Context: an optimization exercise on an open-source flow, tuned for small area. The choices shown serve that exercise and are no tape-out recipe. Only the layout flow was run in this run; the RTL was not checked for function there. Power figures rest on the tool's default switching activity, not on a simulated workload.

==> flow/design.v <==
module riscv_formal_monitor_rv32i (
  input clock,
  input reset,
  input [0:0] rvfi_valid,
  input [63:0] rvfi_order,
  input [31:0] rvfi_insn,
  input [0:0] rvfi_trap,
  input [0:0] rvfi_halt,
  input [0:0] rvfi_intr,
  input [1:0] rvfi_mode,
  input [4:0] rvfi_rs1_addr,
  input [4:0] rvfi_rs2_addr,
  input [31:0] rvfi_rs1_rdata,
  input [31:0] rvfi_rs2_rdata,
  input [4:0] rvfi_rd_addr,
  input [31:0] rvfi_rd_wdata,
  input [31:0] rvfi_pc_rdata,
  input [31:0] rvfi_pc_wdata,
  input [31:0] rvfi_mem_addr,
  input [3:0] rvfi_mem_rmask,
  input [3:0] rvfi_mem_wmask,
  input [31:0] rvfi_mem_rdata,
  input [31:0] rvfi_mem_wdata,
  input [0:0] rvfi_mem_extamo,
  output reg [15:0] errcode
);
  wire ch0_rvfi_valid = rvfi_valid[0];
  wire [63:0] ch0_rvfi_order = rvfi_order[63:0];
  wire [31:0] ch0_rvfi_insn = rvfi_insn[31:0];
  wire ch0_rvfi_trap = rvfi_trap[0];
  wire ch0_rvfi_halt = rvfi_halt[0];
  wire ch0_rvfi_intr = rvfi_intr[0];
  wire [4:0] ch0_rvfi_rs1_addr = rvfi_rs1_addr[4:0];
  wire [4:0] ch0_rvfi_rs2_addr = rvfi_rs2_addr[4:0];
  wire [31:0] ch0_rvfi_rs1_rdata = rvfi_rs1_rdata[31:0];
  wire [31:0] ch0_rvfi_rs2_rdata = rvfi_rs2_rdata[31:0];
  wire [4:0] ch0_rvfi_rd_addr = rvfi_rd_addr[4:0];
  wire [31:0] ch0_rvfi_rd_wdata = rvfi_rd_wdata[31:0];
  wire [31:0] ch0_rvfi_pc_rdata = rvfi_pc_rdata[31:0];
  wire [31:0] ch0_rvfi_pc_wdata = rvfi_pc_wdata[31:0];
  wire [31:0] ch0_rvfi_mem_addr = rvfi_mem_addr[31:0];
  wire [3:0] ch0_rvfi_mem_rmask = rvfi_mem_rmask[3:0];
  wire [3:0] ch0_rvfi_mem_wmask = rvfi_mem_wmask[3:0];
  wire [31:0] ch0_rvfi_mem_rdata = rvfi_mem_rdata[31:0];
  wire [31:0] ch0_rvfi_mem_wdata = rvfi_mem_wdata[31:0];
  wire ch0_rvfi_mem_extamo = rvfi_mem_extamo[0];
  wire ch0_spec_valid;
  wire ch0_spec_trap;
  wire [4:0] ch0_spec_rs1_addr;
  wire [4:0] ch0_spec_rs2_addr;
  wire [4:0] ch0_spec_rd_addr;
  wire [31:0] ch0_spec_rd_wdata;
  wire [31:0] ch0_spec_pc_wdata;
  wire [31:0] ch0_spec_mem_addr;
  wire [3:0] ch0_spec_mem_rmask;
  wire [3:0] ch0_spec_mem_wmask;
  wire [31:0] ch0_spec_mem_wdata;
  riscv_formal_monitor_rv32i_isa_spec ch0_isa_spec (
    .rvfi_valid(ch0_rvfi_valid),
    .rvfi_insn(ch0_rvfi_insn),
    .rvfi_pc_rdata(ch0_rvfi_pc_rdata),
    .rvfi_rs1_rdata(ch0_rvfi_rs1_rdata),
    .rvfi_rs2_rdata(ch0_rvfi_rs2_rdata),
    .rvfi_mem_rdata(ch0_rvfi_mem_rdata),
    .spec_valid(ch0_spec_valid),
    .spec_trap(ch0_spec_trap),
    .spec_rs1_addr(ch0_spec_rs1_addr),
    .spec_rs2_addr(ch0_spec_rs2_addr),
    .spec_rd_addr(ch0_spec_rd_addr),
    .spec_rd_wdata(ch0_spec_rd_wdata),
    .spec_pc_wdata(ch0_spec_pc_wdata),
    .spec_mem_addr(ch0_spec_mem_addr),
    .spec_mem_rmask(ch0_spec_mem_rmask),
    .spec_mem_wmask(ch0_spec_mem_wmask),
    .spec_mem_wdata(ch0_spec_mem_wdata)
  );
  reg [15:0] ch0_errcode;
  task ch0_handle_error;
    input [15:0] code;
    input [511:0] msg;
    begin
      ch0_errcode <= code;
    end
  endtask
  always @(posedge clock) begin
    ch0_errcode <= 0;
    if (!reset && ch0_rvfi_valid) begin
      if (ch0_spec_valid) begin
        if (ch0_rvfi_trap != ch0_spec_trap) begin
          ch0_handle_error(101, "mismatch in trap");
        end
        if (ch0_rvfi_rs1_addr != ch0_spec_rs1_addr && ch0_spec_rs1_addr != 0) begin
          ch0_handle_error(102, "mismatch in rs1_addr");
        end
        if (ch0_rvfi_rs2_addr != ch0_spec_rs2_addr && ch0_spec_rs2_addr != 0) begin
          ch0_handle_error(103, "mismatch in rs2_addr");
        end
        if (ch0_rvfi_rd_addr != ch0_spec_rd_addr) begin
          ch0_handle_error(104, "mismatch in rd_addr");
        end
        if (ch0_rvfi_rd_wdata != ch0_spec_rd_wdata) begin
          ch0_handle_error(105, "mismatch in rd_wdata");
        end
        if (ch0_rvfi_pc_wdata != ch0_spec_pc_wdata) begin
          ch0_handle_error(106, "mismatch in pc_wdata");
        end
        if (ch0_rvfi_mem_wmask != ch0_spec_mem_wmask) begin
          ch0_handle_error(108, "mismatch in mem_wmask");
        end
        if (!ch0_rvfi_mem_rmask[0] && ch0_spec_mem_rmask[0]) begin
          ch0_handle_error(110, "mismatch in mem_rmask[0]");
        end
        if (ch0_rvfi_mem_wmask[0] && ch0_rvfi_mem_wdata[7:0] != ch0_spec_mem_wdata[7:0]) begin
          ch0_handle_error(120, "mismatch in mem_wdata[7:0]");
        end
        if (!ch0_rvfi_mem_rmask[1] && ch0_spec_mem_rmask[1]) begin
          ch0_handle_error(111, "mismatch in mem_rmask[1]");
        end
        if (ch0_rvfi_mem_wmask[1] && ch0_rvfi_mem_wdata[15:8] != ch0_spec_mem_wdata[15:8]) begin
          ch0_handle_error(121, "mismatch in mem_wdata[15:8]");
        end
        if (!ch0_rvfi_mem_rmask[2] && ch0_spec_mem_rmask[2]) begin
          ch0_handle_error(112, "mismatch in mem_rmask[2]");
        end
        if (ch0_rvfi_mem_wmask[2] && ch0_rvfi_mem_wdata[23:16] != ch0_spec_mem_wdata[23:16]) begin
          ch0_handle_error(122, "mismatch in mem_wdata[23:16]");
        end
        if (!ch0_rvfi_mem_rmask[3] && ch0_spec_mem_rmask[3]) begin
          ch0_handle_error(113, "mismatch in mem_rmask[3]");
        end
        if (ch0_rvfi_mem_wmask[3] && ch0_rvfi_mem_wdata[31:24] != ch0_spec_mem_wdata[31:24]) begin
          ch0_handle_error(123, "mismatch in mem_wdata[31:24]");
        end
        if (ch0_rvfi_mem_addr != ch0_spec_mem_addr && (ch0_rvfi_mem_wmask || ch0_rvfi_mem_rmask)) begin
          ch0_handle_error(107, "mismatch in mem_addr");
        end
      end
    end
  end
  wire rob_i0_valid;
  wire [63:0] rob_i0_order;
  wire [176:0] rob_i0_data;
  wire rob_o0_valid;
  wire [63:0] rob_o0_order;
  wire [176:0] rob_o0_data;
  wire ro0_rvfi_valid = rob_o0_valid;
  assign rob_i0_valid = ch0_rvfi_valid;
  wire [63:0] ro0_rvfi_order = rob_o0_order;
  assign rob_i0_order = ch0_rvfi_order;
  wire [4:0] ro0_rvfi_rs1_addr = rob_o0_data[4:0];
  assign rob_i0_data[4:0] = ch0_rvfi_rs1_addr;
  wire [4:0] ro0_rvfi_rs2_addr = rob_o0_data[9:5];
  assign rob_i0_data[9:5] = ch0_rvfi_rs2_addr;
  wire [4:0] ro0_rvfi_rd_addr = rob_o0_data[14:10];
  assign rob_i0_data[14:10] = ch0_rvfi_rd_addr;
  wire [31:0] ro0_rvfi_rs1_rdata = rob_o0_data[46:15];
  assign rob_i0_data[46:15] = ch0_rvfi_rs1_rdata;
  wire [31:0] ro0_rvfi_rs2_rdata = rob_o0_data[78:47];
  assign rob_i0_data[78:47] = ch0_rvfi_rs2_rdata;
  wire [31:0] ro0_rvfi_rd_wdata = rob_o0_data[110:79];
  assign rob_i0_data[110:79] = ch0_rvfi_rd_wdata;
  wire [31:0] ro0_rvfi_pc_rdata = rob_o0_data[142:111];
  assign rob_i0_data[142:111] = ch0_rvfi_pc_rdata;
  wire [31:0] ro0_rvfi_pc_wdata = rob_o0_data[174:143];
  assign rob_i0_data[174:143] = ch0_rvfi_pc_wdata;
  wire [0:0] ro0_rvfi_intr = rob_o0_data[175:175];
  assign rob_i0_data[175:175] = ch0_rvfi_intr;
  wire [0:0] ro0_rvfi_trap = rob_o0_data[176:176];
  assign rob_i0_data[176:176] = ch0_rvfi_trap;
  wire [15:0] rob_errcode;
  riscv_formal_monitor_rv32i_rob rob (
    .clock(clock),
    .reset(reset),
    .i0_valid(rob_i0_valid),
    .i0_order(rob_i0_order),
    .i0_data(rob_i0_data),
    .o0_valid(rob_o0_valid),
    .o0_order(rob_o0_order),
    .o0_data(rob_o0_data),
    .errcode(rob_errcode)
  );
  reg shadow_pc_valid;
  reg shadow_pc_trap;
  reg [31:0] shadow_pc;
  reg shadow0_pc_valid;
  reg shadow0_pc_trap;
  reg [31:0] shadow0_pc_rdata;
  reg [15:0] ro0_errcode_p;
  task ro0_handle_error_p;
    input [15:0] code;
    input [511:0] msg;
    begin
      ro0_errcode_p <= code;
    end
  endtask
  always @* begin
    shadow0_pc_valid = shadow_pc_valid;
    shadow0_pc_trap = shadow_pc_trap;
    shadow0_pc_rdata = shadow_pc;
  end
  always @(posedge clock) begin
    ro0_errcode_p <= 0;
    if (reset) begin
      shadow_pc_valid <= 0;
      shadow_pc_trap <= 0;
    end
    if (!reset && ro0_rvfi_valid) begin
      if (shadow0_pc_valid && shadow0_pc_rdata != ro0_rvfi_pc_rdata && !ro0_rvfi_intr) begin
        ro0_handle_error_p(130, "mismatch with shadow pc");
      end
      if (shadow0_pc_valid && shadow0_pc_trap && !ro0_rvfi_intr) begin
        ro0_handle_error_p(133, "expected intr after trap");
      end
      shadow_pc_valid <= !ro0_rvfi_trap;
      shadow_pc_trap <= ro0_rvfi_trap;
      shadow_pc <= ro0_rvfi_pc_wdata;
    end
  end
  reg [31:0] shadow_xregs_valid;
  reg [31:0] shadow_xregs [0:31];
  reg shadow0_rs1_valid;
  reg shadow0_rs2_valid;
  reg [31:0] shadow0_rs1_rdata;
  reg [31:0] shadow0_rs2_rdata;
  reg [15:0] ro0_errcode_r;
  task ro0_handle_error_r;
    input [15:0] code;
    input [511:0] msg;
    begin
      ro0_errcode_r <= code;
    end
  endtask
  always @* begin
    shadow0_rs1_valid = 0;
    shadow0_rs1_rdata = 0;
    if (!reset && ro0_rvfi_valid) begin
      shadow0_rs1_valid = shadow_xregs_valid[ro0_rvfi_rs1_addr];
      shadow0_rs1_rdata = shadow_xregs[ro0_rvfi_rs1_addr];
    end
  end
  always @* begin
    shadow0_rs2_valid = 0;
    shadow0_rs2_rdata = 0;
    if (!reset && ro0_rvfi_valid) begin
      shadow0_rs2_valid = shadow_xregs_valid[ro0_rvfi_rs2_addr];
      shadow0_rs2_rdata = shadow_xregs[ro0_rvfi_rs2_addr];
    end
  end
  always @(posedge clock) begin
    ro0_errcode_r <= 0;
    if (reset) begin
      shadow_xregs_valid <= 1;
      shadow_xregs[0] <= 0;
    end
    if (!reset && ro0_rvfi_valid) begin
      if (shadow0_rs1_valid && shadow0_rs1_rdata != ro0_rvfi_rs1_rdata) begin
        ro0_handle_error_r(131, "mismatch with shadow rs1");
      end
      if (shadow0_rs2_valid && shadow0_rs2_rdata != ro0_rvfi_rs2_rdata) begin
        ro0_handle_error_r(132, "mismatch with shadow rs2");
      end
      shadow_xregs_valid[ro0_rvfi_rd_addr] <= 1;
      shadow_xregs[ro0_rvfi_rd_addr] <= ro0_rvfi_rd_wdata;
    end
  end
  always @(posedge clock) begin
    errcode <= 0;
    if (!reset) begin
      if (ch0_errcode) errcode <= ch0_errcode;
      if (rob_errcode) errcode <= rob_errcode;
      if (ro0_errcode_p) errcode <= ro0_errcode_p;
      if (ro0_errcode_r) errcode <= ro0_errcode_r;
    end
  end
endmodule
module riscv_formal_monitor_rv32i_rob (
  input clock,
  input reset,
    input i0_valid,
    input [63:0] i0_order,
    input [176:0] i0_data,
    output reg o0_valid,
    output reg [63:0] o0_order,
    output reg [176:0] o0_data,
  output wire [15:0] errcode
);
  always @* o0_valid = i0_valid;
  always @* o0_order = i0_order;
  always @* o0_data = i0_data;
  assign errcode = 0;
endmodule
module riscv_formal_monitor_rv32i_isa_spec (
  input                                 rvfi_valid,
  input  [32   - 1 : 0] rvfi_insn,
  input  [32   - 1 : 0] rvfi_pc_rdata,
  input  [32   - 1 : 0] rvfi_rs1_rdata,
  input  [32   - 1 : 0] rvfi_rs2_rdata,
  input  [32   - 1 : 0] rvfi_mem_rdata,
  output                                spec_valid,
  output                                spec_trap,
  output [                       4 : 0] spec_rs1_addr,
  output [                       4 : 0] spec_rs2_addr,
  output [                       4 : 0] spec_rd_addr,
  output [32   - 1 : 0] spec_rd_wdata,
  output [32   - 1 : 0] spec_pc_wdata,
  output [32   - 1 : 0] spec_mem_addr,
  output [32/8 - 1 : 0] spec_mem_rmask,
  output [32/8 - 1 : 0] spec_mem_wmask,
  output [32   - 1 : 0] spec_mem_wdata
);
  wire                                spec_insn_add_valid;
  wire                                spec_insn_add_trap;
  wire [                       4 : 0] spec_insn_add_rs1_addr;
  wire [                       4 : 0] spec_insn_add_rs2_addr;
  wire [                       4 : 0] spec_insn_add_rd_addr;
  wire [32   - 1 : 0] spec_insn_add_rd_wdata;
  wire [32   - 1 : 0] spec_insn_add_pc_wdata;
  wire [32   - 1 : 0] spec_insn_add_mem_addr;
  wire [32/8 - 1 : 0] spec_insn_add_mem_rmask;
  wire [32/8 - 1 : 0] spec_insn_add_mem_wmask;
  wire [32   - 1 : 0] spec_insn_add_mem_wdata;
  riscv_formal_monitor_rv32i_insn_add insn_add (
    .rvfi_valid(rvfi_valid),
    .rvfi_insn(rvfi_insn),
    .rvfi_pc_rdata(rvfi_pc_rdata),
    .rvfi_rs1_rdata(rvfi_rs1_rdata),
    .rvfi_rs2_rdata(rvfi_rs2_rdata),
    .rvfi_mem_rdata(rvfi_mem_rdata),
    .spec_valid(spec_insn_add_valid),
    .spec_trap(spec_insn_add_trap),
    .spec_rs1_addr(spec_insn_add_rs1_addr),
    .spec_rs2_addr(spec_insn_add_rs2_addr),
    .spec_rd_addr(spec_insn_add_rd_addr),
    .spec_rd_wdata(spec_insn_add_rd_wdata),
    .spec_pc_wdata(spec_insn_add_pc_wdata),
    .spec_mem_addr(spec_insn_add_mem_addr),
    .spec_mem_rmask(spec_insn_add_mem_rmask),
    .spec_mem_wmask(spec_insn_add_mem_wmask),
    .spec_mem_wdata(spec_insn_add_mem_wdata)
  );
  wire                                spec_insn_addi_valid;
  wire                                spec_insn_addi_trap;
  wire [                       4 : 0] spec_insn_addi_rs1_addr;
  wire [                       4 : 0] spec_insn_addi_rs2_addr;
  wire [                       4 : 0] spec_insn_addi_rd_addr;
  wire [32   - 1 : 0] spec_insn_addi_rd_wdata;
  wire [32   - 1 : 0] spec_insn_addi_pc_wdata;
  wire [32   - 1 : 0] spec_insn_addi_mem_addr;
  wire [32/8 - 1 : 0] spec_insn_addi_mem_rmask;
  wire [32/8 - 1 : 0] spec_insn_addi_mem_wmask;
  wire [32   - 1 : 0] spec_insn_addi_mem_wdata;
  riscv_formal_monitor_rv32i_insn_addi insn_addi (
    .rvfi_valid(rvfi_valid),
    .rvfi_insn(rvfi_insn),
    .rvfi_pc_rdata(rvfi_pc_rdata),
    .rvfi_rs1_rdata(rvfi_rs1_rdata),
    .rvfi_rs2_rdata(rvfi_rs2_rdata),
    .rvfi_mem_rdata(rvfi_mem_rdata),
    .spec_valid(spec_insn_addi_valid),
    .spec_trap(spec_insn_addi_trap),
    .spec_rs1_addr(spec_insn_addi_rs1_addr),
    .spec_rs2_addr(spec_insn_addi_rs2_addr),
    .spec_rd_addr(spec_insn_addi_rd_addr),
    .spec_rd_wdata(spec_insn_addi_rd_wdata),
    .spec_pc_wdata(spec_insn_addi_pc_wdata),
    .spec_mem_addr(spec_insn_addi_mem_addr),
    .spec_mem_rmask(spec_insn_addi_mem_rmask),
    .spec_mem_wmask(spec_insn_addi_mem_wmask),
    .spec_mem_wdata(spec_insn_addi_mem_wdata)
  );
  wire                                spec_insn_and_valid;
  wire                                spec_insn_and_trap;
  wire [                       4 : 0] spec_insn_and_rs1_addr;
  wire [                       4 : 0] spec_insn_and_rs2_addr;
  wire [                       4 : 0] spec_insn_and_rd_addr;
  wire [32   - 1 : 0] spec_insn_and_rd_wdata;
  wire [32   - 1 : 0] spec_insn_and_pc_wdata;
  wire [32   - 1 : 0] spec_insn_and_mem_addr;
  wire [32/8 - 1 : 0] spec_insn_and_mem_rmask;
  wire [32/8 - 1 : 0] spec_insn_and_mem_wmask;
  wire [32   - 1 : 0] spec_insn_and_mem_wdata;
  riscv_formal_monitor_rv32i_insn_and insn_and (
    .rvfi_valid(rvfi_valid),
    .rvfi_insn(rvfi_insn),
    .rvfi_pc_rdata(rvfi_pc_rdata),
    .rvfi_rs1_rdata(rvfi_rs1_rdata),
    .rvfi_rs2_rdata(rvfi_rs2_rdata),
    .rvfi_mem_rdata(rvfi_mem_rdata),
    .spec_valid(spec_insn_and_valid),
    .spec_trap(spec_insn_and_trap),
    .spec_rs1_addr(spec_insn_and_rs1_addr),
    .spec_rs2_addr(spec_insn_and_rs2_addr),
    .spec_rd_addr(spec_insn_and_rd_addr),
    .spec_rd_wdata(spec_insn_and_rd_wdata),
    .spec_pc_wdata(spec_insn_and_pc_wdata),
    .spec_mem_addr(spec_insn_and_mem_addr),
    .spec_mem_rmask(spec_insn_and_mem_rmask),
    .spec_mem_wmask(spec_insn_and_mem_wmask),
    .spec_mem_wdata(spec_insn_and_mem_wdata)
  );
  wire                                spec_insn_andi_valid;
  wire                                spec_insn_andi_trap;
  wire [                       4 : 0] spec_insn_andi_rs1_addr;
  wire [                       4 : 0] spec_insn_andi_rs2_addr;
  wire [                       4 : 0] spec_insn_andi_rd_addr;
  wire [32   - 1 : 0] spec_insn_andi_rd_wdata;
  wire [32   - 1 : 0] spec_insn_andi_pc_wdata;
  wire [32   - 1 : 0] spec_insn_andi_mem_addr;
  wire [32/8 - 1 : 0] spec_insn_andi_mem_rmask;
  wire [32/8 - 1 : 0] spec_insn_andi_mem_wmask;
  wire [32   - 1 : 0] spec_insn_andi_mem_wdata;
  riscv_formal_monitor_rv32i_insn_andi insn_andi (
    .rvfi_valid(rvfi_valid),
    .rvfi_insn(rvfi_insn),
    .rvfi_pc_rdata(rvfi_pc_rdata),
    .rvfi_rs1_rdata(rvfi_rs1_rdata),
    .rvfi_rs2_rdata(rvfi_rs2_rdata),
    .rvfi_mem_rdata(rvfi_mem_rdata),
    .spec_valid(spec_insn_andi_valid),
    .spec_trap(spec_insn_andi_trap),
    .spec_rs1_addr(spec_insn_andi_rs1_addr),
    .spec_rs2_addr(spec_insn_andi_rs2_addr),
    .spec_rd_addr(spec_insn_andi_rd_addr),
    .spec_rd_wdata(spec_insn_andi_rd_wdata),
    .spec_pc_wdata(spec_insn_andi_pc_wdata),
    .spec_mem_addr(spec_insn_andi_mem_addr),
    .spec_mem_rmask(spec_insn_andi_mem_rmask),
    .spec_mem_wmask(spec_insn_andi_mem_wmask),
    .spec_mem_wdata(spec_insn_andi_mem_wdata)
  );
  wire                                spec_insn_auipc_valid;
  wire                                spec_insn_auipc_trap;
  wire [                       4 : 0] spec_insn_auipc_rs1_addr;
  wire [                       4 : 0] spec_insn_auipc_rs2_addr;
  wire [                       4 : 0] spec_insn_auipc_rd_addr;
  wire [32   - 1 : 0] spec_insn_auipc_rd_wdata;
  wire [32   - 1 : 0] spec_insn_auipc_pc_wdata;
  wire [32   - 1 : 0] spec_insn_auipc_mem_addr;
  wire [32/8 - 1 : 0] spec_insn_auipc_mem_rmask;
  wire [32/8 - 1 : 0] spec_insn_auipc_mem_wmask;
  wire [32   - 1 : 0] spec_insn_auipc_mem_wdata;
  riscv_formal_monitor_rv32i_insn_auipc insn_auipc (
    .rvfi_valid(rvfi_valid),
    .rvfi_insn(rvfi_insn),
    .rvfi_pc_rdata(rvfi_pc_rdata),
    .rvfi_rs1_rdata(rvfi_rs1_rdata),
    .rvfi_rs2_rdata(rvfi_rs2_rdata),
    .rvfi_mem_rdata(rvfi_mem_rdata),
    .spec_valid(spec_insn_auipc_valid),
    .spec_trap(spec_insn_auipc_trap),
    .spec_rs1_addr(spec_insn_auipc_rs1_addr),
    .spec_rs2_addr(spec_insn_auipc_rs2_addr),
    .spec_rd_addr(spec_insn_auipc_rd_addr),
    .spec_rd_wdata(spec_insn_auipc_rd_wdata),
    .spec_pc_wdata(spec_insn_auipc_pc_wdata),
    .spec_mem_addr(spec_insn_auipc_mem_addr),
    .spec_mem_rmask(spec_insn_auipc_mem_rmask),
    .spec_mem_wmask(spec_insn_auipc_mem_wmask),
    .spec_mem_wdata(spec_insn_auipc_mem_wdata)
  );
  wire                                spec_insn_beq_valid;
  wire                                spec_insn_beq_trap;
  wire [                       4 : 0] spec_insn_beq_rs1_addr;
  wire [                       4 : 0] spec_insn_beq_rs2_addr;
  wire [                       4 : 0] spec_insn_beq_rd_addr;
  wire [32   - 1 : 0] spec_insn_beq_rd_wdata;
  wire [32   - 1 : 0] spec_insn_beq_pc_wdata;
  wire [32   - 1 : 0] spec_insn_beq_mem_addr;
  wire [32/8 - 1 : 0] spec_insn_beq_mem_rmask;
  wire [32/8 - 1 : 0] spec_insn_beq_mem_wmask;
  wire [32   - 1 : 0] spec_insn_beq_mem_wdata;
  riscv_formal_monitor_rv32i_insn_beq insn_beq (
    .rvfi_valid(rvfi_valid),
    .rvfi_insn(rvfi_insn),
    .rvfi_pc_rdata(rvfi_pc_rdata),
    .rvfi_rs1_rdata(rvfi_rs1_rdata),
    .rvfi_rs2_rdata(rvfi_rs2_rdata),
    .rvfi_mem_rdata(rvfi_mem_rdata),
    .spec_valid(spec_insn_beq_valid),
    .spec_trap(spec_insn_beq_trap),
    .spec_rs1_addr(spec_insn_beq_rs1_addr),
    .spec_rs2_addr(spec_insn_beq_rs2_addr),
    .spec_rd_addr(spec_insn_beq_rd_addr),
    .spec_rd_wdata(spec_insn_beq_rd_wdata),
    .spec_pc_wdata(spec_insn_beq_pc_wdata),
    .spec_mem_addr(spec_insn_beq_mem_addr),
    .spec_mem_rmask(spec_insn_beq_mem_rmask),
    .spec_mem_wmask(spec_insn_beq_mem_wmask),
    .spec_mem_wdata(spec_insn_beq_mem_wdata)
  );
  wire                                spec_insn_bge_valid;
  wire                                spec_insn_bge_trap;
  wire [                       4 : 0] spec_insn_bge_rs1_addr;
  wire [                       4 : 0] spec_insn_bge_rs2_addr;
  wire [                       4 : 0] spec_insn_bge_rd_addr;
  wire [32   - 1 : 0] spec_insn_bge_rd_wdata;
  wire [32   - 1 : 0] spec_insn_bge_pc_wdata;
  wire [32   - 1 : 0] spec_insn_bge_mem_addr;
  wire [32/8 - 1 : 0] spec_insn_bge_mem_rmask;
  wire [32/8 - 1 : 0] spec_insn_bge_mem_wmask;
  wire [32   - 1 : 0] spec_insn_bge_mem_wdata;
  riscv_formal_monitor_rv32i_insn_bge insn_bge (
    .rvfi_valid(rvfi_valid),
    .rvfi_insn(rvfi_insn),
    .rvfi_pc_rdata(rvfi_pc_rdata),
    .rvfi_rs1_rdata(rvfi_rs1_rdata),
    .rvfi_rs2_rdata(rvfi_rs2_rdata),
    .rvfi_mem_rdata(rvfi_mem_rdata),
    .spec_valid(spec_insn_bge_valid),
    .spec_trap(spec_insn_bge_trap),
    .spec_rs1_addr(spec_insn_bge_rs1_addr),
    .spec_rs2_addr(spec_insn_bge_rs2_addr),
    .spec_rd_addr(spec_insn_bge_rd_addr),
    .spec_rd_wdata(spec_insn_bge_rd_wdata),
    .spec_pc_wdata(spec_insn_bge_pc_wdata),
    .spec_mem_addr(spec_insn_bge_mem_addr),
    .spec_mem_rmask(spec_insn_bge_mem_rmask),
    .spec_mem_wmask(spec_insn_bge_mem_wmask),
    .spec_mem_wdata(spec_insn_bge_mem_wdata)
  );
  wire                                spec_insn_bgeu_valid;
  wire                                spec_insn_bgeu_trap;
  wire [                       4 : 0] spec_insn_bgeu_rs1_addr;
  wire [                       4 : 0] spec_insn_bgeu_rs2_addr;
  wire [                       4 : 0] spec_insn_bgeu_rd_addr;
  wire [32   - 1 : 0] spec_insn_bgeu_rd_wdata;
  wire [32   - 1 : 0] spec_insn_bgeu_pc_wdata;
  wire [32   - 1 : 0] spec_insn_bgeu_mem_addr;
  wire [32/8 - 1 : 0] spec_insn_bgeu_mem_rmask;
  wire [32/8 - 1 : 0] spec_insn_bgeu_mem_wmask;
  wire [32   - 1 : 0] spec_insn_bgeu_mem_wdata;
  riscv_formal_monitor_rv32i_insn_bgeu insn_bgeu (
    .rvfi_valid(rvfi_valid),
    .rvfi_insn(rvfi_insn),
    .rvfi_pc_rdata(rvfi_pc_rdata),
    .rvfi_rs1_rdata(rvfi_rs1_rdata),
    .rvfi_rs2_rdata(rvfi_rs2_rdata),
    .rvfi_mem_rdata(rvfi_mem_rdata),
    .spec_valid(spec_insn_bgeu_valid),
    .spec_trap(spec_insn_bgeu_trap),
    .spec_rs1_addr(spec_insn_bgeu_rs1_addr),
    .spec_rs2_addr(spec_insn_bgeu_rs2_addr),
    .spec_rd_addr(spec_insn_bgeu_rd_addr),
    .spec_rd_wdata(spec_insn_bgeu_rd_wdata),
    .spec_pc_wdata(spec_insn_bgeu_pc_wdata),
    .spec_mem_addr(spec_insn_bgeu_mem_addr),
    .spec_mem_rmask(spec_insn_bgeu_mem_rmask),
    .spec_mem_wmask(spec_insn_bgeu_mem_wmask),
    .spec_mem_wdata(spec_insn_bgeu_mem_wdata)
  );
  wire                                spec_insn_blt_valid;
  wire                                spec_insn_blt_trap;
  wire [                       4 : 0] spec_insn_blt_rs1_addr;
  wire [                       4 : 0] spec_insn_blt_rs2_addr;
  wire [                       4 : 0] spec_insn_blt_rd_addr;
  wire [32   - 1 : 0] spec_insn_blt_rd_wdata;
  wire [32   - 1 : 0] spec_insn_blt_pc_wdata;
  wire [32   - 1 : 0] spec_insn_blt_mem_addr;
  wire [32/8 - 1 : 0] spec_insn_blt_mem_rmask;
  wire [32/8 - 1 : 0] spec_insn_blt_mem_wmask;
  wire [32   - 1 : 0] spec_insn_blt_mem_wdata;
  riscv_formal_monitor_rv32i_insn_blt insn_blt (
    .rvfi_valid(rvfi_valid),
    .rvfi_insn(rvfi_insn),
    .rvfi_pc_rdata(rvfi_pc_rdata),
    .rvfi_rs1_rdata(rvfi_rs1_rdata),
    .rvfi_rs2_rdata(rvfi_rs2_rdata),
    .rvfi_mem_rdata(rvfi_mem_rdata),
    .spec_valid(spec_insn_blt_valid),
    .spec_trap(spec_insn_blt_trap),
    .spec_rs1_addr(spec_insn_blt_rs1_addr),
    .spec_rs2_addr(spec_insn_blt_rs2_addr),
    .spec_rd_addr(spec_insn_blt_rd_addr),
    .spec_rd_wdata(spec_insn_blt_rd_wdata),
    .spec_pc_wdata(spec_insn_blt_pc_wdata),
    .spec_mem_addr(spec_insn_blt_mem_addr),
    .spec_mem_rmask(spec_insn_blt_mem_rmask),
    .spec_mem_wmask(spec_insn_blt_mem_wmask),
    .spec_mem_wdata(spec_insn_blt_mem_wdata)
  );
  wire                                spec_insn_bltu_valid;
  wire                                spec_insn_bltu_trap;
  wire [                       4 : 0] spec_insn_bltu_rs1_addr;
  wire [                       4 : 0] spec_insn_bltu_rs2_addr;
  wire [                       4 : 0] spec_insn_bltu_rd_addr;
  wire [32   - 1 : 0] spec_insn_bltu_rd_wdata;
  wire [32   - 1 : 0] spec_insn_bltu_pc_wdata;
  wire [32   - 1 : 0] spec_insn_bltu_mem_addr;
  wire [32/8 - 1 : 0] spec_insn_bltu_mem_rmask;
  wire [32/8 - 1 : 0] spec_insn_bltu_mem_wmask;
  wire [32   - 1 : 0] spec_insn_bltu_mem_wdata;
  riscv_formal_monitor_rv32i_insn_bltu insn_bltu (
    .rvfi_valid(rvfi_valid),
    .rvfi_insn(rvfi_insn),
    .rvfi_pc_rdata(rvfi_pc_rdata),
    .rvfi_rs1_rdata(rvfi_rs1_rdata),
    .rvfi_rs2_rdata(rvfi_rs2_rdata),
    .rvfi_mem_rdata(rvfi_mem_rdata),
    .spec_valid(spec_insn_bltu_valid),
    .spec_trap(spec_insn_bltu_trap),
    .spec_rs1_addr(spec_insn_bltu_rs1_addr),
    .spec_rs2_addr(spec_insn_bltu_rs2_addr),
    .spec_rd_addr(spec_insn_bltu_rd_addr),
    .spec_rd_wdata(spec_insn_bltu_rd_wdata),
    .spec_pc_wdata(spec_insn_bltu_pc_wdata),
    .spec_mem_addr(spec_insn_bltu_mem_addr),
    .spec_mem_rmask(spec_insn_bltu_mem_rmask),
    .spec_mem_wmask(spec_insn_bltu_mem_wmask),
    .spec_mem_wdata(spec_insn_bltu_mem_wdata)
  );
  wire                                spec_insn_bne_valid;
  wire                                spec_insn_bne_trap;
  wire [                       4 : 0] spec_insn_bne_rs1_addr;
  wire [                       4 : 0] spec_insn_bne_rs2_addr;
  wire [                       4 : 0] spec_insn_bne_rd_addr;
  wire [32   - 1 : 0] spec_insn_bne_rd_wdata;
  wire [32   - 1 : 0] spec_insn_bne_pc_wdata;
  wire [32   - 1 : 0] spec_insn_bne_mem_addr;
  wire [32/8 - 1 : 0] spec_insn_bne_mem_rmask;
  wire [32/8 - 1 : 0] spec_insn_bne_mem_wmask;
  wire [32   - 1 : 0] spec_insn_bne_mem_wdata;
  riscv_formal_monitor_rv32i_insn_bne insn_bne (
    .rvfi_valid(rvfi_valid),
    .rvfi_insn(rvfi_insn),
    .rvfi_pc_rdata(rvfi_pc_rdata),
    .rvfi_rs1_rdata(rvfi_rs1_rdata),
    .rvfi_rs2_rdata(rvfi_rs2_rdata),
    .rvfi_mem_rdata(rvfi_mem_rdata),
    .spec_valid(spec_insn_bne_valid),
    .spec_trap(spec_insn_bne_trap),
    .spec_rs1_addr(spec_insn_bne_rs1_addr),
    .spec_rs2_addr(spec_insn_bne_rs2_addr),
    .spec_rd_addr(spec_insn_bne_rd_addr),
    .spec_rd_wdata(spec_insn_bne_rd_wdata),
    .spec_pc_wdata(spec_insn_bne_pc_wdata),
    .spec_mem_addr(spec_insn_bne_mem_addr),
    .spec_mem_rmask(spec_insn_bne_mem_rmask),
    .spec_mem_wmask(spec_insn_bne_mem_wmask),
    .spec_mem_wdata(spec_insn_bne_mem_wdata)
  );
  wire                                spec_insn_jal_valid;
  wire                                spec_insn_jal_trap;
  wire [                       4 : 0] spec_insn_jal_rs1_addr;
  wire [                       4 : 0] spec_insn_jal_rs2_addr;
  wire [                       4 : 0] spec_insn_jal_rd_addr;
  wire [32   - 1 : 0] spec_insn_jal_rd_wdata;
  wire [32   - 1 : 0] spec_insn_jal_pc_wdata;
  wire [32   - 1 : 0] spec_insn_jal_mem_addr;
  wire [32/8 - 1 : 0] spec_insn_jal_mem_rmask;
  wire [32/8 - 1 : 0] spec_insn_jal_mem_wmask;
  wire [32   - 1 : 0] spec_insn_jal_mem_wdata;
  riscv_formal_monitor_rv32i_insn_jal insn_jal (
    .rvfi_valid(rvfi_valid),
    .rvfi_insn(rvfi_insn),
    .rvfi_pc_rdata(rvfi_pc_rdata),
    .rvfi_rs1_rdata(rvfi_rs1_rdata),
    .rvfi_rs2_rdata(rvfi_rs2_rdata),
    .rvfi_mem_rdata(rvfi_mem_rdata),
    .spec_valid(spec_insn_jal_valid),
    .spec_trap(spec_insn_jal_trap),
    .spec_rs1_addr(spec_insn_jal_rs1_addr),
    .spec_rs2_addr(spec_insn_jal_rs2_addr),
    .spec_rd_addr(spec_insn_jal_rd_addr),
    .spec_rd_wdata(spec_insn_jal_rd_wdata),
    .spec_pc_wdata(spec_insn_jal_pc_wdata),
    .spec_mem_addr(spec_insn_jal_mem_addr),
    .spec_mem_rmask(spec_insn_jal_mem_rmask),
    .spec_mem_wmask(spec_insn_jal_mem_wmask),
    .spec_mem_wdata(spec_insn_jal_mem_wdata)
  );
  wire                                spec_insn_jalr_valid;
  wire                                spec_insn_jalr_trap;
  wire [                       4 : 0] spec_insn_jalr_rs1_addr;
  wire [                       4 : 0] spec_insn_jalr_rs2_addr;
  wire [                       4 : 0] spec_insn_jalr_rd_addr;
  wire [32   - 1 : 0] spec_insn_jalr_rd_wdata;
  wire [32   - 1 : 0] spec_insn_jalr_pc_wdata;
  wire [32   - 1 : 0] spec_insn_jalr_mem_addr;
  wire [32/8 - 1 : 0] spec_insn_jalr_mem_rmask;
  wire [32/8 - 1 : 0] spec_insn_jalr_mem_wmask;
  wire [32   - 1 : 0] spec_insn_jalr_mem_wdata;
  riscv_formal_monitor_rv32i_insn_jalr insn_jalr (
    .rvfi_valid(rvfi_valid),
    .rvfi_insn(rvfi_insn),
    .rvfi_pc_rdata(rvfi_pc_rdata),
    .rvfi_rs1_rdata(rvfi_rs1_rdata),
    .rvfi_rs2_rdata(rvfi_rs2_rdata),
    .rvfi_mem_rdata(rvfi_mem_rdata),
    .spec_valid(spec_insn_jalr_valid),
    .spec_trap(spec_insn_jalr_trap),
    .spec_rs1_addr(spec_insn_jalr_rs1_addr),
    .spec_rs2_addr(spec_insn_jalr_rs2_addr),
    .spec_rd_addr(spec_insn_jalr_rd_addr),
    .spec_rd_wdata(spec_insn_jalr_rd_wdata),
    .spec_pc_wdata(spec_insn_jalr_pc_wdata),
    .spec_mem_addr(spec_insn_jalr_mem_addr),
    .spec_mem_rmask(spec_insn_jalr_mem_rmask),
    .spec_mem_wmask(spec_insn_jalr_mem_wmask),
    .spec_mem_wdata(spec_insn_jalr_mem_wdata)
  );
  wire                                spec_insn_lb_valid;
  wire                                spec_insn_lb_trap;
  wire [                       4 : 0] spec_insn_lb_rs1_addr;
  wire [                       4 : 0] spec_insn_lb_rs2_addr;
  wire [                       4 : 0] spec_insn_lb_rd_addr;
  wire [32   - 1 : 0] spec_insn_lb_rd_wdata;
  wire [32   - 1 : 0] spec_insn_lb_pc_wdata;
  wire [32   - 1 : 0] spec_insn_lb_mem_addr;
  wire [32/8 - 1 : 0] spec_insn_lb_mem_rmask;
  wire [32/8 - 1 : 0] spec_insn_lb_mem_wmask;
  wire [32   - 1 : 0] spec_insn_lb_mem_wdata;
  riscv_formal_monitor_rv32i_insn_lb insn_lb (
    .rvfi_valid(rvfi_valid),
    .rvfi_insn(rvfi_insn),
    .rvfi_pc_rdata(rvfi_pc_rdata),
    .rvfi_rs1_rdata(rvfi_rs1_rdata),
    .rvfi_rs2_rdata(rvfi_rs2_rdata),
    .rvfi_mem_rdata(rvfi_mem_rdata),
    .spec_valid(spec_insn_lb_valid),
    .spec_trap(spec_insn_lb_trap),
    .spec_rs1_addr(spec_insn_lb_rs1_addr),
    .spec_rs2_addr(spec_insn_lb_rs2_addr),
    .spec_rd_addr(spec_insn_lb_rd_addr),
    .spec_rd_wdata(spec_insn_lb_rd_wdata),
    .spec_pc_wdata(spec_insn_lb_pc_wdata),
    .spec_mem_addr(spec_insn_lb_mem_addr),
    .spec_mem_rmask(spec_insn_lb_mem_rmask),
    .spec_mem_wmask(spec_insn_lb_mem_wmask),
    .spec_mem_wdata(spec_insn_lb_mem_wdata)
  );
  wire                                spec_insn_lbu_valid;
  wire                                spec_insn_lbu_trap;
  wire [                       4 : 0] spec_insn_lbu_rs1_addr;
  wire [                       4 : 0] spec_insn_lbu_rs2_addr;
  wire [                       4 : 0] spec_insn_lbu_rd_addr;
  wire [32   - 1 : 0] spec_insn_lbu_rd_wdata;
  wire [32   - 1 : 0] spec_insn_lbu_pc_wdata;
  wire [32   - 1 : 0] spec_insn_lbu_mem_addr;
  wire [32/8 - 1 : 0] spec_insn_lbu_mem_rmask;
  wire [32/8 - 1 : 0] spec_insn_lbu_mem_wmask;
  wire [32   - 1 : 0] spec_insn_lbu_mem_wdata;
  riscv_formal_monitor_rv32i_insn_lbu insn_lbu (
    .rvfi_valid(rvfi_valid),
    .rvfi_insn(rvfi_insn),
    .rvfi_pc_rdata(rvfi_pc_rdata),
    .rvfi_rs1_rdata(rvfi_rs1_rdata),
    .rvfi_rs2_rdata(rvfi_rs2_rdata),
    .rvfi_mem_rdata(rvfi_mem_rdata),
    .spec_valid(spec_insn_lbu_valid),
    .spec_trap(spec_insn_lbu_trap),
    .spec_rs1_addr(spec_insn_lbu_rs1_addr),
    .spec_rs2_addr(spec_insn_lbu_rs2_addr),
    .spec_rd_addr(spec_insn_lbu_rd_addr),
    .spec_rd_wdata(spec_insn_lbu_rd_wdata),
    .spec_pc_wdata(spec_insn_lbu_pc_wdata),
    .spec_mem_addr(spec_insn_lbu_mem_addr),
    .spec_mem_rmask(spec_insn_lbu_mem_rmask),
    .spec_mem_wmask(spec_insn_lbu_mem_wmask),
    .spec_mem_wdata(spec_insn_lbu_mem_wdata)
  );
  wire                                spec_insn_lh_valid;
  wire                                spec_insn_lh_trap;
  wire [                       4 : 0] spec_insn_lh_rs1_addr;
  wire [                       4 : 0] spec_insn_lh_rs2_addr;
  wire [                       4 : 0] spec_insn_lh_rd_addr;
  wire [32   - 1 : 0] spec_insn_lh_rd_wdata;
  wire [32   - 1 : 0] spec_insn_lh_pc_wdata;
  wire [32   - 1 : 0] spec_insn_lh_mem_addr;
  wire [32/8 - 1 : 0] spec_insn_lh_mem_rmask;
  wire [32/8 - 1 : 0] spec_insn_lh_mem_wmask;
  wire [32   - 1 : 0] spec_insn_lh_mem_wdata;
  riscv_formal_monitor_rv32i_insn_lh insn_lh (
    .rvfi_valid(rvfi_valid),
    .rvfi_insn(rvfi_insn),
    .rvfi_pc_rdata(rvfi_pc_rdata),
    .rvfi_rs1_rdata(rvfi_rs1_rdata),
    .rvfi_rs2_rdata(rvfi_rs2_rdata),
    .rvfi_mem_rdata(rvfi_mem_rdata),
    .spec_valid(spec_insn_lh_valid),
    .spec_trap(spec_insn_lh_trap),
    .spec_rs1_addr(spec_insn_lh_rs1_addr),
    .spec_rs2_addr(spec_insn_lh_rs2_addr),
    .spec_rd_addr(spec_insn_lh_rd_addr),
    .spec_rd_wdata(spec_insn_lh_rd_wdata),
    .spec_pc_wdata(spec_insn_lh_pc_wdata),
    .spec_mem_addr(spec_insn_lh_mem_addr),
    .spec_mem_rmask(spec_insn_lh_mem_rmask),
    .spec_mem_wmask(spec_insn_lh_mem_wmask),
    .spec_mem_wdata(spec_insn_lh_mem_wdata)
  );
  wire                                spec_insn_lhu_valid;
  wire                                spec_insn_lhu_trap;
  wire [                       4 : 0] spec_insn_lhu_rs1_addr;
  wire [                       4 : 0] spec_insn_lhu_rs2_addr;
  wire [                       4 : 0] spec_insn_lhu_rd_addr;
  wire [32   - 1 : 0] spec_insn_lhu_rd_wdata;
  wire [32   - 1 : 0] spec_insn_lhu_pc_wdata;
  wire [32   - 1 : 0] spec_insn_lhu_mem_addr;
  wire [32/8 - 1 : 0] spec_insn_lhu_mem_rmask;
  wire [32/8 - 1 : 0] spec_insn_lhu_mem_wmask;
  wire [32   - 1 : 0] spec_insn_lhu_mem_wdata;
  riscv_formal_monitor_rv32i_insn_lhu insn_lhu (
    .rvfi_valid(rvfi_valid),
    .rvfi_insn(rvfi_insn),
    .rvfi_pc_rdata(rvfi_pc_rdata),
    .rvfi_rs1_rdata(rvfi_rs1_rdata),
    .rvfi_rs2_rdata(rvfi_rs2_rdata),
    .rvfi_mem_rdata(rvfi_mem_rdata),
    .spec_valid(spec_insn_lhu_valid),
    .spec_trap(spec_insn_lhu_trap),
    .spec_rs1_addr(spec_insn_lhu_rs1_addr),
    .spec_rs2_addr(spec_insn_lhu_rs2_addr),
    .spec_rd_addr(spec_insn_lhu_rd_addr),
    .spec_rd_wdata(spec_insn_lhu_rd_wdata),
    .spec_pc_wdata(spec_insn_lhu_pc_wdata),
    .spec_mem_addr(spec_insn_lhu_mem_addr),
    .spec_mem_rmask(spec_insn_lhu_mem_rmask),
    .spec_mem_wmask(spec_insn_lhu_mem_wmask),
    .spec_mem_wdata(spec_insn_lhu_mem_wdata)
  );
  wire                                spec_insn_lui_valid;
  wire                                spec_insn_lui_trap;
  wire [                       4 : 0] spec_insn_lui_rs1_addr;
  wire [                       4 : 0] spec_insn_lui_rs2_addr;
  wire [                       4 : 0] spec_insn_lui_rd_addr;
  wire [32   - 1 : 0] spec_insn_lui_rd_wdata;
  wire [32   - 1 : 0] spec_insn_lui_pc_wdata;
  wire [32   - 1 : 0] spec_insn_lui_mem_addr;
  wire [32/8 - 1 : 0] spec_insn_lui_mem_rmask;
  wire [32/8 - 1 : 0] spec_insn_lui_mem_wmask;
  wire [32   - 1 : 0] spec_insn_lui_mem_wdata;
  riscv_formal_monitor_rv32i_insn_lui insn_lui (
    .rvfi_valid(rvfi_valid),
    .rvfi_insn(rvfi_insn),
    .rvfi_pc_rdata(rvfi_pc_rdata),
    .rvfi_rs1_rdata(rvfi_rs1_rdata),
    .rvfi_rs2_rdata(rvfi_rs2_rdata),
    .rvfi_mem_rdata(rvfi_mem_rdata),
    .spec_valid(spec_insn_lui_valid),
    .spec_trap(spec_insn_lui_trap),
    .spec_rs1_addr(spec_insn_lui_rs1_addr),
    .spec_rs2_addr(spec_insn_lui_rs2_addr),
    .spec_rd_addr(spec_insn_lui_rd_addr),
    .spec_rd_wdata(spec_insn_lui_rd_wdata),
    .spec_pc_wdata(spec_insn_lui_pc_wdata),
    .spec_mem_addr(spec_insn_lui_mem_addr),
    .spec_mem_rmask(spec_insn_lui_mem_rmask),
    .spec_mem_wmask(spec_insn_lui_mem_wmask),
    .spec_mem_wdata(spec_insn_lui_mem_wdata)
  );
  wire                                spec_insn_lw_valid;
  wire                                spec_insn_lw_trap;
  wire [                       4 : 0] spec_insn_lw_rs1_addr;
  wire [                       4 : 0] spec_insn_lw_rs2_addr;
  wire [                       4 : 0] spec_insn_lw_rd_addr;
  wire [32   - 1 : 0] spec_insn_lw_rd_wdata;
  wire [32   - 1 : 0] spec_insn_lw_pc_wdata;
  wire [32   - 1 : 0] spec_insn_lw_mem_addr;
  wire [32/8 - 1 : 0] spec_insn_lw_mem_rmask;
  wire [32/8 - 1 : 0] spec_insn_lw_mem_wmask;
  wire [32   - 1 : 0] spec_insn_lw_mem_wdata;
  riscv_formal_monitor_rv32i_insn_lw insn_lw (
    .rvfi_valid(rvfi_valid),
    .rvfi_insn(rvfi_insn),
    .rvfi_pc_rdata(rvfi_pc_rdata),
    .rvfi_rs1_rdata(rvfi_rs1_rdata),
    .rvfi_rs2_rdata(rvfi_rs2_rdata),
    .rvfi_mem_rdata(rvfi_mem_rdata),
    .spec_valid(spec_insn_lw_valid),
    .spec_trap(spec_insn_lw_trap),
    .spec_rs1_addr(spec_insn_lw_rs1_addr),
    .spec_rs2_addr(spec_insn_lw_rs2_addr),
    .spec_rd_addr(spec_insn_lw_rd_addr),
    .spec_rd_wdata(spec_insn_lw_rd_wdata),
    .spec_pc_wdata(spec_insn_lw_pc_wdata),
    .spec_mem_addr(spec_insn_lw_mem_addr),
    .spec_mem_rmask(spec_insn_lw_mem_rmask),
    .spec_mem_wmask(spec_insn_lw_mem_wmask),
    .spec_mem_wdata(spec_insn_lw_mem_wdata)
  );
  wire                                spec_insn_or_valid;
  wire                                spec_insn_or_trap;
  wire [                       4 : 0] spec_insn_or_rs1_addr;
  wire [                       4 : 0] spec_insn_or_rs2_addr;
  wire [                       4 : 0] spec_insn_or_rd_addr;
  wire [32   - 1 : 0] spec_insn_or_rd_wdata;
  wire [32   - 1 : 0] spec_insn_or_pc_wdata;
  wire [32   - 1 : 0] spec_insn_or_mem_addr;
  wire [32/8 - 1 : 0] spec_insn_or_mem_rmask;
  wire [32/8 - 1 : 0] spec_insn_or_mem_wmask;
  wire [32   - 1 : 0] spec_insn_or_mem_wdata;
  riscv_formal_monitor_rv32i_insn_or insn_or (
    .rvfi_valid(rvfi_valid),
    .rvfi_insn(rvfi_insn),
    .rvfi_pc_rdata(rvfi_pc_rdata),
    .rvfi_rs1_rdata(rvfi_rs1_rdata),
    .rvfi_rs2_rdata(rvfi_rs2_rdata),
    .rvfi_mem_rdata(rvfi_mem_rdata),
    .spec_valid(spec_insn_or_valid),
    .spec_trap(spec_insn_or_trap),
    .spec_rs1_addr(spec_insn_or_rs1_addr),
    .spec_rs2_addr(spec_insn_or_rs2_addr),
    .spec_rd_addr(spec_insn_or_rd_addr),
    .spec_rd_wdata(spec_insn_or_rd_wdata),
    .spec_pc_wdata(spec_insn_or_pc_wdata),
    .spec_mem_addr(spec_insn_or_mem_addr),
    .spec_mem_rmask(spec_insn_or_mem_rmask),
    .spec_mem_wmask(spec_insn_or_mem_wmask),
    .spec_mem_wdata(spec_insn_or_mem_wdata)
  );
  wire                                spec_insn_ori_valid;
  wire                                spec_insn_ori_trap;
  wire [                       4 : 0] spec_insn_ori_rs1_addr;
  wire [                       4 : 0] spec_insn_ori_rs2_addr;
  wire [                       4 : 0] spec_insn_ori_rd_addr;
  wire [32   - 1 : 0] spec_insn_ori_rd_wdata;
  wire [32   - 1 : 0] spec_insn_ori_pc_wdata;
  wire [32   - 1 : 0] spec_insn_ori_mem_addr;
  wire [32/8 - 1 : 0] spec_insn_ori_mem_rmask;
  wire [32/8 - 1 : 0] spec_insn_ori_mem_wmask;
  wire [32   - 1 : 0] spec_insn_ori_mem_wdata;
  riscv_formal_monitor_rv32i_insn_ori insn_ori (
    .rvfi_valid(rvfi_valid),
    .rvfi_insn(rvfi_insn),
    .rvfi_pc_rdata(rvfi_pc_rdata),
    .rvfi_rs1_rdata(rvfi_rs1_rdata),
    .rvfi_rs2_rdata(rvfi_rs2_rdata),
    .rvfi_mem_rdata(rvfi_mem_rdata),
    .spec_valid(spec_insn_ori_valid),
    .spec_trap(spec_insn_ori_trap),
    .spec_rs1_addr(spec_insn_ori_rs1_addr),
    .spec_rs2_addr(spec_insn_ori_rs2_addr),
    .spec_rd_addr(spec_insn_ori_rd_addr),
    .spec_rd_wdata(spec_insn_ori_rd_wdata),
    .spec_pc_wdata(spec_insn_ori_pc_wdata),
    .spec_mem_addr(spec_insn_ori_mem_addr),
    .spec_mem_rmask(spec_insn_ori_mem_rmask),
    .spec_mem_wmask(spec_insn_ori_mem_wmask),
    .spec_mem_wdata(spec_insn_ori_mem_wdata)
  );
  wire                                spec_insn_sb_valid;
  wire                                spec_insn_sb_trap;
  wire [                       4 : 0] spec_insn_sb_rs1_addr;
  wire [                       4 : 0] spec_insn_sb_rs2_addr;
  wire [                       4 : 0] spec_insn_sb_rd_addr;
  wire [32   - 1 : 0] spec_insn_sb_rd_wdata;
  wire [32   - 1 : 0] spec_insn_sb_pc_wdata;
  wire [32   - 1 : 0] spec_insn_sb_mem_addr;
  wire [32/8 - 1 : 0] spec_insn_sb_mem_rmask;
  wire [32/8 - 1 : 0] spec_insn_sb_mem_wmask;
  wire [32   - 1 : 0] spec_insn_sb_mem_wdata;
  riscv_formal_monitor_rv32i_insn_sb insn_sb (
    .rvfi_valid(rvfi_valid),
    .rvfi_insn(rvfi_insn),
    .rvfi_pc_rdata(rvfi_pc_rdata),
    .rvfi_rs1_rdata(rvfi_rs1_rdata),
    .rvfi_rs2_rdata(rvfi_rs2_rdata),
    .rvfi_mem_rdata(rvfi_mem_rdata),
    .spec_valid(spec_insn_sb_valid),
    .spec_trap(spec_insn_sb_trap),
    .spec_rs1_addr(spec_insn_sb_rs1_addr),
    .spec_rs2_addr(spec_insn_sb_rs2_addr),
    .spec_rd_addr(spec_insn_sb_rd_addr),
    .spec_rd_wdata(spec_insn_sb_rd_wdata),
    .spec_pc_wdata(spec_insn_sb_pc_wdata),
    .spec_mem_addr(spec_insn_sb_mem_addr),
    .spec_mem_rmask(spec_insn_sb_mem_rmask),
    .spec_mem_wmask(spec_insn_sb_mem_wmask),
    .spec_mem_wdata(spec_insn_sb_mem_wdata)
  );
  wire                                spec_insn_sh_valid;
  wire                                spec_insn_sh_trap;
  wire [                       4 : 0] spec_insn_sh_rs1_addr;
  wire [                       4 : 0] spec_insn_sh_rs2_addr;
  wire [                       4 : 0] spec_insn_sh_rd_addr;
  wire [32   - 1 : 0] spec_insn_sh_rd_wdata;
  wire [32   - 1 : 0] spec_insn_sh_pc_wdata;
  wire [32   - 1 : 0] spec_insn_sh_mem_addr;
  wire [32/8 - 1 : 0] spec_insn_sh_mem_rmask;
  wire [32/8 - 1 : 0] spec_insn_sh_mem_wmask;
  wire [32   - 1 : 0] spec_insn_sh_mem_wdata;
  riscv_formal_monitor_rv32i_insn_sh insn_sh (
    .rvfi_valid(rvfi_valid),
    .rvfi_insn(rvfi_insn),
    .rvfi_pc_rdata(rvfi_pc_rdata),
    .rvfi_rs1_rdata(rvfi_rs1_rdata),
    .rvfi_rs2_rdata(rvfi_rs2_rdata),
    .rvfi_mem_rdata(rvfi_mem_rdata),
    .spec_valid(spec_insn_sh_valid),
    .spec_trap(spec_insn_sh_trap),
    .spec_rs1_addr(spec_insn_sh_rs1_addr),
    .spec_rs2_addr(spec_insn_sh_rs2_addr),
    .spec_rd_addr(spec_insn_sh_rd_addr),
    .spec_rd_wdata(spec_insn_sh_rd_wdata),
    .spec_pc_wdata(spec_insn_sh_pc_wdata),
    .spec_mem_addr(spec_insn_sh_mem_addr),
    .spec_mem_rmask(spec_insn_sh_mem_rmask),
    .spec_mem_wmask(spec_insn_sh_mem_wmask),
    .spec_mem_wdata(spec_insn_sh_mem_wdata)
  );
  wire                                spec_insn_sll_valid;
  wire                                spec_insn_sll_trap;
  wire [                       4 : 0] spec_insn_sll_rs1_addr;
  wire [                       4 : 0] spec_insn_sll_rs2_addr;
  wire [                       4 : 0] spec_insn_sll_rd_addr;
  wire [32   - 1 : 0] spec_insn_sll_rd_wdata;
  wire [32   - 1 : 0] spec_insn_sll_pc_wdata;
  wire [32   - 1 : 0] spec_insn_sll_mem_addr;
  wire [32/8 - 1 : 0] spec_insn_sll_mem_rmask;
  wire [32/8 - 1 : 0] spec_insn_sll_mem_wmask;
  wire [32   - 1 : 0] spec_insn_sll_mem_wdata;
  riscv_formal_monitor_rv32i_insn_sll insn_sll (
    .rvfi_valid(rvfi_valid),
    .rvfi_insn(rvfi_insn),
    .rvfi_pc_rdata(rvfi_pc_rdata),
    .rvfi_rs1_rdata(rvfi_rs1_rdata),
    .rvfi_rs2_rdata(rvfi_rs2_rdata),
    .rvfi_mem_rdata(rvfi_mem_rdata),
    .spec_valid(spec_insn_sll_valid),
    .spec_trap(spec_insn_sll_trap),
    .spec_rs1_addr(spec_insn_sll_rs1_addr),
    .spec_rs2_addr(spec_insn_sll_rs2_addr),
    .spec_rd_addr(spec_insn_sll_rd_addr),
    .spec_rd_wdata(spec_insn_sll_rd_wdata),
    .spec_pc_wdata(spec_insn_sll_pc_wdata),
    .spec_mem_addr(spec_insn_sll_mem_addr),
    .spec_mem_rmask(spec_insn_sll_mem_rmask),
    .spec_mem_wmask(spec_insn_sll_mem_wmask),
    .spec_mem_wdata(spec_insn_sll_mem_wdata)
  );
  wire                                spec_insn_slli_valid;
  wire                                spec_insn_slli_trap;
  wire [                       4 : 0] spec_insn_slli_rs1_addr;
  wire [                       4 : 0] spec_insn_slli_rs2_addr;
  wire [                       4 : 0] spec_insn_slli_rd_addr;
  wire [32   - 1 : 0] spec_insn_slli_rd_wdata;
  wire [32   - 1 : 0] spec_insn_slli_pc_wdata;
  wire [32   - 1 : 0] spec_insn_slli_mem_addr;
  wire [32/8 - 1 : 0] spec_insn_slli_mem_rmask;
  wire [32/8 - 1 : 0] spec_insn_slli_mem_wmask;
  wire [32   - 1 : 0] spec_insn_slli_mem_wdata;
  riscv_formal_monitor_rv32i_insn_slli insn_slli (
    .rvfi_valid(rvfi_valid),
    .rvfi_insn(rvfi_insn),
    .rvfi_pc_rdata(rvfi_pc_rdata),
    .rvfi_rs1_rdata(rvfi_rs1_rdata),
    .rvfi_rs2_rdata(rvfi_rs2_rdata),
    .rvfi_mem_rdata(rvfi_mem_rdata),
    .spec_valid(spec_insn_slli_valid),
    .spec_trap(spec_insn_slli_trap),
    .spec_rs1_addr(spec_insn_slli_rs1_addr),
    .spec_rs2_addr(spec_insn_slli_rs2_addr),
    .spec_rd_addr(spec_insn_slli_rd_addr),
    .spec_rd_wdata(spec_insn_slli_rd_wdata),
    .spec_pc_wdata(spec_insn_slli_pc_wdata),
    .spec_mem_addr(spec_insn_slli_mem_addr),
    .spec_mem_rmask(spec_insn_slli_mem_rmask),
    .spec_mem_wmask(spec_insn_slli_mem_wmask),
    .spec_mem_wdata(spec_insn_slli_mem_wdata)
  );
  wire                                spec_insn_slt_valid;
  wire                                spec_insn_slt_trap;
  wire [                       4 : 0] spec_insn_slt_rs1_addr;
  wire [                       4 : 0] spec_insn_slt_rs2_addr;
  wire [                       4 : 0] spec_insn_slt_rd_addr;
  wire [32   - 1 : 0] spec_insn_slt_rd_wdata;
  wire [32   - 1 : 0] spec_insn_slt_pc_wdata;
  wire [32   - 1 : 0] spec_insn_slt_mem_addr;
  wire [32/8 - 1 : 0] spec_insn_slt_mem_rmask;
  wire [32/8 - 1 : 0] spec_insn_slt_mem_wmask;
  wire [32   - 1 : 0] spec_insn_slt_mem_wdata;
  riscv_formal_monitor_rv32i_insn_slt insn_slt (
    .rvfi_valid(rvfi_valid),
    .rvfi_insn(rvfi_insn),
    .rvfi_pc_rdata(rvfi_pc_rdata),
    .rvfi_rs1_rdata(rvfi_rs1_rdata),
    .rvfi_rs2_rdata(rvfi_rs2_rdata),
    .rvfi_mem_rdata(rvfi_mem_rdata),
    .spec_valid(spec_insn_slt_valid),
    .spec_trap(spec_insn_slt_trap),
    .spec_rs1_addr(spec_insn_slt_rs1_addr),
    .spec_rs2_addr(spec_insn_slt_rs2_addr),
    .spec_rd_addr(spec_insn_slt_rd_addr),
    .spec_rd_wdata(spec_insn_slt_rd_wdata),
    .spec_pc_wdata(spec_insn_slt_pc_wdata),
    .spec_mem_addr(spec_insn_slt_mem_addr),
    .spec_mem_rmask(spec_insn_slt_mem_rmask),
    .spec_mem_wmask(spec_insn_slt_mem_wmask),
    .spec_mem_wdata(spec_insn_slt_mem_wdata)
  );
  wire                                spec_insn_slti_valid;
  wire                                spec_insn_slti_trap;
  wire [                       4 : 0] spec_insn_slti_rs1_addr;
  wire [                       4 : 0] spec_insn_slti_rs2_addr;
  wire [                       4 : 0] spec_insn_slti_rd_addr;
  wire [32   - 1 : 0] spec_insn_slti_rd_wdata;
  wire [32   - 1 : 0] spec_insn_slti_pc_wdata;
  wire [32   - 1 : 0] spec_insn_slti_mem_addr;
  wire [32/8 - 1 : 0] spec_insn_slti_mem_rmask;
  wire [32/8 - 1 : 0] spec_insn_slti_mem_wmask;
  wire [32   - 1 : 0] spec_insn_slti_mem_wdata;
  riscv_formal_monitor_rv32i_insn_slti insn_slti (
    .rvfi_valid(rvfi_valid),
    .rvfi_insn(rvfi_insn),
    .rvfi_pc_rdata(rvfi_pc_rdata),
    .rvfi_rs1_rdata(rvfi_rs1_rdata),
    .rvfi_rs2_rdata(rvfi_rs2_rdata),
    .rvfi_mem_rdata(rvfi_mem_rdata),
    .spec_valid(spec_insn_slti_valid),
    .spec_trap(spec_insn_slti_trap),
    .spec_rs1_addr(spec_insn_slti_rs1_addr),
    .spec_rs2_addr(spec_insn_slti_rs2_addr),
    .spec_rd_addr(spec_insn_slti_rd_addr),
    .spec_rd_wdata(spec_insn_slti_rd_wdata),
    .spec_pc_wdata(spec_insn_slti_pc_wdata),
    .spec_mem_addr(spec_insn_slti_mem_addr),
    .spec_mem_rmask(spec_insn_slti_mem_rmask),
    .spec_mem_wmask(spec_insn_slti_mem_wmask),
    .spec_mem_wdata(spec_insn_slti_mem_wdata)
  );
  wire                                spec_insn_sltiu_valid;
  wire                                spec_insn_sltiu_trap;
  wire [                       4 : 0] spec_insn_sltiu_rs1_addr;
  wire [                       4 : 0] spec_insn_sltiu_rs2_addr;
  wire [                       4 : 0] spec_insn_sltiu_rd_addr;
  wire [32   - 1 : 0] spec_insn_sltiu_rd_wdata;
  wire [32   - 1 : 0] spec_insn_sltiu_pc_wdata;
  wire [32   - 1 : 0] spec_insn_sltiu_mem_addr;
  wire [32/8 - 1 : 0] spec_insn_sltiu_mem_rmask;
  wire [32/8 - 1 : 0] spec_insn_sltiu_mem_wmask;
  wire [32   - 1 : 0] spec_insn_sltiu_mem_wdata;
  riscv_formal_monitor_rv32i_insn_sltiu insn_sltiu (
    .rvfi_valid(rvfi_valid),
    .rvfi_insn(rvfi_insn),
    .rvfi_pc_rdata(rvfi_pc_rdata),
    .rvfi_rs1_rdata(rvfi_rs1_rdata),
    .rvfi_rs2_rdata(rvfi_rs2_rdata),
    .rvfi_mem_rdata(rvfi_mem_rdata),
    .spec_valid(spec_insn_sltiu_valid),
    .spec_trap(spec_insn_sltiu_trap),
    .spec_rs1_addr(spec_insn_sltiu_rs1_addr),
    .spec_rs2_addr(spec_insn_sltiu_rs2_addr),
    .spec_rd_addr(spec_insn_sltiu_rd_addr),
    .spec_rd_wdata(spec_insn_sltiu_rd_wdata),
    .spec_pc_wdata(spec_insn_sltiu_pc_wdata),
    .spec_mem_addr(spec_insn_sltiu_mem_addr),
    .spec_mem_rmask(spec_insn_sltiu_mem_rmask),
    .spec_mem_wmask(spec_insn_sltiu_mem_wmask),
    .spec_mem_wdata(spec_insn_sltiu_mem_wdata)
  );
  wire                                spec_insn_sltu_valid;
  wire                                spec_insn_sltu_trap;
  wire [                       4 : 0] spec_insn_sltu_rs1_addr;
  wire [                       4 : 0] spec_insn_sltu_rs2_addr;
  wire [                       4 : 0] spec_insn_sltu_rd_addr;
  wire [32   - 1 : 0] spec_insn_sltu_rd_wdata;
  wire [32   - 1 : 0] spec_insn_sltu_pc_wdata;
  wire [32   - 1 : 0] spec_insn_sltu_mem_addr;
  wire [32/8 - 1 : 0] spec_insn_sltu_mem_rmask;
  wire [32/8 - 1 : 0] spec_insn_sltu_mem_wmask;
  wire [32   - 1 : 0] spec_insn_sltu_mem_wdata;
  riscv_formal_monitor_rv32i_insn_sltu insn_sltu (
    .rvfi_valid(rvfi_valid),
    .rvfi_insn(rvfi_insn),
    .rvfi_pc_rdata(rvfi_pc_rdata),
    .rvfi_rs1_rdata(rvfi_rs1_rdata),
    .rvfi_rs2_rdata(rvfi_rs2_rdata),
    .rvfi_mem_rdata(rvfi_mem_rdata),
    .spec_valid(spec_insn_sltu_valid),
    .spec_trap(spec_insn_sltu_trap),
    .spec_rs1_addr(spec_insn_sltu_rs1_addr),
    .spec_rs2_addr(spec_insn_sltu_rs2_addr),
    .spec_rd_addr(spec_insn_sltu_rd_addr),
    .spec_rd_wdata(spec_insn_sltu_rd_wdata),
    .spec_pc_wdata(spec_insn_sltu_pc_wdata),
    .spec_mem_addr(spec_insn_sltu_mem_addr),
    .spec_mem_rmask(spec_insn_sltu_mem_rmask),
    .spec_mem_wmask(spec_insn_sltu_mem_wmask),
    .spec_mem_wdata(spec_insn_sltu_mem_wdata)
  );
  wire                                spec_insn_sra_valid;
  wire                                spec_insn_sra_trap;
  wire [                       4 : 0] spec_insn_sra_rs1_addr;
  wire [                       4 : 0] spec_insn_sra_rs2_addr;
  wire [                       4 : 0] spec_insn_sra_rd_addr;
  wire [32   - 1 : 0] spec_insn_sra_rd_wdata;
  wire [32   - 1 : 0] spec_insn_sra_pc_wdata;
  wire [32   - 1 : 0] spec_insn_sra_mem_addr;
  wire [32/8 - 1 : 0] spec_insn_sra_mem_rmask;
  wire [32/8 - 1 : 0] spec_insn_sra_mem_wmask;
  wire [32   - 1 : 0] spec_insn_sra_mem_wdata;
  riscv_formal_monitor_rv32i_insn_sra insn_sra (
    .rvfi_valid(rvfi_valid),
    .rvfi_insn(rvfi_insn),
    .rvfi_pc_rdata(rvfi_pc_rdata),
    .rvfi_rs1_rdata(rvfi_rs1_rdata),
    .rvfi_rs2_rdata(rvfi_rs2_rdata),
    .rvfi_mem_rdata(rvfi_mem_rdata),
    .spec_valid(spec_insn_sra_valid),
    .spec_trap(spec_insn_sra_trap),
    .spec_rs1_addr(spec_insn_sra_rs1_addr),
    .spec_rs2_addr(spec_insn_sra_rs2_addr),
    .spec_rd_addr(spec_insn_sra_rd_addr),
    .spec_rd_wdata(spec_insn_sra_rd_wdata),
    .spec_pc_wdata(spec_insn_sra_pc_wdata),
    .spec_mem_addr(spec_insn_sra_mem_addr),
    .spec_mem_rmask(spec_insn_sra_mem_rmask),
    .spec_mem_wmask(spec_insn_sra_mem_wmask),
    .spec_mem_wdata(spec_insn_sra_mem_wdata)
  );
  wire                                spec_insn_srai_valid;
  wire                                spec_insn_srai_trap;
  wire [                       4 : 0] spec_insn_srai_rs1_addr;
  wire [                       4 : 0] spec_insn_srai_rs2_addr;
  wire [                       4 : 0] spec_insn_srai_rd_addr;
  wire [32   - 1 : 0] spec_insn_srai_rd_wdata;
  wire [32   - 1 : 0] spec_insn_srai_pc_wdata;
  wire [32   - 1 : 0] spec_insn_srai_mem_addr;
  wire [32/8 - 1 : 0] spec_insn_srai_mem_rmask;
  wire [32/8 - 1 : 0] spec_insn_srai_mem_wmask;
  wire [32   - 1 : 0] spec_insn_srai_mem_wdata;
  riscv_formal_monitor_rv32i_insn_srai insn_srai (
    .rvfi_valid(rvfi_valid),
    .rvfi_insn(rvfi_insn),
    .rvfi_pc_rdata(rvfi_pc_rdata),
    .rvfi_rs1_rdata(rvfi_rs1_rdata),
    .rvfi_rs2_rdata(rvfi_rs2_rdata),
    .rvfi_mem_rdata(rvfi_mem_rdata),
    .spec_valid(spec_insn_srai_valid),
    .spec_trap(spec_insn_srai_trap),
    .spec_rs1_addr(spec_insn_srai_rs1_addr),
    .spec_rs2_addr(spec_insn_srai_rs2_addr),
    .spec_rd_addr(spec_insn_srai_rd_addr),
    .spec_rd_wdata(spec_insn_srai_rd_wdata),
    .spec_pc_wdata(spec_insn_srai_pc_wdata),
    .spec_mem_addr(spec_insn_srai_mem_addr),
    .spec_mem_rmask(spec_insn_srai_mem_rmask),
    .spec_mem_wmask(spec_insn_srai_mem_wmask),
    .spec_mem_wdata(spec_insn_srai_mem_wdata)
  );
  wire                                spec_insn_srl_valid;
  wire                                spec_insn_srl_trap;
  wire [                       4 : 0] spec_insn_srl_rs1_addr;
  wire [                       4 : 0] spec_insn_srl_rs2_addr;
  wire [                       4 : 0] spec_insn_srl_rd_addr;
  wire [32   - 1 : 0] spec_insn_srl_rd_wdata;
  wire [32   - 1 : 0] spec_insn_srl_pc_wdata;
  wire [32   - 1 : 0] spec_insn_srl_mem_addr;
  wire [32/8 - 1 : 0] spec_insn_srl_mem_rmask;
  wire [32/8 - 1 : 0] spec_insn_srl_mem_wmask;
  wire [32   - 1 : 0] spec_insn_srl_mem_wdata;
  riscv_formal_monitor_rv32i_insn_srl insn_srl (
    .rvfi_valid(rvfi_valid),
    .rvfi_insn(rvfi_insn),
    .rvfi_pc_rdata(rvfi_pc_rdata),
    .rvfi_rs1_rdata(rvfi_rs1_rdata),
    .rvfi_rs2_rdata(rvfi_rs2_rdata),
    .rvfi_mem_rdata(rvfi_mem_rdata),
    .spec_valid(spec_insn_srl_valid),
    .spec_trap(spec_insn_srl_trap),
    .spec_rs1_addr(spec_insn_srl_rs1_addr),
    .spec_rs2_addr(spec_insn_srl_rs2_addr),
    .spec_rd_addr(spec_insn_srl_rd_addr),
    .spec_rd_wdata(spec_insn_srl_rd_wdata),
    .spec_pc_wdata(spec_insn_srl_pc_wdata),
    .spec_mem_addr(spec_insn_srl_mem_addr),
    .spec_mem_rmask(spec_insn_srl_mem_rmask),
    .spec_mem_wmask(spec_insn_srl_mem_wmask),
    .spec_mem_wdata(spec_insn_srl_mem_wdata)
  );
  wire                                spec_insn_srli_valid;
  wire                                spec_insn_srli_trap;
  wire [                       4 : 0] spec_insn_srli_rs1_addr;
  wire [                       4 : 0] spec_insn_srli_rs2_addr;
  wire [                       4 : 0] spec_insn_srli_rd_addr;
  wire [32   - 1 : 0] spec_insn_srli_rd_wdata;
  wire [32   - 1 : 0] spec_insn_srli_pc_wdata;
  wire [32   - 1 : 0] spec_insn_srli_mem_addr;
  wire [32/8 - 1 : 0] spec_insn_srli_mem_rmask;
  wire [32/8 - 1 : 0] spec_insn_srli_mem_wmask;
  wire [32   - 1 : 0] spec_insn_srli_mem_wdata;
  riscv_formal_monitor_rv32i_insn_srli insn_srli (
    .rvfi_valid(rvfi_valid),
    .rvfi_insn(rvfi_insn),
    .rvfi_pc_rdata(rvfi_pc_rdata),
    .rvfi_rs1_rdata(rvfi_rs1_rdata),
    .rvfi_rs2_rdata(rvfi_rs2_rdata),
    .rvfi_mem_rdata(rvfi_mem_rdata),
    .spec_valid(spec_insn_srli_valid),
    .spec_trap(spec_insn_srli_trap),
    .spec_rs1_addr(spec_insn_srli_rs1_addr),
    .spec_rs2_addr(spec_insn_srli_rs2_addr),
    .spec_rd_addr(spec_insn_srli_rd_addr),
    .spec_rd_wdata(spec_insn_srli_rd_wdata),
    .spec_pc_wdata(spec_insn_srli_pc_wdata),
    .spec_mem_addr(spec_insn_srli_mem_addr),
    .spec_mem_rmask(spec_insn_srli_mem_rmask),
    .spec_mem_wmask(spec_insn_srli_mem_wmask),
    .spec_mem_wdata(spec_insn_srli_mem_wdata)
  );
  wire                                spec_insn_sub_valid;
  wire                                spec_insn_sub_trap;
  wire [                       4 : 0] spec_insn_sub_rs1_addr;
  wire [                       4 : 0] spec_insn_sub_rs2_addr;
  wire [                       4 : 0] spec_insn_sub_rd_addr;
  wire [32   - 1 : 0] spec_insn_sub_rd_wdata;
  wire [32   - 1 : 0] spec_insn_sub_pc_wdata;
  wire [32   - 1 : 0] spec_insn_sub_mem_addr;
  wire [32/8 - 1 : 0] spec_insn_sub_mem_rmask;
  wire [32/8 - 1 : 0] spec_insn_sub_mem_wmask;
  wire [32   - 1 : 0] spec_insn_sub_mem_wdata;
  riscv_formal_monitor_rv32i_insn_sub insn_sub (
    .rvfi_valid(rvfi_valid),
    .rvfi_insn(rvfi_insn),
    .rvfi_pc_rdata(rvfi_pc_rdata),
    .rvfi_rs1_rdata(rvfi_rs1_rdata),
    .rvfi_rs2_rdata(rvfi_rs2_rdata),
    .rvfi_mem_rdata(rvfi_mem_rdata),
    .spec_valid(spec_insn_sub_valid),
    .spec_trap(spec_insn_sub_trap),
    .spec_rs1_addr(spec_insn_sub_rs1_addr),
    .spec_rs2_addr(spec_insn_sub_rs2_addr),
    .spec_rd_addr(spec_insn_sub_rd_addr),
    .spec_rd_wdata(spec_insn_sub_rd_wdata),
    .spec_pc_wdata(spec_insn_sub_pc_wdata),
    .spec_mem_addr(spec_insn_sub_mem_addr),
    .spec_mem_rmask(spec_insn_sub_mem_rmask),
    .spec_mem_wmask(spec_insn_sub_mem_wmask),
    .spec_mem_wdata(spec_insn_sub_mem_wdata)
  );
  wire                                spec_insn_sw_valid;
  wire                                spec_insn_sw_trap;
  wire [                       4 : 0] spec_insn_sw_rs1_addr;
  wire [                       4 : 0] spec_insn_sw_rs2_addr;
  wire [                       4 : 0] spec_insn_sw_rd_addr;
  wire [32   - 1 : 0] spec_insn_sw_rd_wdata;
  wire [32   - 1 : 0] spec_insn_sw_pc_wdata;
  wire [32   - 1 : 0] spec_insn_sw_mem_addr;
  wire [32/8 - 1 : 0] spec_insn_sw_mem_rmask;
  wire [32/8 - 1 : 0] spec_insn_sw_mem_wmask;
  wire [32   - 1 : 0] spec_insn_sw_mem_wdata;
  riscv_formal_monitor_rv32i_insn_sw insn_sw (
    .rvfi_valid(rvfi_valid),
    .rvfi_insn(rvfi_insn),
    .rvfi_pc_rdata(rvfi_pc_rdata),
    .rvfi_rs1_rdata(rvfi_rs1_rdata),
    .rvfi_rs2_rdata(rvfi_rs2_rdata),
    .rvfi_mem_rdata(rvfi_mem_rdata),
    .spec_valid(spec_insn_sw_valid),
    .spec_trap(spec_insn_sw_trap),
    .spec_rs1_addr(spec_insn_sw_rs1_addr),
    .spec_rs2_addr(spec_insn_sw_rs2_addr),
    .spec_rd_addr(spec_insn_sw_rd_addr),
    .spec_rd_wdata(spec_insn_sw_rd_wdata),
    .spec_pc_wdata(spec_insn_sw_pc_wdata),
    .spec_mem_addr(spec_insn_sw_mem_addr),
    .spec_mem_rmask(spec_insn_sw_mem_rmask),
    .spec_mem_wmask(spec_insn_sw_mem_wmask),
    .spec_mem_wdata(spec_insn_sw_mem_wdata)
  );
  wire                                spec_insn_xor_valid;
  wire                                spec_insn_xor_trap;
  wire [                       4 : 0] spec_insn_xor_rs1_addr;
  wire [                       4 : 0] spec_insn_xor_rs2_addr;
  wire [                       4 : 0] spec_insn_xor_rd_addr;
  wire [32   - 1 : 0] spec_insn_xor_rd_wdata;
  wire [32   - 1 : 0] spec_insn_xor_pc_wdata;
  wire [32   - 1 : 0] spec_insn_xor_mem_addr;
  wire [32/8 - 1 : 0] spec_insn_xor_mem_rmask;
  wire [32/8 - 1 : 0] spec_insn_xor_mem_wmask;
  wire [32   - 1 : 0] spec_insn_xor_mem_wdata;
  riscv_formal_monitor_rv32i_insn_xor insn_xor (
    .rvfi_valid(rvfi_valid),
    .rvfi_insn(rvfi_insn),
    .rvfi_pc_rdata(rvfi_pc_rdata),
    .rvfi_rs1_rdata(rvfi_rs1_rdata),
    .rvfi_rs2_rdata(rvfi_rs2_rdata),
    .rvfi_mem_rdata(rvfi_mem_rdata),
    .spec_valid(spec_insn_xor_valid),
    .spec_trap(spec_insn_xor_trap),
    .spec_rs1_addr(spec_insn_xor_rs1_addr),
    .spec_rs2_addr(spec_insn_xor_rs2_addr),
    .spec_rd_addr(spec_insn_xor_rd_addr),
    .spec_rd_wdata(spec_insn_xor_rd_wdata),
    .spec_pc_wdata(spec_insn_xor_pc_wdata),
    .spec_mem_addr(spec_insn_xor_mem_addr),
    .spec_mem_rmask(spec_insn_xor_mem_rmask),
    .spec_mem_wmask(spec_insn_xor_mem_wmask),
    .spec_mem_wdata(spec_insn_xor_mem_wdata)
  );
  wire                                spec_insn_xori_valid;
  wire                                spec_insn_xori_trap;
  wire [                       4 : 0] spec_insn_xori_rs1_addr;
  wire [                       4 : 0] spec_insn_xori_rs2_addr;
  wire [                       4 : 0] spec_insn_xori_rd_addr;
  wire [32   - 1 : 0] spec_insn_xori_rd_wdata;
  wire [32   - 1 : 0] spec_insn_xori_pc_wdata;
  wire [32   - 1 : 0] spec_insn_xori_mem_addr;
  wire [32/8 - 1 : 0] spec_insn_xori_mem_rmask;
  wire [32/8 - 1 : 0] spec_insn_xori_mem_wmask;
  wire [32   - 1 : 0] spec_insn_xori_mem_wdata;
  riscv_formal_monitor_rv32i_insn_xori insn_xori (
    .rvfi_valid(rvfi_valid),
    .rvfi_insn(rvfi_insn),
    .rvfi_pc_rdata(rvfi_pc_rdata),
    .rvfi_rs1_rdata(rvfi_rs1_rdata),
    .rvfi_rs2_rdata(rvfi_rs2_rdata),
    .rvfi_mem_rdata(rvfi_mem_rdata),
    .spec_valid(spec_insn_xori_valid),
    .spec_trap(spec_insn_xori_trap),
    .spec_rs1_addr(spec_insn_xori_rs1_addr),
    .spec_rs2_addr(spec_insn_xori_rs2_addr),
    .spec_rd_addr(spec_insn_xori_rd_addr),
    .spec_rd_wdata(spec_insn_xori_rd_wdata),
    .spec_pc_wdata(spec_insn_xori_pc_wdata),
    .spec_mem_addr(spec_insn_xori_mem_addr),
    .spec_mem_rmask(spec_insn_xori_mem_rmask),
    .spec_mem_wmask(spec_insn_xori_mem_wmask),
    .spec_mem_wdata(spec_insn_xori_mem_wdata)
  );
  assign spec_valid =
		spec_insn_add_valid ? spec_insn_add_valid :
		spec_insn_addi_valid ? spec_insn_addi_valid :
		spec_insn_and_valid ? spec_insn_and_valid :
		spec_insn_andi_valid ? spec_insn_andi_valid :
		spec_insn_auipc_valid ? spec_insn_auipc_valid :
		spec_insn_beq_valid ? spec_insn_beq_valid :
		spec_insn_bge_valid ? spec_insn_bge_valid :
		spec_insn_bgeu_valid ? spec_insn_bgeu_valid :
		spec_insn_blt_valid ? spec_insn_blt_valid :
		spec_insn_bltu_valid ? spec_insn_bltu_valid :
		spec_insn_bne_valid ? spec_insn_bne_valid :
		spec_insn_jal_valid ? spec_insn_jal_valid :
		spec_insn_jalr_valid ? spec_insn_jalr_valid :
		spec_insn_lb_valid ? spec_insn_lb_valid :
		spec_insn_lbu_valid ? spec_insn_lbu_valid :
		spec_insn_lh_valid ? spec_insn_lh_valid :
		spec_insn_lhu_valid ? spec_insn_lhu_valid :
		spec_insn_lui_valid ? spec_insn_lui_valid :
		spec_insn_lw_valid ? spec_insn_lw_valid :
		spec_insn_or_valid ? spec_insn_or_valid :
		spec_insn_ori_valid ? spec_insn_ori_valid :
		spec_insn_sb_valid ? spec_insn_sb_valid :
		spec_insn_sh_valid ? spec_insn_sh_valid :
		spec_insn_sll_valid ? spec_insn_sll_valid :
		spec_insn_slli_valid ? spec_insn_slli_valid :
		spec_insn_slt_valid ? spec_insn_slt_valid :
		spec_insn_slti_valid ? spec_insn_slti_valid :
		spec_insn_sltiu_valid ? spec_insn_sltiu_valid :
		spec_insn_sltu_valid ? spec_insn_sltu_valid :
		spec_insn_sra_valid ? spec_insn_sra_valid :
		spec_insn_srai_valid ? spec_insn_srai_valid :
		spec_insn_srl_valid ? spec_insn_srl_valid :
		spec_insn_srli_valid ? spec_insn_srli_valid :
		spec_insn_sub_valid ? spec_insn_sub_valid :
		spec_insn_sw_valid ? spec_insn_sw_valid :
		spec_insn_xor_valid ? spec_insn_xor_valid :
		spec_insn_xori_valid ? spec_insn_xori_valid : 0;
  assign spec_trap =
		spec_insn_add_valid ? spec_insn_add_trap :
		spec_insn_addi_valid ? spec_insn_addi_trap :
		spec_insn_and_valid ? spec_insn_and_trap :
		spec_insn_andi_valid ? spec_insn_andi_trap :
		spec_insn_auipc_valid ? spec_insn_auipc_trap :
		spec_insn_beq_valid ? spec_insn_beq_trap :
		spec_insn_bge_valid ? spec_insn_bge_trap :
		spec_insn_bgeu_valid ? spec_insn_bgeu_trap :
		spec_insn_blt_valid ? spec_insn_blt_trap :
		spec_insn_bltu_valid ? spec_insn_bltu_trap :
		spec_insn_bne_valid ? spec_insn_bne_trap :
		spec_insn_jal_valid ? spec_insn_jal_trap :
		spec_insn_jalr_valid ? spec_insn_jalr_trap :
		spec_insn_lb_valid ? spec_insn_lb_trap :
		spec_insn_lbu_valid ? spec_insn_lbu_trap :
		spec_insn_lh_valid ? spec_insn_lh_trap :
		spec_insn_lhu_valid ? spec_insn_lhu_trap :
		spec_insn_lui_valid ? spec_insn_lui_trap :
		spec_insn_lw_valid ? spec_insn_lw_trap :
		spec_insn_or_valid ? spec_insn_or_trap :
		spec_insn_ori_valid ? spec_insn_ori_trap :
		spec_insn_sb_valid ? spec_insn_sb_trap :
		spec_insn_sh_valid ? spec_insn_sh_trap :
		spec_insn_sll_valid ? spec_insn_sll_trap :
		spec_insn_slli_valid ? spec_insn_slli_trap :
		spec_insn_slt_valid ? spec_insn_slt_trap :
		spec_insn_slti_valid ? spec_insn_slti_trap :
		spec_insn_sltiu_valid ? spec_insn_sltiu_trap :
		spec_insn_sltu_valid ? spec_insn_sltu_trap :
		spec_insn_sra_valid ? spec_insn_sra_trap :
		spec_insn_srai_valid ? spec_insn_srai_trap :
		spec_insn_srl_valid ? spec_insn_srl_trap :
		spec_insn_srli_valid ? spec_insn_srli_trap :
		spec_insn_sub_valid ? spec_insn_sub_trap :
		spec_insn_sw_valid ? spec_insn_sw_trap :
		spec_insn_xor_valid ? spec_insn_xor_trap :
		spec_insn_xori_valid ? spec_insn_xori_trap : 0;
  assign spec_rs1_addr =
		spec_insn_add_valid ? spec_insn_add_rs1_addr :
		spec_insn_addi_valid ? spec_insn_addi_rs1_addr :
		spec_insn_and_valid ? spec_insn_and_rs1_addr :
		spec_insn_andi_valid ? spec_insn_andi_rs1_addr :
		spec_insn_auipc_valid ? spec_insn_auipc_rs1_addr :
		spec_insn_beq_valid ? spec_insn_beq_rs1_addr :
		spec_insn_bge_valid ? spec_insn_bge_rs1_addr :
		spec_insn_bgeu_valid ? spec_insn_bgeu_rs1_addr :
		spec_insn_blt_valid ? spec_insn_blt_rs1_addr :
		spec_insn_bltu_valid ? spec_insn_bltu_rs1_addr :
		spec_insn_bne_valid ? spec_insn_bne_rs1_addr :
		spec_insn_jal_valid ? spec_insn_jal_rs1_addr :
		spec_insn_jalr_valid ? spec_insn_jalr_rs1_addr :
		spec_insn_lb_valid ? spec_insn_lb_rs1_addr :
		spec_insn_lbu_valid ? spec_insn_lbu_rs1_addr :
		spec_insn_lh_valid ? spec_insn_lh_rs1_addr :
		spec_insn_lhu_valid ? spec_insn_lhu_rs1_addr :
		spec_insn_lui_valid ? spec_insn_lui_rs1_addr :
		spec_insn_lw_valid ? spec_insn_lw_rs1_addr :
		spec_insn_or_valid ? spec_insn_or_rs1_addr :
		spec_insn_ori_valid ? spec_insn_ori_rs1_addr :
		spec_insn_sb_valid ? spec_insn_sb_rs1_addr :
		spec_insn_sh_valid ? spec_insn_sh_rs1_addr :
		spec_insn_sll_valid ? spec_insn_sll_rs1_addr :
		spec_insn_slli_valid ? spec_insn_slli_rs1_addr :
		spec_insn_slt_valid ? spec_insn_slt_rs1_addr :
		spec_insn_slti_valid ? spec_insn_slti_rs1_addr :
		spec_insn_sltiu_valid ? spec_insn_sltiu_rs1_addr :
		spec_insn_sltu_valid ? spec_insn_sltu_rs1_addr :
		spec_insn_sra_valid ? spec_insn_sra_rs1_addr :
		spec_insn_srai_valid ? spec_insn_srai_rs1_addr :
		spec_insn_srl_valid ? spec_insn_srl_rs1_addr :
		spec_insn_srli_valid ? spec_insn_srli_rs1_addr :
		spec_insn_sub_valid ? spec_insn_sub_rs1_addr :
		spec_insn_sw_valid ? spec_insn_sw_rs1_addr :
		spec_insn_xor_valid ? spec_insn_xor_rs1_addr :
		spec_insn_xori_valid ? spec_insn_xori_rs1_addr : 0;
  assign spec_rs2_addr =
		spec_insn_add_valid ? spec_insn_add_rs2_addr :
		spec_insn_addi_valid ? spec_insn_addi_rs2_addr :
		spec_insn_and_valid ? spec_insn_and_rs2_addr :
		spec_insn_andi_valid ? spec_insn_andi_rs2_addr :
		spec_insn_auipc_valid ? spec_insn_auipc_rs2_addr :
		spec_insn_beq_valid ? spec_insn_beq_rs2_addr :
		spec_insn_bge_valid ? spec_insn_bge_rs2_addr :
		spec_insn_bgeu_valid ? spec_insn_bgeu_rs2_addr :
		spec_insn_blt_valid ? spec_insn_blt_rs2_addr :
		spec_insn_bltu_valid ? spec_insn_bltu_rs2_addr :
		spec_insn_bne_valid ? spec_insn_bne_rs2_addr :
		spec_insn_jal_valid ? spec_insn_jal_rs2_addr :
		spec_insn_jalr_valid ? spec_insn_jalr_rs2_addr :
		spec_insn_lb_valid ? spec_insn_lb_rs2_addr :
		spec_insn_lbu_valid ? spec_insn_lbu_rs2_addr :
		spec_insn_lh_valid ? spec_insn_lh_rs2_addr :
		spec_insn_lhu_valid ? spec_insn_lhu_rs2_addr :
		spec_insn_lui_valid ? spec_insn_lui_rs2_addr :
		spec_insn_lw_valid ? spec_insn_lw_rs2_addr :
		spec_insn_or_valid ? spec_insn_or_rs2_addr :
		spec_insn_ori_valid ? spec_insn_ori_rs2_addr :
		spec_insn_sb_valid ? spec_insn_sb_rs2_addr :
		spec_insn_sh_valid ? spec_insn_sh_rs2_addr :
		spec_insn_sll_valid ? spec_insn_sll_rs2_addr :
		spec_insn_slli_valid ? spec_insn_slli_rs2_addr :
		spec_insn_slt_valid ? spec_insn_slt_rs2_addr :
		spec_insn_slti_valid ? spec_insn_slti_rs2_addr :
		spec_insn_sltiu_valid ? spec_insn_sltiu_rs2_addr :
		spec_insn_sltu_valid ? spec_insn_sltu_rs2_addr :
		spec_insn_sra_valid ? spec_insn_sra_rs2_addr :
		spec_insn_srai_valid ? spec_insn_srai_rs2_addr :
		spec_insn_srl_valid ? spec_insn_srl_rs2_addr :
		spec_insn_srli_valid ? spec_insn_srli_rs2_addr :
		spec_insn_sub_valid ? spec_insn_sub_rs2_addr :
		spec_insn_sw_valid ? spec_insn_sw_rs2_addr :
		spec_insn_xor_valid ? spec_insn_xor_rs2_addr :
		spec_insn_xori_valid ? spec_insn_xori_rs2_addr : 0;
  assign spec_rd_addr =
		spec_insn_add_valid ? spec_insn_add_rd_addr :
		spec_insn_addi_valid ? spec_insn_addi_rd_addr :
		spec_insn_and_valid ? spec_insn_and_rd_addr :
		spec_insn_andi_valid ? spec_insn_andi_rd_addr :
		spec_insn_auipc_valid ? spec_insn_auipc_rd_addr :
		spec_insn_beq_valid ? spec_insn_beq_rd_addr :
		spec_insn_bge_valid ? spec_insn_bge_rd_addr :
		spec_insn_bgeu_valid ? spec_insn_bgeu_rd_addr :
		spec_insn_blt_valid ? spec_insn_blt_rd_addr :
		spec_insn_bltu_valid ? spec_insn_bltu_rd_addr :
		spec_insn_bne_valid ? spec_insn_bne_rd_addr :
		spec_insn_jal_valid ? spec_insn_jal_rd_addr :
		spec_insn_jalr_valid ? spec_insn_jalr_rd_addr :
		spec_insn_lb_valid ? spec_insn_lb_rd_addr :
		spec_insn_lbu_valid ? spec_insn_lbu_rd_addr :
		spec_insn_lh_valid ? spec_insn_lh_rd_addr :
		spec_insn_lhu_valid ? spec_insn_lhu_rd_addr :
		spec_insn_lui_valid ? spec_insn_lui_rd_addr :
		spec_insn_lw_valid ? spec_insn_lw_rd_addr :
		spec_insn_or_valid ? spec_insn_or_rd_addr :
		spec_insn_ori_valid ? spec_insn_ori_rd_addr :
		spec_insn_sb_valid ? spec_insn_sb_rd_addr :
		spec_insn_sh_valid ? spec_insn_sh_rd_addr :
		spec_insn_sll_valid ? spec_insn_sll_rd_addr :
		spec_insn_slli_valid ? spec_insn_slli_rd_addr :
		spec_insn_slt_valid ? spec_insn_slt_rd_addr :
		spec_insn_slti_valid ? spec_insn_slti_rd_addr :
		spec_insn_sltiu_valid ? spec_insn_sltiu_rd_addr :
		spec_insn_sltu_valid ? spec_insn_sltu_rd_addr :
		spec_insn_sra_valid ? spec_insn_sra_rd_addr :
		spec_insn_srai_valid ? spec_insn_srai_rd_addr :
		spec_insn_srl_valid ? spec_insn_srl_rd_addr :
		spec_insn_srli_valid ? spec_insn_srli_rd_addr :
		spec_insn_sub_valid ? spec_insn_sub_rd_addr :
		spec_insn_sw_valid ? spec_insn_sw_rd_addr :
		spec_insn_xor_valid ? spec_insn_xor_rd_addr :
		spec_insn_xori_valid ? spec_insn_xori_rd_addr : 0;
  assign spec_rd_wdata =
		spec_insn_add_valid ? spec_insn_add_rd_wdata :
		spec_insn_addi_valid ? spec_insn_addi_rd_wdata :
		spec_insn_and_valid ? spec_insn_and_rd_wdata :
		spec_insn_andi_valid ? spec_insn_andi_rd_wdata :
		spec_insn_auipc_valid ? spec_insn_auipc_rd_wdata :
		spec_insn_beq_valid ? spec_insn_beq_rd_wdata :
		spec_insn_bge_valid ? spec_insn_bge_rd_wdata :
		spec_insn_bgeu_valid ? spec_insn_bgeu_rd_wdata :
		spec_insn_blt_valid ? spec_insn_blt_rd_wdata :
		spec_insn_bltu_valid ? spec_insn_bltu_rd_wdata :
		spec_insn_bne_valid ? spec_insn_bne_rd_wdata :
		spec_insn_jal_valid ? spec_insn_jal_rd_wdata :
		spec_insn_jalr_valid ? spec_insn_jalr_rd_wdata :
		spec_insn_lb_valid ? spec_insn_lb_rd_wdata :
		spec_insn_lbu_valid ? spec_insn_lbu_rd_wdata :
		spec_insn_lh_valid ? spec_insn_lh_rd_wdata :
		spec_insn_lhu_valid ? spec_insn_lhu_rd_wdata :
		spec_insn_lui_valid ? spec_insn_lui_rd_wdata :
		spec_insn_lw_valid ? spec_insn_lw_rd_wdata :
		spec_insn_or_valid ? spec_insn_or_rd_wdata :
		spec_insn_ori_valid ? spec_insn_ori_rd_wdata :
		spec_insn_sb_valid ? spec_insn_sb_rd_wdata :
		spec_insn_sh_valid ? spec_insn_sh_rd_wdata :
		spec_insn_sll_valid ? spec_insn_sll_rd_wdata :
		spec_insn_slli_valid ? spec_insn_slli_rd_wdata :
		spec_insn_slt_valid ? spec_insn_slt_rd_wdata :
		spec_insn_slti_valid ? spec_insn_slti_rd_wdata :
		spec_insn_sltiu_valid ? spec_insn_sltiu_rd_wdata :
		spec_insn_sltu_valid ? spec_insn_sltu_rd_wdata :
		spec_insn_sra_valid ? spec_insn_sra_rd_wdata :
		spec_insn_srai_valid ? spec_insn_srai_rd_wdata :
		spec_insn_srl_valid ? spec_insn_srl_rd_wdata :
		spec_insn_srli_valid ? spec_insn_srli_rd_wdata :
		spec_insn_sub_valid ? spec_insn_sub_rd_wdata :
		spec_insn_sw_valid ? spec_insn_sw_rd_wdata :
		spec_insn_xor_valid ? spec_insn_xor_rd_wdata :
		spec_insn_xori_valid ? spec_insn_xori_rd_wdata : 0;
  assign spec_pc_wdata =
		spec_insn_add_valid ? spec_insn_add_pc_wdata :
		spec_insn_addi_valid ? spec_insn_addi_pc_wdata :
		spec_insn_and_valid ? spec_insn_and_pc_wdata :
		spec_insn_andi_valid ? spec_insn_andi_pc_wdata :
		spec_insn_auipc_valid ? spec_insn_auipc_pc_wdata :
		spec_insn_beq_valid ? spec_insn_beq_pc_wdata :
		spec_insn_bge_valid ? spec_insn_bge_pc_wdata :
		spec_insn_bgeu_valid ? spec_insn_bgeu_pc_wdata :
		spec_insn_blt_valid ? spec_insn_blt_pc_wdata :
		spec_insn_bltu_valid ? spec_insn_bltu_pc_wdata :
		spec_insn_bne_valid ? spec_insn_bne_pc_wdata :
		spec_insn_jal_valid ? spec_insn_jal_pc_wdata :
		spec_insn_jalr_valid ? spec_insn_jalr_pc_wdata :
		spec_insn_lb_valid ? spec_insn_lb_pc_wdata :
		spec_insn_lbu_valid ? spec_insn_lbu_pc_wdata :
		spec_insn_lh_valid ? spec_insn_lh_pc_wdata :
		spec_insn_lhu_valid ? spec_insn_lhu_pc_wdata :
		spec_insn_lui_valid ? spec_insn_lui_pc_wdata :
		spec_insn_lw_valid ? spec_insn_lw_pc_wdata :
		spec_insn_or_valid ? spec_insn_or_pc_wdata :
		spec_insn_ori_valid ? spec_insn_ori_pc_wdata :
		spec_insn_sb_valid ? spec_insn_sb_pc_wdata :
		spec_insn_sh_valid ? spec_insn_sh_pc_wdata :
		spec_insn_sll_valid ? spec_insn_sll_pc_wdata :
		spec_insn_slli_valid ? spec_insn_slli_pc_wdata :
		spec_insn_slt_valid ? spec_insn_slt_pc_wdata :
		spec_insn_slti_valid ? spec_insn_slti_pc_wdata :
		spec_insn_sltiu_valid ? spec_insn_sltiu_pc_wdata :
		spec_insn_sltu_valid ? spec_insn_sltu_pc_wdata :
		spec_insn_sra_valid ? spec_insn_sra_pc_wdata :
		spec_insn_srai_valid ? spec_insn_srai_pc_wdata :
		spec_insn_srl_valid ? spec_insn_srl_pc_wdata :
		spec_insn_srli_valid ? spec_insn_srli_pc_wdata :
		spec_insn_sub_valid ? spec_insn_sub_pc_wdata :
		spec_insn_sw_valid ? spec_insn_sw_pc_wdata :
		spec_insn_xor_valid ? spec_insn_xor_pc_wdata :
		spec_insn_xori_valid ? spec_insn_xori_pc_wdata : 0;
  assign spec_mem_addr =
		spec_insn_add_valid ? spec_insn_add_mem_addr :
		spec_insn_addi_valid ? spec_insn_addi_mem_addr :
		spec_insn_and_valid ? spec_insn_and_mem_addr :
		spec_insn_andi_valid ? spec_insn_andi_mem_addr :
		spec_insn_auipc_valid ? spec_insn_auipc_mem_addr :
		spec_insn_beq_valid ? spec_insn_beq_mem_addr :
		spec_insn_bge_valid ? spec_insn_bge_mem_addr :
		spec_insn_bgeu_valid ? spec_insn_bgeu_mem_addr :
		spec_insn_blt_valid ? spec_insn_blt_mem_addr :
		spec_insn_bltu_valid ? spec_insn_bltu_mem_addr :
		spec_insn_bne_valid ? spec_insn_bne_mem_addr :
		spec_insn_jal_valid ? spec_insn_jal_mem_addr :
		spec_insn_jalr_valid ? spec_insn_jalr_mem_addr :
		spec_insn_lb_valid ? spec_insn_lb_mem_addr :
		spec_insn_lbu_valid ? spec_insn_lbu_mem_addr :
		spec_insn_lh_valid ? spec_insn_lh_mem_addr :
		spec_insn_lhu_valid ? spec_insn_lhu_mem_addr :
		spec_insn_lui_valid ? spec_insn_lui_mem_addr :
		spec_insn_lw_valid ? spec_insn_lw_mem_addr :
		spec_insn_or_valid ? spec_insn_or_mem_addr :
		spec_insn_ori_valid ? spec_insn_ori_mem_addr :
		spec_insn_sb_valid ? spec_insn_sb_mem_addr :
		spec_insn_sh_valid ? spec_insn_sh_mem_addr :
		spec_insn_sll_valid ? spec_insn_sll_mem_addr :
		spec_insn_slli_valid ? spec_insn_slli_mem_addr :
		spec_insn_slt_valid ? spec_insn_slt_mem_addr :
		spec_insn_slti_valid ? spec_insn_slti_mem_addr :
		spec_insn_sltiu_valid ? spec_insn_sltiu_mem_addr :
		spec_insn_sltu_valid ? spec_insn_sltu_mem_addr :
		spec_insn_sra_valid ? spec_insn_sra_mem_addr :
		spec_insn_srai_valid ? spec_insn_srai_mem_addr :
		spec_insn_srl_valid ? spec_insn_srl_mem_addr :
		spec_insn_srli_valid ? spec_insn_srli_mem_addr :
		spec_insn_sub_valid ? spec_insn_sub_mem_addr :
		spec_insn_sw_valid ? spec_insn_sw_mem_addr :
		spec_insn_xor_valid ? spec_insn_xor_mem_addr :
		spec_insn_xori_valid ? spec_insn_xori_mem_addr : 0;
  assign spec_mem_rmask =
		spec_insn_add_valid ? spec_insn_add_mem_rmask :
		spec_insn_addi_valid ? spec_insn_addi_mem_rmask :
		spec_insn_and_valid ? spec_insn_and_mem_rmask :
		spec_insn_andi_valid ? spec_insn_andi_mem_rmask :
		spec_insn_auipc_valid ? spec_insn_auipc_mem_rmask :
		spec_insn_beq_valid ? spec_insn_beq_mem_rmask :
		spec_insn_bge_valid ? spec_insn_bge_mem_rmask :
		spec_insn_bgeu_valid ? spec_insn_bgeu_mem_rmask :
		spec_insn_blt_valid ? spec_insn_blt_mem_rmask :
		spec_insn_bltu_valid ? spec_insn_bltu_mem_rmask :
		spec_insn_bne_valid ? spec_insn_bne_mem_rmask :
		spec_insn_jal_valid ? spec_insn_jal_mem_rmask :
		spec_insn_jalr_valid ? spec_insn_jalr_mem_rmask :
		spec_insn_lb_valid ? spec_insn_lb_mem_rmask :
		spec_insn_lbu_valid ? spec_insn_lbu_mem_rmask :
		spec_insn_lh_valid ? spec_insn_lh_mem_rmask :
		spec_insn_lhu_valid ? spec_insn_lhu_mem_rmask :
		spec_insn_lui_valid ? spec_insn_lui_mem_rmask :
		spec_insn_lw_valid ? spec_insn_lw_mem_rmask :
		spec_insn_or_valid ? spec_insn_or_mem_rmask :
		spec_insn_ori_valid ? spec_insn_ori_mem_rmask :
		spec_insn_sb_valid ? spec_insn_sb_mem_rmask :
		spec_insn_sh_valid ? spec_insn_sh_mem_rmask :
		spec_insn_sll_valid ? spec_insn_sll_mem_rmask :
		spec_insn_slli_valid ? spec_insn_slli_mem_rmask :
		spec_insn_slt_valid ? spec_insn_slt_mem_rmask :
		spec_insn_slti_valid ? spec_insn_slti_mem_rmask :
		spec_insn_sltiu_valid ? spec_insn_sltiu_mem_rmask :
		spec_insn_sltu_valid ? spec_insn_sltu_mem_rmask :
		spec_insn_sra_valid ? spec_insn_sra_mem_rmask :
		spec_insn_srai_valid ? spec_insn_srai_mem_rmask :
		spec_insn_srl_valid ? spec_insn_srl_mem_rmask :
		spec_insn_srli_valid ? spec_insn_srli_mem_rmask :
		spec_insn_sub_valid ? spec_insn_sub_mem_rmask :
		spec_insn_sw_valid ? spec_insn_sw_mem_rmask :
		spec_insn_xor_valid ? spec_insn_xor_mem_rmask :
		spec_insn_xori_valid ? spec_insn_xori_mem_rmask : 0;
  assign spec_mem_wmask =
		spec_insn_add_valid ? spec_insn_add_mem_wmask :
		spec_insn_addi_valid ? spec_insn_addi_mem_wmask :
		spec_insn_and_valid ? spec_insn_and_mem_wmask :
		spec_insn_andi_valid ? spec_insn_andi_mem_wmask :
		spec_insn_auipc_valid ? spec_insn_auipc_mem_wmask :
		spec_insn_beq_valid ? spec_insn_beq_mem_wmask :
		spec_insn_bge_valid ? spec_insn_bge_mem_wmask :
		spec_insn_bgeu_valid ? spec_insn_bgeu_mem_wmask :
		spec_insn_blt_valid ? spec_insn_blt_mem_wmask :
		spec_insn_bltu_valid ? spec_insn_bltu_mem_wmask :
		spec_insn_bne_valid ? spec_insn_bne_mem_wmask :
		spec_insn_jal_valid ? spec_insn_jal_mem_wmask :
		spec_insn_jalr_valid ? spec_insn_jalr_mem_wmask :
		spec_insn_lb_valid ? spec_insn_lb_mem_wmask :
		spec_insn_lbu_valid ? spec_insn_lbu_mem_wmask :
		spec_insn_lh_valid ? spec_insn_lh_mem_wmask :
		spec_insn_lhu_valid ? spec_insn_lhu_mem_wmask :
		spec_insn_lui_valid ? spec_insn_lui_mem_wmask :
		spec_insn_lw_valid ? spec_insn_lw_mem_wmask :
		spec_insn_or_valid ? spec_insn_or_mem_wmask :
		spec_insn_ori_valid ? spec_insn_ori_mem_wmask :
		spec_insn_sb_valid ? spec_insn_sb_mem_wmask :
		spec_insn_sh_valid ? spec_insn_sh_mem_wmask :
		spec_insn_sll_valid ? spec_insn_sll_mem_wmask :
		spec_insn_slli_valid ? spec_insn_slli_mem_wmask :
		spec_insn_slt_valid ? spec_insn_slt_mem_wmask :
		spec_insn_slti_valid ? spec_insn_slti_mem_wmask :
		spec_insn_sltiu_valid ? spec_insn_sltiu_mem_wmask :
		spec_insn_sltu_valid ? spec_insn_sltu_mem_wmask :
		spec_insn_sra_valid ? spec_insn_sra_mem_wmask :
		spec_insn_srai_valid ? spec_insn_srai_mem_wmask :
		spec_insn_srl_valid ? spec_insn_srl_mem_wmask :
		spec_insn_srli_valid ? spec_insn_srli_mem_wmask :
		spec_insn_sub_valid ? spec_insn_sub_mem_wmask :
		spec_insn_sw_valid ? spec_insn_sw_mem_wmask :
		spec_insn_xor_valid ? spec_insn_xor_mem_wmask :
		spec_insn_xori_valid ? spec_insn_xori_mem_wmask : 0;
  assign spec_mem_wdata =
		spec_insn_add_valid ? spec_insn_add_mem_wdata :
		spec_insn_addi_valid ? spec_insn_addi_mem_wdata :
		spec_insn_and_valid ? spec_insn_and_mem_wdata :
		spec_insn_andi_valid ? spec_insn_andi_mem_wdata :
		spec_insn_auipc_valid ? spec_insn_auipc_mem_wdata :
		spec_insn_beq_valid ? spec_insn_beq_mem_wdata :
		spec_insn_bge_valid ? spec_insn_bge_mem_wdata :
		spec_insn_bgeu_valid ? spec_insn_bgeu_mem_wdata :
		spec_insn_blt_valid ? spec_insn_blt_mem_wdata :
		spec_insn_bltu_valid ? spec_insn_bltu_mem_wdata :
		spec_insn_bne_valid ? spec_insn_bne_mem_wdata :
		spec_insn_jal_valid ? spec_insn_jal_mem_wdata :
		spec_insn_jalr_valid ? spec_insn_jalr_mem_wdata :
		spec_insn_lb_valid ? spec_insn_lb_mem_wdata :
		spec_insn_lbu_valid ? spec_insn_lbu_mem_wdata :
		spec_insn_lh_valid ? spec_insn_lh_mem_wdata :
		spec_insn_lhu_valid ? spec_insn_lhu_mem_wdata :
		spec_insn_lui_valid ? spec_insn_lui_mem_wdata :
		spec_insn_lw_valid ? spec_insn_lw_mem_wdata :
		spec_insn_or_valid ? spec_insn_or_mem_wdata :
		spec_insn_ori_valid ? spec_insn_ori_mem_wdata :
		spec_insn_sb_valid ? spec_insn_sb_mem_wdata :
		spec_insn_sh_valid ? spec_insn_sh_mem_wdata :
		spec_insn_sll_valid ? spec_insn_sll_mem_wdata :
		spec_insn_slli_valid ? spec_insn_slli_mem_wdata :
		spec_insn_slt_valid ? spec_insn_slt_mem_wdata :
		spec_insn_slti_valid ? spec_insn_slti_mem_wdata :
		spec_insn_sltiu_valid ? spec_insn_sltiu_mem_wdata :
		spec_insn_sltu_valid ? spec_insn_sltu_mem_wdata :
		spec_insn_sra_valid ? spec_insn_sra_mem_wdata :
		spec_insn_srai_valid ? spec_insn_srai_mem_wdata :
		spec_insn_srl_valid ? spec_insn_srl_mem_wdata :
		spec_insn_srli_valid ? spec_insn_srli_mem_wdata :
		spec_insn_sub_valid ? spec_insn_sub_mem_wdata :
		spec_insn_sw_valid ? spec_insn_sw_mem_wdata :
		spec_insn_xor_valid ? spec_insn_xor_mem_wdata :
		spec_insn_xori_valid ? spec_insn_xori_mem_wdata : 0;
endmodule
module riscv_formal_monitor_rv32i_insn_add (
  input                                 rvfi_valid,
  input  [32   - 1 : 0] rvfi_insn,
  input  [32   - 1 : 0] rvfi_pc_rdata,
  input  [32   - 1 : 0] rvfi_rs1_rdata,
  input  [32   - 1 : 0] rvfi_rs2_rdata,
  input  [32   - 1 : 0] rvfi_mem_rdata,
  output                                spec_valid,
  output                                spec_trap,
  output [                       4 : 0] spec_rs1_addr,
  output [                       4 : 0] spec_rs2_addr,
  output [                       4 : 0] spec_rd_addr,
  output [32   - 1 : 0] spec_rd_wdata,
  output [32   - 1 : 0] spec_pc_wdata,
  output [32   - 1 : 0] spec_mem_addr,
  output [32/8 - 1 : 0] spec_mem_rmask,
  output [32/8 - 1 : 0] spec_mem_wmask,
  output [32   - 1 : 0] spec_mem_wdata
);
  wire [32-1:0] insn_padding = rvfi_insn >> 16 >> 16;
  wire [6:0] insn_funct7 = rvfi_insn[31:25];
  wire [4:0] insn_rs2    = rvfi_insn[24:20];
  wire [4:0] insn_rs1    = rvfi_insn[19:15];
  wire [2:0] insn_funct3 = rvfi_insn[14:12];
  wire [4:0] insn_rd     = rvfi_insn[11: 7];
  wire [6:0] insn_opcode = rvfi_insn[ 6: 0];
  wire misa_ok = 1;
  wire [32-1:0] result = rvfi_rs1_rdata + rvfi_rs2_rdata;
  assign spec_valid = rvfi_valid && !insn_padding && insn_funct7 == 7'b 0000000 && insn_funct3 == 3'b 000 && insn_opcode == 7'b 0110011;
  assign spec_rs1_addr = insn_rs1;
  assign spec_rs2_addr = insn_rs2;
  assign spec_rd_addr = insn_rd;
  assign spec_rd_wdata = spec_rd_addr ? result : 0;
  assign spec_pc_wdata = rvfi_pc_rdata + 4;
  assign spec_trap = !misa_ok;
  assign spec_mem_addr = 0;
  assign spec_mem_rmask = 0;
  assign spec_mem_wmask = 0;
  assign spec_mem_wdata = 0;
endmodule
module riscv_formal_monitor_rv32i_insn_addi (
  input                                 rvfi_valid,
  input  [32   - 1 : 0] rvfi_insn,
  input  [32   - 1 : 0] rvfi_pc_rdata,
  input  [32   - 1 : 0] rvfi_rs1_rdata,
  input  [32   - 1 : 0] rvfi_rs2_rdata,
  input  [32   - 1 : 0] rvfi_mem_rdata,
  output                                spec_valid,
  output                                spec_trap,
  output [                       4 : 0] spec_rs1_addr,
  output [                       4 : 0] spec_rs2_addr,
  output [                       4 : 0] spec_rd_addr,
  output [32   - 1 : 0] spec_rd_wdata,
  output [32   - 1 : 0] spec_pc_wdata,
  output [32   - 1 : 0] spec_mem_addr,
  output [32/8 - 1 : 0] spec_mem_rmask,
  output [32/8 - 1 : 0] spec_mem_wmask,
  output [32   - 1 : 0] spec_mem_wdata
);
  wire [32-1:0] insn_padding = rvfi_insn >> 16 >> 16;
  wire [32-1:0] insn_imm = $signed(rvfi_insn[31:20]);
  wire [4:0] insn_rs1    = rvfi_insn[19:15];
  wire [2:0] insn_funct3 = rvfi_insn[14:12];
  wire [4:0] insn_rd     = rvfi_insn[11: 7];
  wire [6:0] insn_opcode = rvfi_insn[ 6: 0];
  wire misa_ok = 1;
  wire [32-1:0] result = rvfi_rs1_rdata + insn_imm;
  assign spec_valid = rvfi_valid && !insn_padding && insn_funct3 == 3'b 000 && insn_opcode == 7'b 0010011;
  assign spec_rs1_addr = insn_rs1;
  assign spec_rd_addr = insn_rd;
  assign spec_rd_wdata = spec_rd_addr ? result : 0;
  assign spec_pc_wdata = rvfi_pc_rdata + 4;
  assign spec_rs2_addr = 0;
  assign spec_trap = !misa_ok;
  assign spec_mem_addr = 0;
  assign spec_mem_rmask = 0;
  assign spec_mem_wmask = 0;
  assign spec_mem_wdata = 0;
endmodule
module riscv_formal_monitor_rv32i_insn_and (
  input                                 rvfi_valid,
  input  [32   - 1 : 0] rvfi_insn,
  input  [32   - 1 : 0] rvfi_pc_rdata,
  input  [32   - 1 : 0] rvfi_rs1_rdata,
  input  [32   - 1 : 0] rvfi_rs2_rdata,
  input  [32   - 1 : 0] rvfi_mem_rdata,
  output                                spec_valid,
  output                                spec_trap,
  output [                       4 : 0] spec_rs1_addr,
  output [                       4 : 0] spec_rs2_addr,
  output [                       4 : 0] spec_rd_addr,
  output [32   - 1 : 0] spec_rd_wdata,
  output [32   - 1 : 0] spec_pc_wdata,
  output [32   - 1 : 0] spec_mem_addr,
  output [32/8 - 1 : 0] spec_mem_rmask,
  output [32/8 - 1 : 0] spec_mem_wmask,
  output [32   - 1 : 0] spec_mem_wdata
);
  wire [32-1:0] insn_padding = rvfi_insn >> 16 >> 16;
  wire [6:0] insn_funct7 = rvfi_insn[31:25];
  wire [4:0] insn_rs2    = rvfi_insn[24:20];
  wire [4:0] insn_rs1    = rvfi_insn[19:15];
  wire [2:0] insn_funct3 = rvfi_insn[14:12];
  wire [4:0] insn_rd     = rvfi_insn[11: 7];
  wire [6:0] insn_opcode = rvfi_insn[ 6: 0];
  wire misa_ok = 1;
  wire [32-1:0] result = rvfi_rs1_rdata & rvfi_rs2_rdata;
  assign spec_valid = rvfi_valid && !insn_padding && insn_funct7 == 7'b 0000000 && insn_funct3 == 3'b 111 && insn_opcode == 7'b 0110011;
  assign spec_rs1_addr = insn_rs1;
  assign spec_rs2_addr = insn_rs2;
  assign spec_rd_addr = insn_rd;
  assign spec_rd_wdata = spec_rd_addr ? result : 0;
  assign spec_pc_wdata = rvfi_pc_rdata + 4;
  assign spec_trap = !misa_ok;
  assign spec_mem_addr = 0;
  assign spec_mem_rmask = 0;
  assign spec_mem_wmask = 0;
  assign spec_mem_wdata = 0;
endmodule
module riscv_formal_monitor_rv32i_insn_andi (
  input                                 rvfi_valid,
  input  [32   - 1 : 0] rvfi_insn,
  input  [32   - 1 : 0] rvfi_pc_rdata,
  input  [32   - 1 : 0] rvfi_rs1_rdata,
  input  [32   - 1 : 0] rvfi_rs2_rdata,
  input  [32   - 1 : 0] rvfi_mem_rdata,
  output                                spec_valid,
  output                                spec_trap,
  output [                       4 : 0] spec_rs1_addr,
  output [                       4 : 0] spec_rs2_addr,
  output [                       4 : 0] spec_rd_addr,
  output [32   - 1 : 0] spec_rd_wdata,
  output [32   - 1 : 0] spec_pc_wdata,
  output [32   - 1 : 0] spec_mem_addr,
  output [32/8 - 1 : 0] spec_mem_rmask,
  output [32/8 - 1 : 0] spec_mem_wmask,
  output [32   - 1 : 0] spec_mem_wdata
);
  wire [32-1:0] insn_padding = rvfi_insn >> 16 >> 16;
  wire [32-1:0] insn_imm = $signed(rvfi_insn[31:20]);
  wire [4:0] insn_rs1    = rvfi_insn[19:15];
  wire [2:0] insn_funct3 = rvfi_insn[14:12];
  wire [4:0] insn_rd     = rvfi_insn[11: 7];
  wire [6:0] insn_opcode = rvfi_insn[ 6: 0];
  wire misa_ok = 1;
  wire [32-1:0] result = rvfi_rs1_rdata & insn_imm;
  assign spec_valid = rvfi_valid && !insn_padding && insn_funct3 == 3'b 111 && insn_opcode == 7'b 0010011;
  assign spec_rs1_addr = insn_rs1;
  assign spec_rd_addr = insn_rd;
  assign spec_rd_wdata = spec_rd_addr ? result : 0;
  assign spec_pc_wdata = rvfi_pc_rdata + 4;
  assign spec_rs2_addr = 0;
  assign spec_trap = !misa_ok;
  assign spec_mem_addr = 0;
  assign spec_mem_rmask = 0;
  assign spec_mem_wmask = 0;
  assign spec_mem_wdata = 0;
endmodule
module riscv_formal_monitor_rv32i_insn_auipc (
  input                                 rvfi_valid,
  input  [32   - 1 : 0] rvfi_insn,
  input  [32   - 1 : 0] rvfi_pc_rdata,
  input  [32   - 1 : 0] rvfi_rs1_rdata,
  input  [32   - 1 : 0] rvfi_rs2_rdata,
  input  [32   - 1 : 0] rvfi_mem_rdata,
  output                                spec_valid,
  output                                spec_trap,
  output [                       4 : 0] spec_rs1_addr,
  output [                       4 : 0] spec_rs2_addr,
  output [                       4 : 0] spec_rd_addr,
  output [32   - 1 : 0] spec_rd_wdata,
  output [32   - 1 : 0] spec_pc_wdata,
  output [32   - 1 : 0] spec_mem_addr,
  output [32/8 - 1 : 0] spec_mem_rmask,
  output [32/8 - 1 : 0] spec_mem_wmask,
  output [32   - 1 : 0] spec_mem_wdata
);
  wire [32-1:0] insn_padding = rvfi_insn >> 16 >> 16;
  wire [32-1:0] insn_imm = $signed({rvfi_insn[31:12], 12'b0});
  wire [4:0] insn_rd     = rvfi_insn[11:7];
  wire [6:0] insn_opcode = rvfi_insn[ 6:0];
  wire misa_ok = 1;
  assign spec_valid = rvfi_valid && !insn_padding && insn_opcode == 7'b 0010111;
  assign spec_rd_addr = insn_rd;
  assign spec_rd_wdata = spec_rd_addr ? rvfi_pc_rdata + insn_imm : 0;
  assign spec_pc_wdata = rvfi_pc_rdata + 4;
  assign spec_rs1_addr = 0;
  assign spec_rs2_addr = 0;
  assign spec_trap = !misa_ok;
  assign spec_mem_addr = 0;
  assign spec_mem_rmask = 0;
  assign spec_mem_wmask = 0;
  assign spec_mem_wdata = 0;
endmodule
module riscv_formal_monitor_rv32i_insn_beq (
  input                                 rvfi_valid,
  input  [32   - 1 : 0] rvfi_insn,
  input  [32   - 1 : 0] rvfi_pc_rdata,
  input  [32   - 1 : 0] rvfi_rs1_rdata,
  input  [32   - 1 : 0] rvfi_rs2_rdata,
  input  [32   - 1 : 0] rvfi_mem_rdata,
  output                                spec_valid,
  output                                spec_trap,
  output [                       4 : 0] spec_rs1_addr,
  output [                       4 : 0] spec_rs2_addr,
  output [                       4 : 0] spec_rd_addr,
  output [32   - 1 : 0] spec_rd_wdata,
  output [32   - 1 : 0] spec_pc_wdata,
  output [32   - 1 : 0] spec_mem_addr,
  output [32/8 - 1 : 0] spec_mem_rmask,
  output [32/8 - 1 : 0] spec_mem_wmask,
  output [32   - 1 : 0] spec_mem_wdata
);
  wire [32-1:0] insn_padding = rvfi_insn >> 16 >> 16;
  wire [32-1:0] insn_imm = $signed({rvfi_insn[31], rvfi_insn[7], rvfi_insn[30:25], rvfi_insn[11:8], 1'b0});
  wire [4:0] insn_rs2    = rvfi_insn[24:20];
  wire [4:0] insn_rs1    = rvfi_insn[19:15];
  wire [2:0] insn_funct3 = rvfi_insn[14:12];
  wire [6:0] insn_opcode = rvfi_insn[ 6: 0];
  wire misa_ok = 1;
  wire ialign16 = 0;
  wire cond = rvfi_rs1_rdata == rvfi_rs2_rdata;
  wire [32-1:0] next_pc = cond ? rvfi_pc_rdata + insn_imm : rvfi_pc_rdata + 4;
  assign spec_valid = rvfi_valid && !insn_padding && insn_funct3 == 3'b 000 && insn_opcode == 7'b 1100011;
  assign spec_rs1_addr = insn_rs1;
  assign spec_rs2_addr = insn_rs2;
  assign spec_pc_wdata = next_pc;
  assign spec_trap = (ialign16 ? (next_pc[0] != 0) : (next_pc[1:0] != 0)) || !misa_ok;
  assign spec_rd_addr = 0;
  assign spec_rd_wdata = 0;
  assign spec_mem_addr = 0;
  assign spec_mem_rmask = 0;
  assign spec_mem_wmask = 0;
  assign spec_mem_wdata = 0;
endmodule
module riscv_formal_monitor_rv32i_insn_bge (
  input                                 rvfi_valid,
  input  [32   - 1 : 0] rvfi_insn,
  input  [32   - 1 : 0] rvfi_pc_rdata,
  input  [32   - 1 : 0] rvfi_rs1_rdata,
  input  [32   - 1 : 0] rvfi_rs2_rdata,
  input  [32   - 1 : 0] rvfi_mem_rdata,
  output                                spec_valid,
  output                                spec_trap,
  output [                       4 : 0] spec_rs1_addr,
  output [                       4 : 0] spec_rs2_addr,
  output [                       4 : 0] spec_rd_addr,
  output [32   - 1 : 0] spec_rd_wdata,
  output [32   - 1 : 0] spec_pc_wdata,
  output [32   - 1 : 0] spec_mem_addr,
  output [32/8 - 1 : 0] spec_mem_rmask,
  output [32/8 - 1 : 0] spec_mem_wmask,
  output [32   - 1 : 0] spec_mem_wdata
);
  wire [32-1:0] insn_padding = rvfi_insn >> 16 >> 16;
  wire [32-1:0] insn_imm = $signed({rvfi_insn[31], rvfi_insn[7], rvfi_insn[30:25], rvfi_insn[11:8], 1'b0});
  wire [4:0] insn_rs2    = rvfi_insn[24:20];
  wire [4:0] insn_rs1    = rvfi_insn[19:15];
  wire [2:0] insn_funct3 = rvfi_insn[14:12];
  wire [6:0] insn_opcode = rvfi_insn[ 6: 0];
  wire misa_ok = 1;
  wire ialign16 = 0;
  wire cond = $signed(rvfi_rs1_rdata) >= $signed(rvfi_rs2_rdata);
  wire [32-1:0] next_pc = cond ? rvfi_pc_rdata + insn_imm : rvfi_pc_rdata + 4;
  assign spec_valid = rvfi_valid && !insn_padding && insn_funct3 == 3'b 101 && insn_opcode == 7'b 1100011;
  assign spec_rs1_addr = insn_rs1;
  assign spec_rs2_addr = insn_rs2;
  assign spec_pc_wdata = next_pc;
  assign spec_trap = (ialign16 ? (next_pc[0] != 0) : (next_pc[1:0] != 0)) || !misa_ok;
  assign spec_rd_addr = 0;
  assign spec_rd_wdata = 0;
  assign spec_mem_addr = 0;
  assign spec_mem_rmask = 0;
  assign spec_mem_wmask = 0;
  assign spec_mem_wdata = 0;
endmodule
module riscv_formal_monitor_rv32i_insn_bgeu (
  input                                 rvfi_valid,
  input  [32   - 1 : 0] rvfi_insn,
  input  [32   - 1 : 0] rvfi_pc_rdata,
  input  [32   - 1 : 0] rvfi_rs1_rdata,
  input  [32   - 1 : 0] rvfi_rs2_rdata,
  input  [32   - 1 : 0] rvfi_mem_rdata,
  output                                spec_valid,
  output                                spec_trap,
  output [                       4 : 0] spec_rs1_addr,
  output [                       4 : 0] spec_rs2_addr,
  output [                       4 : 0] spec_rd_addr,
  output [32   - 1 : 0] spec_rd_wdata,
  output [32   - 1 : 0] spec_pc_wdata,
  output [32   - 1 : 0] spec_mem_addr,
  output [32/8 - 1 : 0] spec_mem_rmask,
  output [32/8 - 1 : 0] spec_mem_wmask,
  output [32   - 1 : 0] spec_mem_wdata
);
  wire [32-1:0] insn_padding = rvfi_insn >> 16 >> 16;
  wire [32-1:0] insn_imm = $signed({rvfi_insn[31], rvfi_insn[7], rvfi_insn[30:25], rvfi_insn[11:8], 1'b0});
  wire [4:0] insn_rs2    = rvfi_insn[24:20];
  wire [4:0] insn_rs1    = rvfi_insn[19:15];
  wire [2:0] insn_funct3 = rvfi_insn[14:12];
  wire [6:0] insn_opcode = rvfi_insn[ 6: 0];
  wire misa_ok = 1;
  wire ialign16 = 0;
  wire cond = rvfi_rs1_rdata >= rvfi_rs2_rdata;
  wire [32-1:0] next_pc = cond ? rvfi_pc_rdata + insn_imm : rvfi_pc_rdata + 4;
  assign spec_valid = rvfi_valid && !insn_padding && insn_funct3 == 3'b 111 && insn_opcode == 7'b 1100011;
  assign spec_rs1_addr = insn_rs1;
  assign spec_rs2_addr = insn_rs2;
  assign spec_pc_wdata = next_pc;
  assign spec_trap = (ialign16 ? (next_pc[0] != 0) : (next_pc[1:0] != 0)) || !misa_ok;
  assign spec_rd_addr = 0;
  assign spec_rd_wdata = 0;
  assign spec_mem_addr = 0;
  assign spec_mem_rmask = 0;
  assign spec_mem_wmask = 0;
  assign spec_mem_wdata = 0;
endmodule
module riscv_formal_monitor_rv32i_insn_blt (
  input                                 rvfi_valid,
  input  [32   - 1 : 0] rvfi_insn,
  input  [32   - 1 : 0] rvfi_pc_rdata,
  input  [32   - 1 : 0] rvfi_rs1_rdata,
  input  [32   - 1 : 0] rvfi_rs2_rdata,
  input  [32   - 1 : 0] rvfi_mem_rdata,
  output                                spec_valid,
  output                                spec_trap,
  output [                       4 : 0] spec_rs1_addr,
  output [                       4 : 0] spec_rs2_addr,
  output [                       4 : 0] spec_rd_addr,
  output [32   - 1 : 0] spec_rd_wdata,
  output [32   - 1 : 0] spec_pc_wdata,
  output [32   - 1 : 0] spec_mem_addr,
  output [32/8 - 1 : 0] spec_mem_rmask,
  output [32/8 - 1 : 0] spec_mem_wmask,
  output [32   - 1 : 0] spec_mem_wdata
);
  wire [32-1:0] insn_padding = rvfi_insn >> 16 >> 16;
  wire [32-1:0] insn_imm = $signed({rvfi_insn[31], rvfi_insn[7], rvfi_insn[30:25], rvfi_insn[11:8], 1'b0});
  wire [4:0] insn_rs2    = rvfi_insn[24:20];
  wire [4:0] insn_rs1    = rvfi_insn[19:15];
  wire [2:0] insn_funct3 = rvfi_insn[14:12];
  wire [6:0] insn_opcode = rvfi_insn[ 6: 0];
  wire misa_ok = 1;
  wire ialign16 = 0;
  wire cond = $signed(rvfi_rs1_rdata) < $signed(rvfi_rs2_rdata);
  wire [32-1:0] next_pc = cond ? rvfi_pc_rdata + insn_imm : rvfi_pc_rdata + 4;
  assign spec_valid = rvfi_valid && !insn_padding && insn_funct3 == 3'b 100 && insn_opcode == 7'b 1100011;
  assign spec_rs1_addr = insn_rs1;
  assign spec_rs2_addr = insn_rs2;
  assign spec_pc_wdata = next_pc;
  assign spec_trap = (ialign16 ? (next_pc[0] != 0) : (next_pc[1:0] != 0)) || !misa_ok;
  assign spec_rd_addr = 0;
  assign spec_rd_wdata = 0;
  assign spec_mem_addr = 0;
  assign spec_mem_rmask = 0;
  assign spec_mem_wmask = 0;
  assign spec_mem_wdata = 0;
endmodule
module riscv_formal_monitor_rv32i_insn_bltu (
  input                                 rvfi_valid,
  input  [32   - 1 : 0] rvfi_insn,
  input  [32   - 1 : 0] rvfi_pc_rdata,
  input  [32   - 1 : 0] rvfi_rs1_rdata,
  input  [32   - 1 : 0] rvfi_rs2_rdata,
  input  [32   - 1 : 0] rvfi_mem_rdata,
  output                                spec_valid,
  output                                spec_trap,
  output [                       4 : 0] spec_rs1_addr,
  output [                       4 : 0] spec_rs2_addr,
  output [                       4 : 0] spec_rd_addr,
  output [32   - 1 : 0] spec_rd_wdata,
  output [32   - 1 : 0] spec_pc_wdata,
  output [32   - 1 : 0] spec_mem_addr,
  output [32/8 - 1 : 0] spec_mem_rmask,
  output [32/8 - 1 : 0] spec_mem_wmask,
  output [32   - 1 : 0] spec_mem_wdata
);
  wire [32-1:0] insn_padding = rvfi_insn >> 16 >> 16;
  wire [32-1:0] insn_imm = $signed({rvfi_insn[31], rvfi_insn[7], rvfi_insn[30:25], rvfi_insn[11:8], 1'b0});
  wire [4:0] insn_rs2    = rvfi_insn[24:20];
  wire [4:0] insn_rs1    = rvfi_insn[19:15];
  wire [2:0] insn_funct3 = rvfi_insn[14:12];
  wire [6:0] insn_opcode = rvfi_insn[ 6: 0];
  wire misa_ok = 1;
  wire ialign16 = 0;
  wire cond = rvfi_rs1_rdata < rvfi_rs2_rdata;
  wire [32-1:0] next_pc = cond ? rvfi_pc_rdata + insn_imm : rvfi_pc_rdata + 4;
  assign spec_valid = rvfi_valid && !insn_padding && insn_funct3 == 3'b 110 && insn_opcode == 7'b 1100011;
  assign spec_rs1_addr = insn_rs1;
  assign spec_rs2_addr = insn_rs2;
  assign spec_pc_wdata = next_pc;
  assign spec_trap = (ialign16 ? (next_pc[0] != 0) : (next_pc[1:0] != 0)) || !misa_ok;
  assign spec_rd_addr = 0;
  assign spec_rd_wdata = 0;
  assign spec_mem_addr = 0;
  assign spec_mem_rmask = 0;
  assign spec_mem_wmask = 0;
  assign spec_mem_wdata = 0;
endmodule
module riscv_formal_monitor_rv32i_insn_bne (
  input                                 rvfi_valid,
  input  [32   - 1 : 0] rvfi_insn,
  input  [32   - 1 : 0] rvfi_pc_rdata,
  input  [32   - 1 : 0] rvfi_rs1_rdata,
  input  [32   - 1 : 0] rvfi_rs2_rdata,
  input  [32   - 1 : 0] rvfi_mem_rdata,
  output                                spec_valid,
  output                                spec_trap,
  output [                       4 : 0] spec_rs1_addr,
  output [                       4 : 0] spec_rs2_addr,
  output [                       4 : 0] spec_rd_addr,
  output [32   - 1 : 0] spec_rd_wdata,
  output [32   - 1 : 0] spec_pc_wdata,
  output [32   - 1 : 0] spec_mem_addr,
  output [32/8 - 1 : 0] spec_mem_rmask,
  output [32/8 - 1 : 0] spec_mem_wmask,
  output [32   - 1 : 0] spec_mem_wdata
);
  wire [32-1:0] insn_padding = rvfi_insn >> 16 >> 16;
  wire [32-1:0] insn_imm = $signed({rvfi_insn[31], rvfi_insn[7], rvfi_insn[30:25], rvfi_insn[11:8], 1'b0});
  wire [4:0] insn_rs2    = rvfi_insn[24:20];
  wire [4:0] insn_rs1    = rvfi_insn[19:15];
  wire [2:0] insn_funct3 = rvfi_insn[14:12];
  wire [6:0] insn_opcode = rvfi_insn[ 6: 0];
  wire misa_ok = 1;
  wire ialign16 = 0;
  wire cond = rvfi_rs1_rdata != rvfi_rs2_rdata;
  wire [32-1:0] next_pc = cond ? rvfi_pc_rdata + insn_imm : rvfi_pc_rdata + 4;
  assign spec_valid = rvfi_valid && !insn_padding && insn_funct3 == 3'b 001 && insn_opcode == 7'b 1100011;
  assign spec_rs1_addr = insn_rs1;
  assign spec_rs2_addr = insn_rs2;
  assign spec_pc_wdata = next_pc;
  assign spec_trap = (ialign16 ? (next_pc[0] != 0) : (next_pc[1:0] != 0)) || !misa_ok;
  assign spec_rd_addr = 0;
  assign spec_rd_wdata = 0;
  assign spec_mem_addr = 0;
  assign spec_mem_rmask = 0;
  assign spec_mem_wmask = 0;
  assign spec_mem_wdata = 0;
endmodule
module riscv_formal_monitor_rv32i_insn_jal (
  input                                 rvfi_valid,
  input  [32   - 1 : 0] rvfi_insn,
  input  [32   - 1 : 0] rvfi_pc_rdata,
  input  [32   - 1 : 0] rvfi_rs1_rdata,
  input  [32   - 1 : 0] rvfi_rs2_rdata,
  input  [32   - 1 : 0] rvfi_mem_rdata,
  output                                spec_valid,
  output                                spec_trap,
  output [                       4 : 0] spec_rs1_addr,
  output [                       4 : 0] spec_rs2_addr,
  output [                       4 : 0] spec_rd_addr,
  output [32   - 1 : 0] spec_rd_wdata,
  output [32   - 1 : 0] spec_pc_wdata,
  output [32   - 1 : 0] spec_mem_addr,
  output [32/8 - 1 : 0] spec_mem_rmask,
  output [32/8 - 1 : 0] spec_mem_wmask,
  output [32   - 1 : 0] spec_mem_wdata
);
  wire [32-1:0] insn_padding = rvfi_insn >> 16 >> 16;
  wire [32-1:0] insn_imm = $signed({rvfi_insn[31], rvfi_insn[19:12], rvfi_insn[20], rvfi_insn[30:21], 1'b0});
  wire [4:0] insn_rd     = rvfi_insn[11:7];
  wire [6:0] insn_opcode = rvfi_insn[6:0];
  wire misa_ok = 1;
  wire ialign16 = 0;
  wire [32-1:0] next_pc = rvfi_pc_rdata + insn_imm;
  assign spec_valid = rvfi_valid && !insn_padding && insn_opcode == 7'b 1101111;
  assign spec_rd_addr = insn_rd;
  assign spec_rd_wdata = spec_rd_addr ? rvfi_pc_rdata + 4 : 0;
  assign spec_pc_wdata = next_pc;
  assign spec_trap = (ialign16 ? (next_pc[0] != 0) : (next_pc[1:0] != 0)) || !misa_ok;
  assign spec_rs1_addr = 0;
  assign spec_rs2_addr = 0;
  assign spec_mem_addr = 0;
  assign spec_mem_rmask = 0;
  assign spec_mem_wmask = 0;
  assign spec_mem_wdata = 0;
endmodule
module riscv_formal_monitor_rv32i_insn_jalr (
  input                                 rvfi_valid,
  input  [32   - 1 : 0] rvfi_insn,
  input  [32   - 1 : 0] rvfi_pc_rdata,
  input  [32   - 1 : 0] rvfi_rs1_rdata,
  input  [32   - 1 : 0] rvfi_rs2_rdata,
  input  [32   - 1 : 0] rvfi_mem_rdata,
  output                                spec_valid,
  output                                spec_trap,
  output [                       4 : 0] spec_rs1_addr,
  output [                       4 : 0] spec_rs2_addr,
  output [                       4 : 0] spec_rd_addr,
  output [32   - 1 : 0] spec_rd_wdata,
  output [32   - 1 : 0] spec_pc_wdata,
  output [32   - 1 : 0] spec_mem_addr,
  output [32/8 - 1 : 0] spec_mem_rmask,
  output [32/8 - 1 : 0] spec_mem_wmask,
  output [32   - 1 : 0] spec_mem_wdata
);
  wire [32-1:0] insn_padding = rvfi_insn >> 16 >> 16;
  wire [32-1:0] insn_imm = $signed(rvfi_insn[31:20]);
  wire [4:0] insn_rs1    = rvfi_insn[19:15];
  wire [2:0] insn_funct3 = rvfi_insn[14:12];
  wire [4:0] insn_rd     = rvfi_insn[11: 7];
  wire [6:0] insn_opcode = rvfi_insn[ 6: 0];
  wire misa_ok = 1;
  wire ialign16 = 0;
  wire [32-1:0] next_pc = (rvfi_rs1_rdata + insn_imm) & ~1;
  assign spec_valid = rvfi_valid && !insn_padding && insn_funct3 == 3'b 000 && insn_opcode == 7'b 1100111;
  assign spec_rs1_addr = insn_rs1;
  assign spec_rd_addr = insn_rd;
  assign spec_rd_wdata = spec_rd_addr ? rvfi_pc_rdata + 4 : 0;
  assign spec_pc_wdata = next_pc;
  assign spec_trap = (ialign16 ? (next_pc[0] != 0) : (next_pc[1:0] != 0)) || !misa_ok;
  assign spec_rs2_addr = 0;
  assign spec_mem_addr = 0;
  assign spec_mem_rmask = 0;
  assign spec_mem_wmask = 0;
  assign spec_mem_wdata = 0;
endmodule
module riscv_formal_monitor_rv32i_insn_lb (
  input                                 rvfi_valid,
  input  [32   - 1 : 0] rvfi_insn,
  input  [32   - 1 : 0] rvfi_pc_rdata,
  input  [32   - 1 : 0] rvfi_rs1_rdata,
  input  [32   - 1 : 0] rvfi_rs2_rdata,
  input  [32   - 1 : 0] rvfi_mem_rdata,
  output                                spec_valid,
  output                                spec_trap,
  output [                       4 : 0] spec_rs1_addr,
  output [                       4 : 0] spec_rs2_addr,
  output [                       4 : 0] spec_rd_addr,
  output [32   - 1 : 0] spec_rd_wdata,
  output [32   - 1 : 0] spec_pc_wdata,
  output [32   - 1 : 0] spec_mem_addr,
  output [32/8 - 1 : 0] spec_mem_rmask,
  output [32/8 - 1 : 0] spec_mem_wmask,
  output [32   - 1 : 0] spec_mem_wdata
);
  wire [32-1:0] insn_padding = rvfi_insn >> 16 >> 16;
  wire [32-1:0] insn_imm = $signed(rvfi_insn[31:20]);
  wire [4:0] insn_rs1    = rvfi_insn[19:15];
  wire [2:0] insn_funct3 = rvfi_insn[14:12];
  wire [4:0] insn_rd     = rvfi_insn[11: 7];
  wire [6:0] insn_opcode = rvfi_insn[ 6: 0];
  wire misa_ok = 1;
  wire [32-1:0] addr = rvfi_rs1_rdata + insn_imm;
  wire [7:0] result = rvfi_mem_rdata;
  assign spec_valid = rvfi_valid && insn_funct3 == 3'b 000 && insn_opcode == 7'b 0000011;
  assign spec_rs1_addr = insn_rs1;
  assign spec_rd_addr = insn_rd;
  assign spec_mem_addr = addr;
  assign spec_mem_rmask = ((1 << 1)-1);
  assign spec_rd_wdata = spec_rd_addr ? $signed(result) : 0;
  assign spec_pc_wdata = rvfi_pc_rdata + 4;
  assign spec_trap = !misa_ok;
  assign spec_rs2_addr = 0;
  assign spec_mem_wmask = 0;
  assign spec_mem_wdata = 0;
endmodule
module riscv_formal_monitor_rv32i_insn_lbu (
  input                                 rvfi_valid,
  input  [32   - 1 : 0] rvfi_insn,
  input  [32   - 1 : 0] rvfi_pc_rdata,
  input  [32   - 1 : 0] rvfi_rs1_rdata,
  input  [32   - 1 : 0] rvfi_rs2_rdata,
  input  [32   - 1 : 0] rvfi_mem_rdata,
  output                                spec_valid,
  output                                spec_trap,
  output [                       4 : 0] spec_rs1_addr,
  output [                       4 : 0] spec_rs2_addr,
  output [                       4 : 0] spec_rd_addr,
  output [32   - 1 : 0] spec_rd_wdata,
  output [32   - 1 : 0] spec_pc_wdata,
  output [32   - 1 : 0] spec_mem_addr,
  output [32/8 - 1 : 0] spec_mem_rmask,
  output [32/8 - 1 : 0] spec_mem_wmask,
  output [32   - 1 : 0] spec_mem_wdata
);
  wire [32-1:0] insn_padding = rvfi_insn >> 16 >> 16;
  wire [32-1:0] insn_imm = $signed(rvfi_insn[31:20]);
  wire [4:0] insn_rs1    = rvfi_insn[19:15];
  wire [2:0] insn_funct3 = rvfi_insn[14:12];
  wire [4:0] insn_rd     = rvfi_insn[11: 7];
  wire [6:0] insn_opcode = rvfi_insn[ 6: 0];
  wire misa_ok = 1;
  wire [32-1:0] addr = rvfi_rs1_rdata + insn_imm;
  wire [7:0] result = rvfi_mem_rdata;
  assign spec_valid = rvfi_valid && insn_funct3 == 3'b 100 && insn_opcode == 7'b 0000011;
  assign spec_rs1_addr = insn_rs1;
  assign spec_rd_addr = insn_rd;
  assign spec_mem_addr = addr;
  assign spec_mem_rmask = ((1 << 1)-1);
  assign spec_rd_wdata = spec_rd_addr ? result : 0;
  assign spec_pc_wdata = rvfi_pc_rdata + 4;
  assign spec_trap = !misa_ok;
  assign spec_rs2_addr = 0;
  assign spec_mem_wmask = 0;
  assign spec_mem_wdata = 0;
endmodule
module riscv_formal_monitor_rv32i_insn_lh (
  input                                 rvfi_valid,
  input  [32   - 1 : 0] rvfi_insn,
  input  [32   - 1 : 0] rvfi_pc_rdata,
  input  [32   - 1 : 0] rvfi_rs1_rdata,
  input  [32   - 1 : 0] rvfi_rs2_rdata,
  input  [32   - 1 : 0] rvfi_mem_rdata,
  output                                spec_valid,
  output                                spec_trap,
  output [                       4 : 0] spec_rs1_addr,
  output [                       4 : 0] spec_rs2_addr,
  output [                       4 : 0] spec_rd_addr,
  output [32   - 1 : 0] spec_rd_wdata,
  output [32   - 1 : 0] spec_pc_wdata,
  output [32   - 1 : 0] spec_mem_addr,
  output [32/8 - 1 : 0] spec_mem_rmask,
  output [32/8 - 1 : 0] spec_mem_wmask,
  output [32   - 1 : 0] spec_mem_wdata
);
  wire [32-1:0] insn_padding = rvfi_insn >> 16 >> 16;
  wire [32-1:0] insn_imm = $signed(rvfi_insn[31:20]);
  wire [4:0] insn_rs1    = rvfi_insn[19:15];
  wire [2:0] insn_funct3 = rvfi_insn[14:12];
  wire [4:0] insn_rd     = rvfi_insn[11: 7];
  wire [6:0] insn_opcode = rvfi_insn[ 6: 0];
  wire misa_ok = 1;
  wire [32-1:0] addr = rvfi_rs1_rdata + insn_imm;
  wire [15:0] result = rvfi_mem_rdata;
  assign spec_valid = rvfi_valid && insn_funct3 == 3'b 001 && insn_opcode == 7'b 0000011;
  assign spec_rs1_addr = insn_rs1;
  assign spec_rd_addr = insn_rd;
  assign spec_mem_addr = addr;
  assign spec_mem_rmask = ((1 << 2)-1);
  assign spec_rd_wdata = spec_rd_addr ? $signed(result) : 0;
  assign spec_pc_wdata = rvfi_pc_rdata + 4;
  assign spec_trap = !misa_ok;
  assign spec_rs2_addr = 0;
  assign spec_mem_wmask = 0;
  assign spec_mem_wdata = 0;
endmodule
module riscv_formal_monitor_rv32i_insn_lhu (
  input                                 rvfi_valid,
  input  [32   - 1 : 0] rvfi_insn,
  input  [32   - 1 : 0] rvfi_pc_rdata,
  input  [32   - 1 : 0] rvfi_rs1_rdata,
  input  [32   - 1 : 0] rvfi_rs2_rdata,
  input  [32   - 1 : 0] rvfi_mem_rdata,
  output                                spec_valid,
  output                                spec_trap,
  output [                       4 : 0] spec_rs1_addr,
  output [                       4 : 0] spec_rs2_addr,
  output [                       4 : 0] spec_rd_addr,
  output [32   - 1 : 0] spec_rd_wdata,
  output [32   - 1 : 0] spec_pc_wdata,
  output [32   - 1 : 0] spec_mem_addr,
  output [32/8 - 1 : 0] spec_mem_rmask,
  output [32/8 - 1 : 0] spec_mem_wmask,
  output [32   - 1 : 0] spec_mem_wdata
);
  wire [32-1:0] insn_padding = rvfi_insn >> 16 >> 16;
  wire [32-1:0] insn_imm = $signed(rvfi_insn[31:20]);
  wire [4:0] insn_rs1    = rvfi_insn[19:15];
  wire [2:0] insn_funct3 = rvfi_insn[14:12];
  wire [4:0] insn_rd     = rvfi_insn[11: 7];
  wire [6:0] insn_opcode = rvfi_insn[ 6: 0];
  wire misa_ok = 1;
  wire [32-1:0] addr = rvfi_rs1_rdata + insn_imm;
  wire [15:0] result = rvfi_mem_rdata;
  assign spec_valid = rvfi_valid && insn_funct3 == 3'b 101 && insn_opcode == 7'b 0000011;
  assign spec_rs1_addr = insn_rs1;
  assign spec_rd_addr = insn_rd;
  assign spec_mem_addr = addr;
  assign spec_mem_rmask = ((1 << 2)-1);
  assign spec_rd_wdata = spec_rd_addr ? result : 0;
  assign spec_pc_wdata = rvfi_pc_rdata + 4;
  assign spec_trap = !misa_ok;
  assign spec_rs2_addr = 0;
  assign spec_mem_wmask = 0;
  assign spec_mem_wdata = 0;
endmodule
module riscv_formal_monitor_rv32i_insn_lui (
  input                                 rvfi_valid,
  input  [32   - 1 : 0] rvfi_insn,
  input  [32   - 1 : 0] rvfi_pc_rdata,
  input  [32   - 1 : 0] rvfi_rs1_rdata,
  input  [32   - 1 : 0] rvfi_rs2_rdata,
  input  [32   - 1 : 0] rvfi_mem_rdata,
  output                                spec_valid,
  output                                spec_trap,
  output [                       4 : 0] spec_rs1_addr,
  output [                       4 : 0] spec_rs2_addr,
  output [                       4 : 0] spec_rd_addr,
  output [32   - 1 : 0] spec_rd_wdata,
  output [32   - 1 : 0] spec_pc_wdata,
  output [32   - 1 : 0] spec_mem_addr,
  output [32/8 - 1 : 0] spec_mem_rmask,
  output [32/8 - 1 : 0] spec_mem_wmask,
  output [32   - 1 : 0] spec_mem_wdata
);
  wire [32-1:0] insn_padding = rvfi_insn >> 16 >> 16;
  wire [32-1:0] insn_imm = $signed({rvfi_insn[31:12], 12'b0});
  wire [4:0] insn_rd     = rvfi_insn[11:7];
  wire [6:0] insn_opcode = rvfi_insn[ 6:0];
  wire misa_ok = 1;
  assign spec_valid = rvfi_valid && !insn_padding && insn_opcode == 7'b 0110111;
  assign spec_rd_addr = insn_rd;
  assign spec_rd_wdata = spec_rd_addr ? insn_imm : 0;
  assign spec_pc_wdata = rvfi_pc_rdata + 4;
  assign spec_rs1_addr = 0;
  assign spec_rs2_addr = 0;
  assign spec_trap = !misa_ok;
  assign spec_mem_addr = 0;
  assign spec_mem_rmask = 0;
  assign spec_mem_wmask = 0;
  assign spec_mem_wdata = 0;
endmodule
module riscv_formal_monitor_rv32i_insn_lw (
  input                                 rvfi_valid,
  input  [32   - 1 : 0] rvfi_insn,
  input  [32   - 1 : 0] rvfi_pc_rdata,
  input  [32   - 1 : 0] rvfi_rs1_rdata,
  input  [32   - 1 : 0] rvfi_rs2_rdata,
  input  [32   - 1 : 0] rvfi_mem_rdata,
  output                                spec_valid,
  output                                spec_trap,
  output [                       4 : 0] spec_rs1_addr,
  output [                       4 : 0] spec_rs2_addr,
  output [                       4 : 0] spec_rd_addr,
  output [32   - 1 : 0] spec_rd_wdata,
  output [32   - 1 : 0] spec_pc_wdata,
  output [32   - 1 : 0] spec_mem_addr,
  output [32/8 - 1 : 0] spec_mem_rmask,
  output [32/8 - 1 : 0] spec_mem_wmask,
  output [32   - 1 : 0] spec_mem_wdata
);
  wire [32-1:0] insn_padding = rvfi_insn >> 16 >> 16;
  wire [32-1:0] insn_imm = $signed(rvfi_insn[31:20]);
  wire [4:0] insn_rs1    = rvfi_insn[19:15];
  wire [2:0] insn_funct3 = rvfi_insn[14:12];
  wire [4:0] insn_rd     = rvfi_insn[11: 7];
  wire [6:0] insn_opcode = rvfi_insn[ 6: 0];
  wire misa_ok = 1;
  wire [32-1:0] addr = rvfi_rs1_rdata + insn_imm;
  wire [31:0] result = rvfi_mem_rdata;
  assign spec_valid = rvfi_valid && insn_funct3 == 3'b 010 && insn_opcode == 7'b 0000011;
  assign spec_rs1_addr = insn_rs1;
  assign spec_rd_addr = insn_rd;
  assign spec_mem_addr = addr;
  assign spec_mem_rmask = ((1 << 4)-1);
  assign spec_rd_wdata = spec_rd_addr ? $signed(result) : 0;
  assign spec_pc_wdata = rvfi_pc_rdata + 4;
  assign spec_trap = !misa_ok;
  assign spec_rs2_addr = 0;
  assign spec_mem_wmask = 0;
  assign spec_mem_wdata = 0;
endmodule
module riscv_formal_monitor_rv32i_insn_or (
  input                                 rvfi_valid,
  input  [32   - 1 : 0] rvfi_insn,
  input  [32   - 1 : 0] rvfi_pc_rdata,
  input  [32   - 1 : 0] rvfi_rs1_rdata,
  input  [32   - 1 : 0] rvfi_rs2_rdata,
  input  [32   - 1 : 0] rvfi_mem_rdata,
  output                                spec_valid,
  output                                spec_trap,
  output [                       4 : 0] spec_rs1_addr,
  output [                       4 : 0] spec_rs2_addr,
  output [                       4 : 0] spec_rd_addr,
  output [32   - 1 : 0] spec_rd_wdata,
  output [32   - 1 : 0] spec_pc_wdata,
  output [32   - 1 : 0] spec_mem_addr,
  output [32/8 - 1 : 0] spec_mem_rmask,
  output [32/8 - 1 : 0] spec_mem_wmask,
  output [32   - 1 : 0] spec_mem_wdata
);
  wire [32-1:0] insn_padding = rvfi_insn >> 16 >> 16;
  wire [6:0] insn_funct7 = rvfi_insn[31:25];
  wire [4:0] insn_rs2    = rvfi_insn[24:20];
  wire [4:0] insn_rs1    = rvfi_insn[19:15];
  wire [2:0] insn_funct3 = rvfi_insn[14:12];
  wire [4:0] insn_rd     = rvfi_insn[11: 7];
  wire [6:0] insn_opcode = rvfi_insn[ 6: 0];
  wire misa_ok = 1;
  wire [32-1:0] result = rvfi_rs1_rdata | rvfi_rs2_rdata;
  assign spec_valid = rvfi_valid && !insn_padding && insn_funct7 == 7'b 0000000 && insn_funct3 == 3'b 110 && insn_opcode == 7'b 0110011;
  assign spec_rs1_addr = insn_rs1;
  assign spec_rs2_addr = insn_rs2;
  assign spec_rd_addr = insn_rd;
  assign spec_rd_wdata = spec_rd_addr ? result : 0;
  assign spec_pc_wdata = rvfi_pc_rdata + 4;
  assign spec_trap = !misa_ok;
  assign spec_mem_addr = 0;
  assign spec_mem_rmask = 0;
  assign spec_mem_wmask = 0;
  assign spec_mem_wdata = 0;
endmodule
module riscv_formal_monitor_rv32i_insn_ori (
  input                                 rvfi_valid,
  input  [32   - 1 : 0] rvfi_insn,
  input  [32   - 1 : 0] rvfi_pc_rdata,
  input  [32   - 1 : 0] rvfi_rs1_rdata,
  input  [32   - 1 : 0] rvfi_rs2_rdata,
  input  [32   - 1 : 0] rvfi_mem_rdata,
  output                                spec_valid,
  output                                spec_trap,
  output [                       4 : 0] spec_rs1_addr,
  output [                       4 : 0] spec_rs2_addr,
  output [                       4 : 0] spec_rd_addr,
  output [32   - 1 : 0] spec_rd_wdata,
  output [32   - 1 : 0] spec_pc_wdata,
  output [32   - 1 : 0] spec_mem_addr,
  output [32/8 - 1 : 0] spec_mem_rmask,
  output [32/8 - 1 : 0] spec_mem_wmask,
  output [32   - 1 : 0] spec_mem_wdata
);
  wire [32-1:0] insn_padding = rvfi_insn >> 16 >> 16;
  wire [32-1:0] insn_imm = $signed(rvfi_insn[31:20]);
  wire [4:0] insn_rs1    = rvfi_insn[19:15];
  wire [2:0] insn_funct3 = rvfi_insn[14:12];
  wire [4:0] insn_rd     = rvfi_insn[11: 7];
  wire [6:0] insn_opcode = rvfi_insn[ 6: 0];
  wire misa_ok = 1;
  wire [32-1:0] result = rvfi_rs1_rdata | insn_imm;
  assign spec_valid = rvfi_valid && !insn_padding && insn_funct3 == 3'b 110 && insn_opcode == 7'b 0010011;
  assign spec_rs1_addr = insn_rs1;
  assign spec_rd_addr = insn_rd;
  assign spec_rd_wdata = spec_rd_addr ? result : 0;
  assign spec_pc_wdata = rvfi_pc_rdata + 4;
  assign spec_rs2_addr = 0;
  assign spec_trap = !misa_ok;
  assign spec_mem_addr = 0;
  assign spec_mem_rmask = 0;
  assign spec_mem_wmask = 0;
  assign spec_mem_wdata = 0;
endmodule
module riscv_formal_monitor_rv32i_insn_sb (
  input                                 rvfi_valid,
  input  [32   - 1 : 0] rvfi_insn,
  input  [32   - 1 : 0] rvfi_pc_rdata,
  input  [32   - 1 : 0] rvfi_rs1_rdata,
  input  [32   - 1 : 0] rvfi_rs2_rdata,
  input  [32   - 1 : 0] rvfi_mem_rdata,
  output                                spec_valid,
  output                                spec_trap,
  output [                       4 : 0] spec_rs1_addr,
  output [                       4 : 0] spec_rs2_addr,
  output [                       4 : 0] spec_rd_addr,
  output [32   - 1 : 0] spec_rd_wdata,
  output [32   - 1 : 0] spec_pc_wdata,
  output [32   - 1 : 0] spec_mem_addr,
  output [32/8 - 1 : 0] spec_mem_rmask,
  output [32/8 - 1 : 0] spec_mem_wmask,
  output [32   - 1 : 0] spec_mem_wdata
);
  wire [32-1:0] insn_padding = rvfi_insn >> 16 >> 16;
  wire [32-1:0] insn_imm = $signed({rvfi_insn[31:25], rvfi_insn[11:7]});
  wire [4:0] insn_rs2    = rvfi_insn[24:20];
  wire [4:0] insn_rs1    = rvfi_insn[19:15];
  wire [2:0] insn_funct3 = rvfi_insn[14:12];
  wire [6:0] insn_opcode = rvfi_insn[ 6: 0];
  wire misa_ok = 1;
  wire [32-1:0] addr = rvfi_rs1_rdata + insn_imm;
  assign spec_valid = rvfi_valid && !insn_padding && insn_funct3 == 3'b 000 && insn_opcode == 7'b 0100011;
  assign spec_rs1_addr = insn_rs1;
  assign spec_rs2_addr = insn_rs2;
  assign spec_mem_addr = addr;
  assign spec_mem_wmask = ((1 << 1)-1);
  assign spec_mem_wdata = rvfi_rs2_rdata;
  assign spec_pc_wdata = rvfi_pc_rdata + 4;
  assign spec_trap = !misa_ok;
  assign spec_rd_addr = 0;
  assign spec_rd_wdata = 0;
  assign spec_mem_rmask = 0;
endmodule
module riscv_formal_monitor_rv32i_insn_sh (
  input                                 rvfi_valid,
  input  [32   - 1 : 0] rvfi_insn,
  input  [32   - 1 : 0] rvfi_pc_rdata,
  input  [32   - 1 : 0] rvfi_rs1_rdata,
  input  [32   - 1 : 0] rvfi_rs2_rdata,
  input  [32   - 1 : 0] rvfi_mem_rdata,
  output                                spec_valid,
  output                                spec_trap,
  output [                       4 : 0] spec_rs1_addr,
  output [                       4 : 0] spec_rs2_addr,
  output [                       4 : 0] spec_rd_addr,
  output [32   - 1 : 0] spec_rd_wdata,
  output [32   - 1 : 0] spec_pc_wdata,
  output [32   - 1 : 0] spec_mem_addr,
  output [32/8 - 1 : 0] spec_mem_rmask,
  output [32/8 - 1 : 0] spec_mem_wmask,
  output [32   - 1 : 0] spec_mem_wdata
);
  wire [32-1:0] insn_padding = rvfi_insn >> 16 >> 16;
  wire [32-1:0] insn_imm = $signed({rvfi_insn[31:25], rvfi_insn[11:7]});
  wire [4:0] insn_rs2    = rvfi_insn[24:20];
  wire [4:0] insn_rs1    = rvfi_insn[19:15];
  wire [2:0] insn_funct3 = rvfi_insn[14:12];
  wire [6:0] insn_opcode = rvfi_insn[ 6: 0];
  wire misa_ok = 1;
  wire [32-1:0] addr = rvfi_rs1_rdata + insn_imm;
  assign spec_valid = rvfi_valid && !insn_padding && insn_funct3 == 3'b 001 && insn_opcode == 7'b 0100011;
  assign spec_rs1_addr = insn_rs1;
  assign spec_rs2_addr = insn_rs2;
  assign spec_mem_addr = addr;
  assign spec_mem_wmask = ((1 << 2)-1);
  assign spec_mem_wdata = rvfi_rs2_rdata;
  assign spec_pc_wdata = rvfi_pc_rdata + 4;
  assign spec_trap = !misa_ok;
  assign spec_rd_addr = 0;
  assign spec_rd_wdata = 0;
  assign spec_mem_rmask = 0;
endmodule
module riscv_formal_monitor_rv32i_insn_sll (
  input                                 rvfi_valid,
  input  [32   - 1 : 0] rvfi_insn,
  input  [32   - 1 : 0] rvfi_pc_rdata,
  input  [32   - 1 : 0] rvfi_rs1_rdata,
  input  [32   - 1 : 0] rvfi_rs2_rdata,
  input  [32   - 1 : 0] rvfi_mem_rdata,
  output                                spec_valid,
  output                                spec_trap,
  output [                       4 : 0] spec_rs1_addr,
  output [                       4 : 0] spec_rs2_addr,
  output [                       4 : 0] spec_rd_addr,
  output [32   - 1 : 0] spec_rd_wdata,
  output [32   - 1 : 0] spec_pc_wdata,
  output [32   - 1 : 0] spec_mem_addr,
  output [32/8 - 1 : 0] spec_mem_rmask,
  output [32/8 - 1 : 0] spec_mem_wmask,
  output [32   - 1 : 0] spec_mem_wdata
);
  wire [32-1:0] insn_padding = rvfi_insn >> 16 >> 16;
  wire [6:0] insn_funct7 = rvfi_insn[31:25];
  wire [4:0] insn_rs2    = rvfi_insn[24:20];
  wire [4:0] insn_rs1    = rvfi_insn[19:15];
  wire [2:0] insn_funct3 = rvfi_insn[14:12];
  wire [4:0] insn_rd     = rvfi_insn[11: 7];
  wire [6:0] insn_opcode = rvfi_insn[ 6: 0];
  wire misa_ok = 1;
  wire [5:0] shamt = 32 == 64 ? rvfi_rs2_rdata[5:0] : rvfi_rs2_rdata[4:0];
  wire [32-1:0] result = rvfi_rs1_rdata << shamt;
  assign spec_valid = rvfi_valid && !insn_padding && insn_funct7 == 7'b 0000000 && insn_funct3 == 3'b 001 && insn_opcode == 7'b 0110011;
  assign spec_rs1_addr = insn_rs1;
  assign spec_rs2_addr = insn_rs2;
  assign spec_rd_addr = insn_rd;
  assign spec_rd_wdata = spec_rd_addr ? result : 0;
  assign spec_pc_wdata = rvfi_pc_rdata + 4;
  assign spec_trap = !misa_ok;
  assign spec_mem_addr = 0;
  assign spec_mem_rmask = 0;
  assign spec_mem_wmask = 0;
  assign spec_mem_wdata = 0;
endmodule
module riscv_formal_monitor_rv32i_insn_slli (
  input                                 rvfi_valid,
  input  [32   - 1 : 0] rvfi_insn,
  input  [32   - 1 : 0] rvfi_pc_rdata,
  input  [32   - 1 : 0] rvfi_rs1_rdata,
  input  [32   - 1 : 0] rvfi_rs2_rdata,
  input  [32   - 1 : 0] rvfi_mem_rdata,
  output                                spec_valid,
  output                                spec_trap,
  output [                       4 : 0] spec_rs1_addr,
  output [                       4 : 0] spec_rs2_addr,
  output [                       4 : 0] spec_rd_addr,
  output [32   - 1 : 0] spec_rd_wdata,
  output [32   - 1 : 0] spec_pc_wdata,
  output [32   - 1 : 0] spec_mem_addr,
  output [32/8 - 1 : 0] spec_mem_rmask,
  output [32/8 - 1 : 0] spec_mem_wmask,
  output [32   - 1 : 0] spec_mem_wdata
);
  wire [32-1:0] insn_padding = rvfi_insn >> 16 >> 16;
  wire [6:0] insn_funct6 = rvfi_insn[31:26];
  wire [5:0] insn_shamt  = rvfi_insn[25:20];
  wire [4:0] insn_rs1    = rvfi_insn[19:15];
  wire [2:0] insn_funct3 = rvfi_insn[14:12];
  wire [4:0] insn_rd     = rvfi_insn[11: 7];
  wire [6:0] insn_opcode = rvfi_insn[ 6: 0];
  wire misa_ok = 1;
  wire [32-1:0] result = rvfi_rs1_rdata << insn_shamt;
  assign spec_valid = rvfi_valid && !insn_padding && insn_funct6 == 6'b 000000 && insn_funct3 == 3'b 001 && insn_opcode == 7'b 0010011 && (!insn_shamt[5] || 32 == 64);
  assign spec_rs1_addr = insn_rs1;
  assign spec_rd_addr = insn_rd;
  assign spec_rd_wdata = spec_rd_addr ? result : 0;
  assign spec_pc_wdata = rvfi_pc_rdata + 4;
  assign spec_rs2_addr = 0;
  assign spec_trap = !misa_ok;
  assign spec_mem_addr = 0;
  assign spec_mem_rmask = 0;
  assign spec_mem_wmask = 0;
  assign spec_mem_wdata = 0;
endmodule
module riscv_formal_monitor_rv32i_insn_slt (
  input                                 rvfi_valid,
  input  [32   - 1 : 0] rvfi_insn,
  input  [32   - 1 : 0] rvfi_pc_rdata,
  input  [32   - 1 : 0] rvfi_rs1_rdata,
  input  [32   - 1 : 0] rvfi_rs2_rdata,
  input  [32   - 1 : 0] rvfi_mem_rdata,
  output                                spec_valid,
  output                                spec_trap,
  output [                       4 : 0] spec_rs1_addr,
  output [                       4 : 0] spec_rs2_addr,
  output [                       4 : 0] spec_rd_addr,
  output [32   - 1 : 0] spec_rd_wdata,
  output [32   - 1 : 0] spec_pc_wdata,
  output [32   - 1 : 0] spec_mem_addr,
  output [32/8 - 1 : 0] spec_mem_rmask,
  output [32/8 - 1 : 0] spec_mem_wmask,
  output [32   - 1 : 0] spec_mem_wdata
);
  wire [32-1:0] insn_padding = rvfi_insn >> 16 >> 16;
  wire [6:0] insn_funct7 = rvfi_insn[31:25];
  wire [4:0] insn_rs2    = rvfi_insn[24:20];
  wire [4:0] insn_rs1    = rvfi_insn[19:15];
  wire [2:0] insn_funct3 = rvfi_insn[14:12];
  wire [4:0] insn_rd     = rvfi_insn[11: 7];
  wire [6:0] insn_opcode = rvfi_insn[ 6: 0];
  wire misa_ok = 1;
  wire [32-1:0] result = $signed(rvfi_rs1_rdata) < $signed(rvfi_rs2_rdata);
  assign spec_valid = rvfi_valid && !insn_padding && insn_funct7 == 7'b 0000000 && insn_funct3 == 3'b 010 && insn_opcode == 7'b 0110011;
  assign spec_rs1_addr = insn_rs1;
  assign spec_rs2_addr = insn_rs2;
  assign spec_rd_addr = insn_rd;
  assign spec_rd_wdata = spec_rd_addr ? result : 0;
  assign spec_pc_wdata = rvfi_pc_rdata + 4;
  assign spec_trap = !misa_ok;
  assign spec_mem_addr = 0;
  assign spec_mem_rmask = 0;
  assign spec_mem_wmask = 0;
  assign spec_mem_wdata = 0;
endmodule
module riscv_formal_monitor_rv32i_insn_slti (
  input                                 rvfi_valid,
  input  [32   - 1 : 0] rvfi_insn,
  input  [32   - 1 : 0] rvfi_pc_rdata,
  input  [32   - 1 : 0] rvfi_rs1_rdata,
  input  [32   - 1 : 0] rvfi_rs2_rdata,
  input  [32   - 1 : 0] rvfi_mem_rdata,
  output                                spec_valid,
  output                                spec_trap,
  output [                       4 : 0] spec_rs1_addr,
  output [                       4 : 0] spec_rs2_addr,
  output [                       4 : 0] spec_rd_addr,
  output [32   - 1 : 0] spec_rd_wdata,
  output [32   - 1 : 0] spec_pc_wdata,
  output [32   - 1 : 0] spec_mem_addr,
  output [32/8 - 1 : 0] spec_mem_rmask,
  output [32/8 - 1 : 0] spec_mem_wmask,
  output [32   - 1 : 0] spec_mem_wdata
);
  wire [32-1:0] insn_padding = rvfi_insn >> 16 >> 16;
  wire [32-1:0] insn_imm = $signed(rvfi_insn[31:20]);
  wire [4:0] insn_rs1    = rvfi_insn[19:15];
  wire [2:0] insn_funct3 = rvfi_insn[14:12];
  wire [4:0] insn_rd     = rvfi_insn[11: 7];
  wire [6:0] insn_opcode = rvfi_insn[ 6: 0];
  wire misa_ok = 1;
  wire [32-1:0] result = $signed(rvfi_rs1_rdata) < $signed(insn_imm);
  assign spec_valid = rvfi_valid && !insn_padding && insn_funct3 == 3'b 010 && insn_opcode == 7'b 0010011;
  assign spec_rs1_addr = insn_rs1;
  assign spec_rd_addr = insn_rd;
  assign spec_rd_wdata = spec_rd_addr ? result : 0;
  assign spec_pc_wdata = rvfi_pc_rdata + 4;
  assign spec_rs2_addr = 0;
  assign spec_trap = !misa_ok;
  assign spec_mem_addr = 0;
  assign spec_mem_rmask = 0;
  assign spec_mem_wmask = 0;
  assign spec_mem_wdata = 0;
endmodule
module riscv_formal_monitor_rv32i_insn_sltiu (
  input                                 rvfi_valid,
  input  [32   - 1 : 0] rvfi_insn,
  input  [32   - 1 : 0] rvfi_pc_rdata,
  input  [32   - 1 : 0] rvfi_rs1_rdata,
  input  [32   - 1 : 0] rvfi_rs2_rdata,
  input  [32   - 1 : 0] rvfi_mem_rdata,
  output                                spec_valid,
  output                                spec_trap,
  output [                       4 : 0] spec_rs1_addr,
  output [                       4 : 0] spec_rs2_addr,
  output [                       4 : 0] spec_rd_addr,
  output [32   - 1 : 0] spec_rd_wdata,
  output [32   - 1 : 0] spec_pc_wdata,
  output [32   - 1 : 0] spec_mem_addr,
  output [32/8 - 1 : 0] spec_mem_rmask,
  output [32/8 - 1 : 0] spec_mem_wmask,
  output [32   - 1 : 0] spec_mem_wdata
);
  wire [32-1:0] insn_padding = rvfi_insn >> 16 >> 16;
  wire [32-1:0] insn_imm = $signed(rvfi_insn[31:20]);
  wire [4:0] insn_rs1    = rvfi_insn[19:15];
  wire [2:0] insn_funct3 = rvfi_insn[14:12];
  wire [4:0] insn_rd     = rvfi_insn[11: 7];
  wire [6:0] insn_opcode = rvfi_insn[ 6: 0];
  wire misa_ok = 1;
  wire [32-1:0] result = rvfi_rs1_rdata < insn_imm;
  assign spec_valid = rvfi_valid && !insn_padding && insn_funct3 == 3'b 011 && insn_opcode == 7'b 0010011;
  assign spec_rs1_addr = insn_rs1;
  assign spec_rd_addr = insn_rd;
  assign spec_rd_wdata = spec_rd_addr ? result : 0;
  assign spec_pc_wdata = rvfi_pc_rdata + 4;
  assign spec_rs2_addr = 0;
  assign spec_trap = !misa_ok;
  assign spec_mem_addr = 0;
  assign spec_mem_rmask = 0;
  assign spec_mem_wmask = 0;
  assign spec_mem_wdata = 0;
endmodule
module riscv_formal_monitor_rv32i_insn_sltu (
  input                                 rvfi_valid,
  input  [32   - 1 : 0] rvfi_insn,
  input  [32   - 1 : 0] rvfi_pc_rdata,
  input  [32   - 1 : 0] rvfi_rs1_rdata,
  input  [32   - 1 : 0] rvfi_rs2_rdata,
  input  [32   - 1 : 0] rvfi_mem_rdata,
  output                                spec_valid,
  output                                spec_trap,
  output [                       4 : 0] spec_rs1_addr,
  output [                       4 : 0] spec_rs2_addr,
  output [                       4 : 0] spec_rd_addr,
  output [32   - 1 : 0] spec_rd_wdata,
  output [32   - 1 : 0] spec_pc_wdata,
  output [32   - 1 : 0] spec_mem_addr,
  output [32/8 - 1 : 0] spec_mem_rmask,
  output [32/8 - 1 : 0] spec_mem_wmask,
  output [32   - 1 : 0] spec_mem_wdata
);
  wire [32-1:0] insn_padding = rvfi_insn >> 16 >> 16;
  wire [6:0] insn_funct7 = rvfi_insn[31:25];
  wire [4:0] insn_rs2    = rvfi_insn[24:20];
  wire [4:0] insn_rs1    = rvfi_insn[19:15];
  wire [2:0] insn_funct3 = rvfi_insn[14:12];
  wire [4:0] insn_rd     = rvfi_insn[11: 7];
  wire [6:0] insn_opcode = rvfi_insn[ 6: 0];
  wire misa_ok = 1;
  wire [32-1:0] result = rvfi_rs1_rdata < rvfi_rs2_rdata;
  assign spec_valid = rvfi_valid && !insn_padding && insn_funct7 == 7'b 0000000 && insn_funct3 == 3'b 011 && insn_opcode == 7'b 0110011;
  assign spec_rs1_addr = insn_rs1;
  assign spec_rs2_addr = insn_rs2;
  assign spec_rd_addr = insn_rd;
  assign spec_rd_wdata = spec_rd_addr ? result : 0;
  assign spec_pc_wdata = rvfi_pc_rdata + 4;
  assign spec_trap = !misa_ok;
  assign spec_mem_addr = 0;
  assign spec_mem_rmask = 0;
  assign spec_mem_wmask = 0;
  assign spec_mem_wdata = 0;
endmodule
module riscv_formal_monitor_rv32i_insn_sra (
  input                                 rvfi_valid,
  input  [32   - 1 : 0] rvfi_insn,
  input  [32   - 1 : 0] rvfi_pc_rdata,
  input  [32   - 1 : 0] rvfi_rs1_rdata,
  input  [32   - 1 : 0] rvfi_rs2_rdata,
  input  [32   - 1 : 0] rvfi_mem_rdata,
  output                                spec_valid,
  output                                spec_trap,
  output [                       4 : 0] spec_rs1_addr,
  output [                       4 : 0] spec_rs2_addr,
  output [                       4 : 0] spec_rd_addr,
  output [32   - 1 : 0] spec_rd_wdata,
  output [32   - 1 : 0] spec_pc_wdata,
  output [32   - 1 : 0] spec_mem_addr,
  output [32/8 - 1 : 0] spec_mem_rmask,
  output [32/8 - 1 : 0] spec_mem_wmask,
  output [32   - 1 : 0] spec_mem_wdata
);
  wire [32-1:0] insn_padding = rvfi_insn >> 16 >> 16;
  wire [6:0] insn_funct7 = rvfi_insn[31:25];
  wire [4:0] insn_rs2    = rvfi_insn[24:20];
  wire [4:0] insn_rs1    = rvfi_insn[19:15];
  wire [2:0] insn_funct3 = rvfi_insn[14:12];
  wire [4:0] insn_rd     = rvfi_insn[11: 7];
  wire [6:0] insn_opcode = rvfi_insn[ 6: 0];
  wire misa_ok = 1;
  wire [5:0] shamt = 32 == 64 ? rvfi_rs2_rdata[5:0] : rvfi_rs2_rdata[4:0];
  wire [32-1:0] result = $signed(rvfi_rs1_rdata) >>> shamt;
  assign spec_valid = rvfi_valid && !insn_padding && insn_funct7 == 7'b 0100000 && insn_funct3 == 3'b 101 && insn_opcode == 7'b 0110011;
  assign spec_rs1_addr = insn_rs1;
  assign spec_rs2_addr = insn_rs2;
  assign spec_rd_addr = insn_rd;
  assign spec_rd_wdata = spec_rd_addr ? result : 0;
  assign spec_pc_wdata = rvfi_pc_rdata + 4;
  assign spec_trap = !misa_ok;
  assign spec_mem_addr = 0;
  assign spec_mem_rmask = 0;
  assign spec_mem_wmask = 0;
  assign spec_mem_wdata = 0;
endmodule
module riscv_formal_monitor_rv32i_insn_srai (
  input                                 rvfi_valid,
  input  [32   - 1 : 0] rvfi_insn,
  input  [32   - 1 : 0] rvfi_pc_rdata,
  input  [32   - 1 : 0] rvfi_rs1_rdata,
  input  [32   - 1 : 0] rvfi_rs2_rdata,
  input  [32   - 1 : 0] rvfi_mem_rdata,
  output                                spec_valid,
  output                                spec_trap,
  output [                       4 : 0] spec_rs1_addr,
  output [                       4 : 0] spec_rs2_addr,
  output [                       4 : 0] spec_rd_addr,
  output [32   - 1 : 0] spec_rd_wdata,
  output [32   - 1 : 0] spec_pc_wdata,
  output [32   - 1 : 0] spec_mem_addr,
  output [32/8 - 1 : 0] spec_mem_rmask,
  output [32/8 - 1 : 0] spec_mem_wmask,
  output [32   - 1 : 0] spec_mem_wdata
);
  wire [32-1:0] insn_padding = rvfi_insn >> 16 >> 16;
  wire [6:0] insn_funct6 = rvfi_insn[31:26];
  wire [5:0] insn_shamt  = rvfi_insn[25:20];
  wire [4:0] insn_rs1    = rvfi_insn[19:15];
  wire [2:0] insn_funct3 = rvfi_insn[14:12];
  wire [4:0] insn_rd     = rvfi_insn[11: 7];
  wire [6:0] insn_opcode = rvfi_insn[ 6: 0];
  wire misa_ok = 1;
  wire [32-1:0] result = $signed(rvfi_rs1_rdata) >>> insn_shamt;
  assign spec_valid = rvfi_valid && !insn_padding && insn_funct6 == 6'b 010000 && insn_funct3 == 3'b 101 && insn_opcode == 7'b 0010011 && (!insn_shamt[5] || 32 == 64);
  assign spec_rs1_addr = insn_rs1;
  assign spec_rd_addr = insn_rd;
  assign spec_rd_wdata = spec_rd_addr ? result : 0;
  assign spec_pc_wdata = rvfi_pc_rdata + 4;
  assign spec_rs2_addr = 0;
  assign spec_trap = !misa_ok;
  assign spec_mem_addr = 0;
  assign spec_mem_rmask = 0;
  assign spec_mem_wmask = 0;
  assign spec_mem_wdata = 0;
endmodule
module riscv_formal_monitor_rv32i_insn_srl (
  input                                 rvfi_valid,
  input  [32   - 1 : 0] rvfi_insn,
  input  [32   - 1 : 0] rvfi_pc_rdata,
  input  [32   - 1 : 0] rvfi_rs1_rdata,
  input  [32   - 1 : 0] rvfi_rs2_rdata,
  input  [32   - 1 : 0] rvfi_mem_rdata,
  output                                spec_valid,
  output                                spec_trap,
  output [                       4 : 0] spec_rs1_addr,
  output [                       4 : 0] spec_rs2_addr,
  output [                       4 : 0] spec_rd_addr,
  output [32   - 1 : 0] spec_rd_wdata,
  output [32   - 1 : 0] spec_pc_wdata,
  output [32   - 1 : 0] spec_mem_addr,
  output [32/8 - 1 : 0] spec_mem_rmask,
  output [32/8 - 1 : 0] spec_mem_wmask,
  output [32   - 1 : 0] spec_mem_wdata
);
  wire [32-1:0] insn_padding = rvfi_insn >> 16 >> 16;
  wire [6:0] insn_funct7 = rvfi_insn[31:25];
  wire [4:0] insn_rs2    = rvfi_insn[24:20];
  wire [4:0] insn_rs1    = rvfi_insn[19:15];
  wire [2:0] insn_funct3 = rvfi_insn[14:12];
  wire [4:0] insn_rd     = rvfi_insn[11: 7];
  wire [6:0] insn_opcode = rvfi_insn[ 6: 0];
  wire misa_ok = 1;
  wire [5:0] shamt = 32 == 64 ? rvfi_rs2_rdata[5:0] : rvfi_rs2_rdata[4:0];
  wire [32-1:0] result = rvfi_rs1_rdata >> shamt;
  assign spec_valid = rvfi_valid && !insn_padding && insn_funct7 == 7'b 0000000 && insn_funct3 == 3'b 101 && insn_opcode == 7'b 0110011;
  assign spec_rs1_addr = insn_rs1;
  assign spec_rs2_addr = insn_rs2;
  assign spec_rd_addr = insn_rd;
  assign spec_rd_wdata = spec_rd_addr ? result : 0;
  assign spec_pc_wdata = rvfi_pc_rdata + 4;
  assign spec_trap = !misa_ok;
  assign spec_mem_addr = 0;
  assign spec_mem_rmask = 0;
  assign spec_mem_wmask = 0;
  assign spec_mem_wdata = 0;
endmodule
module riscv_formal_monitor_rv32i_insn_srli (
  input                                 rvfi_valid,
  input  [32   - 1 : 0] rvfi_insn,
  input  [32   - 1 : 0] rvfi_pc_rdata,
  input  [32   - 1 : 0] rvfi_rs1_rdata,
  input  [32   - 1 : 0] rvfi_rs2_rdata,
  input  [32   - 1 : 0] rvfi_mem_rdata,
  output                                spec_valid,
  output                                spec_trap,
  output [                       4 : 0] spec_rs1_addr,
  output [                       4 : 0] spec_rs2_addr,
  output [                       4 : 0] spec_rd_addr,
  output [32   - 1 : 0] spec_rd_wdata,
  output [32   - 1 : 0] spec_pc_wdata,
  output [32   - 1 : 0] spec_mem_addr,
  output [32/8 - 1 : 0] spec_mem_rmask,
  output [32/8 - 1 : 0] spec_mem_wmask,
  output [32   - 1 : 0] spec_mem_wdata
);
  wire [32-1:0] insn_padding = rvfi_insn >> 16 >> 16;
  wire [6:0] insn_funct6 = rvfi_insn[31:26];
  wire [5:0] insn_shamt  = rvfi_insn[25:20];
  wire [4:0] insn_rs1    = rvfi_insn[19:15];
  wire [2:0] insn_funct3 = rvfi_insn[14:12];
  wire [4:0] insn_rd     = rvfi_insn[11: 7];
  wire [6:0] insn_opcode = rvfi_insn[ 6: 0];
  wire misa_ok = 1;
  wire [32-1:0] result = rvfi_rs1_rdata >> insn_shamt;
  assign spec_valid = rvfi_valid && !insn_padding && insn_funct6 == 6'b 000000 && insn_funct3 == 3'b 101 && insn_opcode == 7'b 0010011 && (!insn_shamt[5] || 32 == 64);
  assign spec_rs1_addr = insn_rs1;
  assign spec_rd_addr = insn_rd;
  assign spec_rd_wdata = spec_rd_addr ? result : 0;
  assign spec_pc_wdata = rvfi_pc_rdata + 4;
  assign spec_rs2_addr = 0;
  assign spec_trap = !misa_ok;
  assign spec_mem_addr = 0;
  assign spec_mem_rmask = 0;
  assign spec_mem_wmask = 0;
  assign spec_mem_wdata = 0;
endmodule
module riscv_formal_monitor_rv32i_insn_sub (
  input                                 rvfi_valid,
  input  [32   - 1 : 0] rvfi_insn,
  input  [32   - 1 : 0] rvfi_pc_rdata,
  input  [32   - 1 : 0] rvfi_rs1_rdata,
  input  [32   - 1 : 0] rvfi_rs2_rdata,
  input  [32   - 1 : 0] rvfi_mem_rdata,
  output                                spec_valid,
  output                                spec_trap,
  output [                       4 : 0] spec_rs1_addr,
  output [                       4 : 0] spec_rs2_addr,
  output [                       4 : 0] spec_rd_addr,
  output [32   - 1 : 0] spec_rd_wdata,
  output [32   - 1 : 0] spec_pc_wdata,
  output [32   - 1 : 0] spec_mem_addr,
  output [32/8 - 1 : 0] spec_mem_rmask,
  output [32/8 - 1 : 0] spec_mem_wmask,
  output [32   - 1 : 0] spec_mem_wdata
);
  wire [32-1:0] insn_padding = rvfi_insn >> 16 >> 16;
  wire [6:0] insn_funct7 = rvfi_insn[31:25];
  wire [4:0] insn_rs2    = rvfi_insn[24:20];
  wire [4:0] insn_rs1    = rvfi_insn[19:15];
  wire [2:0] insn_funct3 = rvfi_insn[14:12];
  wire [4:0] insn_rd     = rvfi_insn[11: 7];
  wire [6:0] insn_opcode = rvfi_insn[ 6: 0];
  wire misa_ok = 1;
  wire [32-1:0] result = rvfi_rs1_rdata - rvfi_rs2_rdata;
  assign spec_valid = rvfi_valid && !insn_padding && insn_funct7 == 7'b 0100000 && insn_funct3 == 3'b 000 && insn_opcode == 7'b 0110011;
  assign spec_rs1_addr = insn_rs1;
  assign spec_rs2_addr = insn_rs2;
  assign spec_rd_addr = insn_rd;
  assign spec_rd_wdata = spec_rd_addr ? result : 0;
  assign spec_pc_wdata = rvfi_pc_rdata + 4;
  assign spec_trap = !misa_ok;
  assign spec_mem_addr = 0;
  assign spec_mem_rmask = 0;
  assign spec_mem_wmask = 0;
  assign spec_mem_wdata = 0;
endmodule
module riscv_formal_monitor_rv32i_insn_sw (
  input                                 rvfi_valid,
  input  [32   - 1 : 0] rvfi_insn,
  input  [32   - 1 : 0] rvfi_pc_rdata,
  input  [32   - 1 : 0] rvfi_rs1_rdata,
  input  [32   - 1 : 0] rvfi_rs2_rdata,
  input  [32   - 1 : 0] rvfi_mem_rdata,
  output                                spec_valid,
  output                                spec_trap,
  output [                       4 : 0] spec_rs1_addr,
  output [                       4 : 0] spec_rs2_addr,
  output [                       4 : 0] spec_rd_addr,
  output [32   - 1 : 0] spec_rd_wdata,
  output [32   - 1 : 0] spec_pc_wdata,
  output [32   - 1 : 0] spec_mem_addr,
  output [32/8 - 1 : 0] spec_mem_rmask,
  output [32/8 - 1 : 0] spec_mem_wmask,
  output [32   - 1 : 0] spec_mem_wdata
);
  wire [32-1:0] insn_padding = rvfi_insn >> 16 >> 16;
  wire [32-1:0] insn_imm = $signed({rvfi_insn[31:25], rvfi_insn[11:7]});
  wire [4:0] insn_rs2    = rvfi_insn[24:20];
  wire [4:0] insn_rs1    = rvfi_insn[19:15];
  wire [2:0] insn_funct3 = rvfi_insn[14:12];
  wire [6:0] insn_opcode = rvfi_insn[ 6: 0];
  wire misa_ok = 1;
  wire [32-1:0] addr = rvfi_rs1_rdata + insn_imm;
  assign spec_valid = rvfi_valid && !insn_padding && insn_funct3 == 3'b 010 && insn_opcode == 7'b 0100011;
  assign spec_rs1_addr = insn_rs1;
  assign spec_rs2_addr = insn_rs2;
  assign spec_mem_addr = addr;
  assign spec_mem_wmask = ((1 << 4)-1);
  assign spec_mem_wdata = rvfi_rs2_rdata;
  assign spec_pc_wdata = rvfi_pc_rdata + 4;
  assign spec_trap = !misa_ok;
  assign spec_rd_addr = 0;
  assign spec_rd_wdata = 0;
  assign spec_mem_rmask = 0;
endmodule
module riscv_formal_monitor_rv32i_insn_xor (
  input                                 rvfi_valid,
  input  [32   - 1 : 0] rvfi_insn,
  input  [32   - 1 : 0] rvfi_pc_rdata,
  input  [32   - 1 : 0] rvfi_rs1_rdata,
  input  [32   - 1 : 0] rvfi_rs2_rdata,
  input  [32   - 1 : 0] rvfi_mem_rdata,
  output                                spec_valid,
  output                                spec_trap,
  output [                       4 : 0] spec_rs1_addr,
  output [                       4 : 0] spec_rs2_addr,
  output [                       4 : 0] spec_rd_addr,
  output [32   - 1 : 0] spec_rd_wdata,
  output [32   - 1 : 0] spec_pc_wdata,
  output [32   - 1 : 0] spec_mem_addr,
  output [32/8 - 1 : 0] spec_mem_rmask,
  output [32/8 - 1 : 0] spec_mem_wmask,
  output [32   - 1 : 0] spec_mem_wdata
);
  wire [32-1:0] insn_padding = rvfi_insn >> 16 >> 16;
  wire [6:0] insn_funct7 = rvfi_insn[31:25];
  wire [4:0] insn_rs2    = rvfi_insn[24:20];
  wire [4:0] insn_rs1    = rvfi_insn[19:15];
  wire [2:0] insn_funct3 = rvfi_insn[14:12];
  wire [4:0] insn_rd     = rvfi_insn[11: 7];
  wire [6:0] insn_opcode = rvfi_insn[ 6: 0];
  wire misa_ok = 1;
  wire [32-1:0] result = rvfi_rs1_rdata ^ rvfi_rs2_rdata;
  assign spec_valid = rvfi_valid && !insn_padding && insn_funct7 == 7'b 0000000 && insn_funct3 == 3'b 100 && insn_opcode == 7'b 0110011;
  assign spec_rs1_addr = insn_rs1;
  assign spec_rs2_addr = insn_rs2;
  assign spec_rd_addr = insn_rd;
  assign spec_rd_wdata = spec_rd_addr ? result : 0;
  assign spec_pc_wdata = rvfi_pc_rdata + 4;
  assign spec_trap = !misa_ok;
  assign spec_mem_addr = 0;
  assign spec_mem_rmask = 0;
  assign spec_mem_wmask = 0;
  assign spec_mem_wdata = 0;
endmodule
module riscv_formal_monitor_rv32i_insn_xori (
  input                                 rvfi_valid,
  input  [32   - 1 : 0] rvfi_insn,
  input  [32   - 1 : 0] rvfi_pc_rdata,
  input  [32   - 1 : 0] rvfi_rs1_rdata,
  input  [32   - 1 : 0] rvfi_rs2_rdata,
  input  [32   - 1 : 0] rvfi_mem_rdata,
  output                                spec_valid,
  output                                spec_trap,
  output [                       4 : 0] spec_rs1_addr,
  output [                       4 : 0] spec_rs2_addr,
  output [                       4 : 0] spec_rd_addr,
  output [32   - 1 : 0] spec_rd_wdata,
  output [32   - 1 : 0] spec_pc_wdata,
  output [32   - 1 : 0] spec_mem_addr,
  output [32/8 - 1 : 0] spec_mem_rmask,
  output [32/8 - 1 : 0] spec_mem_wmask,
  output [32   - 1 : 0] spec_mem_wdata
);
  wire [32-1:0] insn_padding = rvfi_insn >> 16 >> 16;
  wire [32-1:0] insn_imm = $signed(rvfi_insn[31:20]);
  wire [4:0] insn_rs1    = rvfi_insn[19:15];
  wire [2:0] insn_funct3 = rvfi_insn[14:12];
  wire [4:0] insn_rd     = rvfi_insn[11: 7];
  wire [6:0] insn_opcode = rvfi_insn[ 6: 0];
  wire misa_ok = 1;
  wire [32-1:0] result = rvfi_rs1_rdata ^ insn_imm;
  assign spec_valid = rvfi_valid && !insn_padding && insn_funct3 == 3'b 100 && insn_opcode == 7'b 0010011;
  assign spec_rs1_addr = insn_rs1;
  assign spec_rd_addr = insn_rd;
  assign spec_rd_wdata = spec_rd_addr ? result : 0;
  assign spec_pc_wdata = rvfi_pc_rdata + 4;
  assign spec_rs2_addr = 0;
  assign spec_trap = !misa_ok;
  assign spec_mem_addr = 0;
  assign spec_mem_rmask = 0;
  assign spec_mem_wmask = 0;
  assign spec_mem_wdata = 0;
endmodule
==> flow/run.sh <==
#!/bin/bash
# synth_recipe.tcl (not shown) runs the flow's synth.tcl, then flattens the netlist and writes it again
# the make line also repeats each setting of config.mk as NAME=value (left out here)
make -C /OpenROAD-flow-scripts/flow DESIGN_CONFIG=/design/flow/config.mk WORK_HOME=/design/flow/orfs CLKGATE_MAP_FILE= SYNTH_SCRIPT=/design/flow/synth_recipe.tcl finish
==> flow/config.mk <==
export PLATFORM = sky130hd
export DESIGN_NAME = riscv_formal_monitor_rv32i
export DESIGN_NICKNAME = riscv_formal_monitor_rv32i
export VERILOG_FILES = /design/flow/design.v
export SDC_FILE = /design/flow/constraint.sdc
export NUM_CORES = 4
export LEC_CHECK = 0
export CAP_MARGIN = 40
export CORE_MARGIN = 2
export CORE_UTILIZATION = 40
export SETUP_SLACK_MARGIN = 0.3
export SLEW_MARGIN = 30
==> flow/constraint.sdc <==
create_clock -name core_clock -period 12.0 [get_ports {clock}]
set_input_delay 2.4000 -clock core_clock [delete_from_list [all_inputs] [get_ports {clock}]]
set_output_delay 2.4000 -clock core_clock [all_outputs]
set_load 0.01 [all_outputs]
congestion_map.png
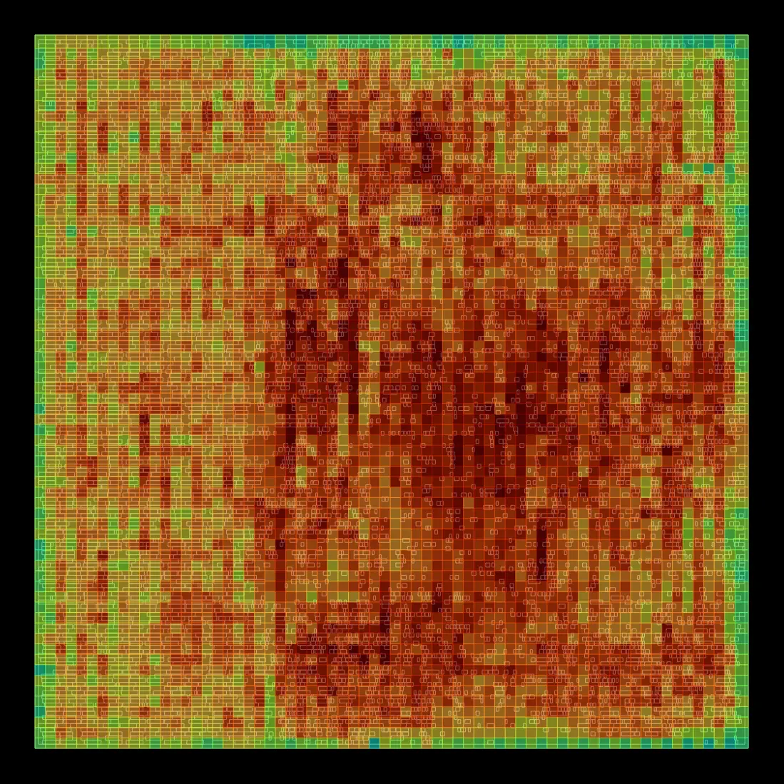
layer with the highest usage: met2
met2 Track Usage GR: 66.16%

ir_map.png
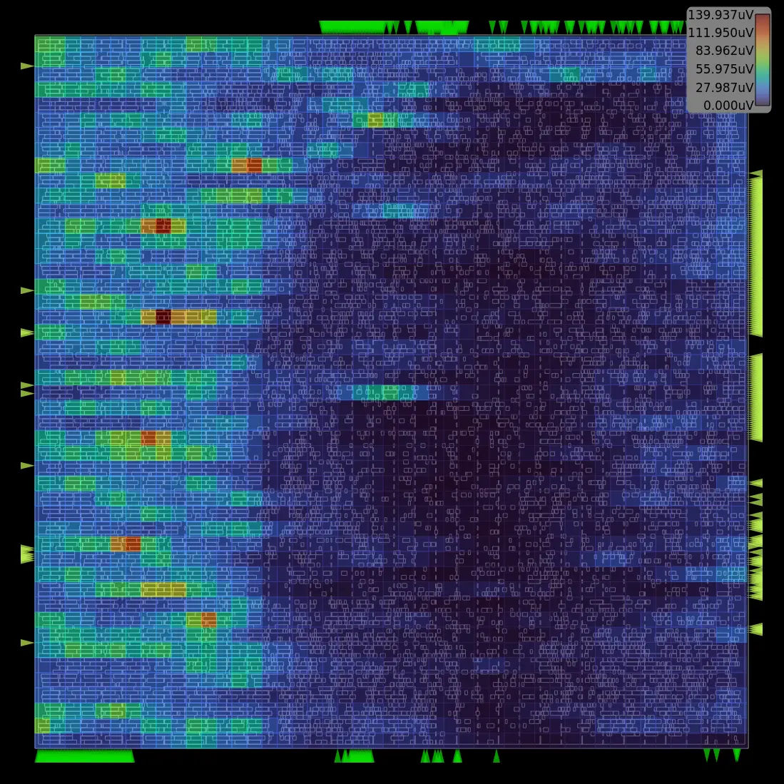
PD cells: 106.4 nW/um^2
internal power: 7.176 mW
Net Sw Power: 3.496 mW

m1.png
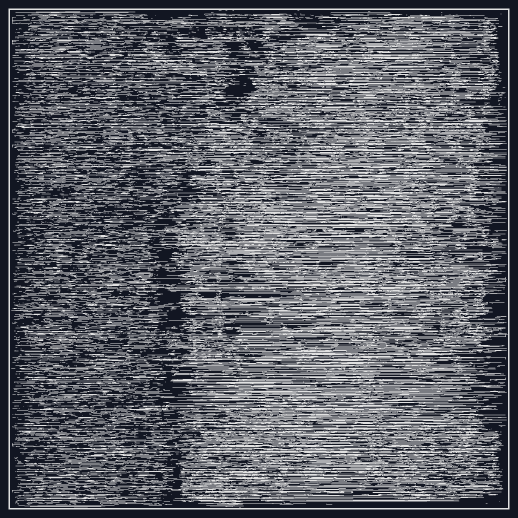
main direction: horizontal
longest straight run: 188 um
wire length on this layer: 202 mm
share of all routed wire: 38%
nets with wire on the layer: 8161

ff_map.png
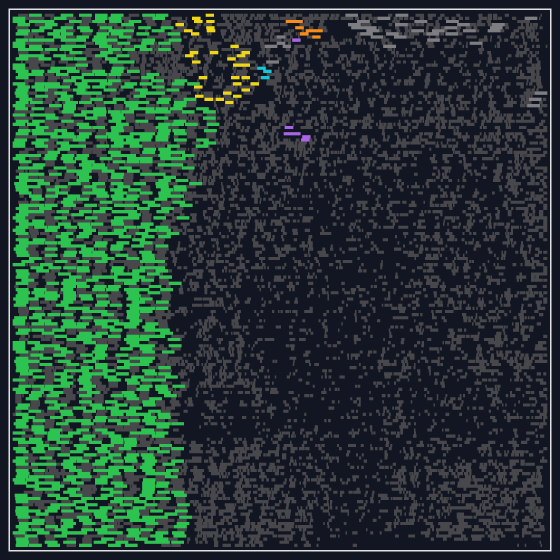
| name in the netlist | color | sequential cells |
|---|---|---|
| ro0_errcode_r | cyan | 3 |
| shadow_xregs_valid | yellow | 32 |
| shadow_xregs | green | 1024 |
| errcode | orange | 7 |
| ch0_errcode | purple | 6 |
not colored: 37

util_map.png
Bar = 100 um. The die is cut into 24 by 24 equal tiles; white is low, dark blue is high, 0 to 100% covered.
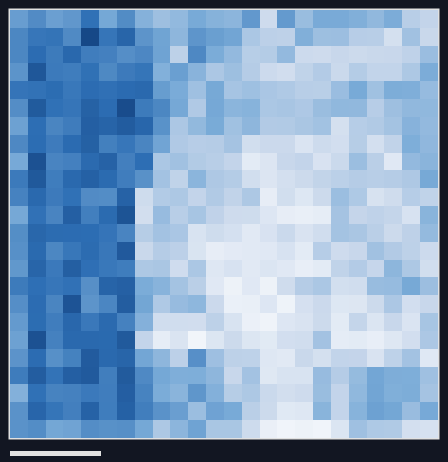
emptiest ninth of the die: center
tiles over 75% full: 12%
mean over tiles: 44%

==> impl_results.md <==
* Antenna diodes at 38
* Leading cell type in the layout, fill and taps excluded: edfxtp_1
* Layout cells sized above 1 at 22.82%
* Sequential Area at 32790 sq um
* Post-synthesis mux area share at 23.12%
* Residual DRC at 0
* CTS Buffer Depth at 3
* Synthesized area per cell at 11.23 sq um
* Post-Syn Area at 87250 sq um
* Critical Path RT at 12.62 ns
* CTS Buf Count at 112
* Adder-cell share of the synthesized area at 3.858%
* Critical path type: in -> reg
* Tap cells at 2854
* Met3 wire length at 66.47 mm
* Grt met1 use at 61.02%
* Fmax at 0.1022 GHz
* XOR/XNOR Fraction of Synth Area at 3.303%
* Logic gate share of total power at 25.9%
* Design Area, Final at 100300 sq um
* Drt initial violations at 14050
* Post-synthesis compound-gate area fraction at 16.46%
* Setup bufs post-CTS at 0
* Hold_ws at 0.4375 ns
* Post-Place Worst Slack at 1.879 ns
* Worst-Margin Slew at 1.043 ns
* Crit path largest cell delay at 0.88 ns
* Simple-Gate Fraction of Synth Area at 11.79%
* Critical Path Fanout Max at 14
* Metal-1 WL at 201.8 mm
* Met2 Wirelength at 220.1 mm
* Initial Util at 40.22%
* Post-synth top area cell: edfxtp_1
* Max reg flops at 1024
* Min Clock Period, post-route at 9.789 ns
* Clkbuf count at 137
* RSZ-0062 raised after global routing: no
* Buffers & Inverters on Critical Path at 2
* Placed insts at 10820
* #MultiIn Comb at 5834
* Status: complete, no violations
* CP Data Arrival Time at 10.41 ns
* Slowest stage cell, crit path: clkdlybuf4s50_1
* Register name with the most flops: shadow_xregs
* Period utilization at 81.58%
* Critical Path Sink: ch0_errcode[5]
* Yosys Warn Count at 2
* Seq. pwr at 4.28 mW
* CP most frequent cell: nand4_1
* Share of the synthesized area in the top cell type at 36.41%
* Count leader, synth: edfxtp_1
* Area occupied by multi-input gates at 51760 sq um
* Synth area leaders: edfxtp_1 36%, mux4_2 20%, ha_1 3.7%
* Crit path max-delay family: simple AND/OR/NAND/NOR gates
* Signal buffers at 839
* Clock power frac at 33.9%
* Fraction of area in registers at 32.70%
* Non-Clock Buffer Area Fraction at 7.472%
* Post-CTS Hold Buffers at 0
* Hold Vio Cnt, Final at 0
* Cts repair resizes at 0
* Clock root buffer: clkbuf_16
* CP startpoint kind: primary input
* Vias at 82240
* Final antenna-violating net count at 0
* GRT Residual Overflow at 0
* Peak supply drop at 0.1355 mV
* CP startpoint: rvfi_rs1_rdata[5]
* Sequential power share at 40.1%
* Core area at 217000 sq um
* Hold depth at 1
* Synth Flop Type: edfxtp_1
* Die Ht at 471.0 um
* Router iterations before antenna repair at 9
* Largest family of logic cells by synthesized area: multiplexers
* Sequential cell count at 1109
* Distinct cell type count after synthesis at 123

## what the ideal ports hide
No port has a modelled driver above. Below, the same layout with a new extraction and two added sets of constraints. Step 1 (the two cells are an assumption about what drives the block):
set clk [get_ports {clock}]
set_driving_cell -lib_cell sky130_fd_sc_hd__clkbuf_16 $clk
set_driving_cell -lib_cell sky130_fd_sc_hd__buf_2 [delete_from_list [all_inputs] $clk]
Step 2 adds t to the input delays and takes it off the output delays; t is the mean of the earliest and latest rising clock arrival at the registers after step 1. Input paths then give back, and output paths get back, about the clock's delay inside the block. Three values: ideal, step 1, step 2; two values: the first two.
shift t [ns]: 0.843
setup WS [ns]: 2.211 / 2.266 / 1.424
clock arrival spread, ns: 0.099 / 0.099
After both steps this run still meets setup and hold. For this run, drivers alone change the setup slack by +0.055 ns; drivers and shift together by -0.787 ns.
